From an optimization exercise on the open Yosys and OpenROAD flow, aimed at small area; shortcuts taken in it are not production practice. At most, simulation tests tie the RTL to the original design; equivalence was not proved. Not every run is shown, and edits may drop behaviour that the tests do not exercise. The RTL of runs 5 and 6 was laid out without a check of its function. Power figures rest on the tool's default switching activity, not on a simulated workload.

Fig. 1: run 1, routed metal, one color a layer
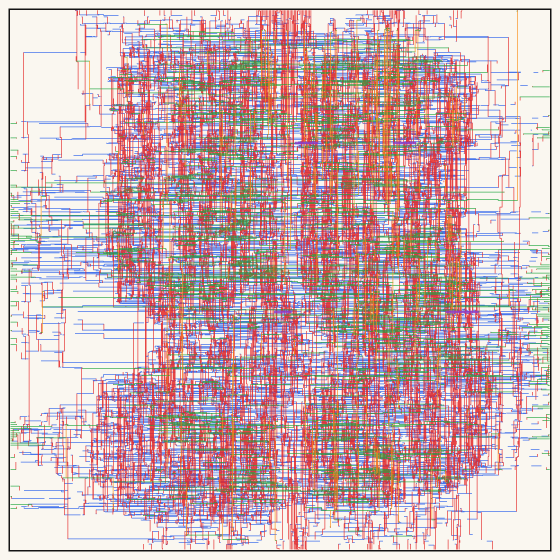
Fig. 2: run 1, track usage over the die
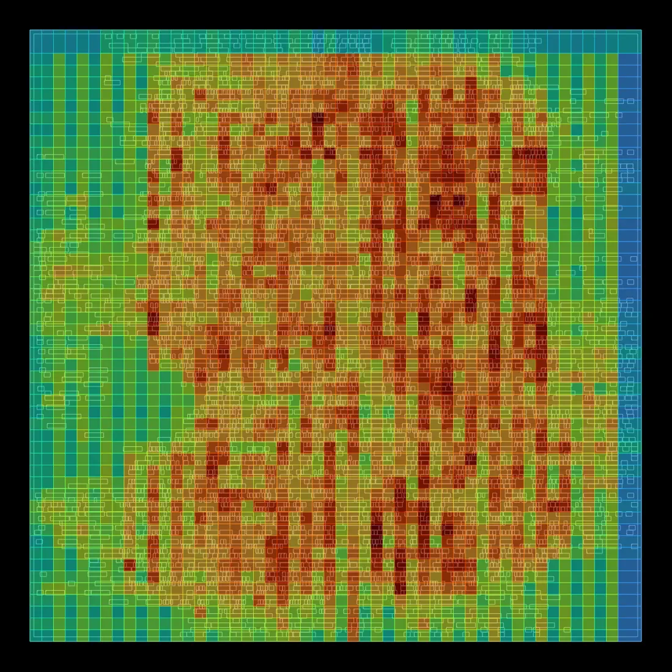
Fig. 3: run 1, clock network drawn from the DEF
Bar = 100 um.
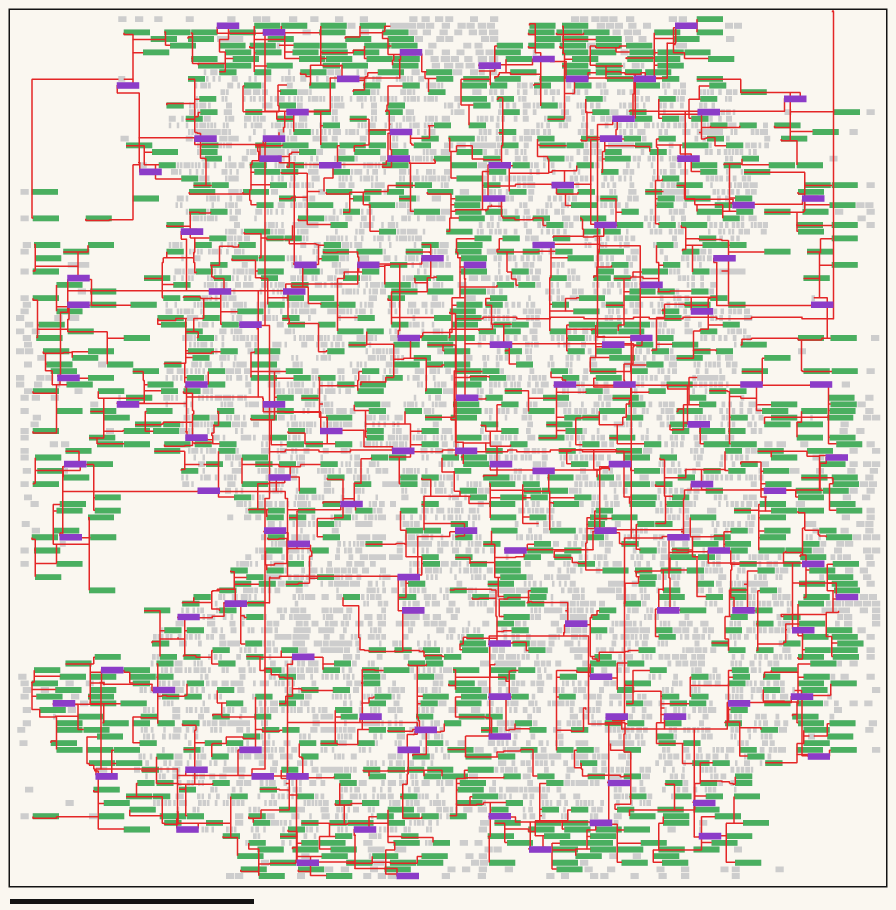
===== design/flow/run.sh =====
#!/bin/bash
# synth_recipe.tcl (not shown) runs the flow's synth.tcl, then flattens the netlist and writes it again
# the make line also repeats each setting of config.mk as NAME=value (left out here)
make -C /OpenROAD-flow-scripts/flow DESIGN_CONFIG=/design/flow/config.mk WORK_HOME=/design/flow/orfs CLKGATE_MAP_FILE= SYNTH_SCRIPT=/design/flow/synth_recipe.tcl finish

===== design/flow/config.mk =====
export PLATFORM = sky130hd
export DESIGN_NAME = MMU
export DESIGN_NICKNAME = MMU
export VERILOG_FILES = /design/flow/design.v
export SDC_FILE = /design/flow/constraint.sdc
export NUM_CORES = 4
export LEC_CHECK = 0
export CAP_MARGIN = 20
export CORE_MARGIN = 2
export CORE_UTILIZATION = 40
export SLEW_MARGIN = 20

===== design/flow/constraint.sdc =====
create_clock -name core_clock -period 6.0 [get_ports {clock}]
set_input_delay 1.2000 -clock core_clock [delete_from_list [all_inputs] [get_ports {clock}]]
set_output_delay 1.2000 -clock core_clock [all_outputs]
set_load 0.01 [all_outputs]

===== design/flow/design.v =====
module Queue(
  input         clock,
  input         reset,
  output        io_enq_ready,
  input         io_enq_valid,
  input  [63:0] io_enq_bits_addr,
  input  [63:0] io_enq_bits_PTBR,
  input  [1:0]  io_enq_bits_source,
  input         io_deq_ready,
  output        io_deq_valid,
  output [63:0] io_deq_bits_addr,
  output [63:0] io_deq_bits_PTBR,
  output [1:0]  io_deq_bits_source
);
  reg [63:0] ram_addr [0:0];  
  wire  ram_addr_io_deq_bits_MPORT_en;  
  wire  ram_addr_io_deq_bits_MPORT_addr;  
  wire [63:0] ram_addr_io_deq_bits_MPORT_data;  
  wire [63:0] ram_addr_MPORT_data;  
  wire  ram_addr_MPORT_addr;  
  wire  ram_addr_MPORT_mask;  
  wire  ram_addr_MPORT_en;  
  reg [63:0] ram_PTBR [0:0];  
  wire  ram_PTBR_io_deq_bits_MPORT_en;  
  wire  ram_PTBR_io_deq_bits_MPORT_addr;  
  wire [63:0] ram_PTBR_io_deq_bits_MPORT_data;  
  wire [63:0] ram_PTBR_MPORT_data;  
  wire  ram_PTBR_MPORT_addr;  
  wire  ram_PTBR_MPORT_mask;  
  wire  ram_PTBR_MPORT_en;  
  reg [1:0] ram_source [0:0];  
  wire  ram_source_io_deq_bits_MPORT_en;  
  wire  ram_source_io_deq_bits_MPORT_addr;  
  wire [1:0] ram_source_io_deq_bits_MPORT_data;  
  wire [1:0] ram_source_MPORT_data;  
  wire  ram_source_MPORT_addr;  
  wire  ram_source_MPORT_mask;  
  wire  ram_source_MPORT_en;  
  reg  maybe_full;  
  wire  empty = ~maybe_full;  
  wire  do_enq = io_enq_ready & io_enq_valid;  
  wire  do_deq = io_deq_ready & io_deq_valid;  
  assign ram_addr_io_deq_bits_MPORT_en = 1'h1;
  assign ram_addr_io_deq_bits_MPORT_addr = 1'h0;
  assign ram_addr_io_deq_bits_MPORT_data = ram_addr[ram_addr_io_deq_bits_MPORT_addr];  
  assign ram_addr_MPORT_data = io_enq_bits_addr;
  assign ram_addr_MPORT_addr = 1'h0;
  assign ram_addr_MPORT_mask = 1'h1;
  assign ram_addr_MPORT_en = io_enq_ready & io_enq_valid;
  assign ram_PTBR_io_deq_bits_MPORT_en = 1'h1;
  assign ram_PTBR_io_deq_bits_MPORT_addr = 1'h0;
  assign ram_PTBR_io_deq_bits_MPORT_data = ram_PTBR[ram_PTBR_io_deq_bits_MPORT_addr];  
  assign ram_PTBR_MPORT_data = io_enq_bits_PTBR;
  assign ram_PTBR_MPORT_addr = 1'h0;
  assign ram_PTBR_MPORT_mask = 1'h1;
  assign ram_PTBR_MPORT_en = io_enq_ready & io_enq_valid;
  assign ram_source_io_deq_bits_MPORT_en = 1'h1;
  assign ram_source_io_deq_bits_MPORT_addr = 1'h0;
  assign ram_source_io_deq_bits_MPORT_data = ram_source[ram_source_io_deq_bits_MPORT_addr];  
  assign ram_source_MPORT_data = io_enq_bits_source;
  assign ram_source_MPORT_addr = 1'h0;
  assign ram_source_MPORT_mask = 1'h1;
  assign ram_source_MPORT_en = io_enq_ready & io_enq_valid;
  assign io_enq_ready = ~maybe_full;  
  assign io_deq_valid = ~empty;  
  assign io_deq_bits_addr = ram_addr_io_deq_bits_MPORT_data;  
  assign io_deq_bits_PTBR = ram_PTBR_io_deq_bits_MPORT_data;  
  assign io_deq_bits_source = ram_source_io_deq_bits_MPORT_data;  
  always @(posedge clock) begin
    if (ram_addr_MPORT_en & ram_addr_MPORT_mask) begin
      ram_addr[ram_addr_MPORT_addr] <= ram_addr_MPORT_data;  
    end
    if (ram_PTBR_MPORT_en & ram_PTBR_MPORT_mask) begin
      ram_PTBR[ram_PTBR_MPORT_addr] <= ram_PTBR_MPORT_data;  
    end
    if (ram_source_MPORT_en & ram_source_MPORT_mask) begin
      ram_source[ram_source_MPORT_addr] <= ram_source_MPORT_data;  
    end
    if (reset) begin  
      maybe_full <= 1'h0;  
    end else if (do_enq != do_deq) begin  
      maybe_full <= do_enq;  
    end
  end
endmodule
module Queue_1(
  input         clock,
  input         reset,
  output        io_enq_ready,
  input         io_enq_valid,
  input  [63:0] io_enq_bits_addr,
  input  [1:0]  io_enq_bits_source,
  input         io_deq_ready,
  output        io_deq_valid,
  output [63:0] io_deq_bits_addr,
  output [1:0]  io_deq_bits_source
);
  reg [63:0] ram_addr [0:0];  
  wire  ram_addr_io_deq_bits_MPORT_en;  
  wire  ram_addr_io_deq_bits_MPORT_addr;  
  wire [63:0] ram_addr_io_deq_bits_MPORT_data;  
  wire [63:0] ram_addr_MPORT_data;  
  wire  ram_addr_MPORT_addr;  
  wire  ram_addr_MPORT_mask;  
  wire  ram_addr_MPORT_en;  
  reg [1:0] ram_source [0:0];  
  wire  ram_source_io_deq_bits_MPORT_en;  
  wire  ram_source_io_deq_bits_MPORT_addr;  
  wire [1:0] ram_source_io_deq_bits_MPORT_data;  
  wire [1:0] ram_source_MPORT_data;  
  wire  ram_source_MPORT_addr;  
  wire  ram_source_MPORT_mask;  
  wire  ram_source_MPORT_en;  
  reg  maybe_full;  
  wire  empty = ~maybe_full;  
  wire  do_enq = io_enq_ready & io_enq_valid;  
  wire  do_deq = io_deq_ready & io_deq_valid;  
  assign ram_addr_io_deq_bits_MPORT_en = 1'h1;
  assign ram_addr_io_deq_bits_MPORT_addr = 1'h0;
  assign ram_addr_io_deq_bits_MPORT_data = ram_addr[ram_addr_io_deq_bits_MPORT_addr];  
  assign ram_addr_MPORT_data = io_enq_bits_addr;
  assign ram_addr_MPORT_addr = 1'h0;
  assign ram_addr_MPORT_mask = 1'h1;
  assign ram_addr_MPORT_en = io_enq_ready & io_enq_valid;
  assign ram_source_io_deq_bits_MPORT_en = 1'h1;
  assign ram_source_io_deq_bits_MPORT_addr = 1'h0;
  assign ram_source_io_deq_bits_MPORT_data = ram_source[ram_source_io_deq_bits_MPORT_addr];  
  assign ram_source_MPORT_data = io_enq_bits_source;
  assign ram_source_MPORT_addr = 1'h0;
  assign ram_source_MPORT_mask = 1'h1;
  assign ram_source_MPORT_en = io_enq_ready & io_enq_valid;
  assign io_enq_ready = ~maybe_full;  
  assign io_deq_valid = ~empty;  
  assign io_deq_bits_addr = ram_addr_io_deq_bits_MPORT_data;  
  assign io_deq_bits_source = ram_source_io_deq_bits_MPORT_data;  
  always @(posedge clock) begin
    if (ram_addr_MPORT_en & ram_addr_MPORT_mask) begin
      ram_addr[ram_addr_MPORT_addr] <= ram_addr_MPORT_data;  
    end
    if (ram_source_MPORT_en & ram_source_MPORT_mask) begin
      ram_source[ram_source_MPORT_addr] <= ram_source_MPORT_data;  
    end
    if (reset) begin  
      maybe_full <= 1'h0;  
    end else if (do_enq != do_deq) begin  
      maybe_full <= do_enq;  
    end
  end
endmodule
module TLB(
  input         clock,
  input         reset,
  output        io_tlb_req_ready,
  input         io_tlb_req_valid,
  input  [63:0] io_tlb_req_bits_addr,
  input  [63:0] io_tlb_req_bits_PTBR,
  input  [1:0]  io_tlb_req_bits_source,
  input         io_tlb_rsp_ready,
  output        io_tlb_rsp_valid,
  output [63:0] io_tlb_rsp_bits_addr,
  output [1:0]  io_tlb_rsp_bits_source,
  output        io_l2tlb_rsp_ready,
  input         io_l2tlb_rsp_valid,
  input  [63:0] io_l2tlb_rsp_bits_addr,
  input  [1:0]  io_l2tlb_rsp_bits_source,
  input         io_l2tlb_req_ready,
  output        io_l2tlb_req_valid,
  output [63:0] io_l2tlb_req_bits_addr,
  output [63:0] io_l2tlb_req_bits_PTBR,
  output [1:0]  io_l2tlb_req_bits_source
);
  wire  l2tlb_req_fifo_clock;  
  wire  l2tlb_req_fifo_reset;  
  wire  l2tlb_req_fifo_io_enq_ready;  
  wire  l2tlb_req_fifo_io_enq_valid;  
  wire [63:0] l2tlb_req_fifo_io_enq_bits_addr;  
  wire [63:0] l2tlb_req_fifo_io_enq_bits_PTBR;  
  wire [1:0] l2tlb_req_fifo_io_enq_bits_source;  
  wire  l2tlb_req_fifo_io_deq_ready;  
  wire  l2tlb_req_fifo_io_deq_valid;  
  wire [63:0] l2tlb_req_fifo_io_deq_bits_addr;  
  wire [63:0] l2tlb_req_fifo_io_deq_bits_PTBR;  
  wire [1:0] l2tlb_req_fifo_io_deq_bits_source;  
  wire  tlb_rsp_fifo_clock;  
  wire  tlb_rsp_fifo_reset;  
  wire  tlb_rsp_fifo_io_enq_ready;  
  wire  tlb_rsp_fifo_io_enq_valid;  
  wire [63:0] tlb_rsp_fifo_io_enq_bits_addr;  
  wire [1:0] tlb_rsp_fifo_io_enq_bits_source;  
  wire  tlb_rsp_fifo_io_deq_ready;  
  wire  tlb_rsp_fifo_io_deq_valid;  
  wire [63:0] tlb_rsp_fifo_io_deq_bits_addr;  
  wire [1:0] tlb_rsp_fifo_io_deq_bits_source;  
  Queue l2tlb_req_fifo (  
    .clock(l2tlb_req_fifo_clock),
    .reset(l2tlb_req_fifo_reset),
    .io_enq_ready(l2tlb_req_fifo_io_enq_ready),
    .io_enq_valid(l2tlb_req_fifo_io_enq_valid),
    .io_enq_bits_addr(l2tlb_req_fifo_io_enq_bits_addr),
    .io_enq_bits_PTBR(l2tlb_req_fifo_io_enq_bits_PTBR),
    .io_enq_bits_source(l2tlb_req_fifo_io_enq_bits_source),
    .io_deq_ready(l2tlb_req_fifo_io_deq_ready),
    .io_deq_valid(l2tlb_req_fifo_io_deq_valid),
    .io_deq_bits_addr(l2tlb_req_fifo_io_deq_bits_addr),
    .io_deq_bits_PTBR(l2tlb_req_fifo_io_deq_bits_PTBR),
    .io_deq_bits_source(l2tlb_req_fifo_io_deq_bits_source)
  );
  Queue_1 tlb_rsp_fifo (  
    .clock(tlb_rsp_fifo_clock),
    .reset(tlb_rsp_fifo_reset),
    .io_enq_ready(tlb_rsp_fifo_io_enq_ready),
    .io_enq_valid(tlb_rsp_fifo_io_enq_valid),
    .io_enq_bits_addr(tlb_rsp_fifo_io_enq_bits_addr),
    .io_enq_bits_source(tlb_rsp_fifo_io_enq_bits_source),
    .io_deq_ready(tlb_rsp_fifo_io_deq_ready),
    .io_deq_valid(tlb_rsp_fifo_io_deq_valid),
    .io_deq_bits_addr(tlb_rsp_fifo_io_deq_bits_addr),
    .io_deq_bits_source(tlb_rsp_fifo_io_deq_bits_source)
  );
  assign io_tlb_req_ready = l2tlb_req_fifo_io_enq_ready;  
  assign io_tlb_rsp_valid = tlb_rsp_fifo_io_deq_valid;  
  assign io_tlb_rsp_bits_addr = tlb_rsp_fifo_io_deq_bits_addr;  
  assign io_tlb_rsp_bits_source = tlb_rsp_fifo_io_deq_bits_source;  
  assign io_l2tlb_rsp_ready = tlb_rsp_fifo_io_enq_ready;  
  assign io_l2tlb_req_valid = l2tlb_req_fifo_io_deq_valid;  
  assign io_l2tlb_req_bits_addr = l2tlb_req_fifo_io_deq_bits_addr;  
  assign io_l2tlb_req_bits_PTBR = l2tlb_req_fifo_io_deq_bits_PTBR;  
  assign io_l2tlb_req_bits_source = l2tlb_req_fifo_io_deq_bits_source;  
  assign l2tlb_req_fifo_clock = clock;
  assign l2tlb_req_fifo_reset = reset;
  assign l2tlb_req_fifo_io_enq_valid = io_tlb_req_valid;  
  assign l2tlb_req_fifo_io_enq_bits_addr = io_tlb_req_bits_addr;  
  assign l2tlb_req_fifo_io_enq_bits_PTBR = io_tlb_req_bits_PTBR;  
  assign l2tlb_req_fifo_io_enq_bits_source = io_tlb_req_bits_source;  
  assign l2tlb_req_fifo_io_deq_ready = io_l2tlb_req_ready;  
  assign tlb_rsp_fifo_clock = clock;
  assign tlb_rsp_fifo_reset = reset;
  assign tlb_rsp_fifo_io_enq_valid = io_l2tlb_rsp_valid;  
  assign tlb_rsp_fifo_io_enq_bits_addr = io_l2tlb_rsp_bits_addr;  
  assign tlb_rsp_fifo_io_enq_bits_source = io_l2tlb_rsp_bits_source;  
  assign tlb_rsp_fifo_io_deq_ready = io_tlb_rsp_ready;  
endmodule
module L2TLB(
  input         clock,
  input         reset,
  output        io_l2tlb_req_ready,
  input         io_l2tlb_req_valid,
  input  [63:0] io_l2tlb_req_bits_addr,
  input  [63:0] io_l2tlb_req_bits_PTBR,
  input  [1:0]  io_l2tlb_req_bits_source,
  input         io_l2tlb_rsp_ready,
  output        io_l2tlb_rsp_valid,
  output [63:0] io_l2tlb_rsp_bits_addr,
  output [1:0]  io_l2tlb_rsp_bits_source,
  output        io_ptw_rsp_ready,
  input         io_ptw_rsp_valid,
  input  [63:0] io_ptw_rsp_bits_addr,
  input  [1:0]  io_ptw_rsp_bits_source,
  input         io_ptw_req_ready,
  output        io_ptw_req_valid,
  output [63:0] io_ptw_req_bits_addr,
  output [63:0] io_ptw_req_bits_PTBR,
  output [1:0]  io_ptw_req_bits_source
);
  wire  ptw_req_fifo_clock;  
  wire  ptw_req_fifo_reset;  
  wire  ptw_req_fifo_io_enq_ready;  
  wire  ptw_req_fifo_io_enq_valid;  
  wire [63:0] ptw_req_fifo_io_enq_bits_addr;  
  wire [63:0] ptw_req_fifo_io_enq_bits_PTBR;  
  wire [1:0] ptw_req_fifo_io_enq_bits_source;  
  wire  ptw_req_fifo_io_deq_ready;  
  wire  ptw_req_fifo_io_deq_valid;  
  wire [63:0] ptw_req_fifo_io_deq_bits_addr;  
  wire [63:0] ptw_req_fifo_io_deq_bits_PTBR;  
  wire [1:0] ptw_req_fifo_io_deq_bits_source;  
  wire  l2tlb_rsp_fifo_clock;  
  wire  l2tlb_rsp_fifo_reset;  
  wire  l2tlb_rsp_fifo_io_enq_ready;  
  wire  l2tlb_rsp_fifo_io_enq_valid;  
  wire [63:0] l2tlb_rsp_fifo_io_enq_bits_addr;  
  wire [1:0] l2tlb_rsp_fifo_io_enq_bits_source;  
  wire  l2tlb_rsp_fifo_io_deq_ready;  
  wire  l2tlb_rsp_fifo_io_deq_valid;  
  wire [63:0] l2tlb_rsp_fifo_io_deq_bits_addr;  
  wire [1:0] l2tlb_rsp_fifo_io_deq_bits_source;  
  Queue ptw_req_fifo (  
    .clock(ptw_req_fifo_clock),
    .reset(ptw_req_fifo_reset),
    .io_enq_ready(ptw_req_fifo_io_enq_ready),
    .io_enq_valid(ptw_req_fifo_io_enq_valid),
    .io_enq_bits_addr(ptw_req_fifo_io_enq_bits_addr),
    .io_enq_bits_PTBR(ptw_req_fifo_io_enq_bits_PTBR),
    .io_enq_bits_source(ptw_req_fifo_io_enq_bits_source),
    .io_deq_ready(ptw_req_fifo_io_deq_ready),
    .io_deq_valid(ptw_req_fifo_io_deq_valid),
    .io_deq_bits_addr(ptw_req_fifo_io_deq_bits_addr),
    .io_deq_bits_PTBR(ptw_req_fifo_io_deq_bits_PTBR),
    .io_deq_bits_source(ptw_req_fifo_io_deq_bits_source)
  );
  Queue_1 l2tlb_rsp_fifo (  
    .clock(l2tlb_rsp_fifo_clock),
    .reset(l2tlb_rsp_fifo_reset),
    .io_enq_ready(l2tlb_rsp_fifo_io_enq_ready),
    .io_enq_valid(l2tlb_rsp_fifo_io_enq_valid),
    .io_enq_bits_addr(l2tlb_rsp_fifo_io_enq_bits_addr),
    .io_enq_bits_source(l2tlb_rsp_fifo_io_enq_bits_source),
    .io_deq_ready(l2tlb_rsp_fifo_io_deq_ready),
    .io_deq_valid(l2tlb_rsp_fifo_io_deq_valid),
    .io_deq_bits_addr(l2tlb_rsp_fifo_io_deq_bits_addr),
    .io_deq_bits_source(l2tlb_rsp_fifo_io_deq_bits_source)
  );
  assign io_l2tlb_req_ready = ptw_req_fifo_io_enq_ready;  
  assign io_l2tlb_rsp_valid = l2tlb_rsp_fifo_io_deq_valid;  
  assign io_l2tlb_rsp_bits_addr = l2tlb_rsp_fifo_io_deq_bits_addr;  
  assign io_l2tlb_rsp_bits_source = l2tlb_rsp_fifo_io_deq_bits_source;  
  assign io_ptw_rsp_ready = l2tlb_rsp_fifo_io_enq_ready;  
  assign io_ptw_req_valid = ptw_req_fifo_io_deq_valid;  
  assign io_ptw_req_bits_addr = ptw_req_fifo_io_deq_bits_addr;  
  assign io_ptw_req_bits_PTBR = ptw_req_fifo_io_deq_bits_PTBR;  
  assign io_ptw_req_bits_source = ptw_req_fifo_io_deq_bits_source;  
  assign ptw_req_fifo_clock = clock;
  assign ptw_req_fifo_reset = reset;
  assign ptw_req_fifo_io_enq_valid = io_l2tlb_req_valid;  
  assign ptw_req_fifo_io_enq_bits_addr = io_l2tlb_req_bits_addr;  
  assign ptw_req_fifo_io_enq_bits_PTBR = io_l2tlb_req_bits_PTBR;  
  assign ptw_req_fifo_io_enq_bits_source = io_l2tlb_req_bits_source;  
  assign ptw_req_fifo_io_deq_ready = io_ptw_req_ready;  
  assign l2tlb_rsp_fifo_clock = clock;
  assign l2tlb_rsp_fifo_reset = reset;
  assign l2tlb_rsp_fifo_io_enq_valid = io_ptw_rsp_valid;  
  assign l2tlb_rsp_fifo_io_enq_bits_addr = io_ptw_rsp_bits_addr;  
  assign l2tlb_rsp_fifo_io_enq_bits_source = io_ptw_rsp_bits_source;  
  assign l2tlb_rsp_fifo_io_deq_ready = io_l2tlb_rsp_ready;  
endmodule
module RRArbiter(
  input         clock,
  input         reset,
  input         io_in_0_valid,
  input  [43:0] io_in_0_bits_ppn,
  input  [26:0] io_in_0_bits_vpn,
  input  [1:0]  io_in_0_bits_cur_level,
  input  [1:0]  io_in_0_bits_source,
  input         io_in_1_valid,
  input  [43:0] io_in_1_bits_ppn,
  input  [26:0] io_in_1_bits_vpn,
  input  [1:0]  io_in_1_bits_cur_level,
  input  [1:0]  io_in_1_bits_source,
  input         io_in_2_valid,
  input  [43:0] io_in_2_bits_ppn,
  input  [26:0] io_in_2_bits_vpn,
  input  [1:0]  io_in_2_bits_cur_level,
  input  [1:0]  io_in_2_bits_source,
  input         io_in_3_valid,
  input  [43:0] io_in_3_bits_ppn,
  input  [26:0] io_in_3_bits_vpn,
  input  [1:0]  io_in_3_bits_cur_level,
  input  [1:0]  io_in_3_bits_source,
  input         io_out_ready,
  output        io_out_valid,
  output [43:0] io_out_bits_ppn,
  output [26:0] io_out_bits_vpn,
  output [1:0]  io_out_bits_cur_level,
  output [1:0]  io_out_bits_source,
  output [1:0]  io_chosen
);
  wire  _GEN_1 = 2'h1 == io_chosen ? io_in_1_valid : io_in_0_valid;  
  wire  _GEN_2 = 2'h2 == io_chosen ? io_in_2_valid : _GEN_1;  
  wire [43:0] _GEN_5 = 2'h1 == io_chosen ? io_in_1_bits_ppn : io_in_0_bits_ppn;  
  wire [43:0] _GEN_6 = 2'h2 == io_chosen ? io_in_2_bits_ppn : _GEN_5;  
  wire [26:0] _GEN_9 = 2'h1 == io_chosen ? io_in_1_bits_vpn : io_in_0_bits_vpn;  
  wire [26:0] _GEN_10 = 2'h2 == io_chosen ? io_in_2_bits_vpn : _GEN_9;  
  wire [1:0] _GEN_13 = 2'h1 == io_chosen ? io_in_1_bits_cur_level : io_in_0_bits_cur_level;  
  wire [1:0] _GEN_14 = 2'h2 == io_chosen ? io_in_2_bits_cur_level : _GEN_13;  
  wire [1:0] _GEN_17 = 2'h1 == io_chosen ? io_in_1_bits_source : io_in_0_bits_source;  
  wire [1:0] _GEN_18 = 2'h2 == io_chosen ? io_in_2_bits_source : _GEN_17;  
  wire  _ctrl_validMask_grantMask_lastGrant_T = io_out_ready & io_out_valid;  
  reg [1:0] lastGrant;  
  wire  grantMask_1 = 2'h1 > lastGrant;  
  wire  grantMask_2 = 2'h2 > lastGrant;  
  wire  grantMask_3 = 2'h3 > lastGrant;  
  wire  validMask_1 = io_in_1_valid & grantMask_1;  
  wire  validMask_2 = io_in_2_valid & grantMask_2;  
  wire  validMask_3 = io_in_3_valid & grantMask_3;  
  wire [1:0] _GEN_21 = io_in_2_valid ? 2'h2 : 2'h3;  
  wire [1:0] _GEN_22 = io_in_1_valid ? 2'h1 : _GEN_21;  
  wire [1:0] _GEN_23 = io_in_0_valid ? 2'h0 : _GEN_22;  
  wire [1:0] _GEN_24 = validMask_3 ? 2'h3 : _GEN_23;  
  wire [1:0] _GEN_25 = validMask_2 ? 2'h2 : _GEN_24;  
  assign io_out_valid = 2'h3 == io_chosen ? io_in_3_valid : _GEN_2;  
  assign io_out_bits_ppn = 2'h3 == io_chosen ? io_in_3_bits_ppn : _GEN_6;  
  assign io_out_bits_vpn = 2'h3 == io_chosen ? io_in_3_bits_vpn : _GEN_10;  
  assign io_out_bits_cur_level = 2'h3 == io_chosen ? io_in_3_bits_cur_level : _GEN_14;  
  assign io_out_bits_source = 2'h3 == io_chosen ? io_in_3_bits_source : _GEN_18;  
  assign io_chosen = validMask_1 ? 2'h1 : _GEN_25;  
  always @(posedge clock) begin
    if (reset) begin  
      lastGrant <= 2'h0;
    end else if (_ctrl_validMask_grantMask_lastGrant_T) begin  
      lastGrant <= io_chosen;  
    end
  end
endmodule
module FistLevelPTW(
  input         clock,
  input         reset,
  output        io_ptw_req_ready,
  input         io_ptw_req_valid,
  input  [63:0] io_ptw_req_bits_addr,
  input  [63:0] io_ptw_req_bits_PTBR,
  input  [1:0]  io_ptw_req_bits_source,
  input         io_mem_req_ready,
  output        io_mem_req_valid,
  output [63:0] io_mem_req_bits_addr,
  output [1:0]  io_mem_req_bits_source,
  output        io_mem_rsp_ready,
  input         io_mem_rsp_valid,
  input  [63:0] io_mem_rsp_bits_addr,
  input  [1:0]  io_mem_rsp_bits_source,
  input         io_ll_req_ready,
  output        io_ll_req_valid,
  output [63:0] io_ll_req_bits_addr,
  output [1:0]  io_ll_req_bits_source
);
  wire  memreq_arb_clock;  
  wire  memreq_arb_io_in_0_valid;  
  wire [43:0] memreq_arb_io_in_0_bits_ppn;  
  wire [26:0] memreq_arb_io_in_0_bits_vpn;  
  wire [1:0] memreq_arb_io_in_0_bits_cur_level;  
  wire [1:0] memreq_arb_io_in_0_bits_source;  
  wire  memreq_arb_io_in_1_valid;  
  wire [43:0] memreq_arb_io_in_1_bits_ppn;  
  wire [26:0] memreq_arb_io_in_1_bits_vpn;  
  wire [1:0] memreq_arb_io_in_1_bits_cur_level;  
  wire [1:0] memreq_arb_io_in_1_bits_source;  
  wire  memreq_arb_io_in_2_valid;  
  wire [43:0] memreq_arb_io_in_2_bits_ppn;  
  wire [26:0] memreq_arb_io_in_2_bits_vpn;  
  wire [1:0] memreq_arb_io_in_2_bits_cur_level;  
  wire [1:0] memreq_arb_io_in_2_bits_source;  
  wire  memreq_arb_io_in_3_valid;  
  wire [43:0] memreq_arb_io_in_3_bits_ppn;  
  wire [26:0] memreq_arb_io_in_3_bits_vpn;  
  wire [1:0] memreq_arb_io_in_3_bits_cur_level;  
  wire [1:0] memreq_arb_io_in_3_bits_source;  
  wire  memreq_arb_io_out_ready;  
  wire  memreq_arb_io_out_valid;  
  wire [43:0] memreq_arb_io_out_bits_ppn;  
  wire [26:0] memreq_arb_io_out_bits_vpn;  
  wire [1:0] memreq_arb_io_out_bits_cur_level;  
  wire [1:0] memreq_arb_io_out_bits_source;  
  wire [1:0] memreq_arb_io_chosen;  
  wire  llreq_arb_clock;  
  wire  llreq_arb_io_in_0_valid;  
  wire [43:0] llreq_arb_io_in_0_bits_ppn;  
  wire [26:0] llreq_arb_io_in_0_bits_vpn;  
  wire [1:0] llreq_arb_io_in_0_bits_cur_level;  
  wire [1:0] llreq_arb_io_in_0_bits_source;  
  wire  llreq_arb_io_in_1_valid;  
  wire [43:0] llreq_arb_io_in_1_bits_ppn;  
  wire [26:0] llreq_arb_io_in_1_bits_vpn;  
  wire [1:0] llreq_arb_io_in_1_bits_cur_level;  
  wire [1:0] llreq_arb_io_in_1_bits_source;  
  wire  llreq_arb_io_in_2_valid;  
  wire [43:0] llreq_arb_io_in_2_bits_ppn;  
  wire [26:0] llreq_arb_io_in_2_bits_vpn;  
  wire [1:0] llreq_arb_io_in_2_bits_cur_level;  
  wire [1:0] llreq_arb_io_in_2_bits_source;  
  wire  llreq_arb_io_in_3_valid;  
  wire [43:0] llreq_arb_io_in_3_bits_ppn;  
  wire [26:0] llreq_arb_io_in_3_bits_vpn;  
  wire [1:0] llreq_arb_io_in_3_bits_cur_level;  
  wire [1:0] llreq_arb_io_in_3_bits_source;  
  wire  llreq_arb_io_out_ready;  
  wire  llreq_arb_io_out_valid;  
  wire [43:0] llreq_arb_io_out_bits_ppn;  
  wire [26:0] llreq_arb_io_out_bits_vpn;  
  wire [1:0] llreq_arb_io_out_bits_cur_level;  
  wire [1:0] llreq_arb_io_out_bits_source;  
  wire [1:0] llreq_arb_io_chosen;  
  reg [43:0] entries_0_ppn;  
  reg [26:0] entries_0_vpn;  
  reg [1:0] entries_0_cur_level;  
  reg [1:0] entries_0_source;  
  reg [43:0] entries_1_ppn;  
  reg [26:0] entries_1_vpn;  
  reg [1:0] entries_1_cur_level;  
  reg [1:0] entries_1_source;  
  reg [43:0] entries_2_ppn;  
  reg [26:0] entries_2_vpn;  
  reg [1:0] entries_2_cur_level;  
  reg [1:0] entries_2_source;  
  reg [43:0] entries_3_ppn;  
  reg [26:0] entries_3_vpn;  
  reg [1:0] entries_3_cur_level;  
  reg [1:0] entries_3_source;  
  reg [1:0] state_0;  
  reg [1:0] state_1;  
  reg [1:0] state_2;  
  reg [1:0] state_3;  
  wire  is_idle_0 = state_0 == 2'h0;  
  wire  is_idle_1 = state_1 == 2'h0;  
  wire  is_idle_2 = state_2 == 2'h0;  
  wire  is_idle_3 = state_3 == 2'h0;  
  wire [1:0] _enq_ptr_T = is_idle_2 ? 2'h2 : 2'h3;  
  wire [1:0] _enq_ptr_T_1 = is_idle_1 ? 2'h1 : _enq_ptr_T;  
  wire [1:0] enq_ptr = is_idle_0 ? 2'h0 : _enq_ptr_T_1;  
  wire  is_memwait_0 = state_0 == 2'h2;  
  wire  is_memwait_1 = state_1 == 2'h2;  
  wire  is_memwait_2 = state_2 == 2'h2;  
  wire  is_memwait_3 = state_3 == 2'h2;  
  wire  is_llreq_0 = state_0 == 2'h3;  
  wire  is_llreq_1 = state_1 == 2'h3;  
  wire  is_llreq_2 = state_2 == 2'h3;  
  wire  _T = io_ptw_req_ready & io_ptw_req_valid;  
  wire [1:0] _GEN_0 = 2'h0 == enq_ptr ? 2'h1 : state_0;  
  wire [1:0] _GEN_1 = 2'h1 == enq_ptr ? 2'h1 : state_1;  
  wire [1:0] _GEN_2 = 2'h2 == enq_ptr ? 2'h1 : state_2;  
  wire [1:0] _GEN_3 = 2'h3 == enq_ptr ? 2'h1 : state_3;  
  wire [1:0] _entries_cur_level_T_1 = 2'h3 - 2'h1;  
  wire [1:0] _GEN_4 = 2'h0 == enq_ptr ? _entries_cur_level_T_1 : entries_0_cur_level;  
  wire [1:0] _GEN_5 = 2'h1 == enq_ptr ? _entries_cur_level_T_1 : entries_1_cur_level;  
  wire [1:0] _GEN_6 = 2'h2 == enq_ptr ? _entries_cur_level_T_1 : entries_2_cur_level;  
  wire [1:0] _GEN_7 = 2'h3 == enq_ptr ? _entries_cur_level_T_1 : entries_3_cur_level;  
  wire [26:0] _GEN_8 = 2'h0 == enq_ptr ? io_ptw_req_bits_addr[38:12] : entries_0_vpn;  
  wire [26:0] _GEN_9 = 2'h1 == enq_ptr ? io_ptw_req_bits_addr[38:12] : entries_1_vpn;  
  wire [26:0] _GEN_10 = 2'h2 == enq_ptr ? io_ptw_req_bits_addr[38:12] : entries_2_vpn;  
  wire [26:0] _GEN_11 = 2'h3 == enq_ptr ? io_ptw_req_bits_addr[38:12] : entries_3_vpn;  
  wire [43:0] _GEN_12 = 2'h0 == enq_ptr ? io_ptw_req_bits_PTBR[43:0] : entries_0_ppn;  
  wire [43:0] _GEN_13 = 2'h1 == enq_ptr ? io_ptw_req_bits_PTBR[43:0] : entries_1_ppn;  
  wire [43:0] _GEN_14 = 2'h2 == enq_ptr ? io_ptw_req_bits_PTBR[43:0] : entries_2_ppn;  
  wire [43:0] _GEN_15 = 2'h3 == enq_ptr ? io_ptw_req_bits_PTBR[43:0] : entries_3_ppn;  
  wire [1:0] _GEN_16 = 2'h0 == enq_ptr ? io_ptw_req_bits_source : entries_0_source;  
  wire [1:0] _GEN_17 = 2'h1 == enq_ptr ? io_ptw_req_bits_source : entries_1_source;  
  wire [1:0] _GEN_18 = 2'h2 == enq_ptr ? io_ptw_req_bits_source : entries_2_source;  
  wire [1:0] _GEN_19 = 2'h3 == enq_ptr ? io_ptw_req_bits_source : entries_3_source;  
  wire [1:0] _GEN_20 = _T ? _GEN_0 : state_0;  
  wire [1:0] _GEN_21 = _T ? _GEN_1 : state_1;  
  wire [1:0] _GEN_22 = _T ? _GEN_2 : state_2;  
  wire [1:0] _GEN_23 = _T ? _GEN_3 : state_3;  
  wire [1:0] _GEN_24 = _T ? _GEN_4 : entries_0_cur_level;  
  wire [1:0] _GEN_25 = _T ? _GEN_5 : entries_1_cur_level;  
  wire [1:0] _GEN_26 = _T ? _GEN_6 : entries_2_cur_level;  
  wire [1:0] _GEN_27 = _T ? _GEN_7 : entries_3_cur_level;  
  wire [26:0] _GEN_28 = _T ? _GEN_8 : entries_0_vpn;  
  wire [26:0] _GEN_29 = _T ? _GEN_9 : entries_1_vpn;  
  wire [26:0] _GEN_30 = _T ? _GEN_10 : entries_2_vpn;  
  wire [26:0] _GEN_31 = _T ? _GEN_11 : entries_3_vpn;  
  wire [43:0] _GEN_32 = _T ? _GEN_12 : entries_0_ppn;  
  wire [43:0] _GEN_33 = _T ? _GEN_13 : entries_1_ppn;  
  wire [43:0] _GEN_34 = _T ? _GEN_14 : entries_2_ppn;  
  wire [43:0] _GEN_35 = _T ? _GEN_15 : entries_3_ppn;  
  wire [1:0] _GEN_36 = _T ? _GEN_16 : entries_0_source;  
  wire [1:0] _GEN_37 = _T ? _GEN_17 : entries_1_source;  
  wire [1:0] _GEN_38 = _T ? _GEN_18 : entries_2_source;  
  wire [1:0] _GEN_39 = _T ? _GEN_19 : entries_3_source;  
  wire [5:0] _io_mem_req_bits_addr_vpnidx_T = memreq_arb_io_out_bits_cur_level * 4'h9;  
  wire [26:0] _io_mem_req_bits_addr_vpnidx_T_1 = memreq_arb_io_out_bits_vpn >> _io_mem_req_bits_addr_vpnidx_T;  
  wire [8:0] io_mem_req_bits_addr_vpnidx = _io_mem_req_bits_addr_vpnidx_T_1[8:0];  
  wire [55:0] _GEN_112 = {memreq_arb_io_out_bits_ppn, 12'h0};  
  wire [58:0] _io_mem_req_bits_addr_T = {{3'd0}, _GEN_112};  
  wire [11:0] _io_mem_req_bits_addr_T_1 = {io_mem_req_bits_addr_vpnidx, 3'h0};  
  wire [58:0] _GEN_113 = {{47'd0}, _io_mem_req_bits_addr_T_1};  
  wire [58:0] _io_mem_req_bits_addr_T_3 = _io_mem_req_bits_addr_T + _GEN_113;  
  wire [58:0] _io_mem_req_bits_addr_T_4 = _io_mem_req_bits_addr_T_3 & 59'hffffffffffffff;  
  wire  _T_1 = io_mem_req_ready & io_mem_req_valid;  
  wire [1:0] _GEN_40 = 2'h0 == memreq_arb_io_chosen ? 2'h2 : _GEN_20;  
  wire [1:0] _GEN_41 = 2'h1 == memreq_arb_io_chosen ? 2'h2 : _GEN_21;  
  wire [1:0] _GEN_42 = 2'h2 == memreq_arb_io_chosen ? 2'h2 : _GEN_22;  
  wire [1:0] _GEN_43 = 2'h3 == memreq_arb_io_chosen ? 2'h2 : _GEN_23;  
  wire [1:0] _GEN_44 = _T_1 ? _GEN_40 : _GEN_20;  
  wire [1:0] _GEN_45 = _T_1 ? _GEN_41 : _GEN_21;  
  wire [1:0] _GEN_46 = _T_1 ? _GEN_42 : _GEN_22;  
  wire [1:0] _GEN_47 = _T_1 ? _GEN_43 : _GEN_23;  
  wire  _T_2 = io_mem_rsp_ready & io_mem_rsp_valid;  
  wire [1:0] _state_0_T_1 = entries_0_cur_level > 2'h1 ? 2'h1 : 2'h3;  
  wire [1:0] _entries_0_cur_level_T_1 = entries_0_cur_level - 2'h1;  
  wire [1:0] _GEN_48 = is_memwait_0 & entries_0_source == io_mem_rsp_bits_source ? _state_0_T_1 : _GEN_44;  
  wire [1:0] _GEN_49 = is_memwait_0 & entries_0_source == io_mem_rsp_bits_source ? _entries_0_cur_level_T_1 : _GEN_24;  
  wire [43:0] _GEN_50 = is_memwait_0 & entries_0_source == io_mem_rsp_bits_source ? io_mem_rsp_bits_addr[53:10] :
    _GEN_32;  
  wire [1:0] _state_1_T_1 = entries_1_cur_level > 2'h1 ? 2'h1 : 2'h3;  
  wire [1:0] _entries_1_cur_level_T_1 = entries_1_cur_level - 2'h1;  
  wire [1:0] _GEN_51 = is_memwait_1 & entries_1_source == io_mem_rsp_bits_source ? _state_1_T_1 : _GEN_45;  
  wire [1:0] _GEN_52 = is_memwait_1 & entries_1_source == io_mem_rsp_bits_source ? _entries_1_cur_level_T_1 : _GEN_25;  
  wire [43:0] _GEN_53 = is_memwait_1 & entries_1_source == io_mem_rsp_bits_source ? io_mem_rsp_bits_addr[53:10] :
    _GEN_33;  
  wire [1:0] _state_2_T_1 = entries_2_cur_level > 2'h1 ? 2'h1 : 2'h3;  
  wire [1:0] _entries_2_cur_level_T_1 = entries_2_cur_level - 2'h1;  
  wire [1:0] _GEN_54 = is_memwait_2 & entries_2_source == io_mem_rsp_bits_source ? _state_2_T_1 : _GEN_46;  
  wire [1:0] _GEN_55 = is_memwait_2 & entries_2_source == io_mem_rsp_bits_source ? _entries_2_cur_level_T_1 : _GEN_26;  
  wire [43:0] _GEN_56 = is_memwait_2 & entries_2_source == io_mem_rsp_bits_source ? io_mem_rsp_bits_addr[53:10] :
    _GEN_34;  
  wire [1:0] _state_3_T_1 = entries_3_cur_level > 2'h1 ? 2'h1 : 2'h3;  
  wire [1:0] _entries_3_cur_level_T_1 = entries_3_cur_level - 2'h1;  
  wire [1:0] _GEN_57 = is_memwait_3 & entries_3_source == io_mem_rsp_bits_source ? _state_3_T_1 : _GEN_47;  
  wire [1:0] _GEN_58 = is_memwait_3 & entries_3_source == io_mem_rsp_bits_source ? _entries_3_cur_level_T_1 : _GEN_27;  
  wire [43:0] _GEN_59 = is_memwait_3 & entries_3_source == io_mem_rsp_bits_source ? io_mem_rsp_bits_addr[53:10] :
    _GEN_35;  
  wire [1:0] _GEN_60 = _T_2 ? _GEN_48 : _GEN_44;  
  wire [1:0] _GEN_61 = _T_2 ? _GEN_49 : _GEN_24;  
  wire [43:0] _GEN_62 = _T_2 ? _GEN_50 : _GEN_32;  
  wire [1:0] _GEN_63 = _T_2 ? _GEN_51 : _GEN_45;  
  wire [1:0] _GEN_64 = _T_2 ? _GEN_52 : _GEN_25;  
  wire [43:0] _GEN_65 = _T_2 ? _GEN_53 : _GEN_33;  
  wire [1:0] _GEN_66 = _T_2 ? _GEN_54 : _GEN_46;  
  wire [1:0] _GEN_67 = _T_2 ? _GEN_55 : _GEN_26;  
  wire [43:0] _GEN_68 = _T_2 ? _GEN_56 : _GEN_34;  
  wire [1:0] _GEN_69 = _T_2 ? _GEN_57 : _GEN_47;  
  wire [1:0] _GEN_70 = _T_2 ? _GEN_58 : _GEN_27;  
  wire [43:0] _GEN_71 = _T_2 ? _GEN_59 : _GEN_35;  
  wire [1:0] _deq_ptr_T = is_llreq_2 ? 2'h2 : 2'h3;  
  wire [1:0] _deq_ptr_T_1 = is_llreq_1 ? 2'h1 : _deq_ptr_T;  
  wire [1:0] deq_ptr = llreq_arb_io_chosen;  
  wire  _T_11 = io_ll_req_ready & io_ll_req_valid;  
  wire [5:0] _io_ll_req_bits_addr_vpnidx_T = llreq_arb_io_out_bits_cur_level * 4'h9;  
  wire [26:0] _io_ll_req_bits_addr_vpnidx_T_1 = llreq_arb_io_out_bits_vpn >> _io_ll_req_bits_addr_vpnidx_T;  
  wire [8:0] io_ll_req_bits_addr_vpnidx = _io_ll_req_bits_addr_vpnidx_T_1[8:0];  
  wire [55:0] _GEN_114 = {llreq_arb_io_out_bits_ppn, 12'h0};  
  wire [58:0] _io_ll_req_bits_addr_T = {{3'd0}, _GEN_114};  
  wire [11:0] _io_ll_req_bits_addr_T_1 = {io_ll_req_bits_addr_vpnidx, 3'h0};  
  wire [58:0] _GEN_115 = {{47'd0}, _io_ll_req_bits_addr_T_1};  
  wire [58:0] _io_ll_req_bits_addr_T_3 = _io_ll_req_bits_addr_T + _GEN_115;  
  wire [58:0] _io_ll_req_bits_addr_T_4 = _io_ll_req_bits_addr_T_3 & 59'hffffffffffffff;  
  RRArbiter memreq_arb (  
    .clock(memreq_arb_clock),
    .reset(reset),
    .io_in_0_valid(memreq_arb_io_in_0_valid),
    .io_in_0_bits_ppn(memreq_arb_io_in_0_bits_ppn),
    .io_in_0_bits_vpn(memreq_arb_io_in_0_bits_vpn),
    .io_in_0_bits_cur_level(memreq_arb_io_in_0_bits_cur_level),
    .io_in_0_bits_source(memreq_arb_io_in_0_bits_source),
    .io_in_1_valid(memreq_arb_io_in_1_valid),
    .io_in_1_bits_ppn(memreq_arb_io_in_1_bits_ppn),
    .io_in_1_bits_vpn(memreq_arb_io_in_1_bits_vpn),
    .io_in_1_bits_cur_level(memreq_arb_io_in_1_bits_cur_level),
    .io_in_1_bits_source(memreq_arb_io_in_1_bits_source),
    .io_in_2_valid(memreq_arb_io_in_2_valid),
    .io_in_2_bits_ppn(memreq_arb_io_in_2_bits_ppn),
    .io_in_2_bits_vpn(memreq_arb_io_in_2_bits_vpn),
    .io_in_2_bits_cur_level(memreq_arb_io_in_2_bits_cur_level),
    .io_in_2_bits_source(memreq_arb_io_in_2_bits_source),
    .io_in_3_valid(memreq_arb_io_in_3_valid),
    .io_in_3_bits_ppn(memreq_arb_io_in_3_bits_ppn),
    .io_in_3_bits_vpn(memreq_arb_io_in_3_bits_vpn),
    .io_in_3_bits_cur_level(memreq_arb_io_in_3_bits_cur_level),
    .io_in_3_bits_source(memreq_arb_io_in_3_bits_source),
    .io_out_ready(memreq_arb_io_out_ready),
    .io_out_valid(memreq_arb_io_out_valid),
    .io_out_bits_ppn(memreq_arb_io_out_bits_ppn),
    .io_out_bits_vpn(memreq_arb_io_out_bits_vpn),
    .io_out_bits_cur_level(memreq_arb_io_out_bits_cur_level),
    .io_out_bits_source(memreq_arb_io_out_bits_source),
    .io_chosen(memreq_arb_io_chosen)
  );
  RRArbiter llreq_arb (  
    .clock(llreq_arb_clock),
    .reset(reset),
    .io_in_0_valid(llreq_arb_io_in_0_valid),
    .io_in_0_bits_ppn(llreq_arb_io_in_0_bits_ppn),
    .io_in_0_bits_vpn(llreq_arb_io_in_0_bits_vpn),
    .io_in_0_bits_cur_level(llreq_arb_io_in_0_bits_cur_level),
    .io_in_0_bits_source(llreq_arb_io_in_0_bits_source),
    .io_in_1_valid(llreq_arb_io_in_1_valid),
    .io_in_1_bits_ppn(llreq_arb_io_in_1_bits_ppn),
    .io_in_1_bits_vpn(llreq_arb_io_in_1_bits_vpn),
    .io_in_1_bits_cur_level(llreq_arb_io_in_1_bits_cur_level),
    .io_in_1_bits_source(llreq_arb_io_in_1_bits_source),
    .io_in_2_valid(llreq_arb_io_in_2_valid),
    .io_in_2_bits_ppn(llreq_arb_io_in_2_bits_ppn),
    .io_in_2_bits_vpn(llreq_arb_io_in_2_bits_vpn),
    .io_in_2_bits_cur_level(llreq_arb_io_in_2_bits_cur_level),
    .io_in_2_bits_source(llreq_arb_io_in_2_bits_source),
    .io_in_3_valid(llreq_arb_io_in_3_valid),
    .io_in_3_bits_ppn(llreq_arb_io_in_3_bits_ppn),
    .io_in_3_bits_vpn(llreq_arb_io_in_3_bits_vpn),
    .io_in_3_bits_cur_level(llreq_arb_io_in_3_bits_cur_level),
    .io_in_3_bits_source(llreq_arb_io_in_3_bits_source),
    .io_out_ready(llreq_arb_io_out_ready),
    .io_out_valid(llreq_arb_io_out_valid),
    .io_out_bits_ppn(llreq_arb_io_out_bits_ppn),
    .io_out_bits_vpn(llreq_arb_io_out_bits_vpn),
    .io_out_bits_cur_level(llreq_arb_io_out_bits_cur_level),
    .io_out_bits_source(llreq_arb_io_out_bits_source),
    .io_chosen(llreq_arb_io_chosen)
  );
  assign io_ptw_req_ready = is_idle_0 | is_idle_1 | is_idle_2 | is_idle_3;  
  assign io_mem_req_valid = memreq_arb_io_out_valid;  
  assign io_mem_req_bits_addr = {{5'd0}, _io_mem_req_bits_addr_T_4};  
  assign io_mem_req_bits_source = memreq_arb_io_out_bits_source;  
  assign io_mem_rsp_ready = is_memwait_0 | is_memwait_1 | is_memwait_2 | is_memwait_3;  
  assign io_ll_req_valid = llreq_arb_io_out_valid;  
  assign io_ll_req_bits_addr = {{5'd0}, _io_ll_req_bits_addr_T_4};  
  assign io_ll_req_bits_source = llreq_arb_io_out_bits_source;  
  assign memreq_arb_clock = clock;
  assign memreq_arb_io_in_0_valid = state_0 == 2'h1;  
  assign memreq_arb_io_in_0_bits_ppn = entries_0_ppn;  
  assign memreq_arb_io_in_0_bits_vpn = entries_0_vpn;  
  assign memreq_arb_io_in_0_bits_cur_level = entries_0_cur_level;  
  assign memreq_arb_io_in_0_bits_source = entries_0_source;  
  assign memreq_arb_io_in_1_valid = state_1 == 2'h1;  
  assign memreq_arb_io_in_1_bits_ppn = entries_1_ppn;  
  assign memreq_arb_io_in_1_bits_vpn = entries_1_vpn;  
  assign memreq_arb_io_in_1_bits_cur_level = entries_1_cur_level;  
  assign memreq_arb_io_in_1_bits_source = entries_1_source;  
  assign memreq_arb_io_in_2_valid = state_2 == 2'h1;  
  assign memreq_arb_io_in_2_bits_ppn = entries_2_ppn;  
  assign memreq_arb_io_in_2_bits_vpn = entries_2_vpn;  
  assign memreq_arb_io_in_2_bits_cur_level = entries_2_cur_level;  
  assign memreq_arb_io_in_2_bits_source = entries_2_source;  
  assign memreq_arb_io_in_3_valid = state_3 == 2'h1;  
  assign memreq_arb_io_in_3_bits_ppn = entries_3_ppn;  
  assign memreq_arb_io_in_3_bits_vpn = entries_3_vpn;  
  assign memreq_arb_io_in_3_bits_cur_level = entries_3_cur_level;  
  assign memreq_arb_io_in_3_bits_source = entries_3_source;  
  assign memreq_arb_io_out_ready = io_mem_req_ready;  
  assign llreq_arb_clock = clock;
  assign llreq_arb_io_in_0_valid = state_0 == 2'h3;  
  assign llreq_arb_io_in_0_bits_ppn = entries_0_ppn;  
  assign llreq_arb_io_in_0_bits_vpn = entries_0_vpn;  
  assign llreq_arb_io_in_0_bits_cur_level = entries_0_cur_level;  
  assign llreq_arb_io_in_0_bits_source = entries_0_source;  
  assign llreq_arb_io_in_1_valid = state_1 == 2'h3;  
  assign llreq_arb_io_in_1_bits_ppn = entries_1_ppn;  
  assign llreq_arb_io_in_1_bits_vpn = entries_1_vpn;  
  assign llreq_arb_io_in_1_bits_cur_level = entries_1_cur_level;  
  assign llreq_arb_io_in_1_bits_source = entries_1_source;  
  assign llreq_arb_io_in_2_valid = state_2 == 2'h3;  
  assign llreq_arb_io_in_2_bits_ppn = entries_2_ppn;  
  assign llreq_arb_io_in_2_bits_vpn = entries_2_vpn;  
  assign llreq_arb_io_in_2_bits_cur_level = entries_2_cur_level;  
  assign llreq_arb_io_in_2_bits_source = entries_2_source;  
  assign llreq_arb_io_in_3_valid = state_3 == 2'h3;  
  assign llreq_arb_io_in_3_bits_ppn = entries_3_ppn;  
  assign llreq_arb_io_in_3_bits_vpn = entries_3_vpn;  
  assign llreq_arb_io_in_3_bits_cur_level = entries_3_cur_level;  
  assign llreq_arb_io_in_3_bits_source = entries_3_source;  
  assign llreq_arb_io_out_ready = io_ll_req_ready;  
  always @(posedge clock) begin
    if (reset) begin  
      entries_0_ppn <= 44'h0;  
    end else if (_T_11) begin  
      if (2'h0 == deq_ptr) begin  
        entries_0_ppn <= 44'h0;  
      end else begin
        entries_0_ppn <= _GEN_62;
      end
    end else begin
      entries_0_ppn <= _GEN_62;
    end
    if (reset) begin  
      entries_0_vpn <= 27'h0;  
    end else if (_T_11) begin  
      if (2'h0 == deq_ptr) begin  
        entries_0_vpn <= 27'h0;  
      end else begin
        entries_0_vpn <= _GEN_28;
      end
    end else begin
      entries_0_vpn <= _GEN_28;
    end
    if (reset) begin  
      entries_0_cur_level <= 2'h0;  
    end else if (_T_11) begin  
      if (2'h0 == deq_ptr) begin  
        entries_0_cur_level <= 2'h0;  
      end else begin
        entries_0_cur_level <= _GEN_61;
      end
    end else begin
      entries_0_cur_level <= _GEN_61;
    end
    if (reset) begin  
      entries_0_source <= 2'h0;  
    end else if (_T_11) begin  
      if (2'h0 == deq_ptr) begin  
        entries_0_source <= 2'h0;  
      end else begin
        entries_0_source <= _GEN_36;
      end
    end else begin
      entries_0_source <= _GEN_36;
    end
    if (reset) begin  
      entries_1_ppn <= 44'h0;  
    end else if (_T_11) begin  
      if (2'h1 == deq_ptr) begin  
        entries_1_ppn <= 44'h0;  
      end else begin
        entries_1_ppn <= _GEN_65;
      end
    end else begin
      entries_1_ppn <= _GEN_65;
    end
    if (reset) begin  
      entries_1_vpn <= 27'h0;  
    end else if (_T_11) begin  
      if (2'h1 == deq_ptr) begin  
        entries_1_vpn <= 27'h0;  
      end else begin
        entries_1_vpn <= _GEN_29;
      end
    end else begin
      entries_1_vpn <= _GEN_29;
    end
    if (reset) begin  
      entries_1_cur_level <= 2'h0;  
    end else if (_T_11) begin  
      if (2'h1 == deq_ptr) begin  
        entries_1_cur_level <= 2'h0;  
      end else begin
        entries_1_cur_level <= _GEN_64;
      end
    end else begin
      entries_1_cur_level <= _GEN_64;
    end
    if (reset) begin  
      entries_1_source <= 2'h0;  
    end else if (_T_11) begin  
      if (2'h1 == deq_ptr) begin  
        entries_1_source <= 2'h0;  
      end else begin
        entries_1_source <= _GEN_37;
      end
    end else begin
      entries_1_source <= _GEN_37;
    end
    if (reset) begin  
      entries_2_ppn <= 44'h0;  
    end else if (_T_11) begin  
      if (2'h2 == deq_ptr) begin  
        entries_2_ppn <= 44'h0;  
      end else begin
        entries_2_ppn <= _GEN_68;
      end
    end else begin
      entries_2_ppn <= _GEN_68;
    end
    if (reset) begin  
      entries_2_vpn <= 27'h0;  
    end else if (_T_11) begin  
      if (2'h2 == deq_ptr) begin  
        entries_2_vpn <= 27'h0;  
      end else begin
        entries_2_vpn <= _GEN_30;
      end
    end else begin
      entries_2_vpn <= _GEN_30;
    end
    if (reset) begin  
      entries_2_cur_level <= 2'h0;  
    end else if (_T_11) begin  
      if (2'h2 == deq_ptr) begin  
        entries_2_cur_level <= 2'h0;  
      end else begin
        entries_2_cur_level <= _GEN_67;
      end
    end else begin
      entries_2_cur_level <= _GEN_67;
    end
    if (reset) begin  
      entries_2_source <= 2'h0;  
    end else if (_T_11) begin  
      if (2'h2 == deq_ptr) begin  
        entries_2_source <= 2'h0;  
      end else begin
        entries_2_source <= _GEN_38;
      end
    end else begin
      entries_2_source <= _GEN_38;
    end
    if (reset) begin  
      entries_3_ppn <= 44'h0;  
    end else if (_T_11) begin  
      if (2'h3 == deq_ptr) begin  
        entries_3_ppn <= 44'h0;  
      end else begin
        entries_3_ppn <= _GEN_71;
      end
    end else begin
      entries_3_ppn <= _GEN_71;
    end
    if (reset) begin  
      entries_3_vpn <= 27'h0;  
    end else if (_T_11) begin  
      if (2'h3 == deq_ptr) begin  
        entries_3_vpn <= 27'h0;  
      end else begin
        entries_3_vpn <= _GEN_31;
      end
    end else begin
      entries_3_vpn <= _GEN_31;
    end
    if (reset) begin  
      entries_3_cur_level <= 2'h0;  
    end else if (_T_11) begin  
      if (2'h3 == deq_ptr) begin  
        entries_3_cur_level <= 2'h0;  
      end else begin
        entries_3_cur_level <= _GEN_70;
      end
    end else begin
      entries_3_cur_level <= _GEN_70;
    end
    if (reset) begin  
      entries_3_source <= 2'h0;  
    end else if (_T_11) begin  
      if (2'h3 == deq_ptr) begin  
        entries_3_source <= 2'h0;  
      end else begin
        entries_3_source <= _GEN_39;
      end
    end else begin
      entries_3_source <= _GEN_39;
    end
    if (reset) begin  
      state_0 <= 2'h0;  
    end else if (_T_11) begin  
      if (2'h0 == deq_ptr) begin  
        state_0 <= 2'h0;  
      end else begin
        state_0 <= _GEN_60;
      end
    end else begin
      state_0 <= _GEN_60;
    end
    if (reset) begin  
      state_1 <= 2'h0;  
    end else if (_T_11) begin  
      if (2'h1 == deq_ptr) begin  
        state_1 <= 2'h0;  
      end else begin
        state_1 <= _GEN_63;
      end
    end else begin
      state_1 <= _GEN_63;
    end
    if (reset) begin  
      state_2 <= 2'h0;  
    end else if (_T_11) begin  
      if (2'h2 == deq_ptr) begin  
        state_2 <= 2'h0;  
      end else begin
        state_2 <= _GEN_66;
      end
    end else begin
      state_2 <= _GEN_66;
    end
    if (reset) begin  
      state_3 <= 2'h0;  
    end else if (_T_11) begin  
      if (2'h3 == deq_ptr) begin  
        state_3 <= 2'h0;  
      end else begin
        state_3 <= _GEN_69;
      end
    end else begin
      state_3 <= _GEN_69;
    end
  end
endmodule
module RRArbiter_2(
  input         clock,
  input         reset,
  input         io_in_0_valid,
  input  [63:0] io_in_0_bits_addr,
  input  [1:0]  io_in_0_bits_source,
  input         io_in_1_valid,
  input  [63:0] io_in_1_bits_addr,
  input  [1:0]  io_in_1_bits_source,
  input         io_in_2_valid,
  input  [63:0] io_in_2_bits_addr,
  input  [1:0]  io_in_2_bits_source,
  input         io_in_3_valid,
  input  [63:0] io_in_3_bits_addr,
  input  [1:0]  io_in_3_bits_source,
  input         io_out_ready,
  output        io_out_valid,
  output [63:0] io_out_bits_addr,
  output [1:0]  io_out_bits_source,
  output [1:0]  io_chosen
);
  wire  _GEN_1 = 2'h1 == io_chosen ? io_in_1_valid : io_in_0_valid;  
  wire  _GEN_2 = 2'h2 == io_chosen ? io_in_2_valid : _GEN_1;  
  wire [63:0] _GEN_5 = 2'h1 == io_chosen ? io_in_1_bits_addr : io_in_0_bits_addr;  
  wire [63:0] _GEN_6 = 2'h2 == io_chosen ? io_in_2_bits_addr : _GEN_5;  
  wire [1:0] _GEN_9 = 2'h1 == io_chosen ? io_in_1_bits_source : io_in_0_bits_source;  
  wire [1:0] _GEN_10 = 2'h2 == io_chosen ? io_in_2_bits_source : _GEN_9;  
  wire  _ctrl_validMask_grantMask_lastGrant_T = io_out_ready & io_out_valid;  
  reg [1:0] lastGrant;  
  wire  grantMask_1 = 2'h1 > lastGrant;  
  wire  grantMask_2 = 2'h2 > lastGrant;  
  wire  grantMask_3 = 2'h3 > lastGrant;  
  wire  validMask_1 = io_in_1_valid & grantMask_1;  
  wire  validMask_2 = io_in_2_valid & grantMask_2;  
  wire  validMask_3 = io_in_3_valid & grantMask_3;  
  wire [1:0] _GEN_13 = io_in_2_valid ? 2'h2 : 2'h3;  
  wire [1:0] _GEN_14 = io_in_1_valid ? 2'h1 : _GEN_13;  
  wire [1:0] _GEN_15 = io_in_0_valid ? 2'h0 : _GEN_14;  
  wire [1:0] _GEN_16 = validMask_3 ? 2'h3 : _GEN_15;  
  wire [1:0] _GEN_17 = validMask_2 ? 2'h2 : _GEN_16;  
  assign io_out_valid = 2'h3 == io_chosen ? io_in_3_valid : _GEN_2;  
  assign io_out_bits_addr = 2'h3 == io_chosen ? io_in_3_bits_addr : _GEN_6;  
  assign io_out_bits_source = 2'h3 == io_chosen ? io_in_3_bits_source : _GEN_10;  
  assign io_chosen = validMask_1 ? 2'h1 : _GEN_17;  
  always @(posedge clock) begin
    if (reset) begin  
      lastGrant <= 2'h0;
    end else if (_ctrl_validMask_grantMask_lastGrant_T) begin  
      lastGrant <= io_chosen;  
    end
  end
endmodule
module LastLevelPTW(
  input         clock,
  input         reset,
  output        io_ll_req_ready,
  input         io_ll_req_valid,
  input  [63:0] io_ll_req_bits_addr,
  input  [1:0]  io_ll_req_bits_source,
  input         io_mem_req_ready,
  output        io_mem_req_valid,
  output [63:0] io_mem_req_bits_addr,
  output [1:0]  io_mem_req_bits_source,
  output        io_mem_rsp_ready,
  input         io_mem_rsp_valid,
  input  [63:0] io_mem_rsp_bits_addr,
  input  [1:0]  io_mem_rsp_bits_source,
  input         io_ptw_rsp_ready,
  output        io_ptw_rsp_valid,
  output [63:0] io_ptw_rsp_bits_addr,
  output [1:0]  io_ptw_rsp_bits_source
);
  wire  memreq_arb_clock;  
  wire  memreq_arb_io_in_0_valid;  
  wire [63:0] memreq_arb_io_in_0_bits_addr;  
  wire [1:0] memreq_arb_io_in_0_bits_source;  
  wire  memreq_arb_io_in_1_valid;  
  wire [63:0] memreq_arb_io_in_1_bits_addr;  
  wire [1:0] memreq_arb_io_in_1_bits_source;  
  wire  memreq_arb_io_in_2_valid;  
  wire [63:0] memreq_arb_io_in_2_bits_addr;  
  wire [1:0] memreq_arb_io_in_2_bits_source;  
  wire  memreq_arb_io_in_3_valid;  
  wire [63:0] memreq_arb_io_in_3_bits_addr;  
  wire [1:0] memreq_arb_io_in_3_bits_source;  
  wire  memreq_arb_io_out_ready;  
  wire  memreq_arb_io_out_valid;  
  wire [63:0] memreq_arb_io_out_bits_addr;  
  wire [1:0] memreq_arb_io_out_bits_source;  
  wire [1:0] memreq_arb_io_chosen;  
  wire  ptwrsp_arb_clock;  
  wire  ptwrsp_arb_io_in_0_valid;  
  wire [63:0] ptwrsp_arb_io_in_0_bits_addr;  
  wire [1:0] ptwrsp_arb_io_in_0_bits_source;  
  wire  ptwrsp_arb_io_in_1_valid;  
  wire [63:0] ptwrsp_arb_io_in_1_bits_addr;  
  wire [1:0] ptwrsp_arb_io_in_1_bits_source;  
  wire  ptwrsp_arb_io_in_2_valid;  
  wire [63:0] ptwrsp_arb_io_in_2_bits_addr;  
  wire [1:0] ptwrsp_arb_io_in_2_bits_source;  
  wire  ptwrsp_arb_io_in_3_valid;  
  wire [63:0] ptwrsp_arb_io_in_3_bits_addr;  
  wire [1:0] ptwrsp_arb_io_in_3_bits_source;  
  wire  ptwrsp_arb_io_out_ready;  
  wire  ptwrsp_arb_io_out_valid;  
  wire [63:0] ptwrsp_arb_io_out_bits_addr;  
  wire [1:0] ptwrsp_arb_io_out_bits_source;  
  wire [1:0] ptwrsp_arb_io_chosen;  
  reg [63:0] entries_0_addr;  
  reg [1:0] entries_0_source;  
  reg [63:0] entries_1_addr;  
  reg [1:0] entries_1_source;  
  reg [63:0] entries_2_addr;  
  reg [1:0] entries_2_source;  
  reg [63:0] entries_3_addr;  
  reg [1:0] entries_3_source;  
  reg [1:0] state_0;  
  reg [1:0] state_1;  
  reg [1:0] state_2;  
  reg [1:0] state_3;  
  wire  is_idle_0 = state_0 == 2'h0;  
  wire  is_idle_1 = state_1 == 2'h0;  
  wire  is_idle_2 = state_2 == 2'h0;  
  wire  is_idle_3 = state_3 == 2'h0;  
  wire [1:0] _enq_ptr_T = is_idle_2 ? 2'h2 : 2'h3;  
  wire [1:0] _enq_ptr_T_1 = is_idle_1 ? 2'h1 : _enq_ptr_T;  
  wire [1:0] enq_ptr = is_idle_0 ? 2'h0 : _enq_ptr_T_1;  
  wire  is_memwait_0 = state_0 == 2'h2;  
  wire  is_memwait_1 = state_1 == 2'h2;  
  wire  is_memwait_2 = state_2 == 2'h2;  
  wire  is_memwait_3 = state_3 == 2'h2;  
  wire  is_ptwrsp_0 = state_0 == 2'h3;  
  wire  is_ptwrsp_1 = state_1 == 2'h3;  
  wire  is_ptwrsp_2 = state_2 == 2'h3;  
  wire  _T = io_ll_req_ready & io_ll_req_valid;  
  wire [1:0] _GEN_0 = 2'h0 == enq_ptr ? 2'h1 : state_0;  
  wire [1:0] _GEN_1 = 2'h1 == enq_ptr ? 2'h1 : state_1;  
  wire [1:0] _GEN_2 = 2'h2 == enq_ptr ? 2'h1 : state_2;  
  wire [1:0] _GEN_3 = 2'h3 == enq_ptr ? 2'h1 : state_3;  
  wire [63:0] _GEN_4 = 2'h0 == enq_ptr ? io_ll_req_bits_addr : entries_0_addr;  
  wire [63:0] _GEN_5 = 2'h1 == enq_ptr ? io_ll_req_bits_addr : entries_1_addr;  
  wire [63:0] _GEN_6 = 2'h2 == enq_ptr ? io_ll_req_bits_addr : entries_2_addr;  
  wire [63:0] _GEN_7 = 2'h3 == enq_ptr ? io_ll_req_bits_addr : entries_3_addr;  
  wire [1:0] _GEN_8 = 2'h0 == enq_ptr ? io_ll_req_bits_source : entries_0_source;  
  wire [1:0] _GEN_9 = 2'h1 == enq_ptr ? io_ll_req_bits_source : entries_1_source;  
  wire [1:0] _GEN_10 = 2'h2 == enq_ptr ? io_ll_req_bits_source : entries_2_source;  
  wire [1:0] _GEN_11 = 2'h3 == enq_ptr ? io_ll_req_bits_source : entries_3_source;  
  wire [1:0] _GEN_12 = _T ? _GEN_0 : state_0;  
  wire [1:0] _GEN_13 = _T ? _GEN_1 : state_1;  
  wire [1:0] _GEN_14 = _T ? _GEN_2 : state_2;  
  wire [1:0] _GEN_15 = _T ? _GEN_3 : state_3;  
  wire [63:0] _GEN_16 = _T ? _GEN_4 : entries_0_addr;  
  wire [63:0] _GEN_17 = _T ? _GEN_5 : entries_1_addr;  
  wire [63:0] _GEN_18 = _T ? _GEN_6 : entries_2_addr;  
  wire [63:0] _GEN_19 = _T ? _GEN_7 : entries_3_addr;  
  wire [1:0] _GEN_20 = _T ? _GEN_8 : entries_0_source;  
  wire [1:0] _GEN_21 = _T ? _GEN_9 : entries_1_source;  
  wire [1:0] _GEN_22 = _T ? _GEN_10 : entries_2_source;  
  wire [1:0] _GEN_23 = _T ? _GEN_11 : entries_3_source;  
  wire  _T_1 = io_mem_req_ready & io_mem_req_valid;  
  wire [1:0] _GEN_24 = 2'h0 == memreq_arb_io_chosen ? 2'h2 : _GEN_12;  
  wire [1:0] _GEN_25 = 2'h1 == memreq_arb_io_chosen ? 2'h2 : _GEN_13;  
  wire [1:0] _GEN_26 = 2'h2 == memreq_arb_io_chosen ? 2'h2 : _GEN_14;  
  wire [1:0] _GEN_27 = 2'h3 == memreq_arb_io_chosen ? 2'h2 : _GEN_15;  
  wire [1:0] _GEN_28 = _T_1 ? _GEN_24 : _GEN_12;  
  wire [1:0] _GEN_29 = _T_1 ? _GEN_25 : _GEN_13;  
  wire [1:0] _GEN_30 = _T_1 ? _GEN_26 : _GEN_14;  
  wire [1:0] _GEN_31 = _T_1 ? _GEN_27 : _GEN_15;  
  wire  _T_2 = io_mem_rsp_ready & io_mem_rsp_valid;  
  wire [1:0] _GEN_32 = is_memwait_0 & entries_0_source == io_mem_rsp_bits_source ? 2'h3 : _GEN_28;  
  wire [63:0] _GEN_33 = is_memwait_0 & entries_0_source == io_mem_rsp_bits_source ? io_mem_rsp_bits_addr : _GEN_16;  
  wire [1:0] _GEN_34 = is_memwait_1 & entries_1_source == io_mem_rsp_bits_source ? 2'h3 : _GEN_29;  
  wire [63:0] _GEN_35 = is_memwait_1 & entries_1_source == io_mem_rsp_bits_source ? io_mem_rsp_bits_addr : _GEN_17;  
  wire [1:0] _GEN_36 = is_memwait_2 & entries_2_source == io_mem_rsp_bits_source ? 2'h3 : _GEN_30;  
  wire [63:0] _GEN_37 = is_memwait_2 & entries_2_source == io_mem_rsp_bits_source ? io_mem_rsp_bits_addr : _GEN_18;  
  wire [1:0] _GEN_38 = is_memwait_3 & entries_3_source == io_mem_rsp_bits_source ? 2'h3 : _GEN_31;  
  wire [63:0] _GEN_39 = is_memwait_3 & entries_3_source == io_mem_rsp_bits_source ? io_mem_rsp_bits_addr : _GEN_19;  
  wire [1:0] _GEN_40 = _T_2 ? _GEN_32 : _GEN_28;  
  wire [63:0] _GEN_41 = _T_2 ? _GEN_33 : _GEN_16;  
  wire [1:0] _GEN_42 = _T_2 ? _GEN_34 : _GEN_29;  
  wire [63:0] _GEN_43 = _T_2 ? _GEN_35 : _GEN_17;  
  wire [1:0] _GEN_44 = _T_2 ? _GEN_36 : _GEN_30;  
  wire [63:0] _GEN_45 = _T_2 ? _GEN_37 : _GEN_18;  
  wire [1:0] _GEN_46 = _T_2 ? _GEN_38 : _GEN_31;  
  wire [63:0] _GEN_47 = _T_2 ? _GEN_39 : _GEN_19;  
  wire [1:0] _deq_ptr_T = is_ptwrsp_2 ? 2'h2 : 2'h3;  
  wire [1:0] _deq_ptr_T_1 = is_ptwrsp_1 ? 2'h1 : _deq_ptr_T;  
  wire [1:0] deq_ptr = ptwrsp_arb_io_chosen;  
  wire  _T_11 = io_ptw_rsp_ready & io_ptw_rsp_valid;  
  RRArbiter_2 memreq_arb (  
    .clock(memreq_arb_clock),
    .reset(reset),
    .io_in_0_valid(memreq_arb_io_in_0_valid),
    .io_in_0_bits_addr(memreq_arb_io_in_0_bits_addr),
    .io_in_0_bits_source(memreq_arb_io_in_0_bits_source),
    .io_in_1_valid(memreq_arb_io_in_1_valid),
    .io_in_1_bits_addr(memreq_arb_io_in_1_bits_addr),
    .io_in_1_bits_source(memreq_arb_io_in_1_bits_source),
    .io_in_2_valid(memreq_arb_io_in_2_valid),
    .io_in_2_bits_addr(memreq_arb_io_in_2_bits_addr),
    .io_in_2_bits_source(memreq_arb_io_in_2_bits_source),
    .io_in_3_valid(memreq_arb_io_in_3_valid),
    .io_in_3_bits_addr(memreq_arb_io_in_3_bits_addr),
    .io_in_3_bits_source(memreq_arb_io_in_3_bits_source),
    .io_out_ready(memreq_arb_io_out_ready),
    .io_out_valid(memreq_arb_io_out_valid),
    .io_out_bits_addr(memreq_arb_io_out_bits_addr),
    .io_out_bits_source(memreq_arb_io_out_bits_source),
    .io_chosen(memreq_arb_io_chosen)
  );
  RRArbiter_2 ptwrsp_arb (  
    .clock(ptwrsp_arb_clock),
    .reset(reset),
    .io_in_0_valid(ptwrsp_arb_io_in_0_valid),
    .io_in_0_bits_addr(ptwrsp_arb_io_in_0_bits_addr),
    .io_in_0_bits_source(ptwrsp_arb_io_in_0_bits_source),
    .io_in_1_valid(ptwrsp_arb_io_in_1_valid),
    .io_in_1_bits_addr(ptwrsp_arb_io_in_1_bits_addr),
    .io_in_1_bits_source(ptwrsp_arb_io_in_1_bits_source),
    .io_in_2_valid(ptwrsp_arb_io_in_2_valid),
    .io_in_2_bits_addr(ptwrsp_arb_io_in_2_bits_addr),
    .io_in_2_bits_source(ptwrsp_arb_io_in_2_bits_source),
    .io_in_3_valid(ptwrsp_arb_io_in_3_valid),
    .io_in_3_bits_addr(ptwrsp_arb_io_in_3_bits_addr),
    .io_in_3_bits_source(ptwrsp_arb_io_in_3_bits_source),
    .io_out_ready(ptwrsp_arb_io_out_ready),
    .io_out_valid(ptwrsp_arb_io_out_valid),
    .io_out_bits_addr(ptwrsp_arb_io_out_bits_addr),
    .io_out_bits_source(ptwrsp_arb_io_out_bits_source),
    .io_chosen(ptwrsp_arb_io_chosen)
  );
  assign io_ll_req_ready = is_idle_0 | is_idle_1 | is_idle_2 | is_idle_3;  
  assign io_mem_req_valid = memreq_arb_io_out_valid;  
  assign io_mem_req_bits_addr = memreq_arb_io_out_bits_addr;  
  assign io_mem_req_bits_source = memreq_arb_io_out_bits_source;  
  assign io_mem_rsp_ready = is_memwait_0 | is_memwait_1 | is_memwait_2 | is_memwait_3;  
  assign io_ptw_rsp_valid = ptwrsp_arb_io_out_valid;  
  assign io_ptw_rsp_bits_addr = ptwrsp_arb_io_out_bits_addr;  
  assign io_ptw_rsp_bits_source = ptwrsp_arb_io_out_bits_source;  
  assign memreq_arb_clock = clock;
  assign memreq_arb_io_in_0_valid = state_0 == 2'h1;  
  assign memreq_arb_io_in_0_bits_addr = entries_0_addr;  
  assign memreq_arb_io_in_0_bits_source = entries_0_source;  
  assign memreq_arb_io_in_1_valid = state_1 == 2'h1;  
  assign memreq_arb_io_in_1_bits_addr = entries_1_addr;  
  assign memreq_arb_io_in_1_bits_source = entries_1_source;  
  assign memreq_arb_io_in_2_valid = state_2 == 2'h1;  
  assign memreq_arb_io_in_2_bits_addr = entries_2_addr;  
  assign memreq_arb_io_in_2_bits_source = entries_2_source;  
  assign memreq_arb_io_in_3_valid = state_3 == 2'h1;  
  assign memreq_arb_io_in_3_bits_addr = entries_3_addr;  
  assign memreq_arb_io_in_3_bits_source = entries_3_source;  
  assign memreq_arb_io_out_ready = io_mem_req_ready;  
  assign ptwrsp_arb_clock = clock;
  assign ptwrsp_arb_io_in_0_valid = state_0 == 2'h3;  
  assign ptwrsp_arb_io_in_0_bits_addr = entries_0_addr;  
  assign ptwrsp_arb_io_in_0_bits_source = entries_0_source;  
  assign ptwrsp_arb_io_in_1_valid = state_1 == 2'h3;  
  assign ptwrsp_arb_io_in_1_bits_addr = entries_1_addr;  
  assign ptwrsp_arb_io_in_1_bits_source = entries_1_source;  
  assign ptwrsp_arb_io_in_2_valid = state_2 == 2'h3;  
  assign ptwrsp_arb_io_in_2_bits_addr = entries_2_addr;  
  assign ptwrsp_arb_io_in_2_bits_source = entries_2_source;  
  assign ptwrsp_arb_io_in_3_valid = state_3 == 2'h3;  
  assign ptwrsp_arb_io_in_3_bits_addr = entries_3_addr;  
  assign ptwrsp_arb_io_in_3_bits_source = entries_3_source;  
  assign ptwrsp_arb_io_out_ready = io_ptw_rsp_ready;  
  always @(posedge clock) begin
    if (reset) begin  
      entries_0_addr <= 64'h0;  
    end else if (_T_11) begin  
      if (2'h0 == deq_ptr) begin  
        entries_0_addr <= 64'h0;  
      end else begin
        entries_0_addr <= _GEN_41;
      end
    end else begin
      entries_0_addr <= _GEN_41;
    end
    if (reset) begin  
      entries_0_source <= 2'h0;  
    end else if (_T_11) begin  
      if (2'h0 == deq_ptr) begin  
        entries_0_source <= 2'h0;  
      end else begin
        entries_0_source <= _GEN_20;
      end
    end else begin
      entries_0_source <= _GEN_20;
    end
    if (reset) begin  
      entries_1_addr <= 64'h0;  
    end else if (_T_11) begin  
      if (2'h1 == deq_ptr) begin  
        entries_1_addr <= 64'h0;  
      end else begin
        entries_1_addr <= _GEN_43;
      end
    end else begin
      entries_1_addr <= _GEN_43;
    end
    if (reset) begin  
      entries_1_source <= 2'h0;  
    end else if (_T_11) begin  
      if (2'h1 == deq_ptr) begin  
        entries_1_source <= 2'h0;  
      end else begin
        entries_1_source <= _GEN_21;
      end
    end else begin
      entries_1_source <= _GEN_21;
    end
    if (reset) begin  
      entries_2_addr <= 64'h0;  
    end else if (_T_11) begin  
      if (2'h2 == deq_ptr) begin  
        entries_2_addr <= 64'h0;  
      end else begin
        entries_2_addr <= _GEN_45;
      end
    end else begin
      entries_2_addr <= _GEN_45;
    end
    if (reset) begin  
      entries_2_source <= 2'h0;  
    end else if (_T_11) begin  
      if (2'h2 == deq_ptr) begin  
        entries_2_source <= 2'h0;  
      end else begin
        entries_2_source <= _GEN_22;
      end
    end else begin
      entries_2_source <= _GEN_22;
    end
    if (reset) begin  
      entries_3_addr <= 64'h0;  
    end else if (_T_11) begin  
      if (2'h3 == deq_ptr) begin  
        entries_3_addr <= 64'h0;  
      end else begin
        entries_3_addr <= _GEN_47;
      end
    end else begin
      entries_3_addr <= _GEN_47;
    end
    if (reset) begin  
      entries_3_source <= 2'h0;  
    end else if (_T_11) begin  
      if (2'h3 == deq_ptr) begin  
        entries_3_source <= 2'h0;  
      end else begin
        entries_3_source <= _GEN_23;
      end
    end else begin
      entries_3_source <= _GEN_23;
    end
    if (reset) begin  
      state_0 <= 2'h0;  
    end else if (_T_11) begin  
      if (2'h0 == deq_ptr) begin  
        state_0 <= 2'h0;  
      end else begin
        state_0 <= _GEN_40;
      end
    end else begin
      state_0 <= _GEN_40;
    end
    if (reset) begin  
      state_1 <= 2'h0;  
    end else if (_T_11) begin  
      if (2'h1 == deq_ptr) begin  
        state_1 <= 2'h0;  
      end else begin
        state_1 <= _GEN_42;
      end
    end else begin
      state_1 <= _GEN_42;
    end
    if (reset) begin  
      state_2 <= 2'h0;  
    end else if (_T_11) begin  
      if (2'h2 == deq_ptr) begin  
        state_2 <= 2'h0;  
      end else begin
        state_2 <= _GEN_44;
      end
    end else begin
      state_2 <= _GEN_44;
    end
    if (reset) begin  
      state_3 <= 2'h0;  
    end else if (_T_11) begin  
      if (2'h3 == deq_ptr) begin  
        state_3 <= 2'h0;  
      end else begin
        state_3 <= _GEN_46;
      end
    end else begin
      state_3 <= _GEN_46;
    end
  end
endmodule
module PageCache(
  input         clock,
  input         reset,
  output        io_in_req_ready,
  input         io_in_req_valid,
  input  [63:0] io_in_req_bits_addr,
  input  [1:0]  io_in_req_bits_source,
  input         io_in_rsp_ready,
  output        io_in_rsp_valid,
  output [63:0] io_in_rsp_bits_addr,
  output [1:0]  io_in_rsp_bits_source,
  input         io_out_req_ready,
  output        io_out_req_valid,
  output [63:0] io_out_req_bits_addr,
  output [1:0]  io_out_req_bits_source,
  output        io_out_rsp_ready,
  input         io_out_rsp_valid,
  input  [63:0] io_out_rsp_bits_data,
  input  [1:0]  io_out_rsp_bits_source
);
  wire  mem_req_fifo_clock;  
  wire  mem_req_fifo_reset;  
  wire  mem_req_fifo_io_enq_ready;  
  wire  mem_req_fifo_io_enq_valid;  
  wire [63:0] mem_req_fifo_io_enq_bits_addr;  
  wire [1:0] mem_req_fifo_io_enq_bits_source;  
  wire  mem_req_fifo_io_deq_ready;  
  wire  mem_req_fifo_io_deq_valid;  
  wire [63:0] mem_req_fifo_io_deq_bits_addr;  
  wire [1:0] mem_req_fifo_io_deq_bits_source;  
  wire  mem_rsp_fifo_clock;  
  wire  mem_rsp_fifo_reset;  
  wire  mem_rsp_fifo_io_enq_ready;  
  wire  mem_rsp_fifo_io_enq_valid;  
  wire [63:0] mem_rsp_fifo_io_enq_bits_addr;  
  wire [1:0] mem_rsp_fifo_io_enq_bits_source;  
  wire  mem_rsp_fifo_io_deq_ready;  
  wire  mem_rsp_fifo_io_deq_valid;  
  wire [63:0] mem_rsp_fifo_io_deq_bits_addr;  
  wire [1:0] mem_rsp_fifo_io_deq_bits_source;  
  Queue_1 mem_req_fifo (  
    .clock(mem_req_fifo_clock),
    .reset(mem_req_fifo_reset),
    .io_enq_ready(mem_req_fifo_io_enq_ready),
    .io_enq_valid(mem_req_fifo_io_enq_valid),
    .io_enq_bits_addr(mem_req_fifo_io_enq_bits_addr),
    .io_enq_bits_source(mem_req_fifo_io_enq_bits_source),
    .io_deq_ready(mem_req_fifo_io_deq_ready),
    .io_deq_valid(mem_req_fifo_io_deq_valid),
    .io_deq_bits_addr(mem_req_fifo_io_deq_bits_addr),
    .io_deq_bits_source(mem_req_fifo_io_deq_bits_source)
  );
  Queue_1 mem_rsp_fifo (  
    .clock(mem_rsp_fifo_clock),
    .reset(mem_rsp_fifo_reset),
    .io_enq_ready(mem_rsp_fifo_io_enq_ready),
    .io_enq_valid(mem_rsp_fifo_io_enq_valid),
    .io_enq_bits_addr(mem_rsp_fifo_io_enq_bits_addr),
    .io_enq_bits_source(mem_rsp_fifo_io_enq_bits_source),
    .io_deq_ready(mem_rsp_fifo_io_deq_ready),
    .io_deq_valid(mem_rsp_fifo_io_deq_valid),
    .io_deq_bits_addr(mem_rsp_fifo_io_deq_bits_addr),
    .io_deq_bits_source(mem_rsp_fifo_io_deq_bits_source)
  );
  assign io_in_req_ready = mem_req_fifo_io_enq_ready;  
  assign io_in_rsp_valid = mem_rsp_fifo_io_deq_valid;  
  assign io_in_rsp_bits_addr = mem_rsp_fifo_io_deq_bits_addr;  
  assign io_in_rsp_bits_source = mem_rsp_fifo_io_deq_bits_source;  
  assign io_out_req_valid = mem_req_fifo_io_deq_valid;  
  assign io_out_req_bits_addr = mem_req_fifo_io_deq_bits_addr;  
  assign io_out_req_bits_source = mem_req_fifo_io_deq_bits_source;  
  assign io_out_rsp_ready = mem_rsp_fifo_io_enq_ready;  
  assign mem_req_fifo_clock = clock;
  assign mem_req_fifo_reset = reset;
  assign mem_req_fifo_io_enq_valid = io_in_req_valid;  
  assign mem_req_fifo_io_enq_bits_addr = io_in_req_bits_addr;  
  assign mem_req_fifo_io_enq_bits_source = io_in_req_bits_source;  
  assign mem_req_fifo_io_deq_ready = io_out_req_ready;  
  assign mem_rsp_fifo_clock = clock;
  assign mem_rsp_fifo_reset = reset;
  assign mem_rsp_fifo_io_enq_valid = io_out_rsp_valid;  
  assign mem_rsp_fifo_io_enq_bits_addr = io_out_rsp_bits_data;  
  assign mem_rsp_fifo_io_enq_bits_source = io_out_rsp_bits_source;  
  assign mem_rsp_fifo_io_deq_ready = io_in_rsp_ready;  
endmodule
module Arbiter(
  output        io_in_0_ready,
  input         io_in_0_valid,
  input  [63:0] io_in_0_bits_addr,
  input  [2:0]  io_in_0_bits_source,
  output        io_in_1_ready,
  input         io_in_1_valid,
  input  [63:0] io_in_1_bits_addr,
  input  [2:0]  io_in_1_bits_source,
  input         io_out_ready,
  output        io_out_valid,
  output [63:0] io_out_bits_addr,
  output [2:0]  io_out_bits_source
);
  wire  grant_1 = ~io_in_0_valid;  
  assign io_in_0_ready = io_out_ready;  
  assign io_in_1_ready = grant_1 & io_out_ready;  
  assign io_out_valid = ~grant_1 | io_in_1_valid;  
  assign io_out_bits_addr = io_in_0_valid ? io_in_0_bits_addr : io_in_1_bits_addr;  
  assign io_out_bits_source = io_in_0_valid ? io_in_0_bits_source : io_in_1_bits_source;  
endmodule
module MMUMemArbiter(
  output        io_memReqVecIn_0_ready,
  input         io_memReqVecIn_0_valid,
  input  [63:0] io_memReqVecIn_0_bits_addr,
  input  [1:0]  io_memReqVecIn_0_bits_source,
  output        io_memReqVecIn_1_ready,
  input         io_memReqVecIn_1_valid,
  input  [63:0] io_memReqVecIn_1_bits_addr,
  input  [1:0]  io_memReqVecIn_1_bits_source,
  input         io_memReqOut_ready,
  output        io_memReqOut_valid,
  output [63:0] io_memReqOut_bits_addr,
  output [2:0]  io_memReqOut_bits_source,
  output        io_memRspIn_ready,
  input         io_memRspIn_valid,
  input  [63:0] io_memRspIn_bits_data,
  input  [2:0]  io_memRspIn_bits_source,
  input         io_memRspVecOut_0_ready,
  output        io_memRspVecOut_0_valid,
  output [63:0] io_memRspVecOut_0_bits_data,
  output [1:0]  io_memRspVecOut_0_bits_source,
  input         io_memRspVecOut_1_ready,
  output        io_memRspVecOut_1_valid,
  output [63:0] io_memRspVecOut_1_bits_data,
  output [1:0]  io_memRspVecOut_1_bits_source
);
  wire  memReqArb_io_in_0_ready;  
  wire  memReqArb_io_in_0_valid;  
  wire [63:0] memReqArb_io_in_0_bits_addr;  
  wire [2:0] memReqArb_io_in_0_bits_source;  
  wire  memReqArb_io_in_1_ready;  
  wire  memReqArb_io_in_1_valid;  
  wire [63:0] memReqArb_io_in_1_bits_addr;  
  wire [2:0] memReqArb_io_in_1_bits_source;  
  wire  memReqArb_io_out_ready;  
  wire  memReqArb_io_out_valid;  
  wire [63:0] memReqArb_io_out_bits_addr;  
  wire [2:0] memReqArb_io_out_bits_source;  
  wire [1:0] _io_memRspIn_ready_T_1 = 2'h1 << io_memRspIn_bits_source[2];  
  wire [1:0] _io_memRspIn_ready_T_2 = {io_memRspVecOut_0_ready,io_memRspVecOut_1_ready};  
  wire [1:0] _io_memRspIn_ready_T_5 = {_io_memRspIn_ready_T_2[0],_io_memRspIn_ready_T_2[1]};  
  wire [1:0] _io_memRspIn_ready_T_6 = _io_memRspIn_ready_T_1 & _io_memRspIn_ready_T_5;  
  Arbiter memReqArb (  
    .io_in_0_ready(memReqArb_io_in_0_ready),
    .io_in_0_valid(memReqArb_io_in_0_valid),
    .io_in_0_bits_addr(memReqArb_io_in_0_bits_addr),
    .io_in_0_bits_source(memReqArb_io_in_0_bits_source),
    .io_in_1_ready(memReqArb_io_in_1_ready),
    .io_in_1_valid(memReqArb_io_in_1_valid),
    .io_in_1_bits_addr(memReqArb_io_in_1_bits_addr),
    .io_in_1_bits_source(memReqArb_io_in_1_bits_source),
    .io_out_ready(memReqArb_io_out_ready),
    .io_out_valid(memReqArb_io_out_valid),
    .io_out_bits_addr(memReqArb_io_out_bits_addr),
    .io_out_bits_source(memReqArb_io_out_bits_source)
  );
  assign io_memReqVecIn_0_ready = memReqArb_io_in_0_ready;  
  assign io_memReqVecIn_1_ready = memReqArb_io_in_1_ready;  
  assign io_memReqOut_valid = memReqArb_io_out_valid;  
  assign io_memReqOut_bits_addr = memReqArb_io_out_bits_addr;  
  assign io_memReqOut_bits_source = memReqArb_io_out_bits_source;  
  assign io_memRspIn_ready = |_io_memRspIn_ready_T_6;  
  assign io_memRspVecOut_0_valid = ~io_memRspIn_bits_source[2] & io_memRspIn_valid;  
  assign io_memRspVecOut_0_bits_data = io_memRspIn_bits_data;  
  assign io_memRspVecOut_0_bits_source = io_memRspIn_bits_source[1:0];  
  assign io_memRspVecOut_1_valid = io_memRspIn_bits_source[2] & io_memRspIn_valid;  
  assign io_memRspVecOut_1_bits_data = io_memRspIn_bits_data;  
  assign io_memRspVecOut_1_bits_source = io_memRspIn_bits_source[1:0];  
  assign memReqArb_io_in_0_valid = io_memReqVecIn_0_valid;  
  assign memReqArb_io_in_0_bits_addr = io_memReqVecIn_0_bits_addr;  
  assign memReqArb_io_in_0_bits_source = {1'h0,io_memReqVecIn_0_bits_source};  
  assign memReqArb_io_in_1_valid = io_memReqVecIn_1_valid;  
  assign memReqArb_io_in_1_bits_addr = io_memReqVecIn_1_bits_addr;  
  assign memReqArb_io_in_1_bits_source = {1'h1,io_memReqVecIn_1_bits_source};  
  assign memReqArb_io_out_ready = io_memReqOut_ready;  
endmodule
module MMU(
  input         clock,
  input         reset,
  output        io_mmu_req_ready,
  input         io_mmu_req_valid,
  input  [63:0] io_mmu_req_bits_addr,
  input  [63:0] io_mmu_req_bits_PTBR,
  input  [1:0]  io_mmu_req_bits_source,
  input         io_mmu_rsp_ready,
  output        io_mmu_rsp_valid,
  output [63:0] io_mmu_rsp_bits_addr,
  output [1:0]  io_mmu_rsp_bits_source,
  input         io_mem_req_ready,
  output        io_mem_req_valid,
  output [63:0] io_mem_req_bits_addr,
  output [2:0]  io_mem_req_bits_source,
  output        io_mem_rsp_ready,
  input         io_mem_rsp_valid,
  input  [63:0] io_mem_rsp_bits_data,
  input  [2:0]  io_mem_rsp_bits_source
);
  wire  tlb_clock;  
  wire  tlb_reset;  
  wire  tlb_io_tlb_req_ready;  
  wire  tlb_io_tlb_req_valid;  
  wire [63:0] tlb_io_tlb_req_bits_addr;  
  wire [63:0] tlb_io_tlb_req_bits_PTBR;  
  wire [1:0] tlb_io_tlb_req_bits_source;  
  wire  tlb_io_tlb_rsp_ready;  
  wire  tlb_io_tlb_rsp_valid;  
  wire [63:0] tlb_io_tlb_rsp_bits_addr;  
  wire [1:0] tlb_io_tlb_rsp_bits_source;  
  wire  tlb_io_l2tlb_rsp_ready;  
  wire  tlb_io_l2tlb_rsp_valid;  
  wire [63:0] tlb_io_l2tlb_rsp_bits_addr;  
  wire [1:0] tlb_io_l2tlb_rsp_bits_source;  
  wire  tlb_io_l2tlb_req_ready;  
  wire  tlb_io_l2tlb_req_valid;  
  wire [63:0] tlb_io_l2tlb_req_bits_addr;  
  wire [63:0] tlb_io_l2tlb_req_bits_PTBR;  
  wire [1:0] tlb_io_l2tlb_req_bits_source;  
  wire  l2tlb_clock;  
  wire  l2tlb_reset;  
  wire  l2tlb_io_l2tlb_req_ready;  
  wire  l2tlb_io_l2tlb_req_valid;  
  wire [63:0] l2tlb_io_l2tlb_req_bits_addr;  
  wire [63:0] l2tlb_io_l2tlb_req_bits_PTBR;  
  wire [1:0] l2tlb_io_l2tlb_req_bits_source;  
  wire  l2tlb_io_l2tlb_rsp_ready;  
  wire  l2tlb_io_l2tlb_rsp_valid;  
  wire [63:0] l2tlb_io_l2tlb_rsp_bits_addr;  
  wire [1:0] l2tlb_io_l2tlb_rsp_bits_source;  
  wire  l2tlb_io_ptw_rsp_ready;  
  wire  l2tlb_io_ptw_rsp_valid;  
  wire [63:0] l2tlb_io_ptw_rsp_bits_addr;  
  wire [1:0] l2tlb_io_ptw_rsp_bits_source;  
  wire  l2tlb_io_ptw_req_ready;  
  wire  l2tlb_io_ptw_req_valid;  
  wire [63:0] l2tlb_io_ptw_req_bits_addr;  
  wire [63:0] l2tlb_io_ptw_req_bits_PTBR;  
  wire [1:0] l2tlb_io_ptw_req_bits_source;  
  wire  ptw_clock;  
  wire  ptw_reset;  
  wire  ptw_io_ptw_req_ready;  
  wire  ptw_io_ptw_req_valid;  
  wire [63:0] ptw_io_ptw_req_bits_addr;  
  wire [63:0] ptw_io_ptw_req_bits_PTBR;  
  wire [1:0] ptw_io_ptw_req_bits_source;  
  wire  ptw_io_mem_req_ready;  
  wire  ptw_io_mem_req_valid;  
  wire [63:0] ptw_io_mem_req_bits_addr;  
  wire [1:0] ptw_io_mem_req_bits_source;  
  wire  ptw_io_mem_rsp_ready;  
  wire  ptw_io_mem_rsp_valid;  
  wire [63:0] ptw_io_mem_rsp_bits_addr;  
  wire [1:0] ptw_io_mem_rsp_bits_source;  
  wire  ptw_io_ll_req_ready;  
  wire  ptw_io_ll_req_valid;  
  wire [63:0] ptw_io_ll_req_bits_addr;  
  wire [1:0] ptw_io_ll_req_bits_source;  
  wire  llptw_clock;  
  wire  llptw_reset;  
  wire  llptw_io_ll_req_ready;  
  wire  llptw_io_ll_req_valid;  
  wire [63:0] llptw_io_ll_req_bits_addr;  
  wire [1:0] llptw_io_ll_req_bits_source;  
  wire  llptw_io_mem_req_ready;  
  wire  llptw_io_mem_req_valid;  
  wire [63:0] llptw_io_mem_req_bits_addr;  
  wire [1:0] llptw_io_mem_req_bits_source;  
  wire  llptw_io_mem_rsp_ready;  
  wire  llptw_io_mem_rsp_valid;  
  wire [63:0] llptw_io_mem_rsp_bits_addr;  
  wire [1:0] llptw_io_mem_rsp_bits_source;  
  wire  llptw_io_ptw_rsp_ready;  
  wire  llptw_io_ptw_rsp_valid;  
  wire [63:0] llptw_io_ptw_rsp_bits_addr;  
  wire [1:0] llptw_io_ptw_rsp_bits_source;  
  wire  page_cache_clock;  
  wire  page_cache_reset;  
  wire  page_cache_io_in_req_ready;  
  wire  page_cache_io_in_req_valid;  
  wire [63:0] page_cache_io_in_req_bits_addr;  
  wire [1:0] page_cache_io_in_req_bits_source;  
  wire  page_cache_io_in_rsp_ready;  
  wire  page_cache_io_in_rsp_valid;  
  wire [63:0] page_cache_io_in_rsp_bits_addr;  
  wire [1:0] page_cache_io_in_rsp_bits_source;  
  wire  page_cache_io_out_req_ready;  
  wire  page_cache_io_out_req_valid;  
  wire [63:0] page_cache_io_out_req_bits_addr;  
  wire [1:0] page_cache_io_out_req_bits_source;  
  wire  page_cache_io_out_rsp_ready;  
  wire  page_cache_io_out_rsp_valid;  
  wire [63:0] page_cache_io_out_rsp_bits_data;  
  wire [1:0] page_cache_io_out_rsp_bits_source;  
  wire  ll_page_cache_clock;  
  wire  ll_page_cache_reset;  
  wire  ll_page_cache_io_in_req_ready;  
  wire  ll_page_cache_io_in_req_valid;  
  wire [63:0] ll_page_cache_io_in_req_bits_addr;  
  wire [1:0] ll_page_cache_io_in_req_bits_source;  
  wire  ll_page_cache_io_in_rsp_ready;  
  wire  ll_page_cache_io_in_rsp_valid;  
  wire [63:0] ll_page_cache_io_in_rsp_bits_addr;  
  wire [1:0] ll_page_cache_io_in_rsp_bits_source;  
  wire  ll_page_cache_io_out_req_ready;  
  wire  ll_page_cache_io_out_req_valid;  
  wire [63:0] ll_page_cache_io_out_req_bits_addr;  
  wire [1:0] ll_page_cache_io_out_req_bits_source;  
  wire  ll_page_cache_io_out_rsp_ready;  
  wire  ll_page_cache_io_out_rsp_valid;  
  wire [63:0] ll_page_cache_io_out_rsp_bits_data;  
  wire [1:0] ll_page_cache_io_out_rsp_bits_source;  
  wire  mem_arb_io_memReqVecIn_0_ready;  
  wire  mem_arb_io_memReqVecIn_0_valid;  
  wire [63:0] mem_arb_io_memReqVecIn_0_bits_addr;  
  wire [1:0] mem_arb_io_memReqVecIn_0_bits_source;  
  wire  mem_arb_io_memReqVecIn_1_ready;  
  wire  mem_arb_io_memReqVecIn_1_valid;  
  wire [63:0] mem_arb_io_memReqVecIn_1_bits_addr;  
  wire [1:0] mem_arb_io_memReqVecIn_1_bits_source;  
  wire  mem_arb_io_memReqOut_ready;  
  wire  mem_arb_io_memReqOut_valid;  
  wire [63:0] mem_arb_io_memReqOut_bits_addr;  
  wire [2:0] mem_arb_io_memReqOut_bits_source;  
  wire  mem_arb_io_memRspIn_ready;  
  wire  mem_arb_io_memRspIn_valid;  
  wire [63:0] mem_arb_io_memRspIn_bits_data;  
  wire [2:0] mem_arb_io_memRspIn_bits_source;  
  wire  mem_arb_io_memRspVecOut_0_ready;  
  wire  mem_arb_io_memRspVecOut_0_valid;  
  wire [63:0] mem_arb_io_memRspVecOut_0_bits_data;  
  wire [1:0] mem_arb_io_memRspVecOut_0_bits_source;  
  wire  mem_arb_io_memRspVecOut_1_ready;  
  wire  mem_arb_io_memRspVecOut_1_valid;  
  wire [63:0] mem_arb_io_memRspVecOut_1_bits_data;  
  wire [1:0] mem_arb_io_memRspVecOut_1_bits_source;  
  TLB tlb (  
    .clock(tlb_clock),
    .reset(tlb_reset),
    .io_tlb_req_ready(tlb_io_tlb_req_ready),
    .io_tlb_req_valid(tlb_io_tlb_req_valid),
    .io_tlb_req_bits_addr(tlb_io_tlb_req_bits_addr),
    .io_tlb_req_bits_PTBR(tlb_io_tlb_req_bits_PTBR),
    .io_tlb_req_bits_source(tlb_io_tlb_req_bits_source),
    .io_tlb_rsp_ready(tlb_io_tlb_rsp_ready),
    .io_tlb_rsp_valid(tlb_io_tlb_rsp_valid),
    .io_tlb_rsp_bits_addr(tlb_io_tlb_rsp_bits_addr),
    .io_tlb_rsp_bits_source(tlb_io_tlb_rsp_bits_source),
    .io_l2tlb_rsp_ready(tlb_io_l2tlb_rsp_ready),
    .io_l2tlb_rsp_valid(tlb_io_l2tlb_rsp_valid),
    .io_l2tlb_rsp_bits_addr(tlb_io_l2tlb_rsp_bits_addr),
    .io_l2tlb_rsp_bits_source(tlb_io_l2tlb_rsp_bits_source),
    .io_l2tlb_req_ready(tlb_io_l2tlb_req_ready),
    .io_l2tlb_req_valid(tlb_io_l2tlb_req_valid),
    .io_l2tlb_req_bits_addr(tlb_io_l2tlb_req_bits_addr),
    .io_l2tlb_req_bits_PTBR(tlb_io_l2tlb_req_bits_PTBR),
    .io_l2tlb_req_bits_source(tlb_io_l2tlb_req_bits_source)
  );
  L2TLB l2tlb (  
    .clock(l2tlb_clock),
    .reset(l2tlb_reset),
    .io_l2tlb_req_ready(l2tlb_io_l2tlb_req_ready),
    .io_l2tlb_req_valid(l2tlb_io_l2tlb_req_valid),
    .io_l2tlb_req_bits_addr(l2tlb_io_l2tlb_req_bits_addr),
    .io_l2tlb_req_bits_PTBR(l2tlb_io_l2tlb_req_bits_PTBR),
    .io_l2tlb_req_bits_source(l2tlb_io_l2tlb_req_bits_source),
    .io_l2tlb_rsp_ready(l2tlb_io_l2tlb_rsp_ready),
    .io_l2tlb_rsp_valid(l2tlb_io_l2tlb_rsp_valid),
    .io_l2tlb_rsp_bits_addr(l2tlb_io_l2tlb_rsp_bits_addr),
    .io_l2tlb_rsp_bits_source(l2tlb_io_l2tlb_rsp_bits_source),
    .io_ptw_rsp_ready(l2tlb_io_ptw_rsp_ready),
    .io_ptw_rsp_valid(l2tlb_io_ptw_rsp_valid),
    .io_ptw_rsp_bits_addr(l2tlb_io_ptw_rsp_bits_addr),
    .io_ptw_rsp_bits_source(l2tlb_io_ptw_rsp_bits_source),
    .io_ptw_req_ready(l2tlb_io_ptw_req_ready),
    .io_ptw_req_valid(l2tlb_io_ptw_req_valid),
    .io_ptw_req_bits_addr(l2tlb_io_ptw_req_bits_addr),
    .io_ptw_req_bits_PTBR(l2tlb_io_ptw_req_bits_PTBR),
    .io_ptw_req_bits_source(l2tlb_io_ptw_req_bits_source)
  );
  FistLevelPTW ptw (  
    .clock(ptw_clock),
    .reset(ptw_reset),
    .io_ptw_req_ready(ptw_io_ptw_req_ready),
    .io_ptw_req_valid(ptw_io_ptw_req_valid),
    .io_ptw_req_bits_addr(ptw_io_ptw_req_bits_addr),
    .io_ptw_req_bits_PTBR(ptw_io_ptw_req_bits_PTBR),
    .io_ptw_req_bits_source(ptw_io_ptw_req_bits_source),
    .io_mem_req_ready(ptw_io_mem_req_ready),
    .io_mem_req_valid(ptw_io_mem_req_valid),
    .io_mem_req_bits_addr(ptw_io_mem_req_bits_addr),
    .io_mem_req_bits_source(ptw_io_mem_req_bits_source),
    .io_mem_rsp_ready(ptw_io_mem_rsp_ready),
    .io_mem_rsp_valid(ptw_io_mem_rsp_valid),
    .io_mem_rsp_bits_addr(ptw_io_mem_rsp_bits_addr),
    .io_mem_rsp_bits_source(ptw_io_mem_rsp_bits_source),
    .io_ll_req_ready(ptw_io_ll_req_ready),
    .io_ll_req_valid(ptw_io_ll_req_valid),
    .io_ll_req_bits_addr(ptw_io_ll_req_bits_addr),
    .io_ll_req_bits_source(ptw_io_ll_req_bits_source)
  );
  LastLevelPTW llptw (  
    .clock(llptw_clock),
    .reset(llptw_reset),
    .io_ll_req_ready(llptw_io_ll_req_ready),
    .io_ll_req_valid(llptw_io_ll_req_valid),
    .io_ll_req_bits_addr(llptw_io_ll_req_bits_addr),
    .io_ll_req_bits_source(llptw_io_ll_req_bits_source),
    .io_mem_req_ready(llptw_io_mem_req_ready),
    .io_mem_req_valid(llptw_io_mem_req_valid),
    .io_mem_req_bits_addr(llptw_io_mem_req_bits_addr),
    .io_mem_req_bits_source(llptw_io_mem_req_bits_source),
    .io_mem_rsp_ready(llptw_io_mem_rsp_ready),
    .io_mem_rsp_valid(llptw_io_mem_rsp_valid),
    .io_mem_rsp_bits_addr(llptw_io_mem_rsp_bits_addr),
    .io_mem_rsp_bits_source(llptw_io_mem_rsp_bits_source),
    .io_ptw_rsp_ready(llptw_io_ptw_rsp_ready),
    .io_ptw_rsp_valid(llptw_io_ptw_rsp_valid),
    .io_ptw_rsp_bits_addr(llptw_io_ptw_rsp_bits_addr),
    .io_ptw_rsp_bits_source(llptw_io_ptw_rsp_bits_source)
  );
  PageCache page_cache (  
    .clock(page_cache_clock),
    .reset(page_cache_reset),
    .io_in_req_ready(page_cache_io_in_req_ready),
    .io_in_req_valid(page_cache_io_in_req_valid),
    .io_in_req_bits_addr(page_cache_io_in_req_bits_addr),
    .io_in_req_bits_source(page_cache_io_in_req_bits_source),
    .io_in_rsp_ready(page_cache_io_in_rsp_ready),
    .io_in_rsp_valid(page_cache_io_in_rsp_valid),
    .io_in_rsp_bits_addr(page_cache_io_in_rsp_bits_addr),
    .io_in_rsp_bits_source(page_cache_io_in_rsp_bits_source),
    .io_out_req_ready(page_cache_io_out_req_ready),
    .io_out_req_valid(page_cache_io_out_req_valid),
    .io_out_req_bits_addr(page_cache_io_out_req_bits_addr),
    .io_out_req_bits_source(page_cache_io_out_req_bits_source),
    .io_out_rsp_ready(page_cache_io_out_rsp_ready),
    .io_out_rsp_valid(page_cache_io_out_rsp_valid),
    .io_out_rsp_bits_data(page_cache_io_out_rsp_bits_data),
    .io_out_rsp_bits_source(page_cache_io_out_rsp_bits_source)
  );
  PageCache ll_page_cache (  
    .clock(ll_page_cache_clock),
    .reset(ll_page_cache_reset),
    .io_in_req_ready(ll_page_cache_io_in_req_ready),
    .io_in_req_valid(ll_page_cache_io_in_req_valid),
    .io_in_req_bits_addr(ll_page_cache_io_in_req_bits_addr),
    .io_in_req_bits_source(ll_page_cache_io_in_req_bits_source),
    .io_in_rsp_ready(ll_page_cache_io_in_rsp_ready),
    .io_in_rsp_valid(ll_page_cache_io_in_rsp_valid),
    .io_in_rsp_bits_addr(ll_page_cache_io_in_rsp_bits_addr),
    .io_in_rsp_bits_source(ll_page_cache_io_in_rsp_bits_source),
    .io_out_req_ready(ll_page_cache_io_out_req_ready),
    .io_out_req_valid(ll_page_cache_io_out_req_valid),
    .io_out_req_bits_addr(ll_page_cache_io_out_req_bits_addr),
    .io_out_req_bits_source(ll_page_cache_io_out_req_bits_source),
    .io_out_rsp_ready(ll_page_cache_io_out_rsp_ready),
    .io_out_rsp_valid(ll_page_cache_io_out_rsp_valid),
    .io_out_rsp_bits_data(ll_page_cache_io_out_rsp_bits_data),
    .io_out_rsp_bits_source(ll_page_cache_io_out_rsp_bits_source)
  );
  MMUMemArbiter mem_arb (  
    .io_memReqVecIn_0_ready(mem_arb_io_memReqVecIn_0_ready),
    .io_memReqVecIn_0_valid(mem_arb_io_memReqVecIn_0_valid),
    .io_memReqVecIn_0_bits_addr(mem_arb_io_memReqVecIn_0_bits_addr),
    .io_memReqVecIn_0_bits_source(mem_arb_io_memReqVecIn_0_bits_source),
    .io_memReqVecIn_1_ready(mem_arb_io_memReqVecIn_1_ready),
    .io_memReqVecIn_1_valid(mem_arb_io_memReqVecIn_1_valid),
    .io_memReqVecIn_1_bits_addr(mem_arb_io_memReqVecIn_1_bits_addr),
    .io_memReqVecIn_1_bits_source(mem_arb_io_memReqVecIn_1_bits_source),
    .io_memReqOut_ready(mem_arb_io_memReqOut_ready),
    .io_memReqOut_valid(mem_arb_io_memReqOut_valid),
    .io_memReqOut_bits_addr(mem_arb_io_memReqOut_bits_addr),
    .io_memReqOut_bits_source(mem_arb_io_memReqOut_bits_source),
    .io_memRspIn_ready(mem_arb_io_memRspIn_ready),
    .io_memRspIn_valid(mem_arb_io_memRspIn_valid),
    .io_memRspIn_bits_data(mem_arb_io_memRspIn_bits_data),
    .io_memRspIn_bits_source(mem_arb_io_memRspIn_bits_source),
    .io_memRspVecOut_0_ready(mem_arb_io_memRspVecOut_0_ready),
    .io_memRspVecOut_0_valid(mem_arb_io_memRspVecOut_0_valid),
    .io_memRspVecOut_0_bits_data(mem_arb_io_memRspVecOut_0_bits_data),
    .io_memRspVecOut_0_bits_source(mem_arb_io_memRspVecOut_0_bits_source),
    .io_memRspVecOut_1_ready(mem_arb_io_memRspVecOut_1_ready),
    .io_memRspVecOut_1_valid(mem_arb_io_memRspVecOut_1_valid),
    .io_memRspVecOut_1_bits_data(mem_arb_io_memRspVecOut_1_bits_data),
    .io_memRspVecOut_1_bits_source(mem_arb_io_memRspVecOut_1_bits_source)
  );
  assign io_mmu_req_ready = tlb_io_tlb_req_ready;  
  assign io_mmu_rsp_valid = tlb_io_tlb_rsp_valid;  
  assign io_mmu_rsp_bits_addr = tlb_io_tlb_rsp_bits_addr;  
  assign io_mmu_rsp_bits_source = tlb_io_tlb_rsp_bits_source;  
  assign io_mem_req_valid = mem_arb_io_memReqOut_valid;  
  assign io_mem_req_bits_addr = mem_arb_io_memReqOut_bits_addr;  
  assign io_mem_req_bits_source = mem_arb_io_memReqOut_bits_source;  
  assign io_mem_rsp_ready = mem_arb_io_memRspIn_ready;  
  assign tlb_clock = clock;
  assign tlb_reset = reset;
  assign tlb_io_tlb_req_valid = io_mmu_req_valid;  
  assign tlb_io_tlb_req_bits_addr = io_mmu_req_bits_addr;  
  assign tlb_io_tlb_req_bits_PTBR = io_mmu_req_bits_PTBR;  
  assign tlb_io_tlb_req_bits_source = io_mmu_req_bits_source;  
  assign tlb_io_tlb_rsp_ready = io_mmu_rsp_ready;  
  assign tlb_io_l2tlb_rsp_valid = l2tlb_io_l2tlb_rsp_valid;  
  assign tlb_io_l2tlb_rsp_bits_addr = l2tlb_io_l2tlb_rsp_bits_addr;  
  assign tlb_io_l2tlb_rsp_bits_source = l2tlb_io_l2tlb_rsp_bits_source;  
  assign tlb_io_l2tlb_req_ready = l2tlb_io_l2tlb_req_ready;  
  assign l2tlb_clock = clock;
  assign l2tlb_reset = reset;
  assign l2tlb_io_l2tlb_req_valid = tlb_io_l2tlb_req_valid;  
  assign l2tlb_io_l2tlb_req_bits_addr = tlb_io_l2tlb_req_bits_addr;  
  assign l2tlb_io_l2tlb_req_bits_PTBR = tlb_io_l2tlb_req_bits_PTBR;  
  assign l2tlb_io_l2tlb_req_bits_source = tlb_io_l2tlb_req_bits_source;  
  assign l2tlb_io_l2tlb_rsp_ready = tlb_io_l2tlb_rsp_ready;  
  assign l2tlb_io_ptw_rsp_valid = llptw_io_ptw_rsp_valid;  
  assign l2tlb_io_ptw_rsp_bits_addr = llptw_io_ptw_rsp_bits_addr;  
  assign l2tlb_io_ptw_rsp_bits_source = llptw_io_ptw_rsp_bits_source;  
  assign l2tlb_io_ptw_req_ready = ptw_io_ptw_req_ready;  
  assign ptw_clock = clock;
  assign ptw_reset = reset;
  assign ptw_io_ptw_req_valid = l2tlb_io_ptw_req_valid;  
  assign ptw_io_ptw_req_bits_addr = l2tlb_io_ptw_req_bits_addr;  
  assign ptw_io_ptw_req_bits_PTBR = l2tlb_io_ptw_req_bits_PTBR;  
  assign ptw_io_ptw_req_bits_source = l2tlb_io_ptw_req_bits_source;  
  assign ptw_io_mem_req_ready = page_cache_io_in_req_ready;  
  assign ptw_io_mem_rsp_valid = page_cache_io_in_rsp_valid;  
  assign ptw_io_mem_rsp_bits_addr = page_cache_io_in_rsp_bits_addr;  
  assign ptw_io_mem_rsp_bits_source = page_cache_io_in_rsp_bits_source;  
  assign ptw_io_ll_req_ready = llptw_io_ll_req_ready;  
  assign llptw_clock = clock;
  assign llptw_reset = reset;
  assign llptw_io_ll_req_valid = ptw_io_ll_req_valid;  
  assign llptw_io_ll_req_bits_addr = ptw_io_ll_req_bits_addr;  
  assign llptw_io_ll_req_bits_source = ptw_io_ll_req_bits_source;  
  assign llptw_io_mem_req_ready = ll_page_cache_io_in_req_ready;  
  assign llptw_io_mem_rsp_valid = ll_page_cache_io_in_rsp_valid;  
  assign llptw_io_mem_rsp_bits_addr = ll_page_cache_io_in_rsp_bits_addr;  
  assign llptw_io_mem_rsp_bits_source = ll_page_cache_io_in_rsp_bits_source;  
  assign llptw_io_ptw_rsp_ready = l2tlb_io_ptw_rsp_ready;  
  assign page_cache_clock = clock;
  assign page_cache_reset = reset;
  assign page_cache_io_in_req_valid = ptw_io_mem_req_valid;  
  assign page_cache_io_in_req_bits_addr = ptw_io_mem_req_bits_addr;  
  assign page_cache_io_in_req_bits_source = ptw_io_mem_req_bits_source;  
  assign page_cache_io_in_rsp_ready = ptw_io_mem_rsp_ready;  
  assign page_cache_io_out_req_ready = mem_arb_io_memReqVecIn_1_ready;  
  assign page_cache_io_out_rsp_valid = mem_arb_io_memRspVecOut_1_valid;  
  assign page_cache_io_out_rsp_bits_data = mem_arb_io_memRspVecOut_1_bits_data;  
  assign page_cache_io_out_rsp_bits_source = mem_arb_io_memRspVecOut_1_bits_source;  
  assign ll_page_cache_clock = clock;
  assign ll_page_cache_reset = reset;
  assign ll_page_cache_io_in_req_valid = llptw_io_mem_req_valid;  
  assign ll_page_cache_io_in_req_bits_addr = llptw_io_mem_req_bits_addr;  
  assign ll_page_cache_io_in_req_bits_source = llptw_io_mem_req_bits_source;  
  assign ll_page_cache_io_in_rsp_ready = llptw_io_mem_rsp_ready;  
  assign ll_page_cache_io_out_req_ready = mem_arb_io_memReqVecIn_0_ready;  
  assign ll_page_cache_io_out_rsp_valid = mem_arb_io_memRspVecOut_0_valid;  
  assign ll_page_cache_io_out_rsp_bits_data = mem_arb_io_memRspVecOut_0_bits_data;  
  assign ll_page_cache_io_out_rsp_bits_source = mem_arb_io_memRspVecOut_0_bits_source;  
  assign mem_arb_io_memReqVecIn_0_valid = ll_page_cache_io_out_req_valid;  
  assign mem_arb_io_memReqVecIn_0_bits_addr = ll_page_cache_io_out_req_bits_addr;  
  assign mem_arb_io_memReqVecIn_0_bits_source = ll_page_cache_io_out_req_bits_source;  
  assign mem_arb_io_memReqVecIn_1_valid = page_cache_io_out_req_valid;  
  assign mem_arb_io_memReqVecIn_1_bits_addr = page_cache_io_out_req_bits_addr;  
  assign mem_arb_io_memReqVecIn_1_bits_source = page_cache_io_out_req_bits_source;  
  assign mem_arb_io_memReqOut_ready = io_mem_req_ready;  
  assign mem_arb_io_memRspIn_valid = io_mem_rsp_valid;  
  assign mem_arb_io_memRspIn_bits_data = io_mem_rsp_bits_data;  
  assign mem_arb_io_memRspIn_bits_source = io_mem_rsp_bits_source;  
  assign mem_arb_io_memRspVecOut_0_ready = ll_page_cache_io_out_rsp_ready;  
  assign mem_arb_io_memRspVecOut_1_ready = page_cache_io_out_rsp_ready;  
endmodule

==> summary.txt, run 1 <==
Run status
The flow ran to the end and the layout has no timing, DRC or antenna violations.

Clock tree
Clock-pin slew was measured on the worst setup and hold paths at 0.06 ns. TritonCTS created 121 clock buffers. The number of H-tree branching levels is 3. The quantity of gates resized following cts is 0.

The cell at the root of the clock tree is sky130_fd_sc_hd__clkbuf_16. The count of hold buffers inserted by post-cts repair is 0. The number of clock sinks seen by CTS is 1,107. The clock passes through at most 3 buffers.

The number of setup buffers added after CTS is 0. The clock tree from TritonCTS is yes. The clock reaches the later pin of the worst-skew pair after 0.75 ns.

Logic synthesis
The number of synthesized register bits is 1,107. Summing the areas of all fa, ha and maj instances in the mapped netlist gives 0.0995% of the synthesized area. The xor and xnor area share after synthesis is 0.278%. The library cell occupying the most area in the post-synthesis netlist is sky130_fd_sc_hd__edfxtp_1. The simple logic cell fraction of the synthesized area is 15.5%. Counting every instance in the synthesized netlist gives 5,329. The number of enable-type register cells in the synthesized netlist is 511.

Among all flip-flop cells after synthesis, the most frequent one is sky130_fd_sc_hd__dfxtp_1. Summing the areas of all compound-gate instances in the mapped netlist gives 21.4% of the synthesized area. After synthesis, the largest family of logic cells by area is compound AO/OA/AOI/OAI gates. The mapped netlist covers 50,300 um2. After synthesis, the cell types taking the most area are sky130_fd_sc_hd__edfxtp_1, sky130_fd_sc_hd__dfxtp_1, sky130_fd_sc_hd__nand2_1.

By instance count, the leading cell after synthesis is sky130_fd_sc_hd__nand2_1. The async set-reset flop share out of synthesis is 0%. The average instance in the mapped netlist occupies 9.44 um2. The commonest cells after synthesis are sky130_fd_sc_hd__nand2_1, sky130_fd_sc_hd__a21oi_1, sky130_fd_sc_hd__dfxtp_1, sky130_fd_sc_hd__edfxtp_1, sky130_fd_sc_hd__nor2_1.

Yosys mapped the design onto 86 distinct sky130hd cell types. The sequential area share after synthesis is 54.2%. Of the post-synthesis cell area, the part taken by muxes is 4.48%.

For this run, the number of Yosys warnings is 6. The share of the synthesized area in the top cell type is 30.5%.

Finish
The non-filler instance count after layout is 7,101. The layout has 11,800 filler cells. The post-route netlist has 8.28% of its cells at a drive strength greater than 1. Leaving out fill and tap cells, the most frequent cells in the layout are sky130_fd_sc_hd__nand2_1, sky130_fd_sc_hd__a21oi_1, sky130_fd_sc_hd__dfxtp_1. The finished cells cover 58,400 um2. The multi-input combinational cells in the finished layout cover a total of 21,300 um2. The area growth from synthesis to layout is 16.1%. The net count of the finished layout is 5,552. The most frequent standard cell in the layout excluding fill and tap cells is sky130_fd_sc_hd__nand2_1. The flip-flop and latch area is 27,300 um2.

Routing
Using the TritonRoute via totals, the vias-per-cell ratio works out to 6.05. After detailed routing, the met3 layer carries 22,100 um of wire. Summed over all layers, the routed wires come to 184,000 um. The detailed router placed 42,900 vias in this run. The number of nets with antenna violations after routing is 0. The first-pass iteration count of the detailed router is 8. For this block, wires on met1 add up to 77,700 um.

After the first detailed-routing iteration, the DRC count stood at 5,391. The highest layer used for signal routing is met5. The total length of routed met2 wires is 77,300 um.

The DRC violation count after routing is 0.

Worst setup path
Counting both buffers and inverters, the worst setup path holds a total of 2. The worst register-to-register path ends at page_cache.mem_req_fifo.ram_addr[0][6]$_DFFE_PN_. In this run the critical register-to-register path is launched from ptw.state_1[1]$_SDFF_PP0_.

The largest single stage delay on the critical path is 0.87 ns. For the worst setup path, the data arrival time is 3.12 ns. The critical-path cell with the highest stage delay is sky130_fd_sc_hd__dfxtp_4.

The largest delay contributor family on the critical path is buffers and inverters. Data on the critical path is required at its endpoint by 4.80 ns. Walking the worst path, the cells encountered are buf_4 -> mux2_2 -> clkdlybuf4s50_1. The logic depth of the worst register-to-register path is 8. For flop-to-flop paths, the worst setup slack is 1.94 ns. STA classifies the critical path startpoint as a flop.

The origin of the worst setup path is ll_page_cache.mem_req_fifo.maybe_full$_SDFFE_PP0P_. In this run the worst setup path terminates at io_mem_req_bits_addr[48]. The path length in cells of the critical path is 3. The startpoint-to-endpoint class of the critical path is reg -> out.

The critical path capture point type is an output pin. The largest fanout on the critical path is 48.

STA
The time the final worst path needs with I/O delays and setup is 4.32 ns. After layout, the worst path uses 72.0% of the clock period. The final-report hold violation count came to 0. The maximum operating frequency is 0.232 GHz. Setup repair after global routing left no endpoint under its margin. The minimum setup slack in the final design is 1.68 ns. The clock arrives with 0.0292 ns of skew. The summed negative setup slack over all endpoints is 0 ns.

The headroom to the max-slew limit is 21.3%. The transition time of the tightest slew-check pin is 1.18 ns. The total of endpoints with negative setup slack in the final report is 0. The count of pins over their slew limit is 0.

Final hold analysis gives a worst-case slack of 0.414 ns.

Worst hold path
In this run the worst hold path is classified as reg -> reg. Along the worst hold path, the cell count comes to 0. The critical hold path startpoint is l2tlb.l2tlb_rsp_fifo.ram_addr[0][33]$_DFFE_PP_. The worst hold path terminates at tlb.tlb_rsp_fifo.ram_addr[0][33]$_DFFE_PP_.

Power
The leakage power is 18.7 nW. The total power density per cell area is 288 nW/um2. After layout, the design draws a total of 16.8 mW. Across the VDD grid, the largest voltage drop is 0.000253 V.

Placement
The global placement routability congestion is 0.878. The setup slack at placement is 2.08 ns. The placed standard-cell area is 54,200 um2. The number of placed instances, taps included, is 6,872. The post-DP HPWL is 107,000 um.

The count of input and output buffers is 282.

Global routing
The first-pass GRT wire length is 265,000 um. The via count of the first global-routing pass was 39,500. Entering global routing, the biggest net connects 111 pins. The layer flagged by global routing as most heavily used is met2. Global routing consumed, on the met1 layer, 39.4% of the routing resources. The initial antenna violation count is 12. The total grt overflow is 0.

Flow run
The reported max-cap violation count is 0.

Floorplanning
The die is 359 um tall. In this run the core area contains 130 standard-cell rows. The initial core utilization is 40.2%.

Pin placement for this block handled 340 I/O pins. The area enclosed by the die boundary is 129,000 um2. The area of the placeable core is 125,000 um2. The x dimension of the die is 359 um.
## Picture notes: Fig. 1
| color | layer | wire length |
|---|---|---|
| green | M3 | 22.1 mm |
| red | M2 | 77.3 mm |
| orange | M4 | 6,400 um |
| purple | M5 | 58.0 um |
| blue | M1 | 77.7 mm |
routed length per instance: 25.9 um
overall fraction of global-route tracks in use: 27.6%

## Picture notes: Fig. 2
final core area utilization: 46.6%
met2 track demand over resource: 40.4%
GRT met3 Usage: 6.57%

## Picture notes: Fig. 3
[purple] clock-net drivers | count: 121
[red] clock wires | length: 14,800 um
[green] flip-flops | count: 1,107
flops lie: widely spread
routed clock nets: 122

[run 1: where the power goes]
| group | internal (mW) | leakage [nW] | switching (mW) |
|---|---|---|---|
| Sequential | 8.06 | 9.46 | 0.153 |
| Combinational | 0.270 | 7.21 | 0.506 |
| Clock | 4.65 | 2.04 | 3.19 |
[run 1: area by class of cell]
| type | count | share of cell area [%] |
|---|---|---|
| Sequential cell | 1107 | 46.7 |
| Multi-Input combinational cell | 3741 | 36.5 |
| Timing Repair Buffer | 361 | 6.02 |
| Clock buffer | 167 | 5.91 |
| Tap cell | 1650 | 3.54 |
| Clock inverter | 61 | 1.22 |
| Inverter | 13 | 0.0857 |
| Antenna cell | 1 | 0.00428 |
Fig. 4: run 1, zoomed window
Region (164, 93) to (194, 123) um. Cells in gray, sequential cells in the stronger gray; small squares are vias.
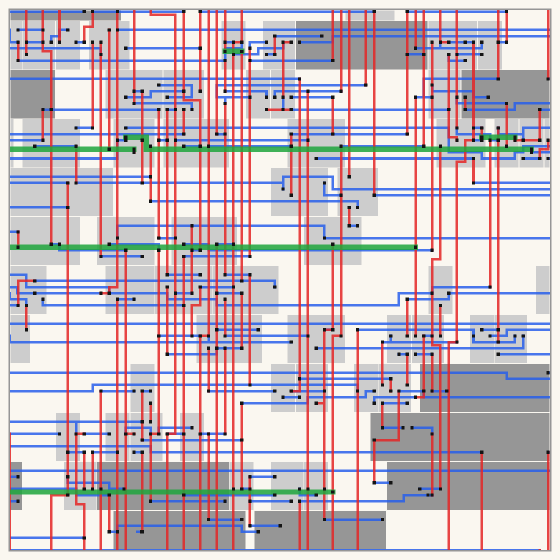

--- run 2 (changed files replaced; the others as in run 1) ---
==> design/flow/design.v <==
module MMU(
  input         clock,
  input         reset,
  output        io_mmu_req_ready,
  input         io_mmu_req_valid,
  input  [63:0] io_mmu_req_bits_addr,
  input  [63:0] io_mmu_req_bits_PTBR,
  input  [1:0]  io_mmu_req_bits_source,
  input         io_mmu_rsp_ready,
  output        io_mmu_rsp_valid,
  output [63:0] io_mmu_rsp_bits_addr,
  output [1:0]  io_mmu_rsp_bits_source,
  input         io_mem_req_ready,
  output        io_mem_req_valid,
  output [63:0] io_mem_req_bits_addr,
  output [2:0]  io_mem_req_bits_source,
  output        io_mem_rsp_ready,
  input         io_mem_rsp_valid,
  input  [63:0] io_mem_rsp_bits_data,
  input  [2:0]  io_mem_rsp_bits_source
);
  function [1:0] rr_pick;
    input [3:0] v;
    input [1:0] lg;
    begin
      if (v[1] && lg < 2'd1)      rr_pick = 2'd1;
      else if (v[2] && lg < 2'd2) rr_pick = 2'd2;
      else if (v[3] && lg < 2'd3) rr_pick = 2'd3;
      else if (v[0])              rr_pick = 2'd0;
      else if (v[1])              rr_pick = 2'd1;
      else if (v[2])              rr_pick = 2'd2;
      else                        rr_pick = 2'd3;
    end
  endfunction
  function [1:0] first_set;
    input [3:0] v;
    begin
      if (v[0])      first_set = 2'd0;
      else if (v[1]) first_set = 2'd1;
      else if (v[2]) first_set = 2'd2;
      else           first_set = 2'd3;
    end
  endfunction
  reg        q1_full, q2_full, q3_full, q4_full;      
  reg [1:0]  q1_src, q2_src, q3_src, q4_src;
  reg        pcq_full, llq_full, pcr_full, llr_full;  
  reg [1:0]  pcq_src, llq_src, pcr_src, llr_src;
  reg        pcq_lvl;                                 
  reg [7:0]  fst;                                     
  reg [3:0]  flv;                                     
  reg [7:0]  fsrc;
  reg [7:0]  lst;                                     
  reg [7:0]  lsrc;
  reg [1:0]  fl_mlg, fl_llg, ll_mlg, ll_rlg;          
  reg [175:0] s_ppn;    
  reg [79:0]  s_vlo;    
  reg [27:0]  s_vhi;    
  wire [3:0] fl_idle, fl_req, fl_wait, fl_ll;
  wire [3:0] ll_idle, ll_req, ll_wait, ll_rsp;
  wire [3:0] fl_hit, ll_hit;
  genvar g;
  generate
    for (g = 0; g < 4; g = g + 1) begin : dec
      assign fl_idle[g] = fst[2*g +: 2] == 2'd0;
      assign fl_req[g]  = fst[2*g +: 2] == 2'd1;
      assign fl_wait[g] = fst[2*g +: 2] == 2'd2;
      assign fl_ll[g]   = fst[2*g +: 2] == 2'd3;
      assign ll_idle[g] = lst[2*g +: 2] == 2'd0;
      assign ll_req[g]  = lst[2*g +: 2] == 2'd1;
      assign ll_wait[g] = lst[2*g +: 2] == 2'd2;
      assign ll_rsp[g]  = lst[2*g +: 2] == 2'd3;
      assign fl_hit[g]  = fl_wait[g] && fsrc[2*g +: 2] == pcr_src;
      assign ll_hit[g]  = ll_wait[g] && lsrc[2*g +: 2] == llr_src;
    end
  endgenerate
  wire req_fire = io_mmu_req_valid & ~q1_full;
  wire q1_deq   = q1_full & ~q2_full;
  wire q2_deq   = q2_full & (|fl_idle);
  wire [1:0] fl_enq = first_set(fl_idle);
  wire [1:0] fl_mch   = rr_pick(fl_req, fl_mlg);
  wire       fl_mfire = (|fl_req) & ~pcq_full;
  wire       pcr_deq  = pcr_full & (|fl_wait);
  wire [1:0] fl_lch   = rr_pick(fl_ll, fl_llg);
  wire       fl_lfire = (|fl_ll) & (|ll_idle);
  wire [1:0] ll_enq   = first_set(ll_idle);
  wire [1:0] ll_mch   = rr_pick(ll_req, ll_mlg);
  wire       ll_mfire = (|ll_req) & ~llq_full;
  wire       llr_deq  = llr_full & (|ll_wait);
  wire [1:0] ll_rch   = rr_pick(ll_rsp, ll_rlg);
  wire       ll_rfire = (|ll_rsp) & ~q3_full;
  wire q3_deq = q3_full & ~q4_full;
  wire q4_deq = q4_full & io_mmu_rsp_ready;
  wire llq_deq  = llq_full & io_mem_req_ready;
  wire pcq_deq  = pcq_full & ~llq_full & io_mem_req_ready;
  wire rsp_hi   = io_mem_rsp_bits_source[2];
  wire pcr_enq  = io_mem_rsp_valid & rsp_hi & ~pcr_full;
  wire llr_enq  = io_mem_rsp_valid & ~rsp_hi & ~llr_full;
  integer i;
  always @(posedge clock) begin
    if (reset) q1_full <= 1'b0; else if (req_fire) q1_full <= 1'b1; else if (q1_deq) q1_full <= 1'b0;
    if (reset) q2_full <= 1'b0; else if (q1_deq) q2_full <= 1'b1; else if (q2_deq) q2_full <= 1'b0;
    if (reset) q3_full <= 1'b0; else if (ll_rfire) q3_full <= 1'b1; else if (q3_deq) q3_full <= 1'b0;
    if (reset) q4_full <= 1'b0; else if (q3_deq) q4_full <= 1'b1; else if (q4_deq) q4_full <= 1'b0;
    if (reset) pcq_full <= 1'b0; else if (fl_mfire) pcq_full <= 1'b1; else if (pcq_deq) pcq_full <= 1'b0;
    if (reset) llq_full <= 1'b0; else if (ll_mfire) llq_full <= 1'b1; else if (llq_deq) llq_full <= 1'b0;
    if (reset) pcr_full <= 1'b0; else if (pcr_enq) pcr_full <= 1'b1; else if (pcr_deq) pcr_full <= 1'b0;
    if (reset) llr_full <= 1'b0; else if (llr_enq) llr_full <= 1'b1; else if (llr_deq) llr_full <= 1'b0;
    if (req_fire) q1_src <= io_mmu_req_bits_source;
    if (q1_deq) q2_src <= q1_src;
    if (ll_rfire) q3_src <= lsrc[2*ll_rch +: 2];
    if (q3_deq) q4_src <= q3_src;
    if (fl_mfire) begin
      pcq_src <= fsrc[2*fl_mch +: 2];
      pcq_lvl <= flv[fl_mch];
    end
    if (ll_mfire) llq_src <= lsrc[2*ll_mch +: 2];
    if (pcr_enq) pcr_src <= io_mem_rsp_bits_source[1:0];
    if (llr_enq) llr_src <= io_mem_rsp_bits_source[1:0];
    if (reset) fl_mlg <= 2'd0; else if (fl_mfire) fl_mlg <= fl_mch;
    if (reset) fl_llg <= 2'd0; else if (fl_lfire) fl_llg <= fl_lch;
    if (reset) ll_mlg <= 2'd0; else if (ll_mfire) ll_mlg <= ll_mch;
    if (reset) ll_rlg <= 2'd0; else if (ll_rfire) ll_rlg <= ll_rch;
    for (i = 0; i < 4; i = i + 1) begin
      if (reset) begin
        fst[2*i +: 2] <= 2'd0;
        lst[2*i +: 2] <= 2'd0;
      end else begin
        if (q2_deq && fl_enq == i) fst[2*i +: 2] <= 2'd1;
        if (fl_mfire && fl_mch == i) fst[2*i +: 2] <= 2'd2;
        if (pcr_deq && fl_hit[i]) fst[2*i +: 2] <= flv[i] ? 2'd1 : 2'd3;
        if (fl_lfire && fl_lch == i) fst[2*i +: 2] <= 2'd0;
        if (fl_lfire && ll_enq == i) lst[2*i +: 2] <= 2'd1;
        if (ll_mfire && ll_mch == i) lst[2*i +: 2] <= 2'd2;
        if (llr_deq && ll_hit[i]) lst[2*i +: 2] <= 2'd3;
        if (ll_rfire && ll_rch == i) lst[2*i +: 2] <= 2'd0;
      end
      if (q2_deq && fl_enq == i) begin
        flv[i] <= 1'b1;
        fsrc[2*i +: 2] <= q2_src;
      end else if (pcr_deq && fl_hit[i]) begin
        flv[i] <= 1'b0;
      end
      if (fl_lfire && ll_enq == i) lsrc[2*i +: 2] <= fsrc[2*fl_lch +: 2];
    end
  end
  wire rsp_fire = io_mem_rsp_valid & (rsp_hi ? ~pcr_full : ~llr_full);
  wire [43:0] req_ppn = io_mmu_req_bits_PTBR[43:0];
  wire [19:0] req_vlo = io_mmu_req_bits_addr[31:12];
  wire [6:0]  req_vhi = io_mmu_req_bits_addr[38:32];
  wire [43:0] rsp_ppn = io_mem_rsp_bits_data[53:10];
  wire [19:0] rsp_vlo = {io_mem_rsp_bits_data[63:54], io_mem_rsp_bits_data[9:0]};
  generate
    for (g = 0; g < 4; g = g + 1) begin : slot
      wire wp = rsp_fire && io_mem_rsp_bits_source[1:0] == g;
      wire wv = wp & ~rsp_hi;
      wire wr = req_fire && io_mmu_req_bits_source == g && !wp;
      wire hp = ~(wr | wp);
      wire hv = ~(wr | wv);
      always @(posedge clock) begin
        s_ppn[44*g +: 44] <= ({44{wr}} & req_ppn) | ({44{wp}} & rsp_ppn) | ({44{hp}} & s_ppn[44*g +: 44]);
        s_vlo[20*g +: 20] <= ({20{wr}} & req_vlo) | ({20{wv}} & rsp_vlo) | ({20{hv}} & s_vlo[20*g +: 20]);
        s_vhi[7*g +: 7]   <= ({7{wr}} & req_vhi) | ({7{~wr}} & s_vhi[7*g +: 7]);
      end
    end
  endgenerate
  wire [1:0]  m_src = llq_full ? llq_src : pcq_src;
  wire [43:0] m_ppn = s_ppn[44*m_src +: 44];
  wire [26:0] m_vpn = {s_vhi[7*m_src +: 7], s_vlo[20*m_src +: 20]};
  wire [8:0]  m_idx = llq_full ? m_vpn[8:0] : (pcq_lvl ? m_vpn[26:18] : m_vpn[17:9]);
  assign io_mmu_req_ready       = ~q1_full;
  assign io_mmu_rsp_valid       = q4_full;
  assign io_mmu_rsp_bits_source = q4_src;
  assign io_mmu_rsp_bits_addr   = {s_vlo[20*q4_src + 10 +: 10], s_ppn[44*q4_src +: 44], s_vlo[20*q4_src +: 10]};
  assign io_mem_req_valid       = llq_full | pcq_full;
  assign io_mem_req_bits_addr   = {8'h0, m_ppn, m_idx, 3'h0};
  assign io_mem_req_bits_source = {~llq_full, m_src};
  assign io_mem_rsp_ready       = rsp_hi ? ~pcr_full : ~llr_full;
endmodule
==> design/flow/config.mk <==
export PLATFORM = sky130hd
export DESIGN_NAME = MMU
export DESIGN_NICKNAME = MMU
export VERILOG_FILES = /design/flow/design.v
export SDC_FILE = /design/flow/constraint.sdc
export NUM_CORES = 4
export LEC_CHECK = 0
export CAP_MARGIN = 20
export CORE_MARGIN = 2
export CORE_UTILIZATION = 40
export CTS_BUF_LIST = sky130_fd_sc_hd__clkbuf_4
export SLEW_MARGIN = 20
Fig. 5: run 2, zoomed window
Region (95, 51) to (125, 81) um. Cells in gray, sequential cells in the stronger gray; small squares are vias.
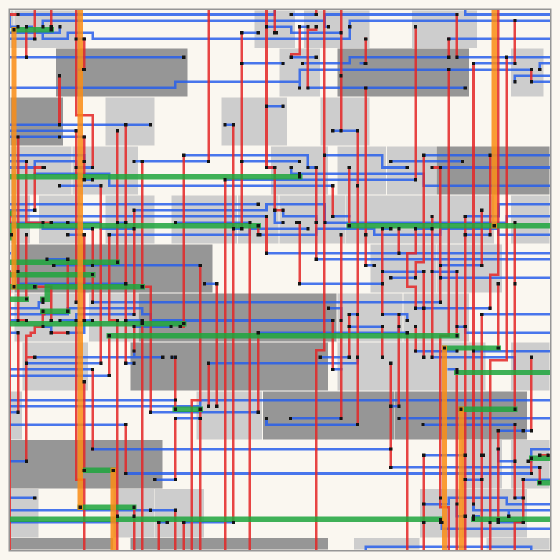
| color | layer |
|---|---|
| green | M3 |
| orange | M4 |
| blue | M1 |
| red | M2 |
most frequent: a221o_1 (6), clkdlybuf4s50_1 (6)
netlist names of flops here include: s_vlo (5)
sequential cells in the window: 9
cells with their middle in the window: 44

Fig. 6: run 2, track usage over the die
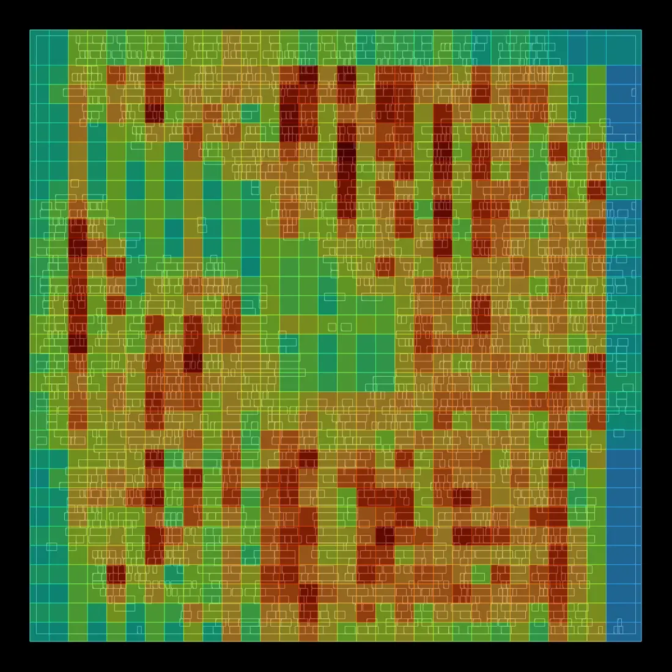
overall fraction of global-route tracks in use: 26.1%
most congested layer reported by global routing: met2
final core area utilization: 49.6%
GR met1 Demand/Resource: 34.0%

Fig. 7: run 2, routed metal, one color a layer
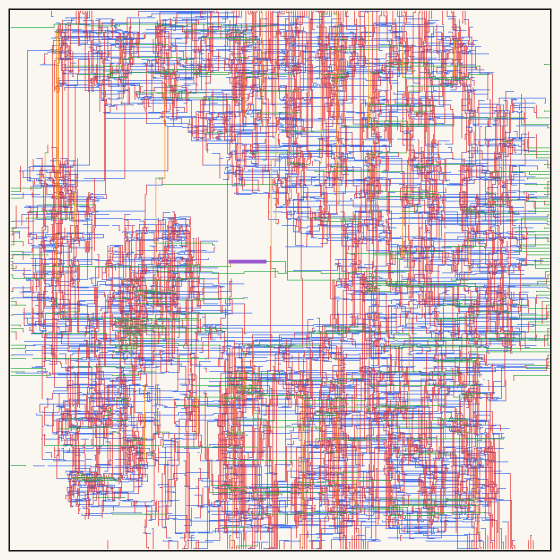
| color | layer | wire length |
|---|---|---|
| purple | M5 | 13.8 um |
| orange | M4 | 2,170 um |
| red | M2 | 29.6 mm |
| green | M3 | 4,980 um |
| blue | M1 | 27.3 mm |
Routed WL: 64,100 um
vias after detailed routing: 17,200
routed length per instance: 21.6 um

==> run 2 against run 1 <==
- still clean
- critical path depth is 4 higher
- first-iteration DRC count is 72% lower
- die area is 63% lower
- sequential share of layout area is 13 points lower
- critical path type unchanged
- largest power group unchanged
==> summary.txt, run 2 <==
Run status
The run finished with no timing, DRC or antenna violations.

Floorplanning
The area enclosed by the die boundary is 48,200 um2 (-63%). The initial core utilization is 40.2% (about the same). The number of placement rows is 79 (-39%). The die height is 220 um (-39%). The top-level port count is 340 (unchanged).

The area of the placeable core is 46,300 um2 (-63%). The x dimension of the die is 220 um (-39%).

Logic synthesis
Among all flip-flop cells after synthesis, the most frequent one is sky130_fd_sc_hd__dfxtp_1. The share of the synthesized area in the top cell type came to 31.4% (+0.93 points). The number of enable-type register cells in the synthesized netlist is 61 (-88%).

The synthesized cell area is 18,600 um2 (-63%). By area the synthesized netlist is led by sky130_fd_sc_hd__dfxtp_1, sky130_fd_sc_hd__edfxtp_1, sky130_fd_sc_hd__mux2i_1. The largest total area in the synthesized netlist belongs to sky130_fd_sc_hd__dfxtp_1.

The sequential area share after synthesis is 41.3% (-13 points). The yosys synthesis warning count came to 1 (-5). The cell count after synthesis was 2,030 (-62%). The number of synthesized register bits is 353 (-68%).

In the synthesized netlist, the cells that appear most often are sky130_fd_sc_hd__nand2_1, sky130_fd_sc_hd__dfxtp_1, sky130_fd_sc_hd__mux2i_1, sky130_fd_sc_hd__nor2_1, sky130_fd_sc_hd__a21oi_1. The async set-reset flop share out of synthesis is 0% (unchanged). The dominant cell by count in the synthesized netlist is sky130_fd_sc_hd__nand2_1. The mean instance size in the synthesized netlist was 9.16 um2 (-3.0%). The number of different library cells in the post-synthesis netlist is 69 (-20%).

Finish
The flip-flop and latch area was 7680 um2 (-72%). In the layout the commonest cells are sky130_fd_sc_hd__nand2_1, sky130_fd_sc_hd__dfxtp_1, sky130_fd_sc_hd__clkdlybuf4s50_1. Counting flops per register, the top entry is s_ppn. The net count of the finished layout is 2,474 (-55%). The non-filler instance count after layout was 2,962 (-58%). The largest registers in the layout are s_ppn (176), s_vlo (80). The area growth from synthesis to layout is 23.3%. The area occupied by multi-input gates came to 10,100 um2 (-53%). The finished layout cell area is 22,900 um2 (-61%). The register with the most flip-flops in the layout has 176 of them. The share of final-layout standard cells stronger than drive strength 1 is 12.4% (+4.2 points).

Leaving out fill and tap cells, the most frequent cell in the layout is sky130_fd_sc_hd__nand2_1. The number of filler instances in the final layout is 4,409 (-63%).

Routing
The DRC violation count after routing was 0 (unchanged). The number of nets with antenna violations after routing is 0 (unchanged). The first-iteration detailed-routing DRC count came to 1,519 (-72%).

The first-pass iteration count of the detailed router is 5 (-3). The routed via count divided by cell count was 5.82 (-3.8%).

STA
The worst clock skew on the final layout is 0.0497 ns (+0.0205 ns). The total of endpoints with negative setup slack in the final report was 0 (unchanged). The minimum setup slack in the final design is 0.684 ns (-0.998 ns). Setup repair after global routing left no endpoint under its margin. The transition time of the tightest slew-check pin came to 1.16 ns (-0.0213 ns). The worst hold margin is 0.421 ns (+0.00692 ns). The maximum operating frequency is 0.188 GHz (-19%).

The summed negative setup slack over all endpoints is 0 ns (unchanged). The headroom to the max-slew limit is 22.7% (+1.4 points). The final-report hold violation count is 0 (unchanged). The count of pins over their slew limit is 0 (unchanged). The time the final worst path needs with I/O delays and setup is 5.32 ns (+0.998 ns). The final period utilization came to 88.6% (+17 points).

Placement
The setup slack at placement is 1.59 ns (-0.483 ns). The post-DP HPWL was 39,300 um (-63%). The count of input and output buffers came to 271 (-3.9%).

The placed instance count is 2,776 (-60%). The placed standard-cell area is 21,600 um2 (-60%). The global placement routability congestion is 0.894 (+1.8%).

Worst setup path
In this run the critical register-to-register path is captured at s_ppn[64]$_DFF_P_. The slack of the worst reg-to-reg path was 3.23 ns (+1.29 ns). Following the worst setup path forward leads to its endpoint at io_mem_req_bits_addr[19]. The critical path capture point type is an output pin. The logic depth of the worst register-to-register path is 7 (-1). The largest fanout on the critical path is 73 (+52%). STA classifies the critical path startpoint as a flop.

On the critical path, the stage with the largest delay is an instance of sky130_fd_sc_hd__buf_4. The largest stage delay on the critical path is 0.80 ns (-0.07 ns). Among the stages of the critical path, the cell type that occurs most often is sky130_fd_sc_hd__buf_4. The beginning of the worst register-to-register path is q1_full$_SDFFE_PP0P_.

The buffering stage count on the worst path with inverters included is 3 (+1). The worst endpoint required time is 4.80 ns (about the same). The path length in cells of the critical path is 7 (+4). On the critical path the largest part of the delay comes from buffers and inverters.

The startpoint-to-endpoint class of the critical path is reg -> out. The origin of the worst setup path is llq_full$_SDFFE_PP0P_. The arrival time of data at the critical path endpoint came to 4.12 ns (+1.00 ns). Walking the worst path, the cells encountered are mux2i_4 -> buf_4 -> buf_4 -> nand2_1 -> and3_1 -> a31oi_1 -> clkdlybuf4s50_1.

Clock tree
The count of hold buffers inserted by post-cts repair is 0 (unchanged). The number of buffers inserted by post-CTS setup repair is 0 (unchanged). The cell at the root of the clock tree is sky130_fd_sc_hd__clkbuf_4.

The number of H-tree branching levels came to 3 (unchanged). The number of buffers created by CTS was 100 (-17%). The maximum clock path buffer count is 3 (unchanged). The quantity of gates resized following cts is 0 (unchanged). The clock tree from TritonCTS is yes. The worst-skew pair later-pin latency is 0.83 ns (+0.08 ns). The clock transition time at the flip-flop clock pins of the worst setup and hold paths came to 0.06 ns (about the same). The number of clock sinks seen by CTS is 353 (-68%).

Flow run
The reported max-cap violation count is 0 (unchanged).

Worst hold path
The depth of the worst hold-timing path is 0 (unchanged). The startpoint identified for the worst hold timing path is q1_src[1]$_DFFE_PP_. The worst hold path class is reg -> reg. For hold timing, the worst endpoint is q2_src[1]$_DFFE_PP_.

Power
The worst vdd rail ir drop is 0.000136 V (-46%). The final total power is 7.19 mW (-57%). The leakage power is 9.16 nW (-51%). The total power density per cell area is 313 nW/um2 (+8.8%).

Global routing
The initial antenna violation count is 6 (-6). The total grt overflow is 0 (unchanged). The via count of the first global-routing pass is 16,800 (-58%). The first-pass GRT wire length is 96,900 um (-63%). The largest net degree at the start of global routing was 89 (-20%).
## run 2: cell count changes in the layout (fill, tap and decap cells not counted), sizes merged, moves of 208 or more
cell,change
nand2,-757
a21oi,-540
edfxtp,-450
dfxtp,-304
nor2,-218
a211oi,-208
## run 2: final cells by class
class                      count  area share, %
multi-input combinational   1485           43.8
sequential                   353           33.5
timing repair buffer         309           13.2
clock buffer                 145           4.74
tap                          607           3.31
clock inverter                34          0.971
inverter                      22          0.371
antenna                        7         0.0763
## run 2: logic make-up after synthesis
logic type	after synthesis	synth area share [%]
other	1	0.0202
multiplexers	253	18.7
AO/OA/AOI/OAI	442	15.9
XOR/XNOR	16	0.753
AND/OR/NAND/NOR	763	18.3
buffers and inverters	202	5.04
flip-flops	353	41.3
## run 2: power breakdown
group          switching [mW]  internal [mW]  total (mW)
sequential              0.333           2.84        3.17
clock                    1.08           1.24        2.32
combinational           0.756          0.943        1.70
total                    2.17           5.02        7.19
## run 2: layer usage
metal / vias to the layer above / routed length, um / track usage, %
li1: 7946 / - / -
met1: 8346 / 27300 / 34.0
met2: 810 / 29600 / 41.8
met3: 133 / 4980 / 4.78
met4: 2 / 2170 / 12.4
met5: - / 13 / 0
==> run 3: changes to the inputs <==
--- a/design/flow/config.mk
+++ b/design/flow/config.mk
@@ -8,5 +8,4 @@
 export CAP_MARGIN = 20
 export CORE_MARGIN = 2
 export CORE_UTILIZATION = 40
-export CTS_BUF_LIST = sky130_fd_sc_hd__clkbuf_4
 export SLEW_MARGIN = 20
==> run 3 against run 2 <==
- setup slack improved by 0.29 ns
- synthesized area did not move
- combinational power barely moved
- maximum frequency rose by 5.8%
- cell area barely moved
- synthesized cell count did not move
- final cell count fell by 3.6%
- worst hold slack got worse by 0.0046 ns
==> summary.txt, run 3 <==
Run status
The run finished with no timing, DRC or antenna violations.

Finish
The non-filler instance count after layout was 2,854 (-3.6%). s_ppn holds more flip-flops than any other register. The portion of the layout cell area used by clock cells is 5.80% (+0.084 points). The fraction of area in registers came to 33.4% (about the same). The flip-flop count of the largest register, all copies and words added was 176 (unchanged).

In the final layout, the registers with the most flip-flops are s_ppn (176), s_vlo (80). The proportion of cell area occupied by multi-input gates is 43.8% (about the same). The number of clock buffer instances in the layout is 60 (-59%).

The number of antenna repair diodes is 4 (-3). The non-clock buffer share of cell area is 13.2% (about the same). The flip-flop and latch area is 7680 um2 (unchanged). The number of logic inverters in the finished layout came to 22 (unchanged).

The area growth from synthesis to layout is 23.4% (about the same). The most frequent standard cell in the layout excluding fill and tap cells is sky130_fd_sc_hd__nand2_1. The number of filler instances in the final layout came to 4,349 (-1.4%).

The area occupied by multi-input gates came to 10,100 um2 (unchanged). The final core utilization is 49.6% (about the same). The net count of the finished layout is 2,415 (-2.4%).

The number of multi-input combinational cells in the layout is 1,485 (unchanged). The number of buffers outside the clock class in the layout is 309 (unchanged). The sequential cell count of the final layout is 353 (unchanged).

The finished layout cell area is 23,000 um2 (about the same).

Floorplanning
The area of the placeable core came to 46,300 um2 (unchanged). The area enclosed by the die boundary is 48,200 um2 (unchanged). The initial core utilization is 40.2% (unchanged). The tapcell count is 607 (unchanged). The top-level port count is 340 (unchanged). The die height is 220 um (unchanged).

The number of placement rows is 79 (unchanged). The x dimension of the die was 220 um (unchanged).

Worst setup path
The arrival time of data at the critical path endpoint is 3.83 ns (-0.29 ns). The beginning of the worst register-to-register path is q1_full$_SDFFE_PP0P_. The slack of the worst reg-to-reg path is 3.23 ns (about the same). The buffering stage count on the worst path with inverters included was 3 (unchanged). STA classifies the critical path startpoint as a flop. The largest fanout on the critical path was 73 (unchanged). Among the stages of the critical path, the cell type that occurs most often is sky130_fd_sc_hd__buf_4.

The startpoint-to-endpoint class of the critical path is reg -> out. The logic depth of the worst register-to-register path is 7 (unchanged). The signal on the critical path passes through mux2i_4 -> buf_4 -> buf_4 -> nand2_1 -> and3_1 -> a31oi_1 -> clkdlybuf4s50_1.

The path length in cells of the critical path is 7 (unchanged). STA classifies the critical path endpoint as an output pin. On the critical path, the stage with the largest delay is an instance of sky130_fd_sc_hd__buf_4. The worst endpoint required time came to 4.80 ns (about the same).

The largest stage delay on the critical path is 0.80 ns (about the same). In this design, the largest share of critical-path delay is due to buffers and inverters. The origin of the worst setup path is llq_full$_SDFFE_PP0P_. In this run the worst setup path terminates at io_mem_req_bits_addr[23].

Clock tree
The number of H-tree branching levels came to 2 (-1). The maximum clock path buffer count is 3 (unchanged). The number of buffers inserted by post-CTS setup repair is 0 (unchanged).

The quantity of gates resized following cts is 0 (unchanged). The number of buffers created by CTS is 41 (-59%). TritonCTS built the clock tree. The number of clock sinks seen by CTS was 353 (unchanged). The cell at the root of the clock tree is sky130_fd_sc_hd__clkbuf_16. The count of hold buffers inserted by post-cts repair was 0 (unchanged).

Routing
Routed signal wires occupy layers up through met5. The first-pass iteration count of the detailed router came to 6 (+1). The overall via count from detail_route is 16,900 (-2.2%). The total length of routed met2 wires is 29,500 um (-0.59%). The routed wire length is 63,600 um (-0.82%). The DRC violation count after routing is 0 (unchanged).

The wire length per cell after detailed routing is 22.3 um (+2.9%). The routed length on met1 came to 26,900 um (-1.7%). The met3 wire length is 4860 um (-2.4%). The number of nets with antenna violations after routing is 0 (unchanged).

Logic synthesis
Ranked by instance count, the synthesized netlist is headed by sky130_fd_sc_hd__nand2_1, sky130_fd_sc_hd__dfxtp_1, sky130_fd_sc_hd__mux2i_1, sky130_fd_sc_hd__nor2_1, sky130_fd_sc_hd__a21oi_1. In the synthesized netlist the dominant register cell turns out to be sky130_fd_sc_hd__dfxtp_1. Yosys attributes the largest share of cell area to sky130_fd_sc_hd__dfxtp_1, sky130_fd_sc_hd__edfxtp_1, sky130_fd_sc_hd__mux2i_1. The cell count after synthesis is 2,030 (unchanged). The share of the synthesized area in the top cell type was 31.4% (unchanged).

The yosys synthesis warning count is 1 (unchanged). In the post-synthesis netlist, the cell with the most instances is sky130_fd_sc_hd__nand2_1. The library cell occupying the most area in the post-synthesis netlist is sky130_fd_sc_hd__dfxtp_1. The post-synthesis compound-gate area fraction is 15.9% (unchanged). The mean instance size in the synthesized netlist came to 9.16 um2 (unchanged). The async set-reset flop share out of synthesis is 0% (unchanged).

The multiplexer share of the synthesized area is 18.7% (unchanged). After synthesis, the largest family of logic cells by area is multiplexers. The sequential area share after synthesis came to 41.3% (unchanged). The number of different library cells in the post-synthesis netlist is 69 (unchanged). The xor and xnor area share after synthesis is 0.753% (unchanged). The number of synthesized register bits was 353 (unchanged). The synthesized cell area is 18,600 um2 (unchanged).

Global routing
The first-pass GRT wire length is 95,900 um (-0.95%). The via count of the first global-routing pass is 16,400 (-2.6%). The largest net degree at the start of global routing is 89 (unchanged). The global routing usage summed across all routing layers was 25.8% (-0.29 points).

The total grt overflow is 0 (unchanged).

STA
The time the final worst path needs with I/O delays and setup is 5.03 ns (-0.290 ns). The final-report hold violation count is 0 (unchanged). The minimum setup slack in the final design was 0.974 ns (+0.290 ns). The transition time of the tightest slew-check pin is 1.14 ns (-0.0164 ns). The worst hold margin is 0.416 ns (-0.00462 ns). The final period utilization came to 83.8% (-4.8 points). The maximum operating frequency is 0.199 GHz (+5.8%). The count of pins over their slew limit is 0 (unchanged). The headroom to the max-slew limit is 23.8% (+1.1 points). The total of endpoints with negative setup slack in the final report was 0 (unchanged). Setup repair after global routing left no endpoint under its margin.

The summed negative setup slack over all endpoints is 0 ns (unchanged).

Power
The final total power is 7.36 mW (+2.4%). The total power density per cell area is 321 nW/um2 (+2.4%). The leakage power is 9.04 nW (-1.3%).

Placement
The placed standard-cell area came to 21,600 um2 (unchanged). The count of input and output buffers came to 271 (unchanged). The global placement routability congestion is 0.894 (unchanged).

The placed instance count is 2,776 (unchanged). The setup slack at placement is 1.59 ns (unchanged).

Flow run
The reported max-cap violation count is 0 (unchanged).
## run 3: how the worst min path moves through the flow
stage	endpoint	slack, ns	cells past startpoint	from
6_report	q2_src[1]$_DFFE_PP_	0.42	0	q1_src[1]$_DFFE_PP_
5_1_grt	q4_src[0]$_DFFE_PP_	0.44	0	q3_src[0]$_DFFE_PP_
4_1_cts	q2_src[1]$_DFFE_PP_	0.42	0	q1_src[1]$_DFFE_PP_
3_5_place_dp	q2_src[1]$_DFFE_PP_	0.40	0	q1_src[1]$_DFFE_PP_
3_3_place_gp	q4_src[1]$_DFFE_PP_	0.41	0	q3_src[1]$_DFFE_PP_
2_1_floorplan	q2_src[0]$_DFFE_PP_	0.40	0	q1_src[0]$_DFFE_PP_
## run 3: per-layer routing
layer | up-vias | GRT usage (%)
met5 | - | 0
met3 | 163 | 3.99
met4 | 2 | 11.5
met1 | 8121 | 34.1
met2 | 805 | 41.6
li1 | 7765 | -
## run 3: where the power goes
part / switching [mW] / internal [mW]
logic: 0.756 / 0.943
clock network: 1.03 / 1.46
registers: 0.332 / 2.84
Fig. 8: run 3, clock network drawn from the DEF
Bar = 50 um.
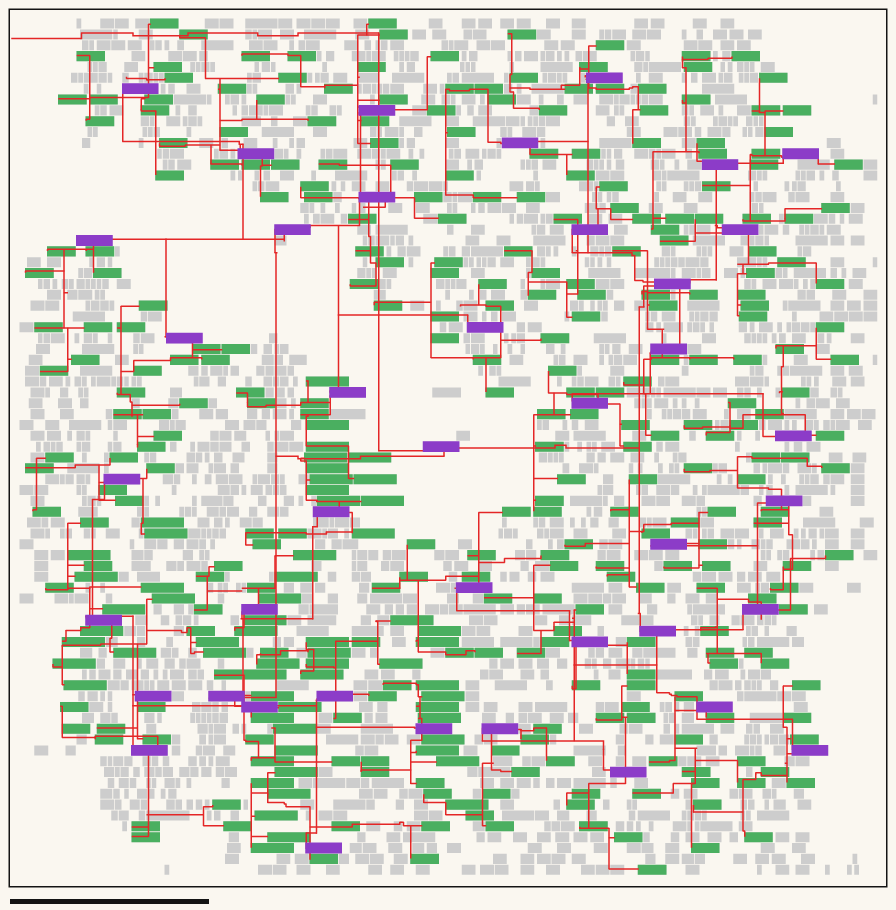
[green] flip-flops | count: 353
[purple] clock-net drivers | count: 41
[red] clock wires | length: 5,040 um
routed clock nets: 42
flops lie: widely spread
clock group power: 2.49 mW
clock share of power: 33.9%
Worst-Skew Late Latency: 0.57 ns
clock skew: 0.0169 ns

Fig. 9: run 3, zoomed window
Region (95, 51) to (125, 81) um. Cells in gray, sequential cells in the stronger gray; small squares are vias.
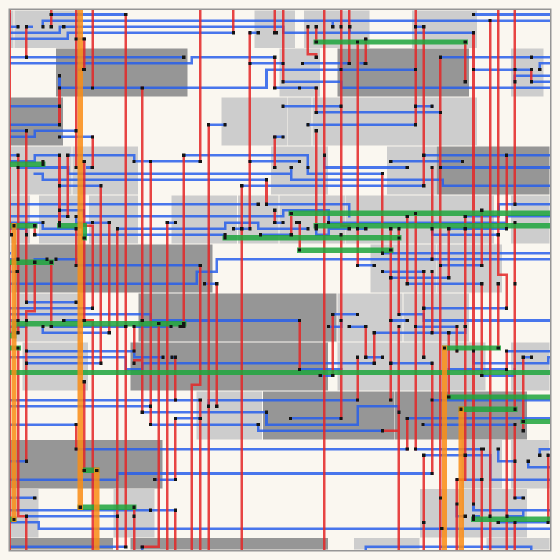
| color | layer |
|---|---|
| orange | M4 |
| blue | M1 |
| green | M3 |
| red | M2 |
cells with their middle in the window: 41
most frequent: a221o_1 (6), clkdlybuf4s50_1 (6)
sequential cells in the window: 9
netlist names of flops here include: s_vlo (5)

Fig. 10: run 3, track usage over the die
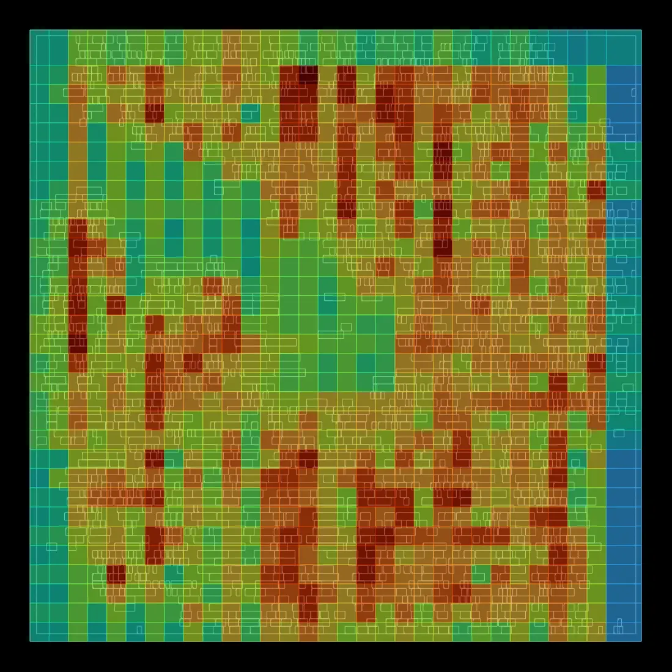
GR met1 Demand/Resource: 34.1%
met2 track demand over resource: 41.6%

==> run 4: changes to the inputs <==
==> design/flow/flow/run.sh (new file) <==
#!/bin/bash
# Standard ORFS layout with two changes: the smallest buffer on every port (instead of
# clkdlybuf4s50_1), and clock tree synthesis without dummy loads and with larger sink clusters.
export BUFFER_PORTS_ARGS="-buffer_cell sky130_fd_sc_hd__buf_1"
export CTS_ARGS="-sink_clustering_enable -repair_clock_nets -dont_use_dummy_load -buf_list sky130_fd_sc_hd__clkbuf_16"
bash standard.sh > standard.log 2>&1
==> design/flow/standard.sh (new file) <==
#!/bin/bash
# synth_recipe.tcl (not shown) runs the flow's synth.tcl, then flattens the netlist and writes it again
# the make line also repeats each setting of config.mk as NAME=value (left out here)
make -C /OpenROAD-flow-scripts/flow DESIGN_CONFIG=/design/flow/config.mk WORK_HOME=/design/flow/orfs CLKGATE_MAP_FILE= SYNTH_SCRIPT=/design/flow/synth_recipe.tcl "${@:-finish}"
removed: design/flow/run.sh
Fig. 11: run 4, clock network drawn from the DEF
Bar = 50 um.
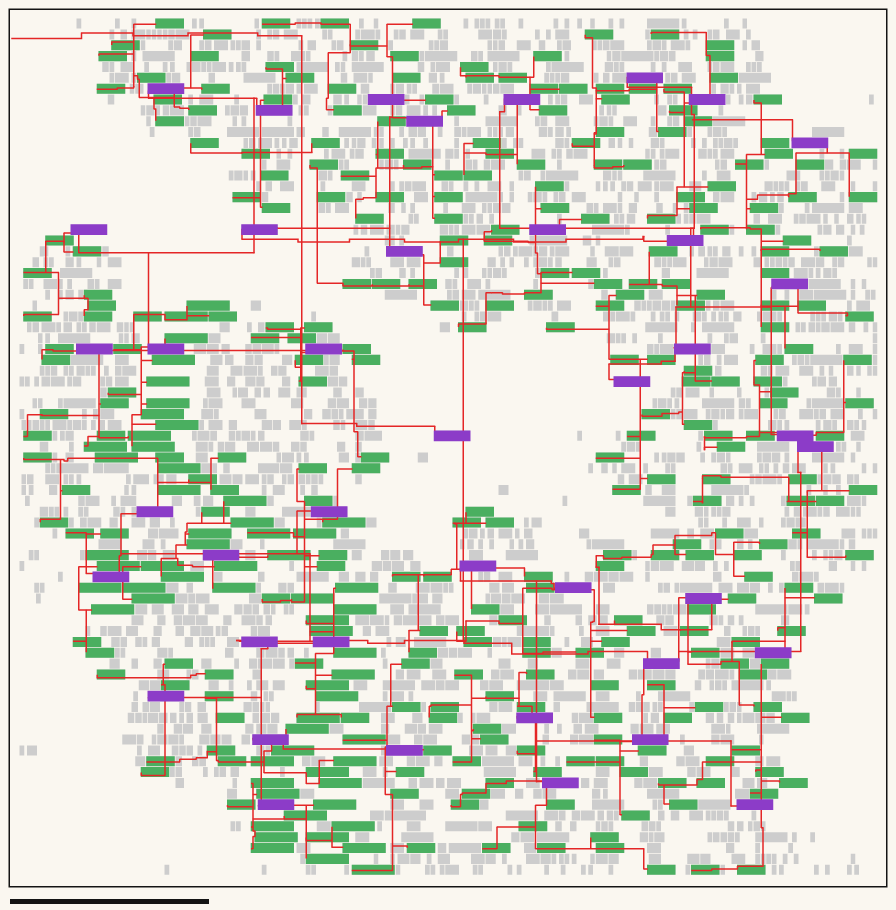
[purple] clock-net drivers | count: 41
[red] clock wires | length: 4,940 um
[green] flip-flops | count: 353
flops lie: widely spread
routed clock nets: 42
clock share of power: 31.7%
Worst-Skew Late Latency: 0.56 ns
clock skew: 0.0208 ns
clock group power: 2.12 mW

Fig. 12: run 4, zoomed window
Region (95, 51) to (125, 81) um. Cells in gray, sequential cells in the stronger gray; small squares are vias.
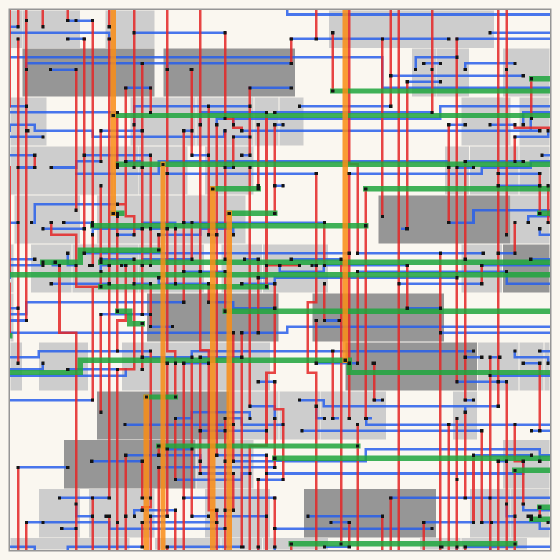
| color | layer |
|---|---|
| blue | M1 |
| orange | M4 |
| green | M3 |
| red | M2 |
cells with their middle in the window: 53
most frequent: and3_1 (9), dfxtp_1 (9), a221o_1 (7)
netlist names of flops here include: s_vlo (8), s_ppn (1)
sequential cells in the window: 9

Fig. 13: run 4, track usage over the die
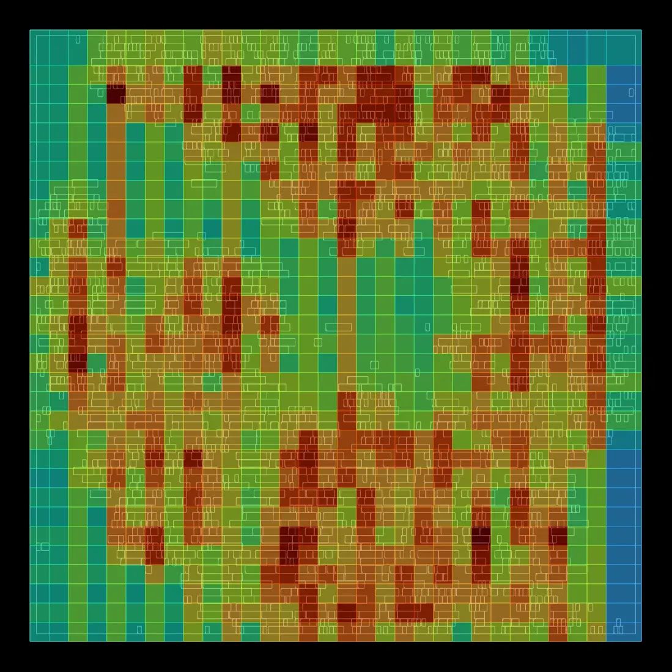
overall fraction of global-route tracks in use: 25.0%
met2 track demand over resource: 39.4%
GRT met3 Usage: 5.15%
routed length per instance: 22.2 um
GR met1 Demand/Resource: 33.2%

==> run 4 against run 3 <==
- largest power group unchanged
- utilization decreased by 4.4 points
- via count shrank 0.85%
- critical endpoint is now io_mem_req_bits_addr[3]
- first-iteration DRC count decreased by 12%
==> summary.txt, run 4 <==
Global routing
The via count of the first global-routing pass is 16,100 (-1.6%). The largest net degree at the start of global routing was 82 (-7.9%). The total grt overflow was 0 (unchanged). The first-pass GRT wire length is 93,000 um (-3.1%).

Finish
The finished layout cell area is 20,900 um2 (-8.8%). The area occupied by multi-input gates is 10,100 um2 (+0.21%). The proportion of cell area occupied by multi-input gates came to 48.1% (+4.3 points).

The area growth from synthesis to layout is 12.6%. The final core utilization is 45.3% (-4.4 points). The sequential cell count of the final layout was 353 (unchanged).

The number of filler instances in the final layout came to 4,461 (+2.6%). The number of logic inverters in the finished layout is 22 (unchanged). The fraction of area in registers came to 36.7% (+3.2 points). The number of antenna repair diodes is 11 (+7). The portion of the layout cell area used by clock cells is 4.90% (-0.90 points).

The number of buffers outside the clock class in the layout is 303 (-1.9%). The register with the most flip-flops is s_ppn. The non-filler instance count after layout is 2,822 (-1.1%).

The number of multi-input combinational cells in the layout is 1,485 (unchanged). The flip-flop count of the largest register, all copies and words added is 176 (unchanged). The number of clock buffer instances in the layout is 41 (-32%).

Power
The leakage power is 8.12 nW (-10%). The final total power is 6.71 mW (-8.9%). The total power density per cell area is 320 nW/um2 (about the same). The switching part of the total power came to 29.9% (+1.2 points).

The combinational share of power is 21.1% (-2.0 points). The net switching power is 2.01 mW (-5.1%). The internal power of the cells was 4.70 mW (-10%).

Routing
The DRC violation count after routing is 0 (unchanged). The overall via count from detail_route is 16,700 (-0.85%).

STA
The time the final worst path needs with I/O delays and setup is 4.62 ns (-0.411 ns). The headroom to the max-slew limit came to 25.9% (+2.1 points). The final-report hold violation count is 0 (unchanged). The maximum operating frequency is 0.217 GHz (+8.9%).

Setup repair after global routing left no endpoint under its margin. The worst hold margin was 0.410 ns (-0.00632 ns). The transition time of the tightest slew-check pin is 1.11 ns (-0.0288 ns). The count of pins over their slew limit is 0 (unchanged).

Logic synthesis
The cell count after synthesis is 2,030 (unchanged). The sequential area share after synthesis is 41.3% (unchanged). The yosys synthesis warning count is 1 (unchanged). The post-synthesis compound-gate area fraction is 15.9% (unchanged). Yosys instantiated no cell more often than sky130_fd_sc_hd__nand2_1. The number of synthesized register bits is 353 (unchanged).

The async set-reset flop share out of synthesis was 0% (unchanged). By area, the combinational part of the netlist is dominated by multiplexers. The synthesized cell area came to 18,600 um2 (unchanged).

The number of different library cells in the post-synthesis netlist is 69 (unchanged).

Floorplanning
The area of the placeable core is 46,300 um2 (unchanged). The top-level port count came to 340 (unchanged). The die height is 220 um (unchanged).

Worst setup path
The startpoint-to-endpoint class of the critical path is reg -> out. On the critical path, the stage with the largest delay is an instance of sky130_fd_sc_hd__buf_4. The critical path capture point type is an output pin.

Walking the worst path, the cells encountered are buf_4 -> mux2i_4 -> buf_4 -> buf_4 -> nand3_1 -> nand3_1 -> o21ai_0 -> buf_1. The arrival time of data at the critical path endpoint was 3.42 ns (-0.41 ns). The most common cell type on the critical path is sky130_fd_sc_hd__buf_4.

Clock tree
The cell at the root of the clock tree is sky130_fd_sc_hd__clkbuf_16. The quantity of gates resized following cts is 0 (unchanged). The number of buffers inserted by post-CTS setup repair is 0 (unchanged).

Run status
The flow ran to the end and the layout has no timing, DRC or antenna violations.
-- run 4: cell counts after synthesis --
No cell type changed its count.
-- run 4: power groups by stage --
stage | sequential, mW | clock [mW] | combinational (mW)
final | 3.17 | 2.12 | 1.41
after global routing | 3.22 | 2.26 | 1.55
after CTS | 3.16 | 2.18 | 1.41
after detailed placement | 3.20 | 0 | 1.41
after global placement | 3.18 | 0 | 1.37
after floorplan | 3.10 | 0 | 1.01
-- run 4: final timing paths --
path	depth (start not counted)	slack, ns	end	startpoint
max reg2reg	7	2.97	s_vlo[15]$_DFF_P_	pcr_full$_SDFFE_PP0P_
max	8	1.38	io_mem_req_bits_addr[3]	llq_full$_SDFFE_PP0P_
min	0	0.41	q2_src[1]$_DFFE_PP_	q1_src[1]$_DFFE_PP_
min reg2reg	0	0.41	q2_src[1]$_DFFE_PP_	q1_src[1]$_DFFE_PP_
-- run 4: routing by layer --
metal | up-vias | track usage [%] | part of all wire [%]
met5 | - | 0 | 0.029
met2 | 747 | 39.4 | 46
met4 | 4 | 11.3 | 3.7
met3 | 139 | 5.15 | 7.8
met1 | 8099 | 33.2 | 42
li1 | 7724 | - | -
==> run 5: changes to the inputs <==
--- a/design/flow/design.v
+++ b/design/flow/design.v
@@ -163,14 +163,33 @@
       end
     end
   endgenerate
+  integer k;
   wire [1:0]  m_src = llq_full ? llq_src : pcq_src;
-  wire [43:0] m_ppn = s_ppn[44*m_src +: 44];
-  wire [26:0] m_vpn = {s_vhi[7*m_src +: 7], s_vlo[20*m_src +: 20]};
-  wire [8:0]  m_idx = llq_full ? m_vpn[8:0] : (pcq_lvl ? m_vpn[26:18] : m_vpn[17:9]);
+  wire        lv0 = llq_full;
+  wire        lv1 = ~llq_full & ~pcq_lvl;
+  wire        lv2 = ~llq_full & pcq_lvl;
+  reg  [43:0] m_ppn;
+  reg  [8:0]  m_idx;
+  reg  [26:0] vk;
+  always @(*) begin
+    m_ppn = 44'h0;
+    m_idx = 9'h0;
+    for (k = 0; k < 4; k = k + 1) begin
+      vk = {s_vhi[7*k +: 7], s_vlo[20*k +: 20]};
+      m_ppn = m_ppn | ({44{m_src == k}} & s_ppn[44*k +: 44]);
+      m_idx = m_idx | ({9{m_src == k}} & (({9{lv0}} & vk[8:0]) | ({9{lv1}} & vk[17:9]) | ({9{lv2}} & vk[26:18])));
+    end
+  end
   assign io_mmu_req_ready       = ~q1_full;
   assign io_mmu_rsp_valid       = q4_full;
   assign io_mmu_rsp_bits_source = q4_src;
-  assign io_mmu_rsp_bits_addr   = {s_vlo[20*q4_src + 10 +: 10], s_ppn[44*q4_src +: 44], s_vlo[20*q4_src +: 10]};
+  reg [63:0] rsp_word;
+  always @(*) begin
+    rsp_word = 64'h0;
+    for (k = 0; k < 4; k = k + 1)
+      rsp_word = rsp_word | ({64{q4_src == k}} & {s_vlo[20*k + 10 +: 10], s_ppn[44*k +: 44], s_vlo[20*k +: 10]});
+  end
+  assign io_mmu_rsp_bits_addr   = rsp_word;
   assign io_mem_req_valid       = llq_full | pcq_full;
   assign io_mem_req_bits_addr   = {8'h0, m_ppn, m_idx, 3'h0};
   assign io_mem_req_bits_source = {~llq_full, m_src};
==> design/flow/flow/run.sh (replaced) <==
#!/bin/bash
# The standard layout (standard.sh) with three changes:
#  - synthesis: synth_recipe.tcl unchanged, except that abc maps with flow/nf.script (&nf);
#  - port buffers: the smallest buffer (buf_1) on every input and output port;
#  - clock tree: no dummy loads, clkbuf_16 buffers, larger sink clusters.
set -euo pipefail
W=$PWD
cat flow/abc_override.tcl synth_recipe.tcl > my_synth.tcl
sed "s#SYNTH_SCRIPT=[^ ]*#SYNTH_SCRIPT=$W/my_synth.tcl#" standard.sh > my_standard.sh
grep -q "SYNTH_SCRIPT=$W/my_synth.tcl" my_standard.sh
export FLOW_ABC_SCRIPT=$W/flow/nf.script
export BUFFER_PORTS_ARGS="-buffer_cell sky130_fd_sc_hd__buf_1"
export CTS_ARGS="-sink_clustering_enable -repair_clock_nets -dont_use_dummy_load -buf_list sky130_fd_sc_hd__clkbuf_16 -sink_clustering_size 30 -sink_clustering_max_diameter 100"
bash my_standard.sh > standard.log 2>&1
==> design/flow/flow/abc_override.tcl (new file) <==
# Map the logic with ABC's &nf area-oriented mapper (flow/nf.script) in place of the script
# ORFS passes to abc; everything else in the synthesis is the standard synthesis.
proc abc {args} {
  set i [lsearch -exact $args -script]
  if { $i >= 0 } { set args [lreplace $args $i [expr {$i + 1}] -script $::env(FLOW_ABC_SCRIPT)] }
  yosys abc {*}$args
}
==> design/flow/flow/nf.script (new file) <==
strash
&get -n
&st
&dch
&nf -R 1000
&put
Fig. 14: run 5, track usage over the die
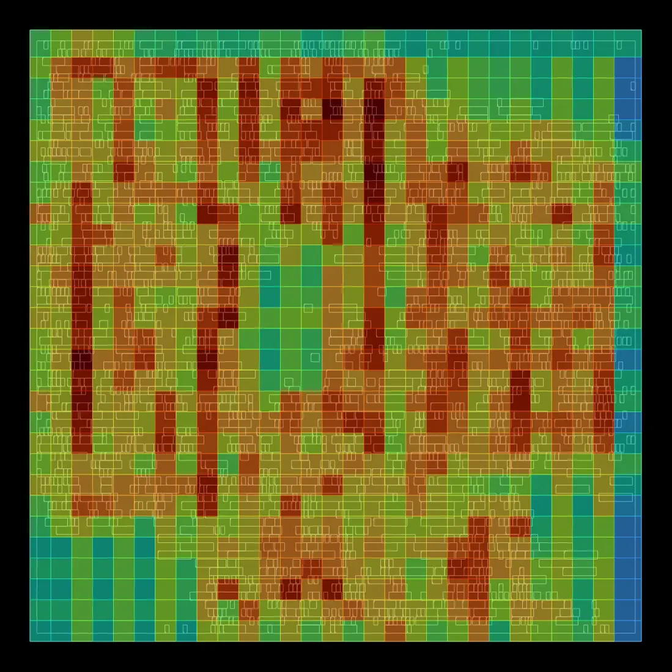
met2 track demand over resource: 46.1%
final core area utilization: 47.3%
routed length per instance: 23.4 um
GRT met3 Usage: 6.24%

Fig. 15: run 5, clock network drawn from the DEF
Bar = 50 um.
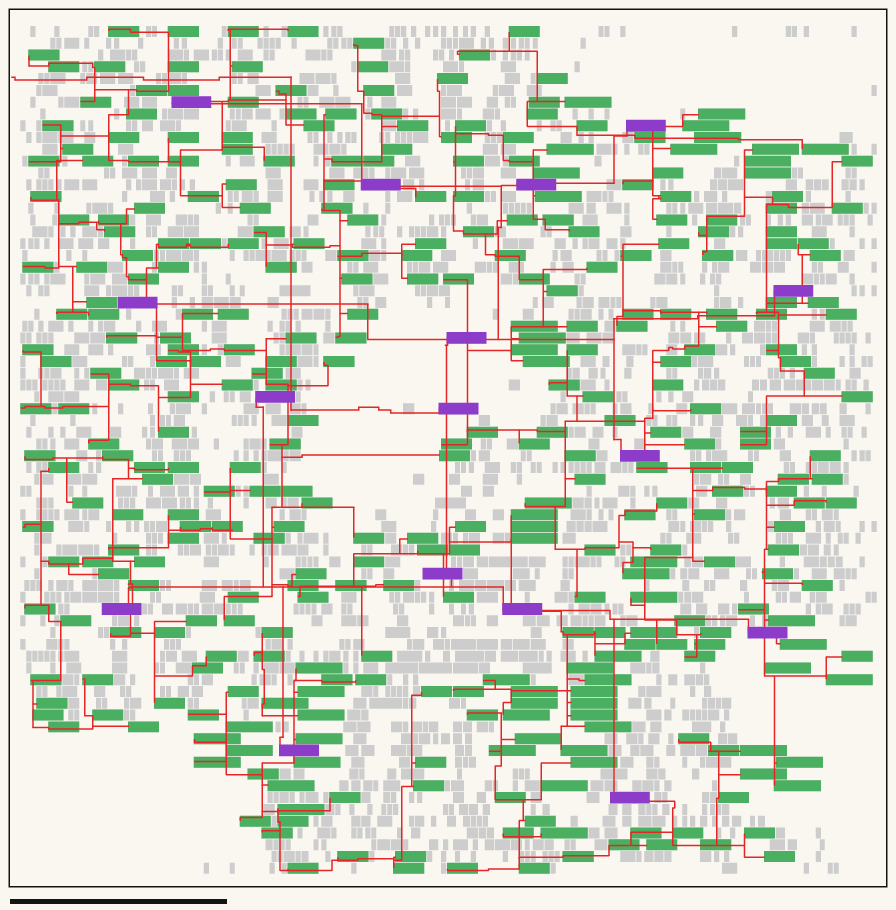
[red] clock wires | length: 4,250 um
[green] flip-flops | count: 353
[purple] clock-net drivers | count: 16
flops lie: widely spread
routed clock nets: 17
clock group power: 1.26 mW
clock share of power: 21.7%

Fig. 16: run 5, metal 1
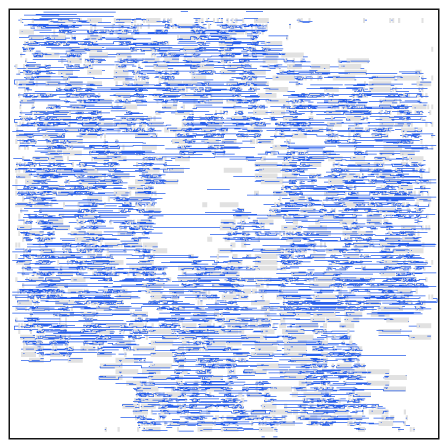
longest straight run: 93.4 um
share of all routed wire: 40%

==> run 5 against run 4 <==
- still clean on timing, DRC and antenna
- sequential share of layout area is 5.2 points higher
- register-to-register slack worse by 0.18 ns
- clock-buffer cell count fell by 25
- clock skew is 0.011 ns higher
- cell area fell by 12%
- worst hold slack improved by 0.010 ns
- sequential cell count unchanged
- setup slack got worse by 0.41 ns
- via count decreased by 1.2%
- non-clock buffer count increased by 14
- final cell count shrank 6.5%
- sequential power barely moved
==> summary.txt, run 5 <==
Logic synthesis
By area the synthesized netlist is led by sky130_fd_sc_hd__dfxtp_1, sky130_fd_sc_hd__nand2_1, sky130_fd_sc_hd__a222oi_1. A synthesized cell averages 8.81 um2. Ranked by instance count, the synthesized netlist is headed by sky130_fd_sc_hd__nand2_1, sky130_fd_sc_hd__dfxtp_1, sky130_fd_sc_hd__a22oi_1, sky130_fd_sc_hd__a222oi_1, sky130_fd_sc_hd__clkinv_1. The synthesized cell area is 15,700 um2 (-16%).

The synthesized design contains 61 enable-type register cells. In the synthesized netlist the dominant register cell turns out to be sky130_fd_sc_hd__dfxtp_1. The library cell occupying the most area in the post-synthesis netlist is sky130_fd_sc_hd__dfxtp_1. The sequential area share after synthesis is 48.9% (+7.6 points). The dominant cell by count in the synthesized netlist is sky130_fd_sc_hd__nand2_1. The number of different library cells in the post-synthesis netlist came to 40 (-42%).

The async set-reset flop share out of synthesis is 0% (unchanged). The top cell type by area accounts for 37.2% of the synthesized area. The cell count after synthesis is 1,783 (-12%). The number of synthesized register bits was 353 (unchanged).

The yosys synthesis warning count is 1 (unchanged).

Worst setup path
The critical-path cell with the highest stage delay is sky130_fd_sc_hd__mux2i_1. STA puts the critical path data required time at 4.80 ns. The path length in cells of the critical path is 8 (unchanged). The slack of the worst reg-to-reg path is 2.79 ns (-0.18 ns). The terminus of the critical flop-to-flop path is s_vlo[40]$_DFF_P_. In this design, the stage delay of the slowest critical-path cell is 0.70 ns. The largest delay contributor family on the critical path is buffers and inverters. The origin of the worst setup path is llq_full$_SDFFE_PP0P_. The kind of launch point of the worst setup path is a flop. In this run the critical register-to-register path is launched from pcr_full$_SDFFE_PP0P_.

The logic depth of the worst register-to-register path is 10 (+3). In this run the worst path has a maximum fanout of 43. The startpoint-to-endpoint class of the critical path is reg -> out. The signal on the critical path passes through buf_4 -> mux2i_1 -> clkinv_1 -> nand2_1 -> a21oi_1 -> nor3_1 -> o21ai_0 -> buf_1. The critical path contains buffers and inverters numbering 3 combined. The critical path capture point type is an output pin.

The end point of the critical path is io_mem_req_bits_addr[4]. The arrival time of data at the critical path endpoint is 3.82 ns (+0.40 ns).

Floorplanning
The die height is 202 um (-8.0%). The area of the placeable core is 38,700 um2 (-16%). The die is 202 um wide.

The tapcell count is 518. The top-level port count is 340 (unchanged). The number of placement rows is 72. The initial utilization of the core area, before any placement, comes to 40.5%. The area enclosed by the die boundary is 40,900 um2.

Power
The internal power of the cells is 3.85 mW (-18%). The combinational share of power is 23.7% (+2.6 points). The total power density per cell area was 316 nW/um2 (-1.3%). The portion of total power attributed to sequential cells is 54.6%.

The final total power is 5.80 mW (-14%). Across the VDD grid, the largest voltage drop is 0.000222 V. The net switching power is 1.94 mW (-3.2%). The switching part of the total power is 33.5% (+3.6 points). The leakage power is 7.32 nW (-9.9%).

Global routing
The initial antenna violation count is 10. The largest net degree at the start of global routing came to 51 (-38%). The total grt overflow is 0 (unchanged).

The via count of the first global-routing pass is 15,700 (-2.6%). The first-pass GRT wire length is 92,100 um (-0.93%). The global routing usage summed across all routing layers was 28.7% (+3.7 points).

Finish
The number of buffers outside the clock class in the layout is 317 (+4.6%). The number of multi-input combinational cells in the layout is 1,338 (-9.9%). The non-filler instance count after layout is 2,639 (-6.5%). Relative to the synthesized area, the layout overhead comes to 16.7%. The sequential cell count of the final layout was 353 (unchanged). The number of logic inverters in the finished layout was 91 (+310%).

The top cell class by occupied area is multi-input gates. The number of filler instances in the final layout is 3,804 (-15%). The proportion of cell area occupied by multi-input gates came to 42.9% (-5.3 points). The area occupied by multi-input gates is 7860 um2 (-22%). The finished layout cell area is 18,300 um2 (-12%). The register with the most flip-flops is s_ppn. The flip-flop count of the largest register, all copies and words added is 176 (unchanged). The number of clock buffer instances in the layout is 16 (-61%). The fraction of area in registers was 41.9% (+5.2 points).

The net count of the finished layout is 2,320. In the layout the commonest cells are sky130_fd_sc_hd__nand2_1, sky130_fd_sc_hd__dfxtp_1, sky130_fd_sc_hd__buf_1. The number of antenna repair diodes is 6 (-5). The most frequent standard cell in the layout excluding fill and tap cells is sky130_fd_sc_hd__nand2_1.

In the final layout, the share of cells above drive strength 1 is 4.21%. The sequential cells in the finished layout cover a total of 7680 um2. The largest registers in the layout are s_ppn (176), s_vlo (80). The non-clock buffer share of cell area is 7.57%. The portion of the layout cell area used by clock cells is 2.18% (-2.7 points).

STA
The maximum operating frequency is 0.199 GHz (-8.1%). The total of endpoints with negative setup slack in the final report is 0. For the final routed database, the setup TNS stands at 0 ns. The count of pins over their slew limit is 0 (unchanged).

After layout, the worst setup slack is 0.978 ns. The transition time of the tightest slew-check pin came to 1.11 ns (-0.00662 ns). The worst hold margin is 0.420 ns (+0.00997 ns). The time the final worst path needs with I/O delays and setup was 5.02 ns (+0.407 ns). The final period utilization is 83.7%. The final-report hold violation count is 0 (unchanged). The worst clock skew on the final layout came to 0.0317 ns (+0.0109 ns). The headroom to the max-slew limit is 26.1% (+0.27 points). Setup repair after global routing left no endpoint under its margin.

Routing
The overall via count from detail_route is 16,500 (-1.2%). The count of nets left with antenna violations once routing finished came out at 0. In the routed layout, each cell is associated on average with a via count of 6.26.

The DRC violation count after routing is 0 (unchanged). The routed wire length is 61,700 um. The detailed router finished its first iteration with 2,830 violations.

The first-pass iteration count of the detailed router is 12.

Flow run
The reported max-cap violation count is 0.

Worst hold path
In this run the most critical hold path is launched from q3_src[1]$_DFFE_PP_. The depth of the worst hold-timing path came to 0 (unchanged). The path class of the tightest hold or removal check is reg -> reg. The worst hold path terminates at q4_src[1]$_DFFE_PP_.

Clock tree
The number of buffers inserted by post-CTS setup repair is 0 (unchanged). The cell sitting at the root of the clock tree is a sky130_fd_sc_hd__clkbuf_16. The number of buffers created by CTS is 16. The longest clock path from root to sink contains 3 buffers. The number of H-tree branching levels is 1. The quantity of gates resized following cts is 0 (unchanged).

The worst-skew pair later-pin latency came to 0.55 ns (about the same). The count of hold buffers inserted by post-cts repair is 0. The clock transition time at the flip-flop clock pins of the worst setup and hold paths is 0.11 ns.

For this design, the sink count on the clock tree is 353. TritonCTS built the clock tree.

Run status
The flow ran to the end and the layout has no timing, DRC or antenna violations.

Placement
The placed instance count is 2,617. The global placement routability congestion is 0.892. The setup slack at placement is 1.58 ns.

After detailed placement, the total cell area comes to 17,900 um2. The HPWL after detailed placement is 37,800 um. Input and output buffers added on the ports amount to 271.
## run 5: cell count changes after synthesis, sizes merged, moves of 73 or more
cell    previous run  this run
clkbuf            86         0
a22oi              9       206
clkinv             1        91
nor2             171        77
a31oi             94         6
buf               94        11
nand2            368       633
a21oi            114        41
a222oi             2       201
mux4              73         0
and3             106         0
mux2i            180         8
## run 5: cells by family after synthesis
kind of cell              synth area share [%]
AOI/OAI and AO/OA                         26.7
xor gates and xnor gates                 0.892
buffers and inverters                     2.70
DFF                                       48.9
muxes                                    0.510
other                                   0.0239
and+or+nand+nor                           20.3
## run 5: power by group through the flow
stage	combinational [mW]	clock (mW)	sequential, mW
after CTS	1.36	1.29	3.15
after global placement	1.33	0	3.19
after detailed placement	1.36	0	3.20
after global routing	1.52	1.35	3.21
after floorplan	0.876	0	3.11
final	1.37	1.26	3.17
## run 5: layer usage
metal  GRT usage [%]  up-vias  wire [um]
li1                -     7443          -
met1            38.3     7872      24600
met2            46.1     1052      27900
met3            6.24      130       7440
met4            9.98       14       1700
met5               0        -         89
==> run 6: changes to the inputs <==
--- a/design/flow/config.mk
+++ b/design/flow/config.mk
@@ -6,6 +6,8 @@
 export NUM_CORES = 4
 export LEC_CHECK = 0
 export CAP_MARGIN = 20
+export CELL_PAD_IN_SITES_DETAIL_PLACEMENT = 1
 export CORE_MARGIN = 2
 export CORE_UTILIZATION = 40
+export PLACE_DENSITY = 0.45
 export SLEW_MARGIN = 20
==> run 6 against run 5 <==
- die area is the same
- first-iteration DRC count fell by 20%
- combinational power barely moved
- synthesized cell count unchanged
- setup slack better by 0.37 ns
- worst hold slack improved by 0.012 ns
- still clean on timing, DRC and antenna
- via count down 0.36%
- critical path type unchanged
- final cell count hardly changed
- global-route usage up 1.9 points
- critical path depth down 1
- total power increased by 0.19%
- sequential power barely moved
==> summary.txt, run 6 <==
Power
The total power density per cell area came to 317 nW/um2 (+0.39%). The portion of total power attributed to sequential cells is 54.7% (about the same). The reported sequential group power came to 3.18 mW (about the same). The power group with the largest share is sequential cells.

The leakage power is 7.29 nW (-0.34%). The switching part of the total power is 33.7% (+0.18 points). The power consumed by combinational cells is 1.38 mW (about the same). The combinational share of power is 23.7% (about the same).

STA
The transition time of the tightest slew-check pin is 1.08 ns (-0.0224 ns). The worst hold margin is 0.432 ns (+0.0116 ns). Setup repair after global routing left no endpoint under its margin. The minimum setup slack in the final design is 1.35 ns (+0.373 ns).

The maximum operating frequency was 0.215 GHz (+8.0%). The final period utilization is 77.5% (-6.2 points). The count of pins over their slew limit is 0 (unchanged).

The time the final worst path needs with I/O delays and setup is 4.65 ns (-0.373 ns). The headroom to the max-slew limit was 27.5% (+1.3 points). The summed negative setup slack over all endpoints is 0 ns (unchanged). The final-report hold violation count was 0 (unchanged).

The total of endpoints with negative setup slack in the final report is 0 (unchanged).

Finish
In the final layout, the registers with the most flip-flops are s_ppn (176), s_vlo (80). The number of filler instances in the final layout was 4,734 (+24%). The proportion of cell area occupied by multi-input gates was 42.9% (+0.048 points). The portion of the layout cell area used by clock cells is 2.19% (+0.0042 points). The share of final-layout standard cells stronger than drive strength 1 is 3.98% (-0.23 points). s_ppn holds more flip-flops than any other register. The number of logic inverters in the finished layout is 91 (unchanged). The library cell used most frequently in the layout, excluding fill and tap cells, is sky130_fd_sc_hd__nand2_1. The non-filler instance count after layout was 2,637 (-0.076%). Compared with the post-synthesis result, the final layout area differs by 16.5%. The flip-flop count of the largest register, all copies and words added came to 176 (unchanged). The top cell types in the final layout, fill and taps aside, are sky130_fd_sc_hd__nand2_1, sky130_fd_sc_hd__dfxtp_1, sky130_fd_sc_hd__buf_1. The flip-flop and latch area was 7680 um2 (about the same). The number of clock buffer instances in the layout is 16 (unchanged). The net count of the finished layout came to 2,315 (-0.22%). The number of antenna repair diodes was 9 (+3). The area occupied by multi-input gates is 7850 um2 (about the same).

Logic synthesis
The adder-cell area share of the yosys netlist is 0% (unchanged). The xor and xnor area share after synthesis is 0.892% (unchanged). The sequential area share after synthesis is 48.9% (unchanged).

The primary flip-flop cell chosen by synthesis mapping is sky130_fd_sc_hd__dfxtp_1. The synthesized cell area is 15,700 um2 (unchanged). The yosys synthesis warning count is 1 (unchanged). The async set-reset flop share out of synthesis is 0% (unchanged). The simple logic cell fraction of the synthesized area is 20.3% (unchanged). The multiplexer share of the synthesized area was 0.510% (unchanged).

The number of enable-type register cells in the synthesized netlist is 61 (unchanged). By area, the combinational part of the netlist is dominated by compound AO/OA/AOI/OAI gates. The commonest cells after synthesis are sky130_fd_sc_hd__nand2_1, sky130_fd_sc_hd__dfxtp_1, sky130_fd_sc_hd__a22oi_1, sky130_fd_sc_hd__a222oi_1, sky130_fd_sc_hd__clkinv_1. The largest total area in the synthesized netlist belongs to sky130_fd_sc_hd__dfxtp_1.

Placement
The setup slack at placement came to 1.40 ns (-0.181 ns). The global placement routability congestion is 0.835 (-6.4%). The post-DP HPWL was 39,600 um (+4.8%).

The placed standard-cell area came to 17,900 um2 (-0.20%). The count of input and output buffers was 271 (unchanged). The placed instance count is 2,612 (-0.19%).

Worst setup path
The buffering stage count on the worst path with inverters included is 3 (unchanged). The startpoint identified for the worst register-to-register timing path is llr_full$_SDFFE_PP0P_. The critical path capture point type is an output pin.

The worst endpoint required time came to 4.80 ns (about the same). The largest fanout on the critical path is 44 (+2.3%). The terminus of the critical flop-to-flop path is s_vlo[43]$_DFF_P_. The logic depth of the worst register-to-register path was 10 (unchanged).

The setup path with the least slack is of type reg -> out.

Worst hold path
The sink of the worst hold path is q2_src[1]$_DFFE_PP_.

Floorplanning
The tapcell count is 518 (unchanged). The x dimension of the die is 202 um (unchanged). The top-level port count is 340 (unchanged). The area of the placeable core came to 38,700 um2 (unchanged).

The number of placement rows was 72 (unchanged). The area enclosed by the die boundary came to 40,900 um2 (unchanged).

Run status
The flow ran to the end and the layout has no timing, DRC or antenna violations.

Clock tree
The root buffer cell chosen for the clock tree is sky130_fd_sc_hd__clkbuf_16. The number of H-tree branching levels is 1 (unchanged). The maximum clock path buffer count is 3 (unchanged). The count of hold buffers inserted by post-cts repair came to 0 (unchanged).

The quantity of gates resized following cts is 0 (unchanged). The clock transition time at the flip-flop clock pins of the worst setup and hold paths is 0.11 ns (about the same).

Routing
The routed wire length is 64,700 um (+4.9%).

Global routing
The largest net degree at the start of global routing was 54 (+5.9%). The first-pass GRT wire length is 98,400 um (+6.9%).
run 6: cell types whose count changed in the layout (fill, tap and decap cells not counted):
cell / before / now
sky130_fd_sc_hd__diode_2: 6 / 9
sky130_fd_sc_hd__dfxtp_1: 292 / 291
sky130_fd_sc_hd__dfxtp_2: 0 / 1
sky130_fd_sc_hd__buf_4: 44 / 39
sky130_fd_sc_hd__a31oi_1: 4 / 5
sky130_fd_sc_hd__a31oi_2: 1 / 0
run 6: how the worst max path moves through the flow:
| stage | endpoint | slack [ns] | cells after the start |
|---|---|---|---|
| global route | io_mem_req_bits_addr[32] | 1.15 | 7 |
| CTS | io_mem_req_bits_addr[38] | 1.35 | 7 |
| floorplan | s_vlo[60]$_DFF_P_ | -0.05 | 7 |
| global placement | s_vlo[43]$_DFF_P_ | 1.44 | 11 |
| detailed placement | s_vlo[43]$_DFF_P_ | 1.40 | 11 |
| finish | io_mem_req_bits_addr[32] | 1.35 | 7 |
run 6: routing by layer:
layer | routed length (um) | global-route usage [%]
met5 | 77 | 0
met4 | 1280 | 9.72
met3 | 5770 | 6.11
met2 | 31000 | 51.7
met1 | 26600 | 39.5
Fig. 17: run 6, clock network drawn from the DEF
Bar = 50 um.
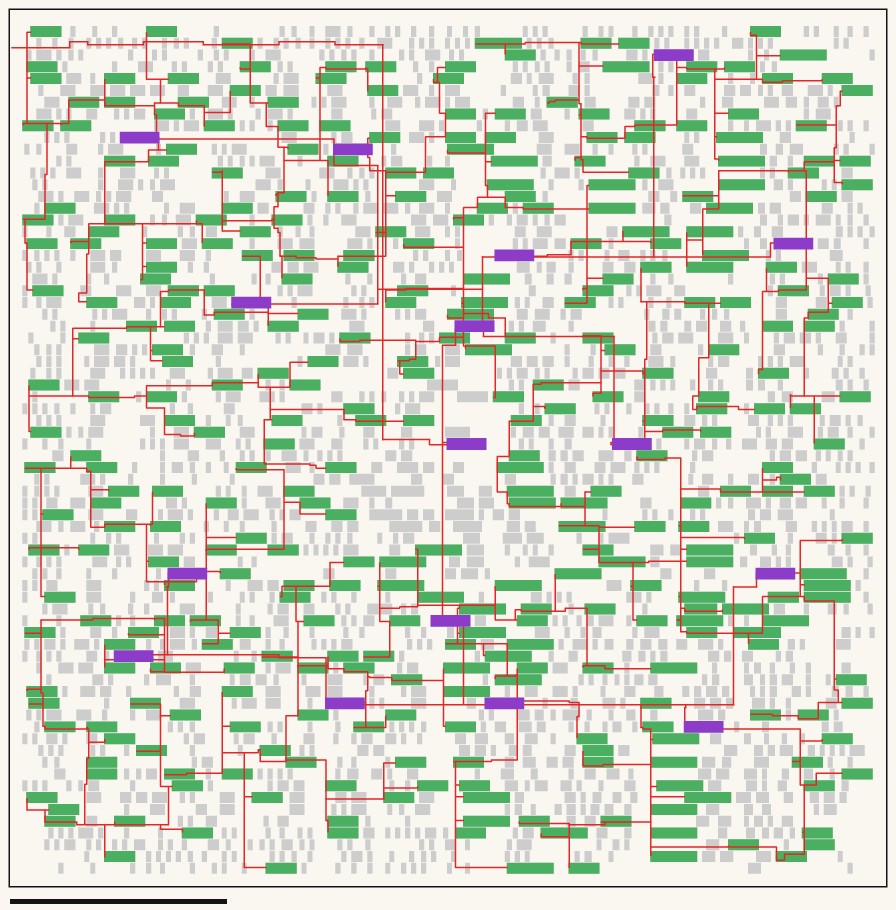
[red] clock wires | length: 4,310 um
[purple] clock-net drivers | count: 16
[green] flip-flops | count: 353
routed clock nets: 17
clock group power: 1.25 mW
clock share of power: 21.6%
clock skew: 0.0461 ns
Worst-Skew Late Latency: 0.54 ns

Fig. 18: run 6, track usage over the die
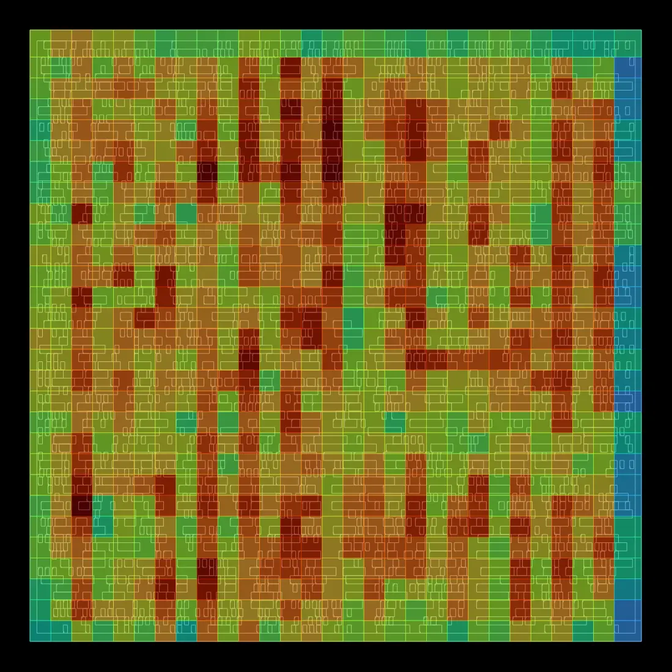
final core area utilization: 47.2%
met2 track demand over resource: 51.7%
routed length per instance: 24.5 um

Fig. 19: run 6, routed metal, one color a layer
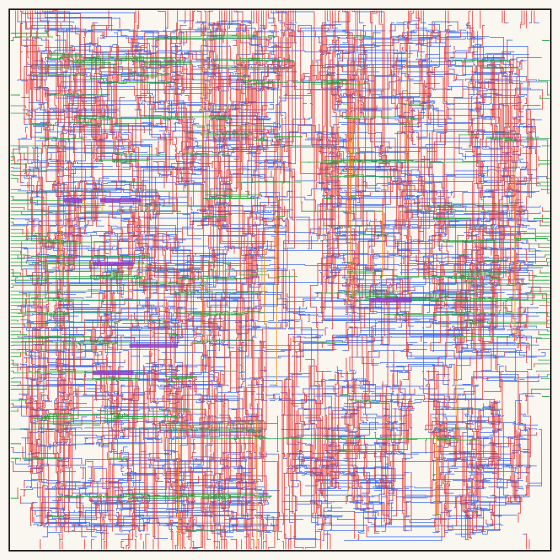
| color | layer | wire length |
|---|---|---|
| red | M2 | 31.0 mm |
| orange | M4 | 1,280 um |
| purple | M5 | 77.3 um |
| green | M3 | 5,770 um |
| blue | M1 | 26.6 mm |

==> run 7: changes to the inputs <==
--- a/design/flow/design.v
+++ b/design/flow/design.v
@@ -42,9 +42,10 @@
     end
   endfunction
   reg        q1_full, q2_full, q3_full, q4_full;      
-  reg [1:0]  q1_src, q2_src, q3_src, q4_src;
+  reg [1:0]  q1_src, q3_src, q4_src;                 
   reg        pcq_full, llq_full, pcr_full, llr_full;  
-  reg [1:0]  pcq_src, llq_src, pcr_src, llr_src;
+  reg [1:0]  pcq_src, llq_src;
+  reg [1:0]  r_src;                                   
   reg        pcq_lvl;                                 
   reg [7:0]  fst;                                     
   reg [3:0]  flv;                                     
@@ -69,23 +70,23 @@
       assign ll_req[g]  = lst[2*g +: 2] == 2'd1;
       assign ll_wait[g] = lst[2*g +: 2] == 2'd2;
       assign ll_rsp[g]  = lst[2*g +: 2] == 2'd3;
-      assign fl_hit[g]  = fl_wait[g] && fsrc[2*g +: 2] == pcr_src;
-      assign ll_hit[g]  = ll_wait[g] && lsrc[2*g +: 2] == llr_src;
+      assign fl_hit[g]  = fl_wait[g] && fsrc[2*g +: 2] == r_src;
+      assign ll_hit[g]  = ll_wait[g] && lsrc[2*g +: 2] == r_src;
     end
   endgenerate
   wire req_fire = io_mmu_req_valid & ~q1_full;
   wire q1_deq   = q1_full & ~q2_full;
-  wire q2_deq   = q2_full & (|fl_idle);
+  wire q2_deq   = q2_full;              
   wire [1:0] fl_enq = first_set(fl_idle);
   wire [1:0] fl_mch   = rr_pick(fl_req, fl_mlg);
   wire       fl_mfire = (|fl_req) & ~pcq_full;
-  wire       pcr_deq  = pcr_full & (|fl_wait);
+  wire       pcr_deq  = pcr_full;       
   wire [1:0] fl_lch   = rr_pick(fl_ll, fl_llg);
-  wire       fl_lfire = (|fl_ll) & (|ll_idle);
+  wire       fl_lfire = |fl_ll;         
   wire [1:0] ll_enq   = first_set(ll_idle);
   wire [1:0] ll_mch   = rr_pick(ll_req, ll_mlg);
   wire       ll_mfire = (|ll_req) & ~llq_full;
-  wire       llr_deq  = llr_full & (|ll_wait);
+  wire       llr_deq  = llr_full;
   wire [1:0] ll_rch   = rr_pick(ll_rsp, ll_rlg);
   wire       ll_rfire = (|ll_rsp) & ~q3_full;
   wire q3_deq = q3_full & ~q4_full;
@@ -106,7 +107,6 @@
     if (reset) pcr_full <= 1'b0; else if (pcr_enq) pcr_full <= 1'b1; else if (pcr_deq) pcr_full <= 1'b0;
     if (reset) llr_full <= 1'b0; else if (llr_enq) llr_full <= 1'b1; else if (llr_deq) llr_full <= 1'b0;
     if (req_fire) q1_src <= io_mmu_req_bits_source;
-    if (q1_deq) q2_src <= q1_src;
     if (ll_rfire) q3_src <= lsrc[2*ll_rch +: 2];
     if (q3_deq) q4_src <= q3_src;
     if (fl_mfire) begin
@@ -114,8 +114,7 @@
       pcq_lvl <= flv[fl_mch];
     end
     if (ll_mfire) llq_src <= lsrc[2*ll_mch +: 2];
-    if (pcr_enq) pcr_src <= io_mem_rsp_bits_source[1:0];
-    if (llr_enq) llr_src <= io_mem_rsp_bits_source[1:0];
+    if (pcr_enq | llr_enq) r_src <= io_mem_rsp_bits_source[1:0];
     if (reset) fl_mlg <= 2'd0; else if (fl_mfire) fl_mlg <= fl_mch;
     if (reset) fl_llg <= 2'd0; else if (fl_lfire) fl_llg <= fl_lch;
     if (reset) ll_mlg <= 2'd0; else if (ll_mfire) ll_mlg <= ll_mch;
@@ -136,7 +135,7 @@
       end
       if (q2_deq && fl_enq == i) begin
         flv[i] <= 1'b1;
-        fsrc[2*i +: 2] <= q2_src;
+        fsrc[2*i +: 2] <= q1_src;
       end else if (pcr_deq && fl_hit[i]) begin
         flv[i] <= 1'b0;
       end
@@ -159,7 +158,7 @@
       always @(posedge clock) begin
         s_ppn[44*g +: 44] <= ({44{wr}} & req_ppn) | ({44{wp}} & rsp_ppn) | ({44{hp}} & s_ppn[44*g +: 44]);
         s_vlo[20*g +: 20] <= ({20{wr}} & req_vlo) | ({20{wv}} & rsp_vlo) | ({20{hv}} & s_vlo[20*g +: 20]);
-        s_vhi[7*g +: 7]   <= ({7{wr}} & req_vhi) | ({7{~wr}} & s_vhi[7*g +: 7]);
+        if (wr) s_vhi[7*g +: 7] <= req_vhi;
       end
     end
   endgenerate
==> design/flow/flow/nf.script (replaced) <==
strash
&get -n
&st
&dch -f
&nf -R 2000 -C 32 -F 8
&put
Fig. 20: run 7, clock network drawn from the DEF
Bar = 50 um.
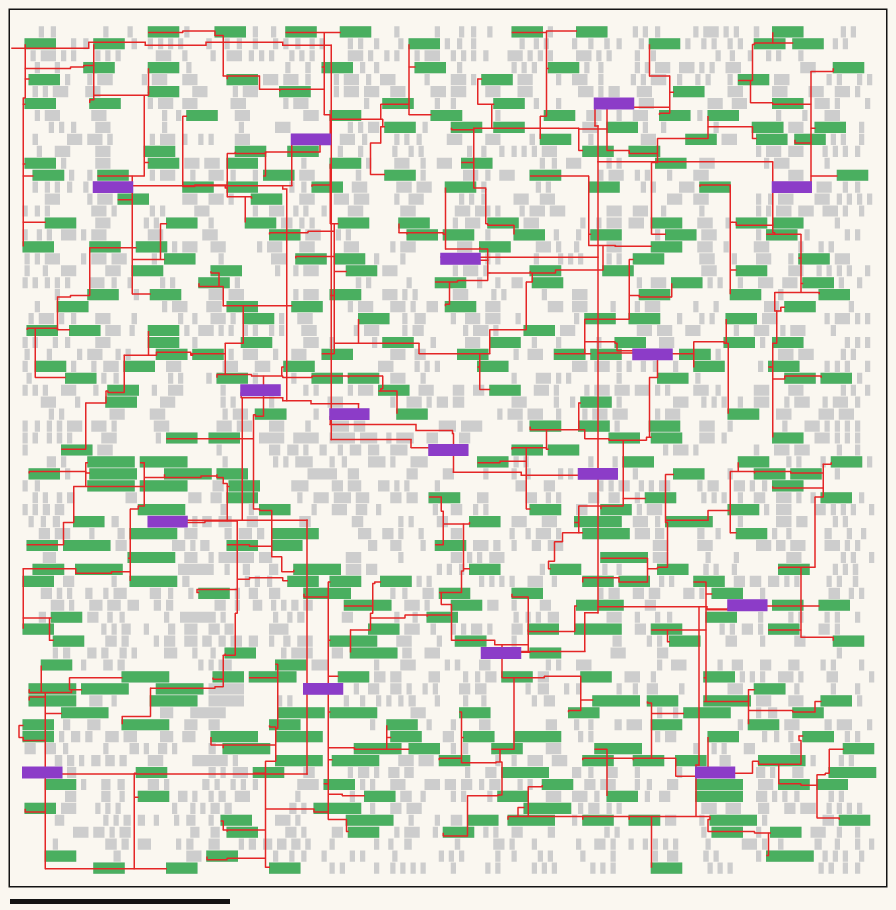
Worst-Skew Late Latency: 0.52 ns
clock share of power: 22.6%
clock group power: 1.23 mW

Fig. 21: run 7, track usage over the die
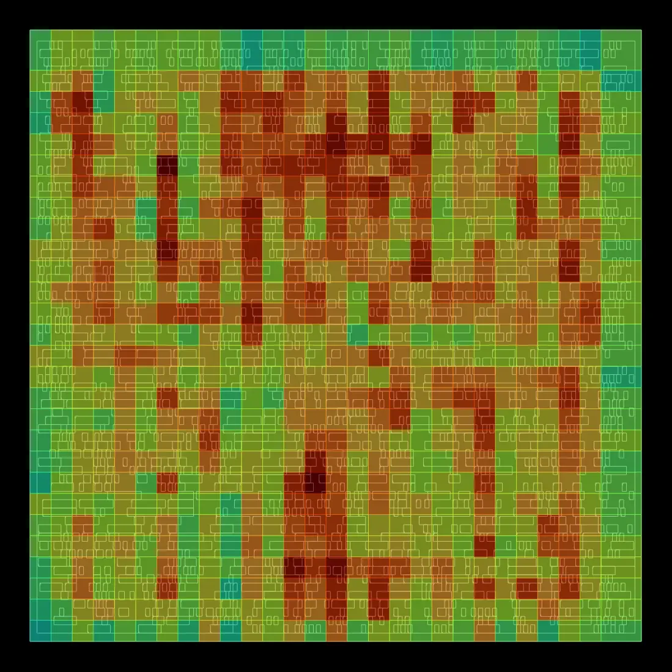
routed length per instance: 25.4 um
GRT met3 Usage: 5.47%
met2 track demand over resource: 49.5%

==> run 7 against run 6 <==
- non-clock buffer count up 1
- cell area shrank 2.7%
- utilization barely moved
- worst hold slack improved by 0.00060 ns
- clock power about the same
- critical path type unchanged
- critical endpoint unchanged
- largest power group unchanged
==> summary.txt, run 7 <==
Run status
The flow ran to the end and the layout has no timing, DRC or antenna violations.

Logic synthesis
The number of different library cells in the post-synthesis netlist is 40. The synthesized cell area is 15,300 um2 (-2.7%). The commonest cells after synthesis are sky130_fd_sc_hd__nand2_1, sky130_fd_sc_hd__a222oi_1, sky130_fd_sc_hd__dfxtp_1, sky130_fd_sc_hd__clkinv_1, sky130_fd_sc_hd__a22oi_1.

The mean instance size in the synthesized netlist is 9.45 um2. The yosys synthesis warning count was 1 (unchanged). The number of synthesized register bits is 349. The share of the synthesized area in the top cell type is 38.3%. The cell count after synthesis is 1,617.

The number of enable-type register cells in the synthesized netlist is 57 (-6.6%). The async set-reset flop share out of synthesis is 0% (unchanged). The primary flip-flop cell chosen by synthesis mapping is sky130_fd_sc_hd__dfxtp_1. Yosys attributes the largest share of cell area to sky130_fd_sc_hd__dfxtp_1, sky130_fd_sc_hd__a222oi_1, sky130_fd_sc_hd__edfxtp_1. In the post-synthesis netlist, the cell with the most instances is sky130_fd_sc_hd__nand2_1.

The sequential area share after synthesis is 49.5% (+0.57 points). The library cell occupying the most area in the post-synthesis netlist is sky130_fd_sc_hd__dfxtp_1.

Clock tree
The maximum clock path buffer count is 3 (unchanged). The clock transition time at the flip-flop clock pins of the worst setup and hold paths is 0.10 ns (about the same). Once the clock tree was built, the setup fixing pass inserted 0 buffers. The quantity of gates resized following cts was 0 (unchanged). The count of hold buffers inserted by post-cts repair is 0 (unchanged). TritonCTS built the clock tree. The number of buffers created by CTS is 16. The number of H-tree branching levels came to 1 (unchanged). The cell at the root of the clock tree is sky130_fd_sc_hd__clkbuf_16. Clock tree synthesis found a total of 349 sinks.

Floorplanning
The area of the placeable core is 37,700 um2 (-2.8%). The number of placement rows is 71 (-1.4%). For this configuration, the core starts out at a cell density of 40.6%. The x dimension of the die is 199 um (-1.3%). The area enclosed by the die boundary came to 39,800 um2 (-2.7%). In this run the vertical extent of the chip is 199 um. The top-level port count is 340 (unchanged).

Global routing
The total grt overflow is 0. The first-pass GRT wire length is 92,900 um (-5.7%). The initial antenna violation count is 7. For this run, the total global-route usage over all layers was measured as 30.4%.

The largest net degree at the start of global routing is 65 (+20%). The via count of the first global-routing pass is 15,600.

Finish
The register with the most flip-flops is s_ppn. The net count of the finished layout is 2,150 (-7.1%). The largest registers in the layout are s_ppn (176), s_vlo (80), s_vhi (28). Summing all non-filler instances in the final layout gives an area of 17,800 um2. The flip-flop count of the largest register, all copies and words added is 176 (unchanged). The number of filler instances in the final layout was 4,482 (-5.3%). The final core utilization is 47.3% (about the same). The non-filler instance count after layout is 2,462 (-6.6%).

The area growth from synthesis to layout is 16.5% (about the same). The share of final-layout standard cells stronger than drive strength 1 is 4.73% (+0.75 points). The library cell used most frequently in the layout, excluding fill and tap cells, is sky130_fd_sc_hd__nand2_1. The top cell types in the final layout, fill and taps aside, are sky130_fd_sc_hd__nand2_1, sky130_fd_sc_hd__a222oi_1, sky130_fd_sc_hd__dfxtp_1.

Worst setup path
The critical-path cell with the highest stage delay is sky130_fd_sc_hd__mux2i_1. The critical path capture point type is an output pin. In this design, the stage delay of the slowest critical-path cell is 0.65 ns.

The signal on the critical path passes through mux2i_1 -> clkinv_1 -> nor2_4 -> buf_4 -> a222oi_1 -> nand2_1 -> buf_1. On the critical path the largest part of the delay comes from buffers and inverters. The startpoint-to-endpoint class of the critical path is reg -> out. The largest fanout on the critical path is 22 (-50%). The worst endpoint required time is 4.80 ns (about the same). For the worst setup path, the data arrival time is 3.38 ns. The buffering stage count on the worst path with inverters included is 3 (unchanged).

STA classifies the critical path startpoint as a flop.

Power
The internal power of the cells is 3.72 mW. The total power density per cell area is 306 nW/um2 (-3.5%). The switching part of the total power is 31.8% (-1.9 points). The portion of total power attributed to sequential cells was 56.4% (+1.7 points). Summing internal, switching and leakage power gives 5.45 mW.

VDD sags by at most 0.000229 V. The leakage power is 6.69 nW (-8.2%). For this design the total switching power over the nets is 1.73 mW.

The power consumed by combinational cells is 1.15 mW (-17%). The power group with the largest share is sequential cells. The combinational share of power was 21.0% (-2.7 points). The reported sequential group power is 3.08 mW (-3%).

STA
The maximum operating frequency is 0.218 GHz (+1.5%). The summed negative setup slack over all endpoints is 0 ns (unchanged). The total of endpoints with negative setup slack in the final report is 0 (unchanged). The transition time of the tightest slew-check pin is 1.12 ns (+0.0407 ns). The time the final worst path needs with I/O delays and setup came to 4.58 ns (-0.0685 ns).

The minimum setup slack in the final design is 1.42 ns (+0.0685 ns). The final period utilization is 76.4% (-1.1 points). The headroom to the max-slew limit is 24.9% (-2.6 points).

The final-report hold violation count came to 0 (unchanged). Setup repair after global routing left no endpoint under its margin. The count of pins over their slew limit is 0 (unchanged). The worst hold margin was 0.432 ns (+0.000604 ns). The worst clock skew on the final layout was 0.0424 ns (-0.00369 ns).

Routing
The first TritonRoute pass finished after 13 iterations. In the routed design, unresolved DRC markers number 0. The routed via count divided by cell count is 6.44. The overall via count from detail_route is 15,900. For this block, the initial DRC count from the detailed router was 2,734.

The number of nets with antenna violations after routing is 0. The routed wire length is 62,400 um (-3.5%).

Flow run
Across the run, the number of max-cap violations was 0.

Placement
The setup slack at placement is 1.39 ns (-0.0114 ns). The placed standard-cell area is 17,400 um2 (-2.7%). The post-DP HPWL was 38,100 um (-3.8%). The global placement routability congestion is 0.791 (-5.3%). The placed instance count is 2,440 (-6.6%). The count of input and output buffers came to 271 (unchanged).

Worst hold path
The worst hold path class is reg -> reg.
Fig. 22: run 7, zoomed window
Region (85, 45) to (115, 75) um. Cells in gray, sequential cells in the stronger gray; small squares are vias.
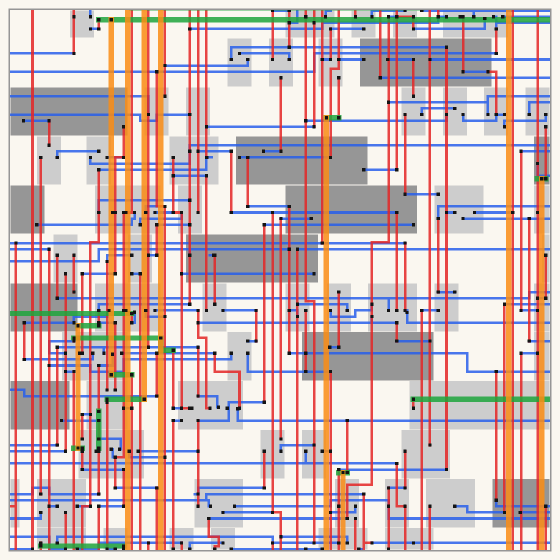
| color | layer |
|---|---|
| orange | M4 |
| green | M3 |
| blue | M1 |
| red | M2 |
sequential cells in the window: 7
most frequent: nand2_1 (20), dfxtp_1 (7)
netlist names of flops here include: s_vlo (7)
cells with their middle in the window: 51

## run 7: cell type report
type                       count  area (um2)  area share (%)
antenna                        6        15.0          0.0843
inverter                     192         721            4.05
timing repair buffer         313        1330            7.49
clock buffer                  16         400            2.25
tap                          511         639            3.59
sequential                   349        7560            42.5
multi-input combinational   1075        7140            40.1
## run 7: layer usage
metal,global-route usage [%],part of all wire [%]
met2,49.5,46
met4,10.1,2.8
met5,0,0.042
met1,40.7,42
met3,5.47,9.5
## run 7: logic make-up (layout without fill, tap and decap cells)
family	Yosys count	after routing	share of synthesized area, %
muxes	14	14	1.49
AOI/OAI and AO/OA	478	478	28.3
buffers and inverters	203	521	5.26
xor gates and xnor gates	16	16	0.917
DFF	349	349	49.5
and+or+nand+nor	556	556	14.6
other	1	17	0.0245
## run 7: path summary, 6_finish.rpt
path,start,to,slack (ns),cells after the start
setup / recovery,llq_full$_SDFFE_PP0P_,io_mem_req_bits_addr[32],1.42,7
setup reg to reg,pcr_full$_SDFF_PP0_,s_vlo[74]$_DFF_P_,2.68,9
hold reg to reg,q3_src[0]$_DFFE_PP_,q4_src[0]$_DFFE_PP_,0.43,0
hold / removal,q3_src[0]$_DFFE_PP_,q4_src[0]$_DFFE_PP_,0.43,0
==> run 8: changes to the inputs <==
--- a/design/flow/design.v
+++ b/design/flow/design.v
@@ -52,7 +52,7 @@
   reg [7:0]  fsrc;
   reg [7:0]  lst;                                     
   reg [7:0]  lsrc;
-  reg [1:0]  fl_mlg, fl_llg, ll_mlg, ll_rlg;          
+  reg [1:0]  fl_mlg, ll_mlg, ll_rlg;                  
   reg [175:0] s_ppn;    
   reg [79:0]  s_vlo;    
   reg [27:0]  s_vhi;    
@@ -75,13 +75,13 @@
     end
   endgenerate
   wire req_fire = io_mmu_req_valid & ~q1_full;
-  wire q1_deq   = q1_full & ~q2_full;
+  wire q1_deq   = q1_full;              
   wire q2_deq   = q2_full;              
   wire [1:0] fl_enq = first_set(fl_idle);
   wire [1:0] fl_mch   = rr_pick(fl_req, fl_mlg);
   wire       fl_mfire = (|fl_req) & ~pcq_full;
   wire       pcr_deq  = pcr_full;       
-  wire [1:0] fl_lch   = rr_pick(fl_ll, fl_llg);
+  wire [1:0] fl_lch   = first_set(fl_ll);
   wire       fl_lfire = |fl_ll;         
   wire [1:0] ll_enq   = first_set(ll_idle);
   wire [1:0] ll_mch   = rr_pick(ll_req, ll_mlg);
@@ -116,7 +116,6 @@
     if (ll_mfire) llq_src <= lsrc[2*ll_mch +: 2];
     if (pcr_enq | llr_enq) r_src <= io_mem_rsp_bits_source[1:0];
     if (reset) fl_mlg <= 2'd0; else if (fl_mfire) fl_mlg <= fl_mch;
-    if (reset) fl_llg <= 2'd0; else if (fl_lfire) fl_llg <= fl_lch;
     if (reset) ll_mlg <= 2'd0; else if (ll_mfire) ll_mlg <= ll_mch;
     if (reset) ll_rlg <= 2'd0; else if (ll_rfire) ll_rlg <= ll_rch;
     for (i = 0; i < 4; i = i + 1) begin
==> design/flow/config.mk (replaced) <==
export PLATFORM = sky130hd
export DESIGN_NAME = MMU
export DESIGN_NICKNAME = MMU
export VERILOG_FILES = /design/flow/design.v
export SDC_FILE = /design/flow/constraint.sdc
export NUM_CORES = 4
export LEC_CHECK = 0
export CAP_MARGIN = 5
export CELL_PAD_IN_SITES_DETAIL_PLACEMENT = 1
export CORE_MARGIN = 2
export CORE_UTILIZATION = 40
export PLACE_DENSITY = 0.45
export SLEW_MARGIN = 5
Fig. 23: run 8, zoomed window
Region (84, 45) to (114, 75) um. Cells in gray, sequential cells in the stronger gray; small squares are vias.
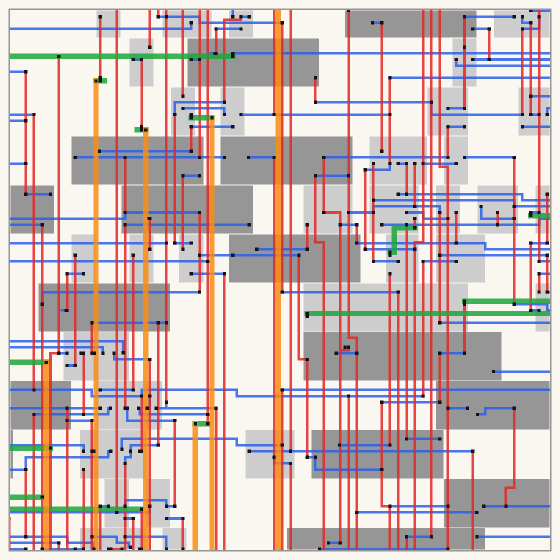

Fig. 24: run 8, clock network drawn from the DEF
Bar = 50 um.
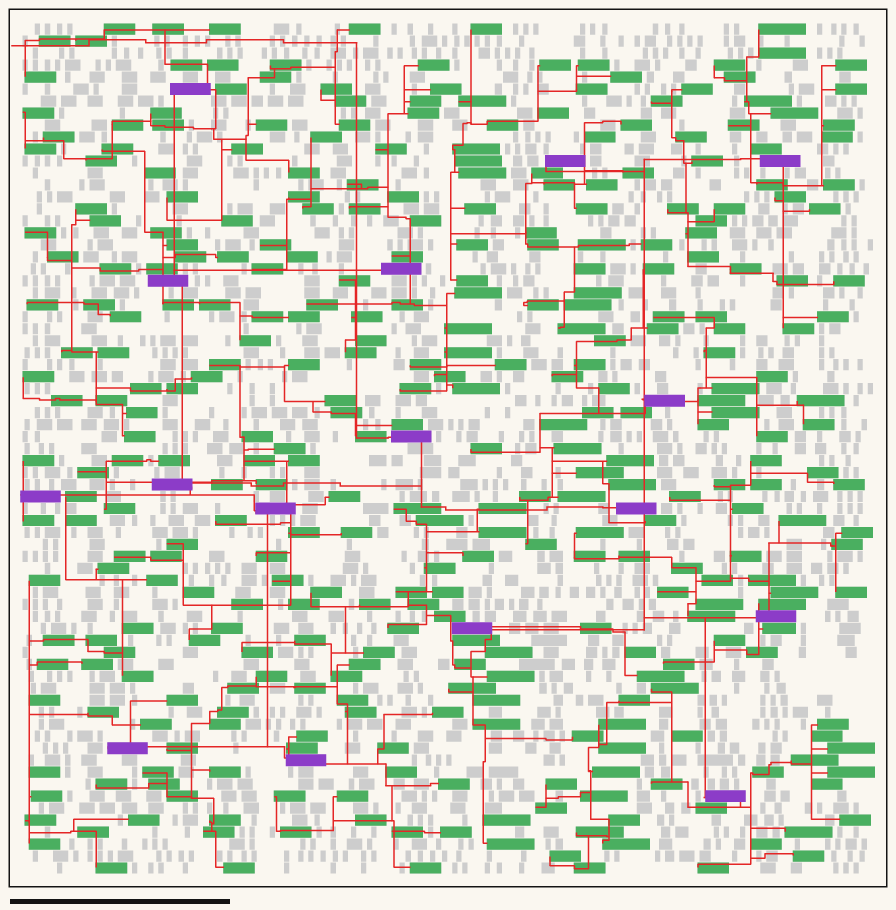
[green] flip-flops | count: 347
[red] clock wires | length: 4,300 um
[purple] clock-net drivers | count: 16
flops lie: widely spread
routed clock nets: 17

==> run 8 against run 7 <==
- global-route usage up 0.51 points
- clock power about the same
- synthesized cell count down 0.25%
- first-iteration DRC count down 0.73%
- routed wire length up 1.3%
- maximum frequency down 3.5%
- critical path depth unchanged
- utilization down 0.066 points
- setup slack worse by 0.17 ns
- largest power group unchanged
- highest routed layer unchanged
==> summary.txt, run 8 <==
Run status
The run finished with no timing, DRC or antenna violations.

Global routing
The via count of the first global-routing pass was 15,900 (+1.8%). The global routing usage summed across all routing layers came to 30.9% (+0.51 points). The first-pass GRT wire length came to 94,300 um (+1.5%). The largest net degree at the start of global routing is 64 (-1.5%).

The total grt overflow is 0 (unchanged). The initial antenna violation count came to 12 (+5).

Clock tree
The clock transition time at the flip-flop clock pins of the worst setup and hold paths is 0.11 ns (about the same). The tree is rooted in a sky130_fd_sc_hd__clkbuf_16. The quantity of gates resized following cts is 0 (unchanged).

The worst-skew pair later-pin latency is 0.53 ns (about the same). The maximum clock path buffer count is 3 (unchanged). The number of clock sinks seen by CTS is 347 (-0.57%).

The number of H-tree branching levels is 1 (unchanged). The clock tree from TritonCTS is yes. The count of hold buffers inserted by post-cts repair is 0 (unchanged). The number of buffers inserted by post-CTS setup repair was 0 (unchanged). The number of buffers created by CTS is 16 (unchanged).

Worst setup path
The arrival time of data at the critical path endpoint is 3.55 ns (+0.17 ns). In this run the critical register-to-register path is launched from llr_full$_SDFF_PP0_. The buffering stage count on the worst path with inverters included was 3 (unchanged). The largest fanout on the critical path is 44 (+100%). The largest delay contributor family on the critical path is buffers and inverters. The critical-path cell with the highest stage delay is sky130_fd_sc_hd__mux2i_1. The worst endpoint required time is 4.80 ns (about the same). The origin of the worst setup path is llq_full$_SDFFE_PP0P_.

The critical path capture point type is an output pin. The largest stage delay on the critical path is 0.70 ns (+0.05 ns). The slack of the worst reg-to-reg path is 2.85 ns (+0.17 ns). In this run the worst setup path terminates at io_mem_req_bits_addr[42]. The logic depth of the worst register-to-register path is 7 (-2).

Traced cell by cell, the critical path runs through mux2i_1 -> clkinv_1 -> nor2_4 -> buf_4 -> a222oi_1 -> nand2_1 -> buf_1. The kind of launch point of the worst setup path is a flop. The path length in cells of the critical path is 7 (unchanged). The critical path in this run is classified as reg -> out. The terminus of the critical flop-to-flop path is s_ppn[144]$_DFF_P_.

STA
The final-report hold violation count came to 0 (unchanged). The final period utilization is 79.1% (+2.8 points). The minimum setup slack in the final design is 1.25 ns (-0.167 ns). The time the final worst path needs with I/O delays and setup came to 4.75 ns (+0.167 ns).

The transition time of the tightest slew-check pin was 1.13 ns (+0.00498 ns). Setup repair after global routing left no endpoint under its margin. The maximum operating frequency is 0.211 GHz (-3.5%). The headroom to the max-slew limit came to 24.5% (-0.43 points). The summed negative setup slack over all endpoints is 0 ns (unchanged). The total of endpoints with negative setup slack in the final report is 0 (unchanged).

The worst clock skew on the final layout came to 0.0713 ns (+0.0288 ns). The worst hold margin is 0.434 ns (+0.00145 ns). The count of pins over their slew limit is 0 (unchanged).

Power
The worst vdd rail ir drop was 0.000215 V (-6.3%). The total power density per cell area is 308 nW/um2 (+0.42%). The switching part of the total power came to 32.2% (+0.36 points). The net switching power came to 1.75 mW (+0.94%). The relative contribution of the clock network to total power came to 23.1% (+0.5 points). The final total power was 5.44 mW (-0.19%).

The portion of total power attributed to sequential cells came to 56.1% (-0.3 points). The internal power of the cells is 3.69 mW (-0.72%). The leakage power was 6.66 nW (-0.51%). The combinational share of power is 20.9% (about the same).

Routing
The first-iteration detailed-routing DRC count was 2,714 (-0.73%). The routed wire length is 63,300 um (+1.3%). The number of nets with antenna violations after routing is 0 (unchanged). The overall via count from detail_route was 15,900 (+0.23%). The routed via count divided by cell count came to 6.47 (+0.35%). The DRC violation count after routing was 0 (unchanged). The first-pass iteration count of the detailed router is 17 (+4).

Worst hold path
The critical hold path startpoint is q3_src[1]$_DFFE_PP_. The depth of the worst hold-timing path was 0 (unchanged). The worst hold path terminates at q4_src[1]$_DFFE_PP_. The tightest min-delay check is of the reg -> reg type.

Floorplanning
The top-level port count is 340 (unchanged). The initial core utilization is 40.5% (-0.068 points). The x dimension of the die is 199 um (-0.31%). The number of placement rows was 71 (unchanged). The die height is 199 um (-0.31%). The area of the placeable core came to 37,500 um2 (-0.47%).

The area enclosed by the die boundary came to 39,500 um2 (-0.63%).

Logic synthesis
The largest family of logic cells by synthesized area is compound AO/OA/AOI/OAI gates. The share of the synthesized area in the top cell type was 38.2% (about the same). The post-synthesis compound-gate area fraction is 28.3% (about the same).

Yosys attributes the largest share of cell area to sky130_fd_sc_hd__dfxtp_1, sky130_fd_sc_hd__a222oi_1, sky130_fd_sc_hd__edfxtp_1. The sequential area share after synthesis is 49.5% (+0.054 points). The async set-reset flop share out of synthesis came to 0% (unchanged). The number of enable-type register cells in the synthesized netlist is 57 (unchanged). The number of different library cells in the post-synthesis netlist is 40 (unchanged). The simple logic cell fraction of the synthesized area is 15.1% (+0.50 points). The xor and xnor area share after synthesis is 0.923% (+0.0059 points). The synthesized cell area was 15,200 um2 (-0.64%). By count the netlist is led by sky130_fd_sc_hd__nand2_1, sky130_fd_sc_hd__a222oi_1, sky130_fd_sc_hd__dfxtp_1, sky130_fd_sc_hd__clkinv_1, sky130_fd_sc_hd__nor2_1.

The yosys synthesis warning count was 1 (unchanged). The number of synthesized register bits was 347 (-0.57%). Among all cell types in the netlist, the one instantiated most often is sky130_fd_sc_hd__nand2_1. The multiplexer share of the synthesized area was 0.972% (-0.52 points). The library cell occupying the most area in the post-synthesis netlist is sky130_fd_sc_hd__dfxtp_1. The primary flip-flop cell chosen by synthesis mapping is sky130_fd_sc_hd__dfxtp_1. The adder-cell area share of the yosys netlist came to 0% (unchanged). The cell count after synthesis is 1,613 (-0.25%).

The mean instance size in the synthesized netlist is 9.41 um2 (-0.39%).

Finish
The largest registers in the layout are s_ppn (176), s_vlo (80), s_vhi (28). The non-filler instance count after layout is 2,459 (-0.12%). The flip-flop count of the largest register, all copies and words added is 176 (unchanged). The register with the most flip-flops is s_ppn. The final core utilization was 47.2% (-0.066 points).

The finished layout cell area is 17,700 um2 (-0.61%). The net count of the finished layout was 2,145 (-0.23%). The area growth from synthesis to layout was 16.5% (about the same).

The top cell types in the final layout, fill and taps aside, are sky130_fd_sc_hd__nand2_1, sky130_fd_sc_hd__a222oi_1, sky130_fd_sc_hd__dfxtp_1. The most frequent standard cell in the layout excluding fill and tap cells is sky130_fd_sc_hd__nand2_1. The share of final-layout standard cells stronger than drive strength 1 came to 4.48% (-0.25 points).

Flow run
The reported max-cap violation count is 0 (unchanged).

Placement
The setup slack at placement was 1.65 ns (+0.261 ns). The global placement routability congestion was 0.821 (+3.9%). The placed instance count was 2,435 (-0.20%). The count of input and output buffers is 271 (unchanged). The placed standard-cell area is 17,300 um2 (-0.62%). The post-DP HPWL is 38,400 um (+0.71%).
Fig. 25: run 8, track usage over the die
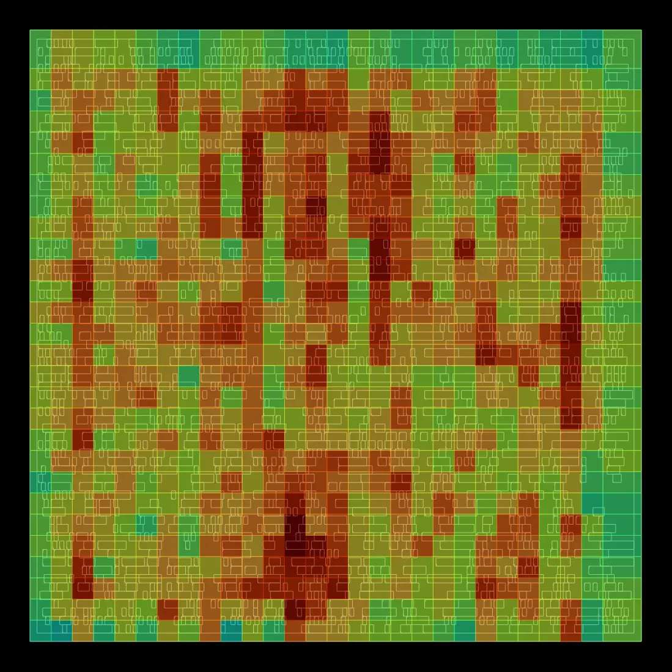
met2 track demand over resource: 52.2%
routed length per instance: 25.7 um

run 8: changes by cell type in the layout (fill, tap and decap cells not counted), moves of 4 or more:
cell                       before  now
sky130_fd_sc_hd__o21bai_1       5    1
sky130_fd_sc_hd__mux4_2         7    3
sky130_fd_sc_hd__nor2_1        67   73
sky130_fd_sc_hd__a21boi_0       6    2
sky130_fd_sc_hd__clkinv_1     192  188
run 8: layer usage:
layer,wire (um),up-vias,GRT usage (%)
met5,68,-,0
met1,24900,7952,38.6
li1,-,7042,-
met4,1820,10,11.4
met3,6140,113,6.60
met2,30300,782,52.2
run 8: layout make-up:
class                   count  area, um2
fillers                  4425      19800
flip-flops and latches    347       7520
multi-input cells        1077       7080
repair buffers            312       1330
inverters                 188        706
well taps                 511        639
clock buffers              16        400
diodes                      8       20.0
run 8: power by group through the flow:
stage               Combinational [mW]  Clock (mW)  Sequential (mW)
CTS                               1.14        1.28             3.04
global placement                  1.09           0             3.07
detailed placement                1.13           0             3.09
global route                      1.26        1.35             3.09
finish                            1.14        1.26             3.05
floorplan                        0.740           0             3.00
==> run 9: changes to the inputs <==
--- a/design/flow/config.mk
+++ b/design/flow/config.mk
@@ -8,6 +8,6 @@
 export CAP_MARGIN = 5
 export CELL_PAD_IN_SITES_DETAIL_PLACEMENT = 1
 export CORE_MARGIN = 2
-export CORE_UTILIZATION = 40
-export PLACE_DENSITY = 0.45
+export CORE_UTILIZATION = 55
+export PLACE_DENSITY = 0.6
 export SLEW_MARGIN = 5
Fig. 26: run 9, routed metal, one color a layer
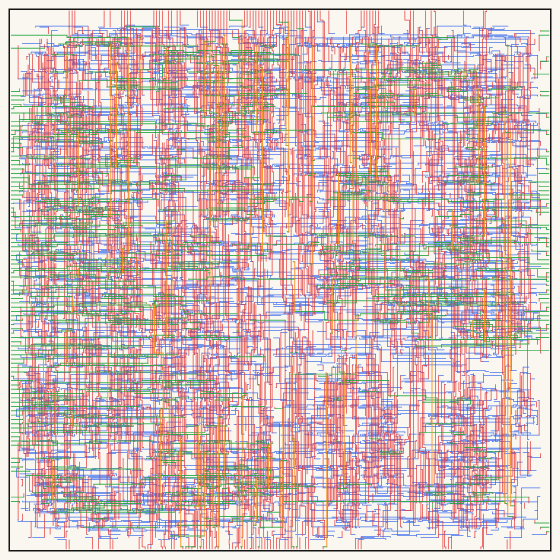
| color | layer | wire length |
|---|---|---|
| green | M3 | 7,590 um |
| red | M2 | 29.6 mm |
| orange | M4 | 3,340 um |
| blue | M1 | 21.6 mm |

Fig. 27: run 9, zoomed window
Region (70, 36) to (100, 66) um. Cells in gray, sequential cells in the stronger gray; small squares are vias.
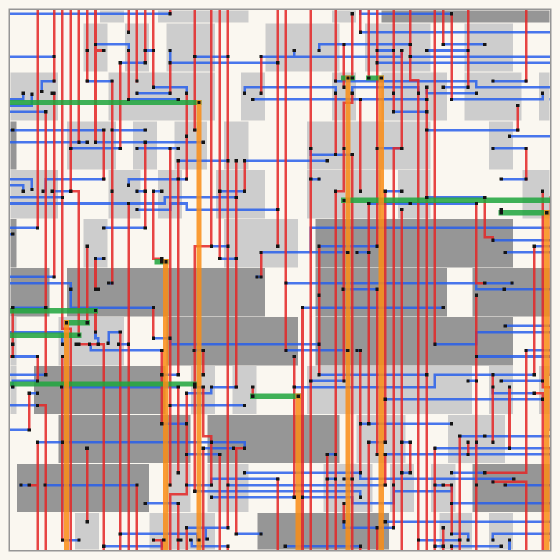
| color | layer |
|---|---|
| green | M3 |
| red | M2 |
| blue | M1 |
| orange | M4 |
most frequent: dfxtp_1 (7), nand2_1 (6)
netlist names of flops here include: s_ppn (3), fsrc (2)
cells with their middle in the window: 52
sequential cells in the window: 10

Fig. 28: run 9, track usage over the die
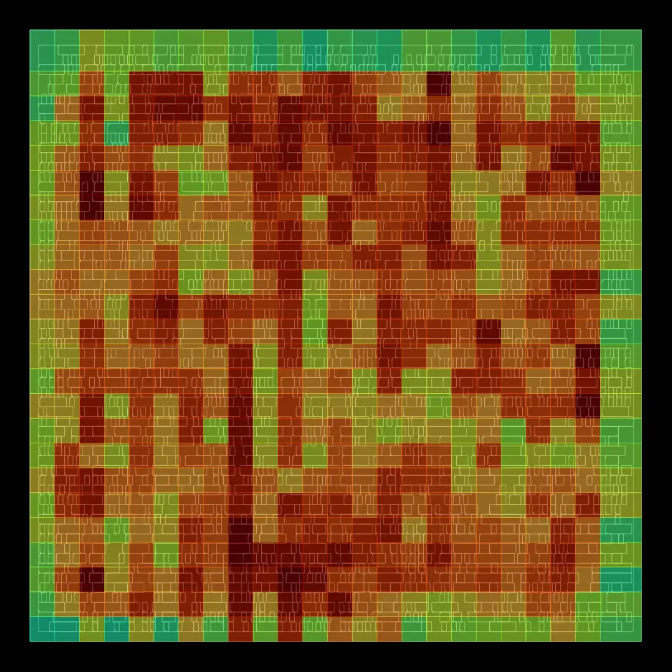
met2 track demand over resource: 70.5%
routed length per instance: 27.2 um
GR met1 Demand/Resource: 46.8%

==> run 9 against run 8 <==
- cell area fell by 1.3%
- worst hold slack gained 0.0015 ns
- sequential share of layout area rose by 0.56 points
- sequential power about the same
- clock skew down 0.049 ns
- setup slack lost 0.68 ns
- global-route usage rose by 10 points
- final cell count fell by 6.9%
- largest cell class unchanged
- largest power group unchanged
- highest routed layer is now met4
==> summary.txt, run 9 <==
Run status
The run finished with no timing, DRC or antenna violations.

Power
The power group with the largest share is sequential cells. The reported sequential group power was 3.08 mW (about the same). The combinational share of power came to 21.4% (+0.5 points). The internal power of the cells is 3.67 mW (-0.75%). The switching part of the total power is 32.6% (+0.41 points).

The clock network power consumption was 1.19 mW (-6%). The relative contribution of the clock network to total power is 21.9% (-1.2 points). The final total power is 5.44 mW (-0.14%).

STA
Setup repair after global routing left no endpoint under its margin. The final-report hold violation count is 0 (unchanged). The time the final worst path needs with I/O delays and setup is 5.43 ns (+0.683 ns).

The transition time of the tightest slew-check pin is 1.15 ns (+0.0260 ns). The maximum operating frequency is 0.184 GHz (-13%). The worst clock skew on the final layout is 0.0218 ns (-0.0494 ns). The summed negative setup slack over all endpoints came to 0 ns (unchanged). The total of endpoints with negative setup slack in the final report came to 0 (unchanged).

The final period utilization is 90.5% (+11 points). The headroom to the max-slew limit came to 22.9% (-1.6 points). The worst hold margin came to 0.435 ns (+0.00153 ns).

Worst setup path
The critical-path cell with the highest stage delay is sky130_fd_sc_hd__mux2i_1. Traced cell by cell, the critical path runs through buf_4 -> mux2i_1 -> clkinv_1 -> nor2_4 -> buf_4 -> a222oi_1 -> nand2_1 -> buf_1. The worst endpoint required time came to 4.80 ns (about the same).

The largest fanout on the critical path is 40 (-9.1%). The critical path capture point type is an output pin. The buffering stage count on the worst path with inverters included was 4 (+1). The kind of launch point of the worst setup path is a flop. The largest stage delay on the critical path came to 0.74 ns (+0.04 ns).

Finish
The finished layout cell area came to 17,500 um2 (-1.3%). The area growth from synthesis to layout is 15.0%. The area occupied by multi-input gates was 7080 um2 (unchanged).

The number of filler instances in the final layout is 3,231 (-27%). The final core utilization is 64.6% (+17 points). The flip-flop and latch area came to 7520 um2 (about the same). The register with the most flip-flops is s_ppn. The net count of the finished layout was 2,145 (unchanged).

Logic synthesis
After synthesis, the largest family of logic cells by area is compound AO/OA/AOI/OAI gates. The sequential area share after synthesis is 49.5% (unchanged). The share of the synthesized area in the top cell type is 38.2% (unchanged). By area the synthesized netlist is led by sky130_fd_sc_hd__dfxtp_1, sky130_fd_sc_hd__a222oi_1, sky130_fd_sc_hd__edfxtp_1. The post-synthesis compound-gate area fraction was 28.3% (unchanged). The cell count after synthesis is 1,613 (unchanged).

The synthesized cell area is 15,200 um2 (unchanged). The mean instance size in the synthesized netlist came to 9.41 um2 (unchanged). The number of enable-type register cells in the synthesized netlist came to 57 (unchanged). The primary flip-flop cell chosen by synthesis mapping is sky130_fd_sc_hd__dfxtp_1. The yosys synthesis warning count is 1 (unchanged). The adder-cell area share of the yosys netlist is 0% (unchanged). The simple logic cell fraction of the synthesized area is 15.1% (unchanged). The library cell occupying the most area in the post-synthesis netlist is sky130_fd_sc_hd__dfxtp_1.

Global routing
The most used routing layer in global routing is met2. The total grt overflow is 0 (unchanged). The met3 usage in global routing is 9.00% (+2.4 points). The largest net degree at the start of global routing is 65 (+1.6%).

Flow run
The reported max-cap violation count is 0 (unchanged).

Clock tree
The clock tree from TritonCTS is yes. The number of buffers inserted by post-CTS setup repair is 0 (unchanged). The quantity of gates resized following cts is 0 (unchanged). The maximum clock path buffer count is 3 (unchanged). The clock transition time at the flip-flop clock pins of the worst setup and hold paths was 0.10 ns (about the same).

The cell at the root of the clock tree is sky130_fd_sc_hd__clkbuf_16. The number of clock sinks seen by CTS was 347 (unchanged). The count of hold buffers inserted by post-cts repair came to 0 (unchanged).

Routing
The first-pass iteration count of the detailed router came to 16 (-1). The highest layer used for signal routing is met4. The routed via count divided by cell count is 7.37 (+14%).

The met3 wire length is 7590 um (+24%). The routed wire length was 62,200 um (-1.7%).

Placement
The post-DP HPWL is 38,400 um (about the same). The placed instance count is 2,266 (-6.9%). The count of input and output buffers is 271 (unchanged).

The setup slack at placement is 1.22 ns (-0.424 ns).

Floorplanning
The x dimension of the die is 170 um (-14%). The area of the placeable core is 27,000 um2 (-28%). The number of placement rows is 60 (-15%). The die height is 170 um (-14%). The initial core utilization is 56.2% (+16 points).
## run 9: cell types whose count changed in the layout (fill, tap and decap cells not counted)
cell,before,now
sky130_fd_sc_hd__buf_4,41,42
sky130_fd_sc_hd__dfxtp_2,1,0
sky130_fd_sc_hd__clkbuf_16,16,15
sky130_fd_sc_hd__dfxtp_1,289,290
## run 9: path summary, 6_finish.rpt
path                                            start                  endpoint  depth (start not counted)  slack [ns]
worst min register to register    q3_src[0]$_DFFE_PP_       q4_src[0]$_DFFE_PP_                          0        0.44
worst max-delay path            llq_full$_SDFFE_PP0P_  io_mem_req_bits_addr[34]                          8        0.57
worst max register to register    llr_full$_SDFF_PP0_          s_ppn[0]$_DFF_P_                          8        2.80
worst min-delay path              q3_src[0]$_DFFE_PP_       q4_src[0]$_DFFE_PP_                          0        0.44
## run 9: layout make-up
| cell class | instances | area share [%] |
|---|---|---|
| Inverter | 188 | 4.04 |
| Sequential cell | 347 | 43.0 |
| Timing Repair Buffer | 313 | 7.63 |
| Multi-Input combinational cell | 1077 | 40.6 |
| Clock buffer | 15 | 2.15 |
| Antenna cell | 8 | 0.115 |
| Tap cell | 341 | 2.44 |
Fig. 29: run 9, metal 1
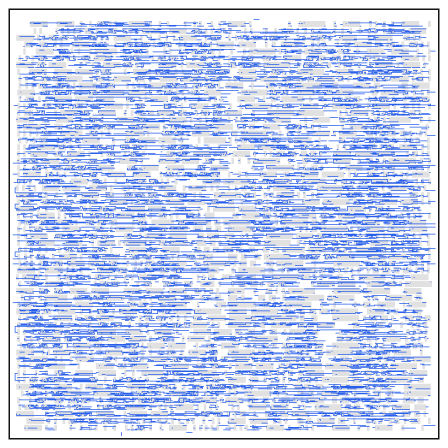

==> run 10: changes to the inputs <==
--- a/design/flow/flow/run.sh
+++ b/design/flow/flow/run.sh
@@ -10,5 +10,5 @@
 grep -q "SYNTH_SCRIPT=$W/my_synth.tcl" my_standard.sh
 export FLOW_ABC_SCRIPT=$W/flow/nf.script
 export BUFFER_PORTS_ARGS="-buffer_cell sky130_fd_sc_hd__buf_1"
-export CTS_ARGS="-sink_clustering_enable -repair_clock_nets -dont_use_dummy_load -buf_list sky130_fd_sc_hd__clkbuf_16 -sink_clustering_size 30 -sink_clustering_max_diameter 100"
+export CTS_ARGS="-sink_clustering_enable -repair_clock_nets -dont_use_dummy_load -buf_list sky130_fd_sc_hd__clkbuf_16 -sink_clustering_size 30 -sink_clustering_max_diameter 70"
 bash my_standard.sh > standard.log 2>&1
--- a/design/flow/config.mk
+++ b/design/flow/config.mk
@@ -8,6 +8,6 @@
 export CAP_MARGIN = 5
 export CELL_PAD_IN_SITES_DETAIL_PLACEMENT = 1
 export CORE_MARGIN = 2
-export CORE_UTILIZATION = 55
-export PLACE_DENSITY = 0.6
+export CORE_UTILIZATION = 40
+export PLACE_DENSITY = 0.45
 export SLEW_MARGIN = 5
Fig. 30: run 10, metal 1
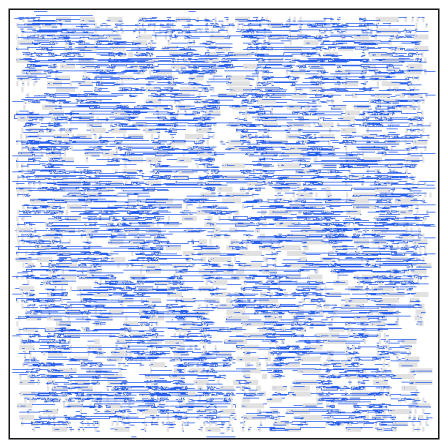
main direction: horizontal
wire length on this layer: 24.9 mm
share of all routed wire: 39%
nets with wire on the layer: 1,898
longest straight run: 65.8 um

Fig. 31: run 10, routed metal, one color a layer
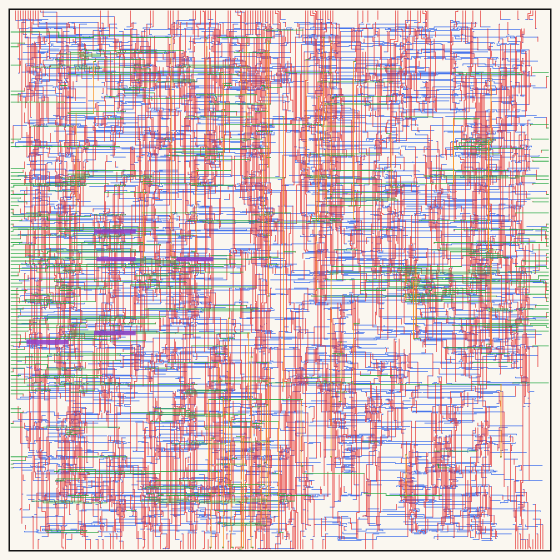
Routed WL: 63,700 um
routed length per instance: 25.8 um
vias after detailed routing: 16,000

Fig. 32: run 10, clock network drawn from the DEF
Bar = 50 um.
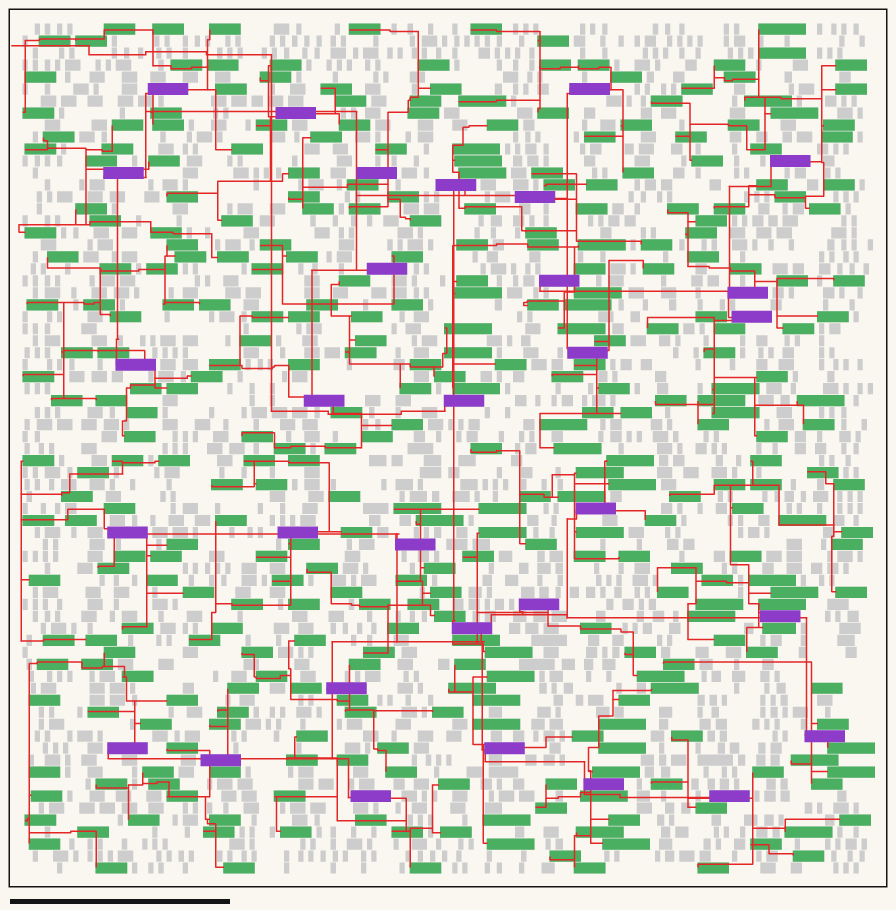
[red] clock wires | length: 4,520 um
[green] flip-flops | count: 347
[purple] clock-net drivers | count: 31
routed clock nets: 32

==> run 10 against run 9 <==
- still clean on timing, DRC and antenna
- first-iteration DRC count down 41%
- clock power up 48%
- synthesized area unchanged
- worst hold slack worse by 0.017 ns
- combinational power about the same
- critical path type unchanged
- highest routed layer is now met5
==> summary.txt, run 10 <==
STA
The time the final worst path needs with I/O delays and setup is 4.82 ns (-0.615 ns). The final-report hold violation count is 0 (unchanged). The maximum operating frequency is 0.208 GHz (+13%). The headroom to the max-slew limit is 25.8% (+2.9 points).

Setup repair after global routing left no endpoint under its margin. The total of endpoints with negative setup slack in the final report is 0 (unchanged). The worst clock skew on the final layout came to 0.0396 ns (+0.0178 ns).

The final period utilization is 80.3% (-10 points). The summed negative setup slack over all endpoints is 0 ns (unchanged). The worst hold margin is 0.418 ns (-0.0172 ns). The transition time of the tightest slew-check pin came to 1.11 ns (-0.0457 ns).

Logic synthesis
The number of enable-type register cells in the synthesized netlist is 57 (unchanged). The largest total area in the synthesized netlist belongs to sky130_fd_sc_hd__dfxtp_1. The async set-reset flop share out of synthesis is 0%. The adder-cell area share of the yosys netlist is 0% (unchanged). The sequential area share after synthesis came to 49.5% (unchanged).

The cell count after synthesis came to 1,613 (unchanged). The share of the synthesized area in the top cell type is 38.2% (unchanged). The yosys synthesis warning count is 1 (unchanged). The synthesized cell area is 15,200 um2 (unchanged). After synthesis, the largest family of logic cells by area is compound AO/OA/AOI/OAI gates. The mean instance size in the synthesized netlist came to 9.41 um2 (unchanged). The simple logic cell fraction of the synthesized area was 15.1% (unchanged). Among all flip-flop cells after synthesis, the most frequent one is sky130_fd_sc_hd__dfxtp_1. In the post-synthesis netlist, the biggest area contributors are sky130_fd_sc_hd__dfxtp_1, sky130_fd_sc_hd__a222oi_1, sky130_fd_sc_hd__edfxtp_1.

Clock tree
The quantity of gates resized following cts was 0 (unchanged). The number of buffers inserted by post-CTS setup repair is 0 (unchanged). Clock tree synthesis selected as its root buffer the cell sky130_fd_sc_hd__clkbuf_16. The number of clock sinks seen by CTS is 347 (unchanged). The clock tree from TritonCTS is yes. The clock transition time at the flip-flop clock pins of the worst setup and hold paths is 0.09 ns (about the same). The maximum clock path buffer count came to 3 (unchanged). The count of hold buffers inserted by post-cts repair is 0 (unchanged).

Placement
The setup slack at placement is 1.65 ns (+0.424 ns). The count of input and output buffers is 271 (unchanged). The global placement routability congestion is 0.821. The post-DP HPWL is 38,400 um (about the same). The placed instance count is 2,435 (+7.5%).

Worst setup path
The largest stage delay on the critical path is 0.70 ns (-0.04 ns). The logic depth of the worst register-to-register path was 7 (-1). The critical-path cell with the highest stage delay is sky130_fd_sc_hd__mux2i_1. The worst endpoint required time came to 4.80 ns (about the same). The buffering stage count on the worst path with inverters included came to 3 (-1). STA classifies the critical path startpoint as a flop. In this run the critical register-to-register path is launched from pcr_full$_SDFF_PP0_. The worst setup path is captured at an output pin. Walking the worst path, the cells encountered are mux2i_1 -> clkinv_1 -> nor2_4 -> buf_4 -> a222oi_1 -> nand2_1 -> buf_1. The terminus of the critical flop-to-flop path is s_ppn[162]$_DFF_P_. The largest fanout on the critical path came to 44 (+10%). The slack of the worst reg-to-reg path came to 2.90 ns (+0.10 ns).

Finish
The non-clock buffer share of cell area is 7.33% (-0.30 points). The flip-flop and latch area is 7520 um2 (about the same). For this run, the number of standard cells in the final layout without fillers is 2,473. The proportion of cell area occupied by multi-input gates came to 39.2% (-1.4 points). The area occupied by multi-input gates was 7080 um2 (unchanged).

Compared with the post-synthesis result, the final layout area differs by 19.0%. The number of clock buffer instances in the layout is 31 (+16). The number of antenna repair diodes is 7 (-1). By area, flip-flops and latches come first. The portion of the layout cell area used by clock cells is 4.29% (+2.1 points). The number of buffers outside the clock class in the layout was 312 (-0.32%).

The net count of the finished layout is 2,160 (+0.70%). The number of multi-input combinational cells in the layout was 1,077 (unchanged). The number of logic inverters in the finished layout is 188 (unchanged).

The number of filler instances in the final layout is 4,397 (+36%). The fraction of area in registers is 41.6% (-1.4 points). The register with the most flip-flops is s_ppn. The sequential cell count of the final layout is 347 (unchanged). The finished layout cell area was 18,100 um2 (+3.5%).

The final core utilization is 48.2% (-16 points).

Routing
The first-pass iteration count of the detailed router was 11 (-5). In the routed design, unresolved DRC markers number 0. The routed via count divided by cell count is 6.47 (-12%).

The met3 wire length came to 6340 um (-17%). The highest layer used for signal routing is met5. The total length of routed met2 wires is 30,500 um.

Floorplanning
The area of the placeable core is 37,500 um2 (+39%). The x dimension of the die is 199 um (+17%). The die height is 199 um (+17%). The number of placement rows is 71 (+18%). The tapcell count is 511 (+50%). The initial core utilization came to 40.5% (-16 points).

Global routing
The total grt overflow is 0 (unchanged). The met3 usage in global routing was 6.66% (-2.3 points). The largest net degree at the start of global routing is 64 (-1.5%). The met2 global-route usage is 52.7% (-18 points). The most used routing layer in global routing is met2.

Run status
The flow ran to the end and the layout has no timing, DRC or antenna violations.

Flow run
The reported max-cap violation count is 0 (unchanged).

Worst hold path
The startpoint identified for the worst hold timing path is q3_src[1]$_DFFE_PP_. The depth of the worst hold-timing path is 0 (unchanged). The worst hold path terminates at q4_src[1]$_DFFE_PP_.

Power
IR analysis of the VDD net gives a maximum drop of 0.000212 V. The final total power is 5.95 mW (+9.5%).
run 10: how the worst max path moves through the flow:
| stage | startpoint | endpoint | slack [ns] | cells past startpoint |
|---|---|---|---|---|
| 6_report | llq_full$_SDFFE_PP0P_ | io_mem_req_bits_addr[42] | 1.18 | 7 |
| 2_1_floorplan | io_mem_rsp_bits_source[2] | s_vlo[61]$_DFF_P_ | 0.08 | 7 |
| 3_5_place_dp | io_mem_rsp_bits_source[2] | s_vlo[68]$_DFF_P_ | 1.65 | 10 |
| 3_3_place_gp | io_mem_rsp_bits_source[2] | s_vlo[72]$_DFF_P_ | 1.76 | 10 |
| 5_1_grt | llq_full$_SDFFE_PP0P_ | io_mem_req_bits_addr[37] | 0.93 | 7 |
| 4_1_cts | llq_full$_SDFFE_PP0P_ | io_mem_req_bits_addr[37] | 1.18 | 7 |
run 10: power breakdown:
part           internal [mW]  total (mW)  leakage, nW  switching [mW]
Combinational          0.467        1.14         3.51           0.673
Clock                  0.902        1.76        0.382           0.857
Sequential              2.74        3.06         2.95           0.311
==> run 11: changes to the inputs <==
--- a/design/flow/flow/run.sh
+++ b/design/flow/flow/run.sh
@@ -10,5 +10,5 @@
 grep -q "SYNTH_SCRIPT=$W/my_synth.tcl" my_standard.sh
 export FLOW_ABC_SCRIPT=$W/flow/nf.script
 export BUFFER_PORTS_ARGS="-buffer_cell sky130_fd_sc_hd__buf_1"
-export CTS_ARGS="-sink_clustering_enable -repair_clock_nets -dont_use_dummy_load -buf_list sky130_fd_sc_hd__clkbuf_16 -sink_clustering_size 30 -sink_clustering_max_diameter 70"
+export CTS_ARGS="-sink_clustering_enable -repair_clock_nets -dont_use_dummy_load -buf_list sky130_fd_sc_hd__clkbuf_16 -sink_clustering_size 26 -sink_clustering_max_diameter 100"
 bash my_standard.sh > standard.log 2>&1
==> run 11 against run 10 <==
- global-route usage decreased by 0.22 points
- final cell count decreased by 0.57%
- clock power shrank 27%
- largest cell class unchanged
- critical path type unchanged
- critical endpoint unchanged
==> summary.txt, run 11 <==
STA
The transition time of the tightest slew-check pin is 1.14 ns (+0.0260 ns). The count of pins over their slew limit is 0. The worst hold margin is 0.429 ns (+0.0111 ns). The time the final worst path needs with I/O delays and setup is 4.76 ns (-0.0598 ns). The maximum operating frequency came to 0.210 GHz (+1.3%). The worst clock skew on the final layout came to 0.0413 ns (+0.00165 ns). Setup slack on the critical path of the routed design comes to 1.24 ns.

The total of endpoints with negative setup slack in the final report was 0 (unchanged). The headroom to the max-slew limit is 24.1% (-1.7 points). Setup repair after global routing left no endpoint under its margin. The final-report hold violation count came to 0 (unchanged).

The summed negative setup slack over all endpoints came to 0 ns (unchanged). The final period utilization is 79.3% (-1.0 points).

Finish
In the final design, more cell area goes to flip-flops and latches than to any other class. Counting flops per register, the top entry is s_ppn. The non-filler instance count after layout is 2,459 (-0.57%). The flip-flop and latch area is 7520 um2 (unchanged). The most frequent standard cell in the layout excluding fill and tap cells is sky130_fd_sc_hd__nand2_1. The number of multi-input combinational cells in the layout came to 1,077 (unchanged).

The number of antenna repair diodes came to 7 (unchanged). The number of filler instances in the final layout came to 4,424 (+0.61%). The fraction of area in registers is 42.4% (+0.82 points). The sequential cell count of the final layout is 347 (unchanged). The number of buffers outside the clock class in the layout is 312 (unchanged). The net count of the finished layout was 2,146 (-0.65%). The area growth from synthesis to layout is 16.7%. The finished layout cell area is 17,700 um2 (-1.9%). The non-clock buffer share of cell area is 7.48% (+0.15 points). The proportion of cell area occupied by multi-input gates is 40.0% (+0.78 points). The top cell types in the final layout, fill and taps aside, are sky130_fd_sc_hd__nand2_1, sky130_fd_sc_hd__a222oi_1, sky130_fd_sc_hd__dfxtp_1. The portion of the layout cell area used by clock cells is 2.40% (-1.9 points).

The area occupied by multi-input gates is 7080 um2 (unchanged). The number of logic inverters in the finished layout was 188 (unchanged). The register with the most flip-flops in the layout has 176 of them.

The number of clock buffer instances in the layout is 17 (-45%).

Logic synthesis
In the synthesized netlist the dominant register cell turns out to be sky130_fd_sc_hd__dfxtp_1. The mean instance size in the synthesized netlist was 9.41 um2 (unchanged). The number of different library cells in the post-synthesis netlist is 40. By area, the combinational part of the netlist is dominated by compound AO/OA/AOI/OAI gates. The cell count after synthesis is 1,613 (unchanged). The xor and xnor area share after synthesis is 0.923%.

The yosys synthesis warning count is 1 (unchanged). The most common cell in the synthesized netlist is sky130_fd_sc_hd__nand2_1. The simple logic cell fraction of the synthesized area is 15.1% (unchanged). The number of enable-type register cells in the synthesized netlist was 57 (unchanged). The commonest cells after synthesis are sky130_fd_sc_hd__nand2_1, sky130_fd_sc_hd__a222oi_1, sky130_fd_sc_hd__dfxtp_1, sky130_fd_sc_hd__clkinv_1, sky130_fd_sc_hd__nor2_1. The library cell occupying the most area in the post-synthesis netlist is sky130_fd_sc_hd__dfxtp_1.

Sorting the synthesized cells by area gives the leading types as sky130_fd_sc_hd__dfxtp_1, sky130_fd_sc_hd__a222oi_1, sky130_fd_sc_hd__edfxtp_1. The async set-reset flop share out of synthesis was 0% (unchanged). The share of the synthesized area in the top cell type is 38.2% (unchanged). The sequential area share after synthesis is 49.5% (unchanged). The adder-cell area share of the yosys netlist came to 0% (unchanged). The post-synthesis compound-gate area fraction is 28.3%. The synthesized cell area was 15,200 um2 (unchanged). Multiplexer cells account for 0.972% of the synthesized area.

Clock tree
The clock reaches the later pin of the worst-skew pair after 0.54 ns. Clock tree synthesis inserted a total of 17 buffers. The clock transition time at the flip-flop clock pins of the worst setup and hold paths is 0.09 ns (about the same). The quantity of gates resized following cts is 0 (unchanged). The number of buffers inserted by post-CTS setup repair was 0 (unchanged). The count of hold buffers inserted by post-cts repair is 0 (unchanged). The clock tree from TritonCTS is yes. The number of clock sinks seen by CTS is 347 (unchanged). The tree is rooted in a sky130_fd_sc_hd__clkbuf_16. The maximum clock path buffer count is 3 (unchanged). The number of H-tree branching levels is 1.

Placement
The setup slack at placement is 1.65 ns (unchanged). The placed standard-cell area is 17,300 um2. The global placement routability congestion was 0.821 (unchanged).

The count of input and output buffers came to 271 (unchanged). The placed instance count came to 2,435 (unchanged). The post-DP HPWL is 38,400 um (unchanged).

Run status
The flow ran to the end and the layout has no timing, DRC or antenna violations.

Global routing
Global routing used 30.9% of the available tracks across all layers. The total grt overflow is 0 (unchanged). The initial antenna violation count was 10. The largest net degree at the start of global routing is 64 (unchanged).

Worst setup path
The largest fanout on the critical path is 44 (unchanged). The worst endpoint required time is 4.80 ns (about the same). The startpoint-to-endpoint class of the critical path is reg -> out. The largest stage delay on the critical path is 0.70 ns (about the same).

The critical-path cell with the highest stage delay is sky130_fd_sc_hd__mux2i_1. The buffering stage count on the worst path with inverters included is 3 (unchanged). The kind of launch point of the worst setup path is a flop.

The largest delay contributor family on the critical path is buffers and inverters. The signal on the critical path passes through mux2i_1 -> clkinv_1 -> nor2_4 -> buf_4 -> a222oi_1 -> nand2_1 -> buf_1. The critical path capture point type is an output pin.

Data on the critical path arrives at its endpoint at 3.56 ns.

Floorplanning
The x dimension of the die is 199 um (unchanged). The area of the placeable core is 37,500 um2 (unchanged). The top-level port count is 340. The tapcell count is 511 (unchanged). The initial core utilization was 40.5% (unchanged). The number of placement rows is 71 (unchanged). The die height is 199 um (unchanged).

Power
The internal power of the cells was 3.72 mW (-9.5%). The portion of total power attributed to sequential cells is 55.8% (+4.5 points). The final total power is 5.47 mW (-8.1%).

The switching part of the total power is 32.0% (+1.1 points). The combinational share of power was 20.8% (+1.7 points). The net switching power is 1.75 mW (-4.9%). The relative contribution of the clock network to total power is 23.4% (-6.1 points). The worst vdd rail ir drop was 0.000165 V (-22%).

Summed over all cells, the static leakage comes to 6.67 nW.

Routing
The wire length per cell after detailed routing was 25.9 um (+0.39%). The detail route stage leaves a number of antenna-violating nets equal to 0. The first-pass iteration count of the detailed router is 13 (+2).

The routed via count divided by cell count was 6.51 (+0.67%). The DRC violation count after routing is 0 (unchanged).

Flow run
The reported max-cap violation count is 0 (unchanged).
run 11: routing by layer:
metal  share of wire, %  global-route usage [%]  routed length, um  vias up
met3                9.5                    6.44               6030      114
li1                   -                       -                  -     7045
met4                2.7                    11.7               1690       10
met5               0.11                       0                 70        -
met2                 49                    52.7              30900      803
met1                 39                    38.3              24800     8034
run 11: worst paths after layout:
path / start / endpoint / slack, ns / cells past startpoint
worst max-delay path: llq_full$_SDFFE_PP0P_ / io_mem_req_bits_addr[42] / 1.24 / 7
worst min-delay path: q3_src[1]$_DFFE_PP_ / q4_src[1]$_DFFE_PP_ / 0.43 / 0
worst max register to register: pcr_full$_SDFF_PP0_ / s_vlo[68]$_DFF_P_ / 2.90 / 9
worst min register to register: q3_src[1]$_DFFE_PP_ / q4_src[1]$_DFFE_PP_ / 0.43 / 0
run 11: power by group through the flow:
| stage | Clock (mW) | Combinational [mW] | Sequential, mW |
|---|---|---|---|
| global route | 1.39 | 1.26 | 3.09 |
| finish | 1.28 | 1.14 | 3.05 |
| floorplan | 0 | 0.740 | 3.00 |
| CTS | 1.32 | 1.14 | 3.04 |
| global placement | 0 | 1.09 | 3.07 |
| detailed placement | 0 | 1.13 | 3.09 |
Fig. 33: run 11, track usage over the die
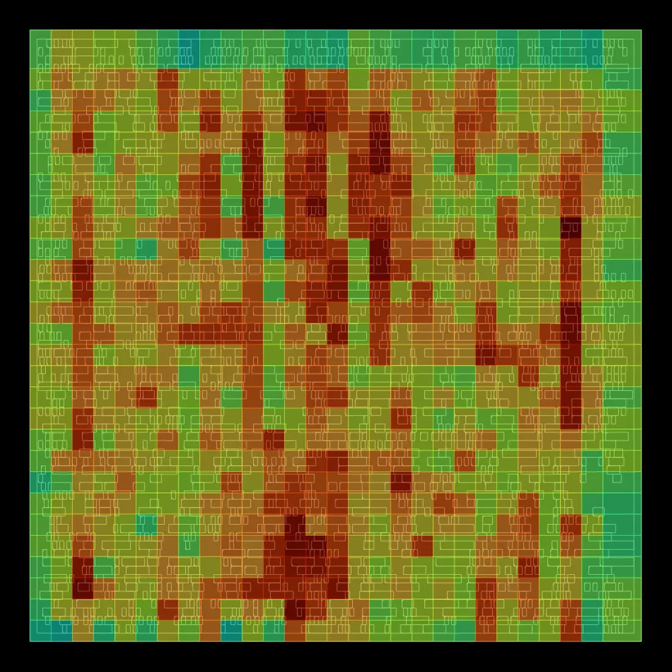
final core area utilization: 47.3%
met2 track demand over resource: 52.7%

Fig. 34: run 11, routed metal, one color a layer
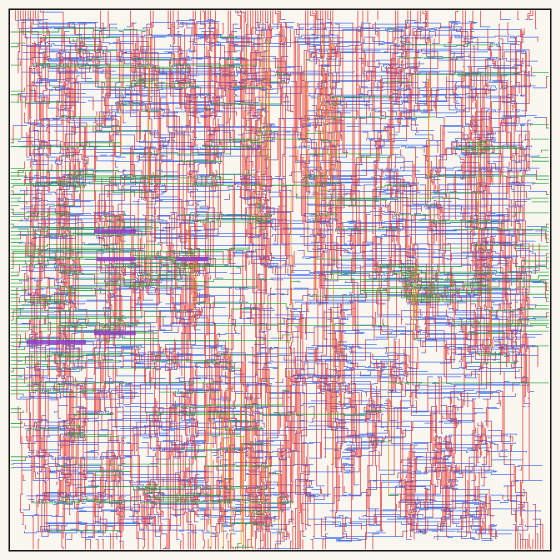
| color | layer | wire length |
|---|---|---|
| purple | M5 | 70.8 um |
| green | M3 | 6,030 um |
| blue | M1 | 24.8 mm |
| orange | M4 | 1,690 um |
| red | M2 | 30.9 mm |

Fig. 35: run 11, metal 1
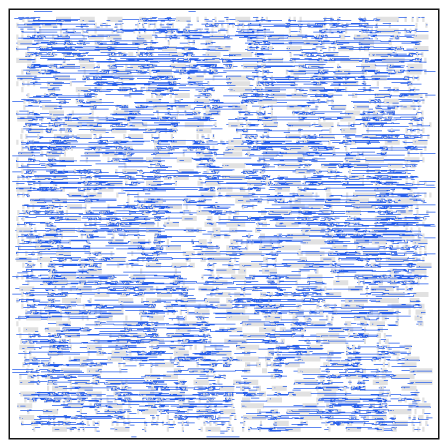
Routed WL: 63,600 um
vias after detailed routing: 16,000
GR met1 Demand/Resource: 38.3%


==> screenshots <==
Clock network drawn from the DEF.
Bar = 50 um.
picture 1
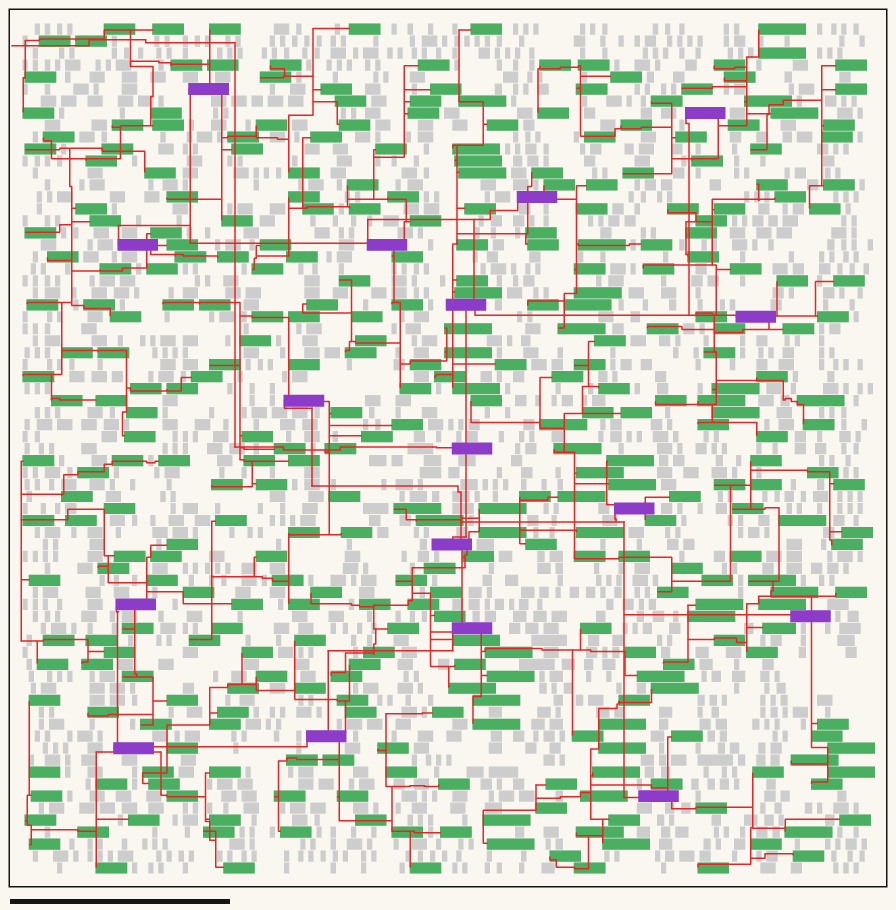
picture 2
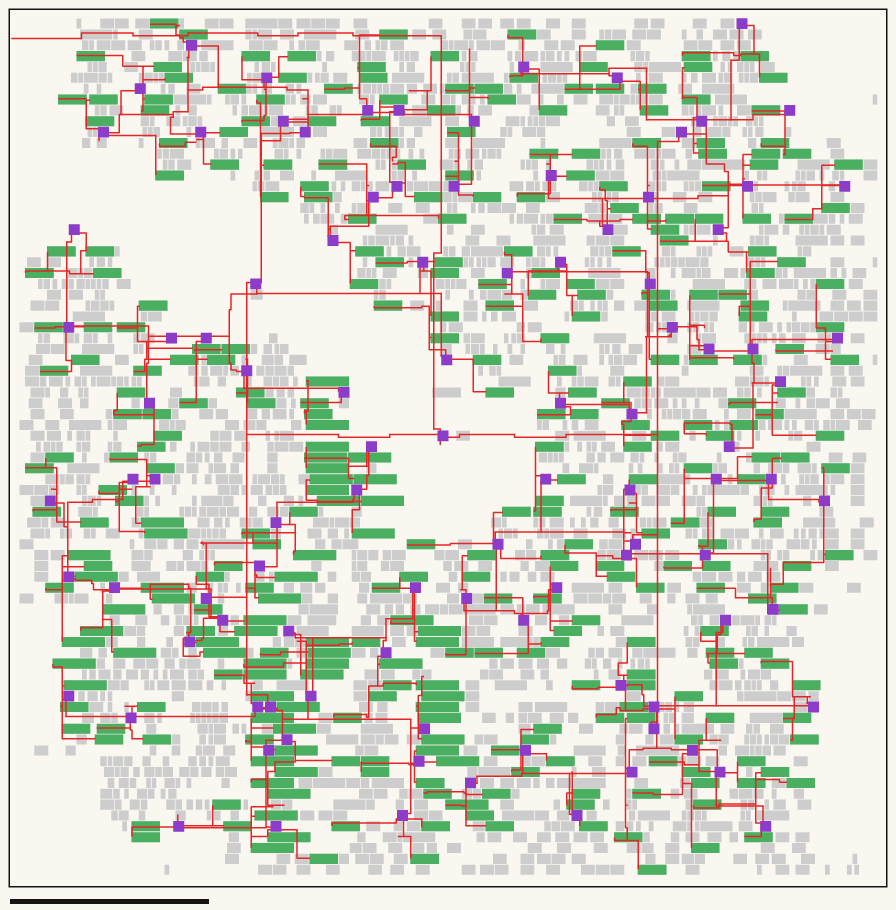
picture 3
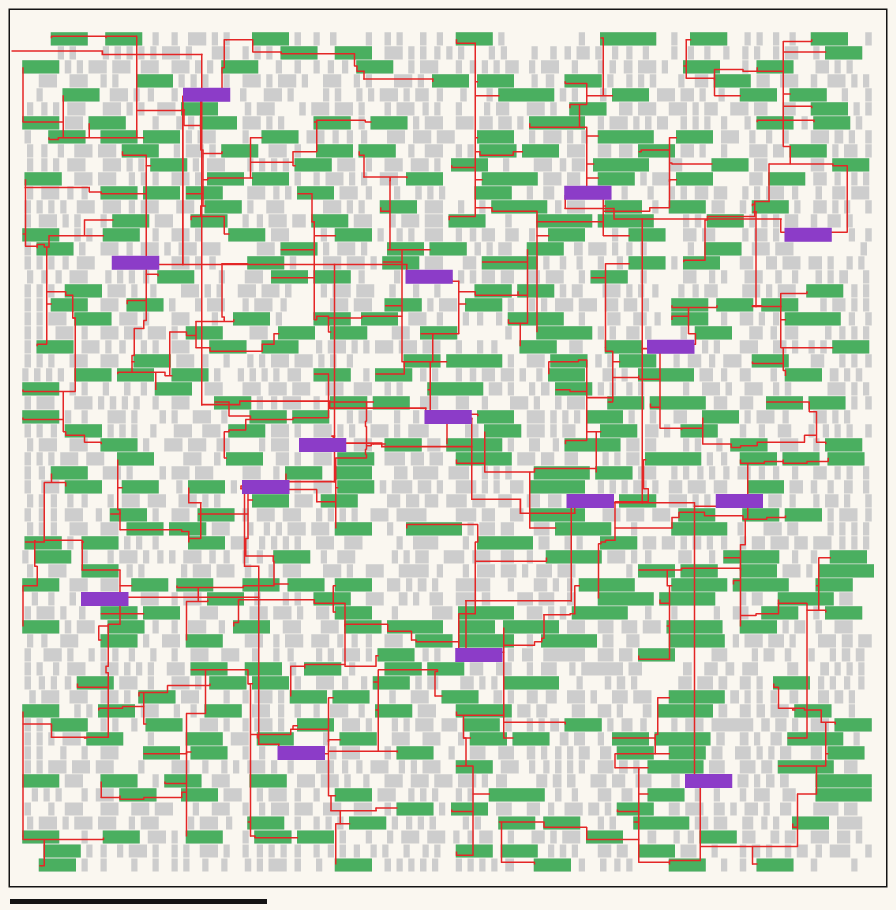
The one with the smallest die is picture 3.
| from | picture |
|---|---|
| run 2 | picture 2 |
| run 11 | picture 1 |
| run 9 | picture 3 |


==> gallery <==
Metal 1.
(a)
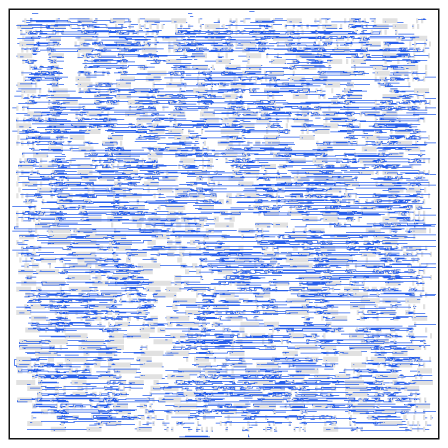
(b)
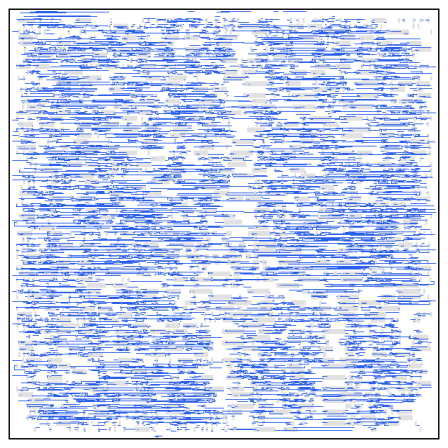
(c)
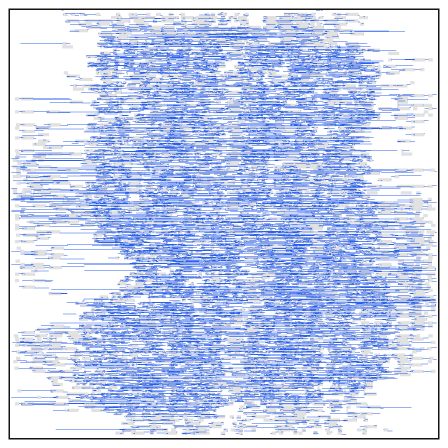
(d)
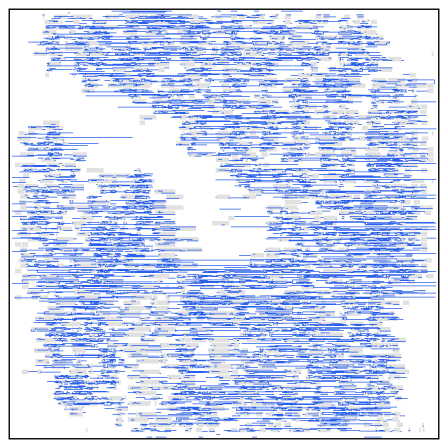
(e)
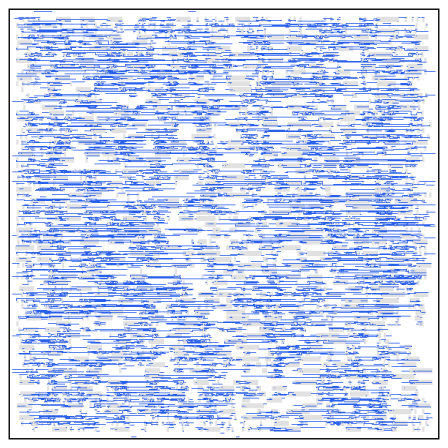
| picture | from |
|---|---|
| (c) | run 1 |
| (a) | run 7 |
| (d) | run 3 |
| (b) | run 6 |
| (e) | run 8 |

Key to (d):
wire length on this layer: 26.9 mm
nets with wire on the layer: 2,166
longest straight run: 64.9 um
main direction: horizontal
share of all routed wire: 42%

==> re-timing with driven ports <==
No port has a modelled driver above. Below, the same layouts with a new extraction and two added sets of constraints.
Step 1 (the two cells are an assumption about what drives the block):
set clk [get_ports {clock}]
set_driving_cell -lib_cell sky130_fd_sc_hd__clkbuf_16 $clk
set_driving_cell -lib_cell sky130_fd_sc_hd__buf_2 [delete_from_list [all_inputs] $clk]
Step 2 also shifts input and output timing later by t, the mid clock arrival at the registers, as if the neighbouring blocks saw the same clock.
a / b / c = ideal / step 1 / step 2; a / b = the first two.
| run | shift t [ns] | setup slack, ns | worst register clock-pin slew, ns | pins driven straight from the clock port |
|---|---|---|---|---|
| run 1 | 0.806 | 1.682 / 1.605 / 1.937 | 0.07 / 0.07 | 1 |
| run 2 | 0.859 | 0.684 / 0.630 / 1.489 | 0.07 / 0.07 | 1 |
| run 3 | 0.616 | 0.974 / 0.915 / 1.531 | 0.07 / 0.07 | 1 |
| run 4 | 0.601 | 1.385 / 1.326 / 1.589 | 0.06 / 0.06 | 1 |
| run 5 | 0.584 | 0.978 / 0.921 / 1.505 | 0.12 / 0.12 | 1 |
| run 6 | 0.575 | 1.350 / 1.291 / 1.403 | 0.12 / 0.12 | 1 |
| run 7 | 0.564 | 1.419 / 1.361 / 1.418 | 0.12 / 0.12 | 1 |
| run 8 | 0.559 | 1.251 / 1.198 / 1.658 | 0.12 / 0.12 | 1 |
| run 9 | 0.566 | 0.569 / 0.517 / 1.083 | 0.12 / 0.12 | 1 |
| run 10 | 0.633 | 1.183 / 1.125 / 1.669 | 0.09 / 0.09 | 1 |
| run 11 | 0.579 | 1.243 / 1.185 / 1.660 | 0.11 / 0.11 | 1 |
After both steps setup and hold are still met in every run listed. For run 7, which loses most, drivers alone change the setup slack by -0.058 ns; drivers and shift together by -0.001 ns.
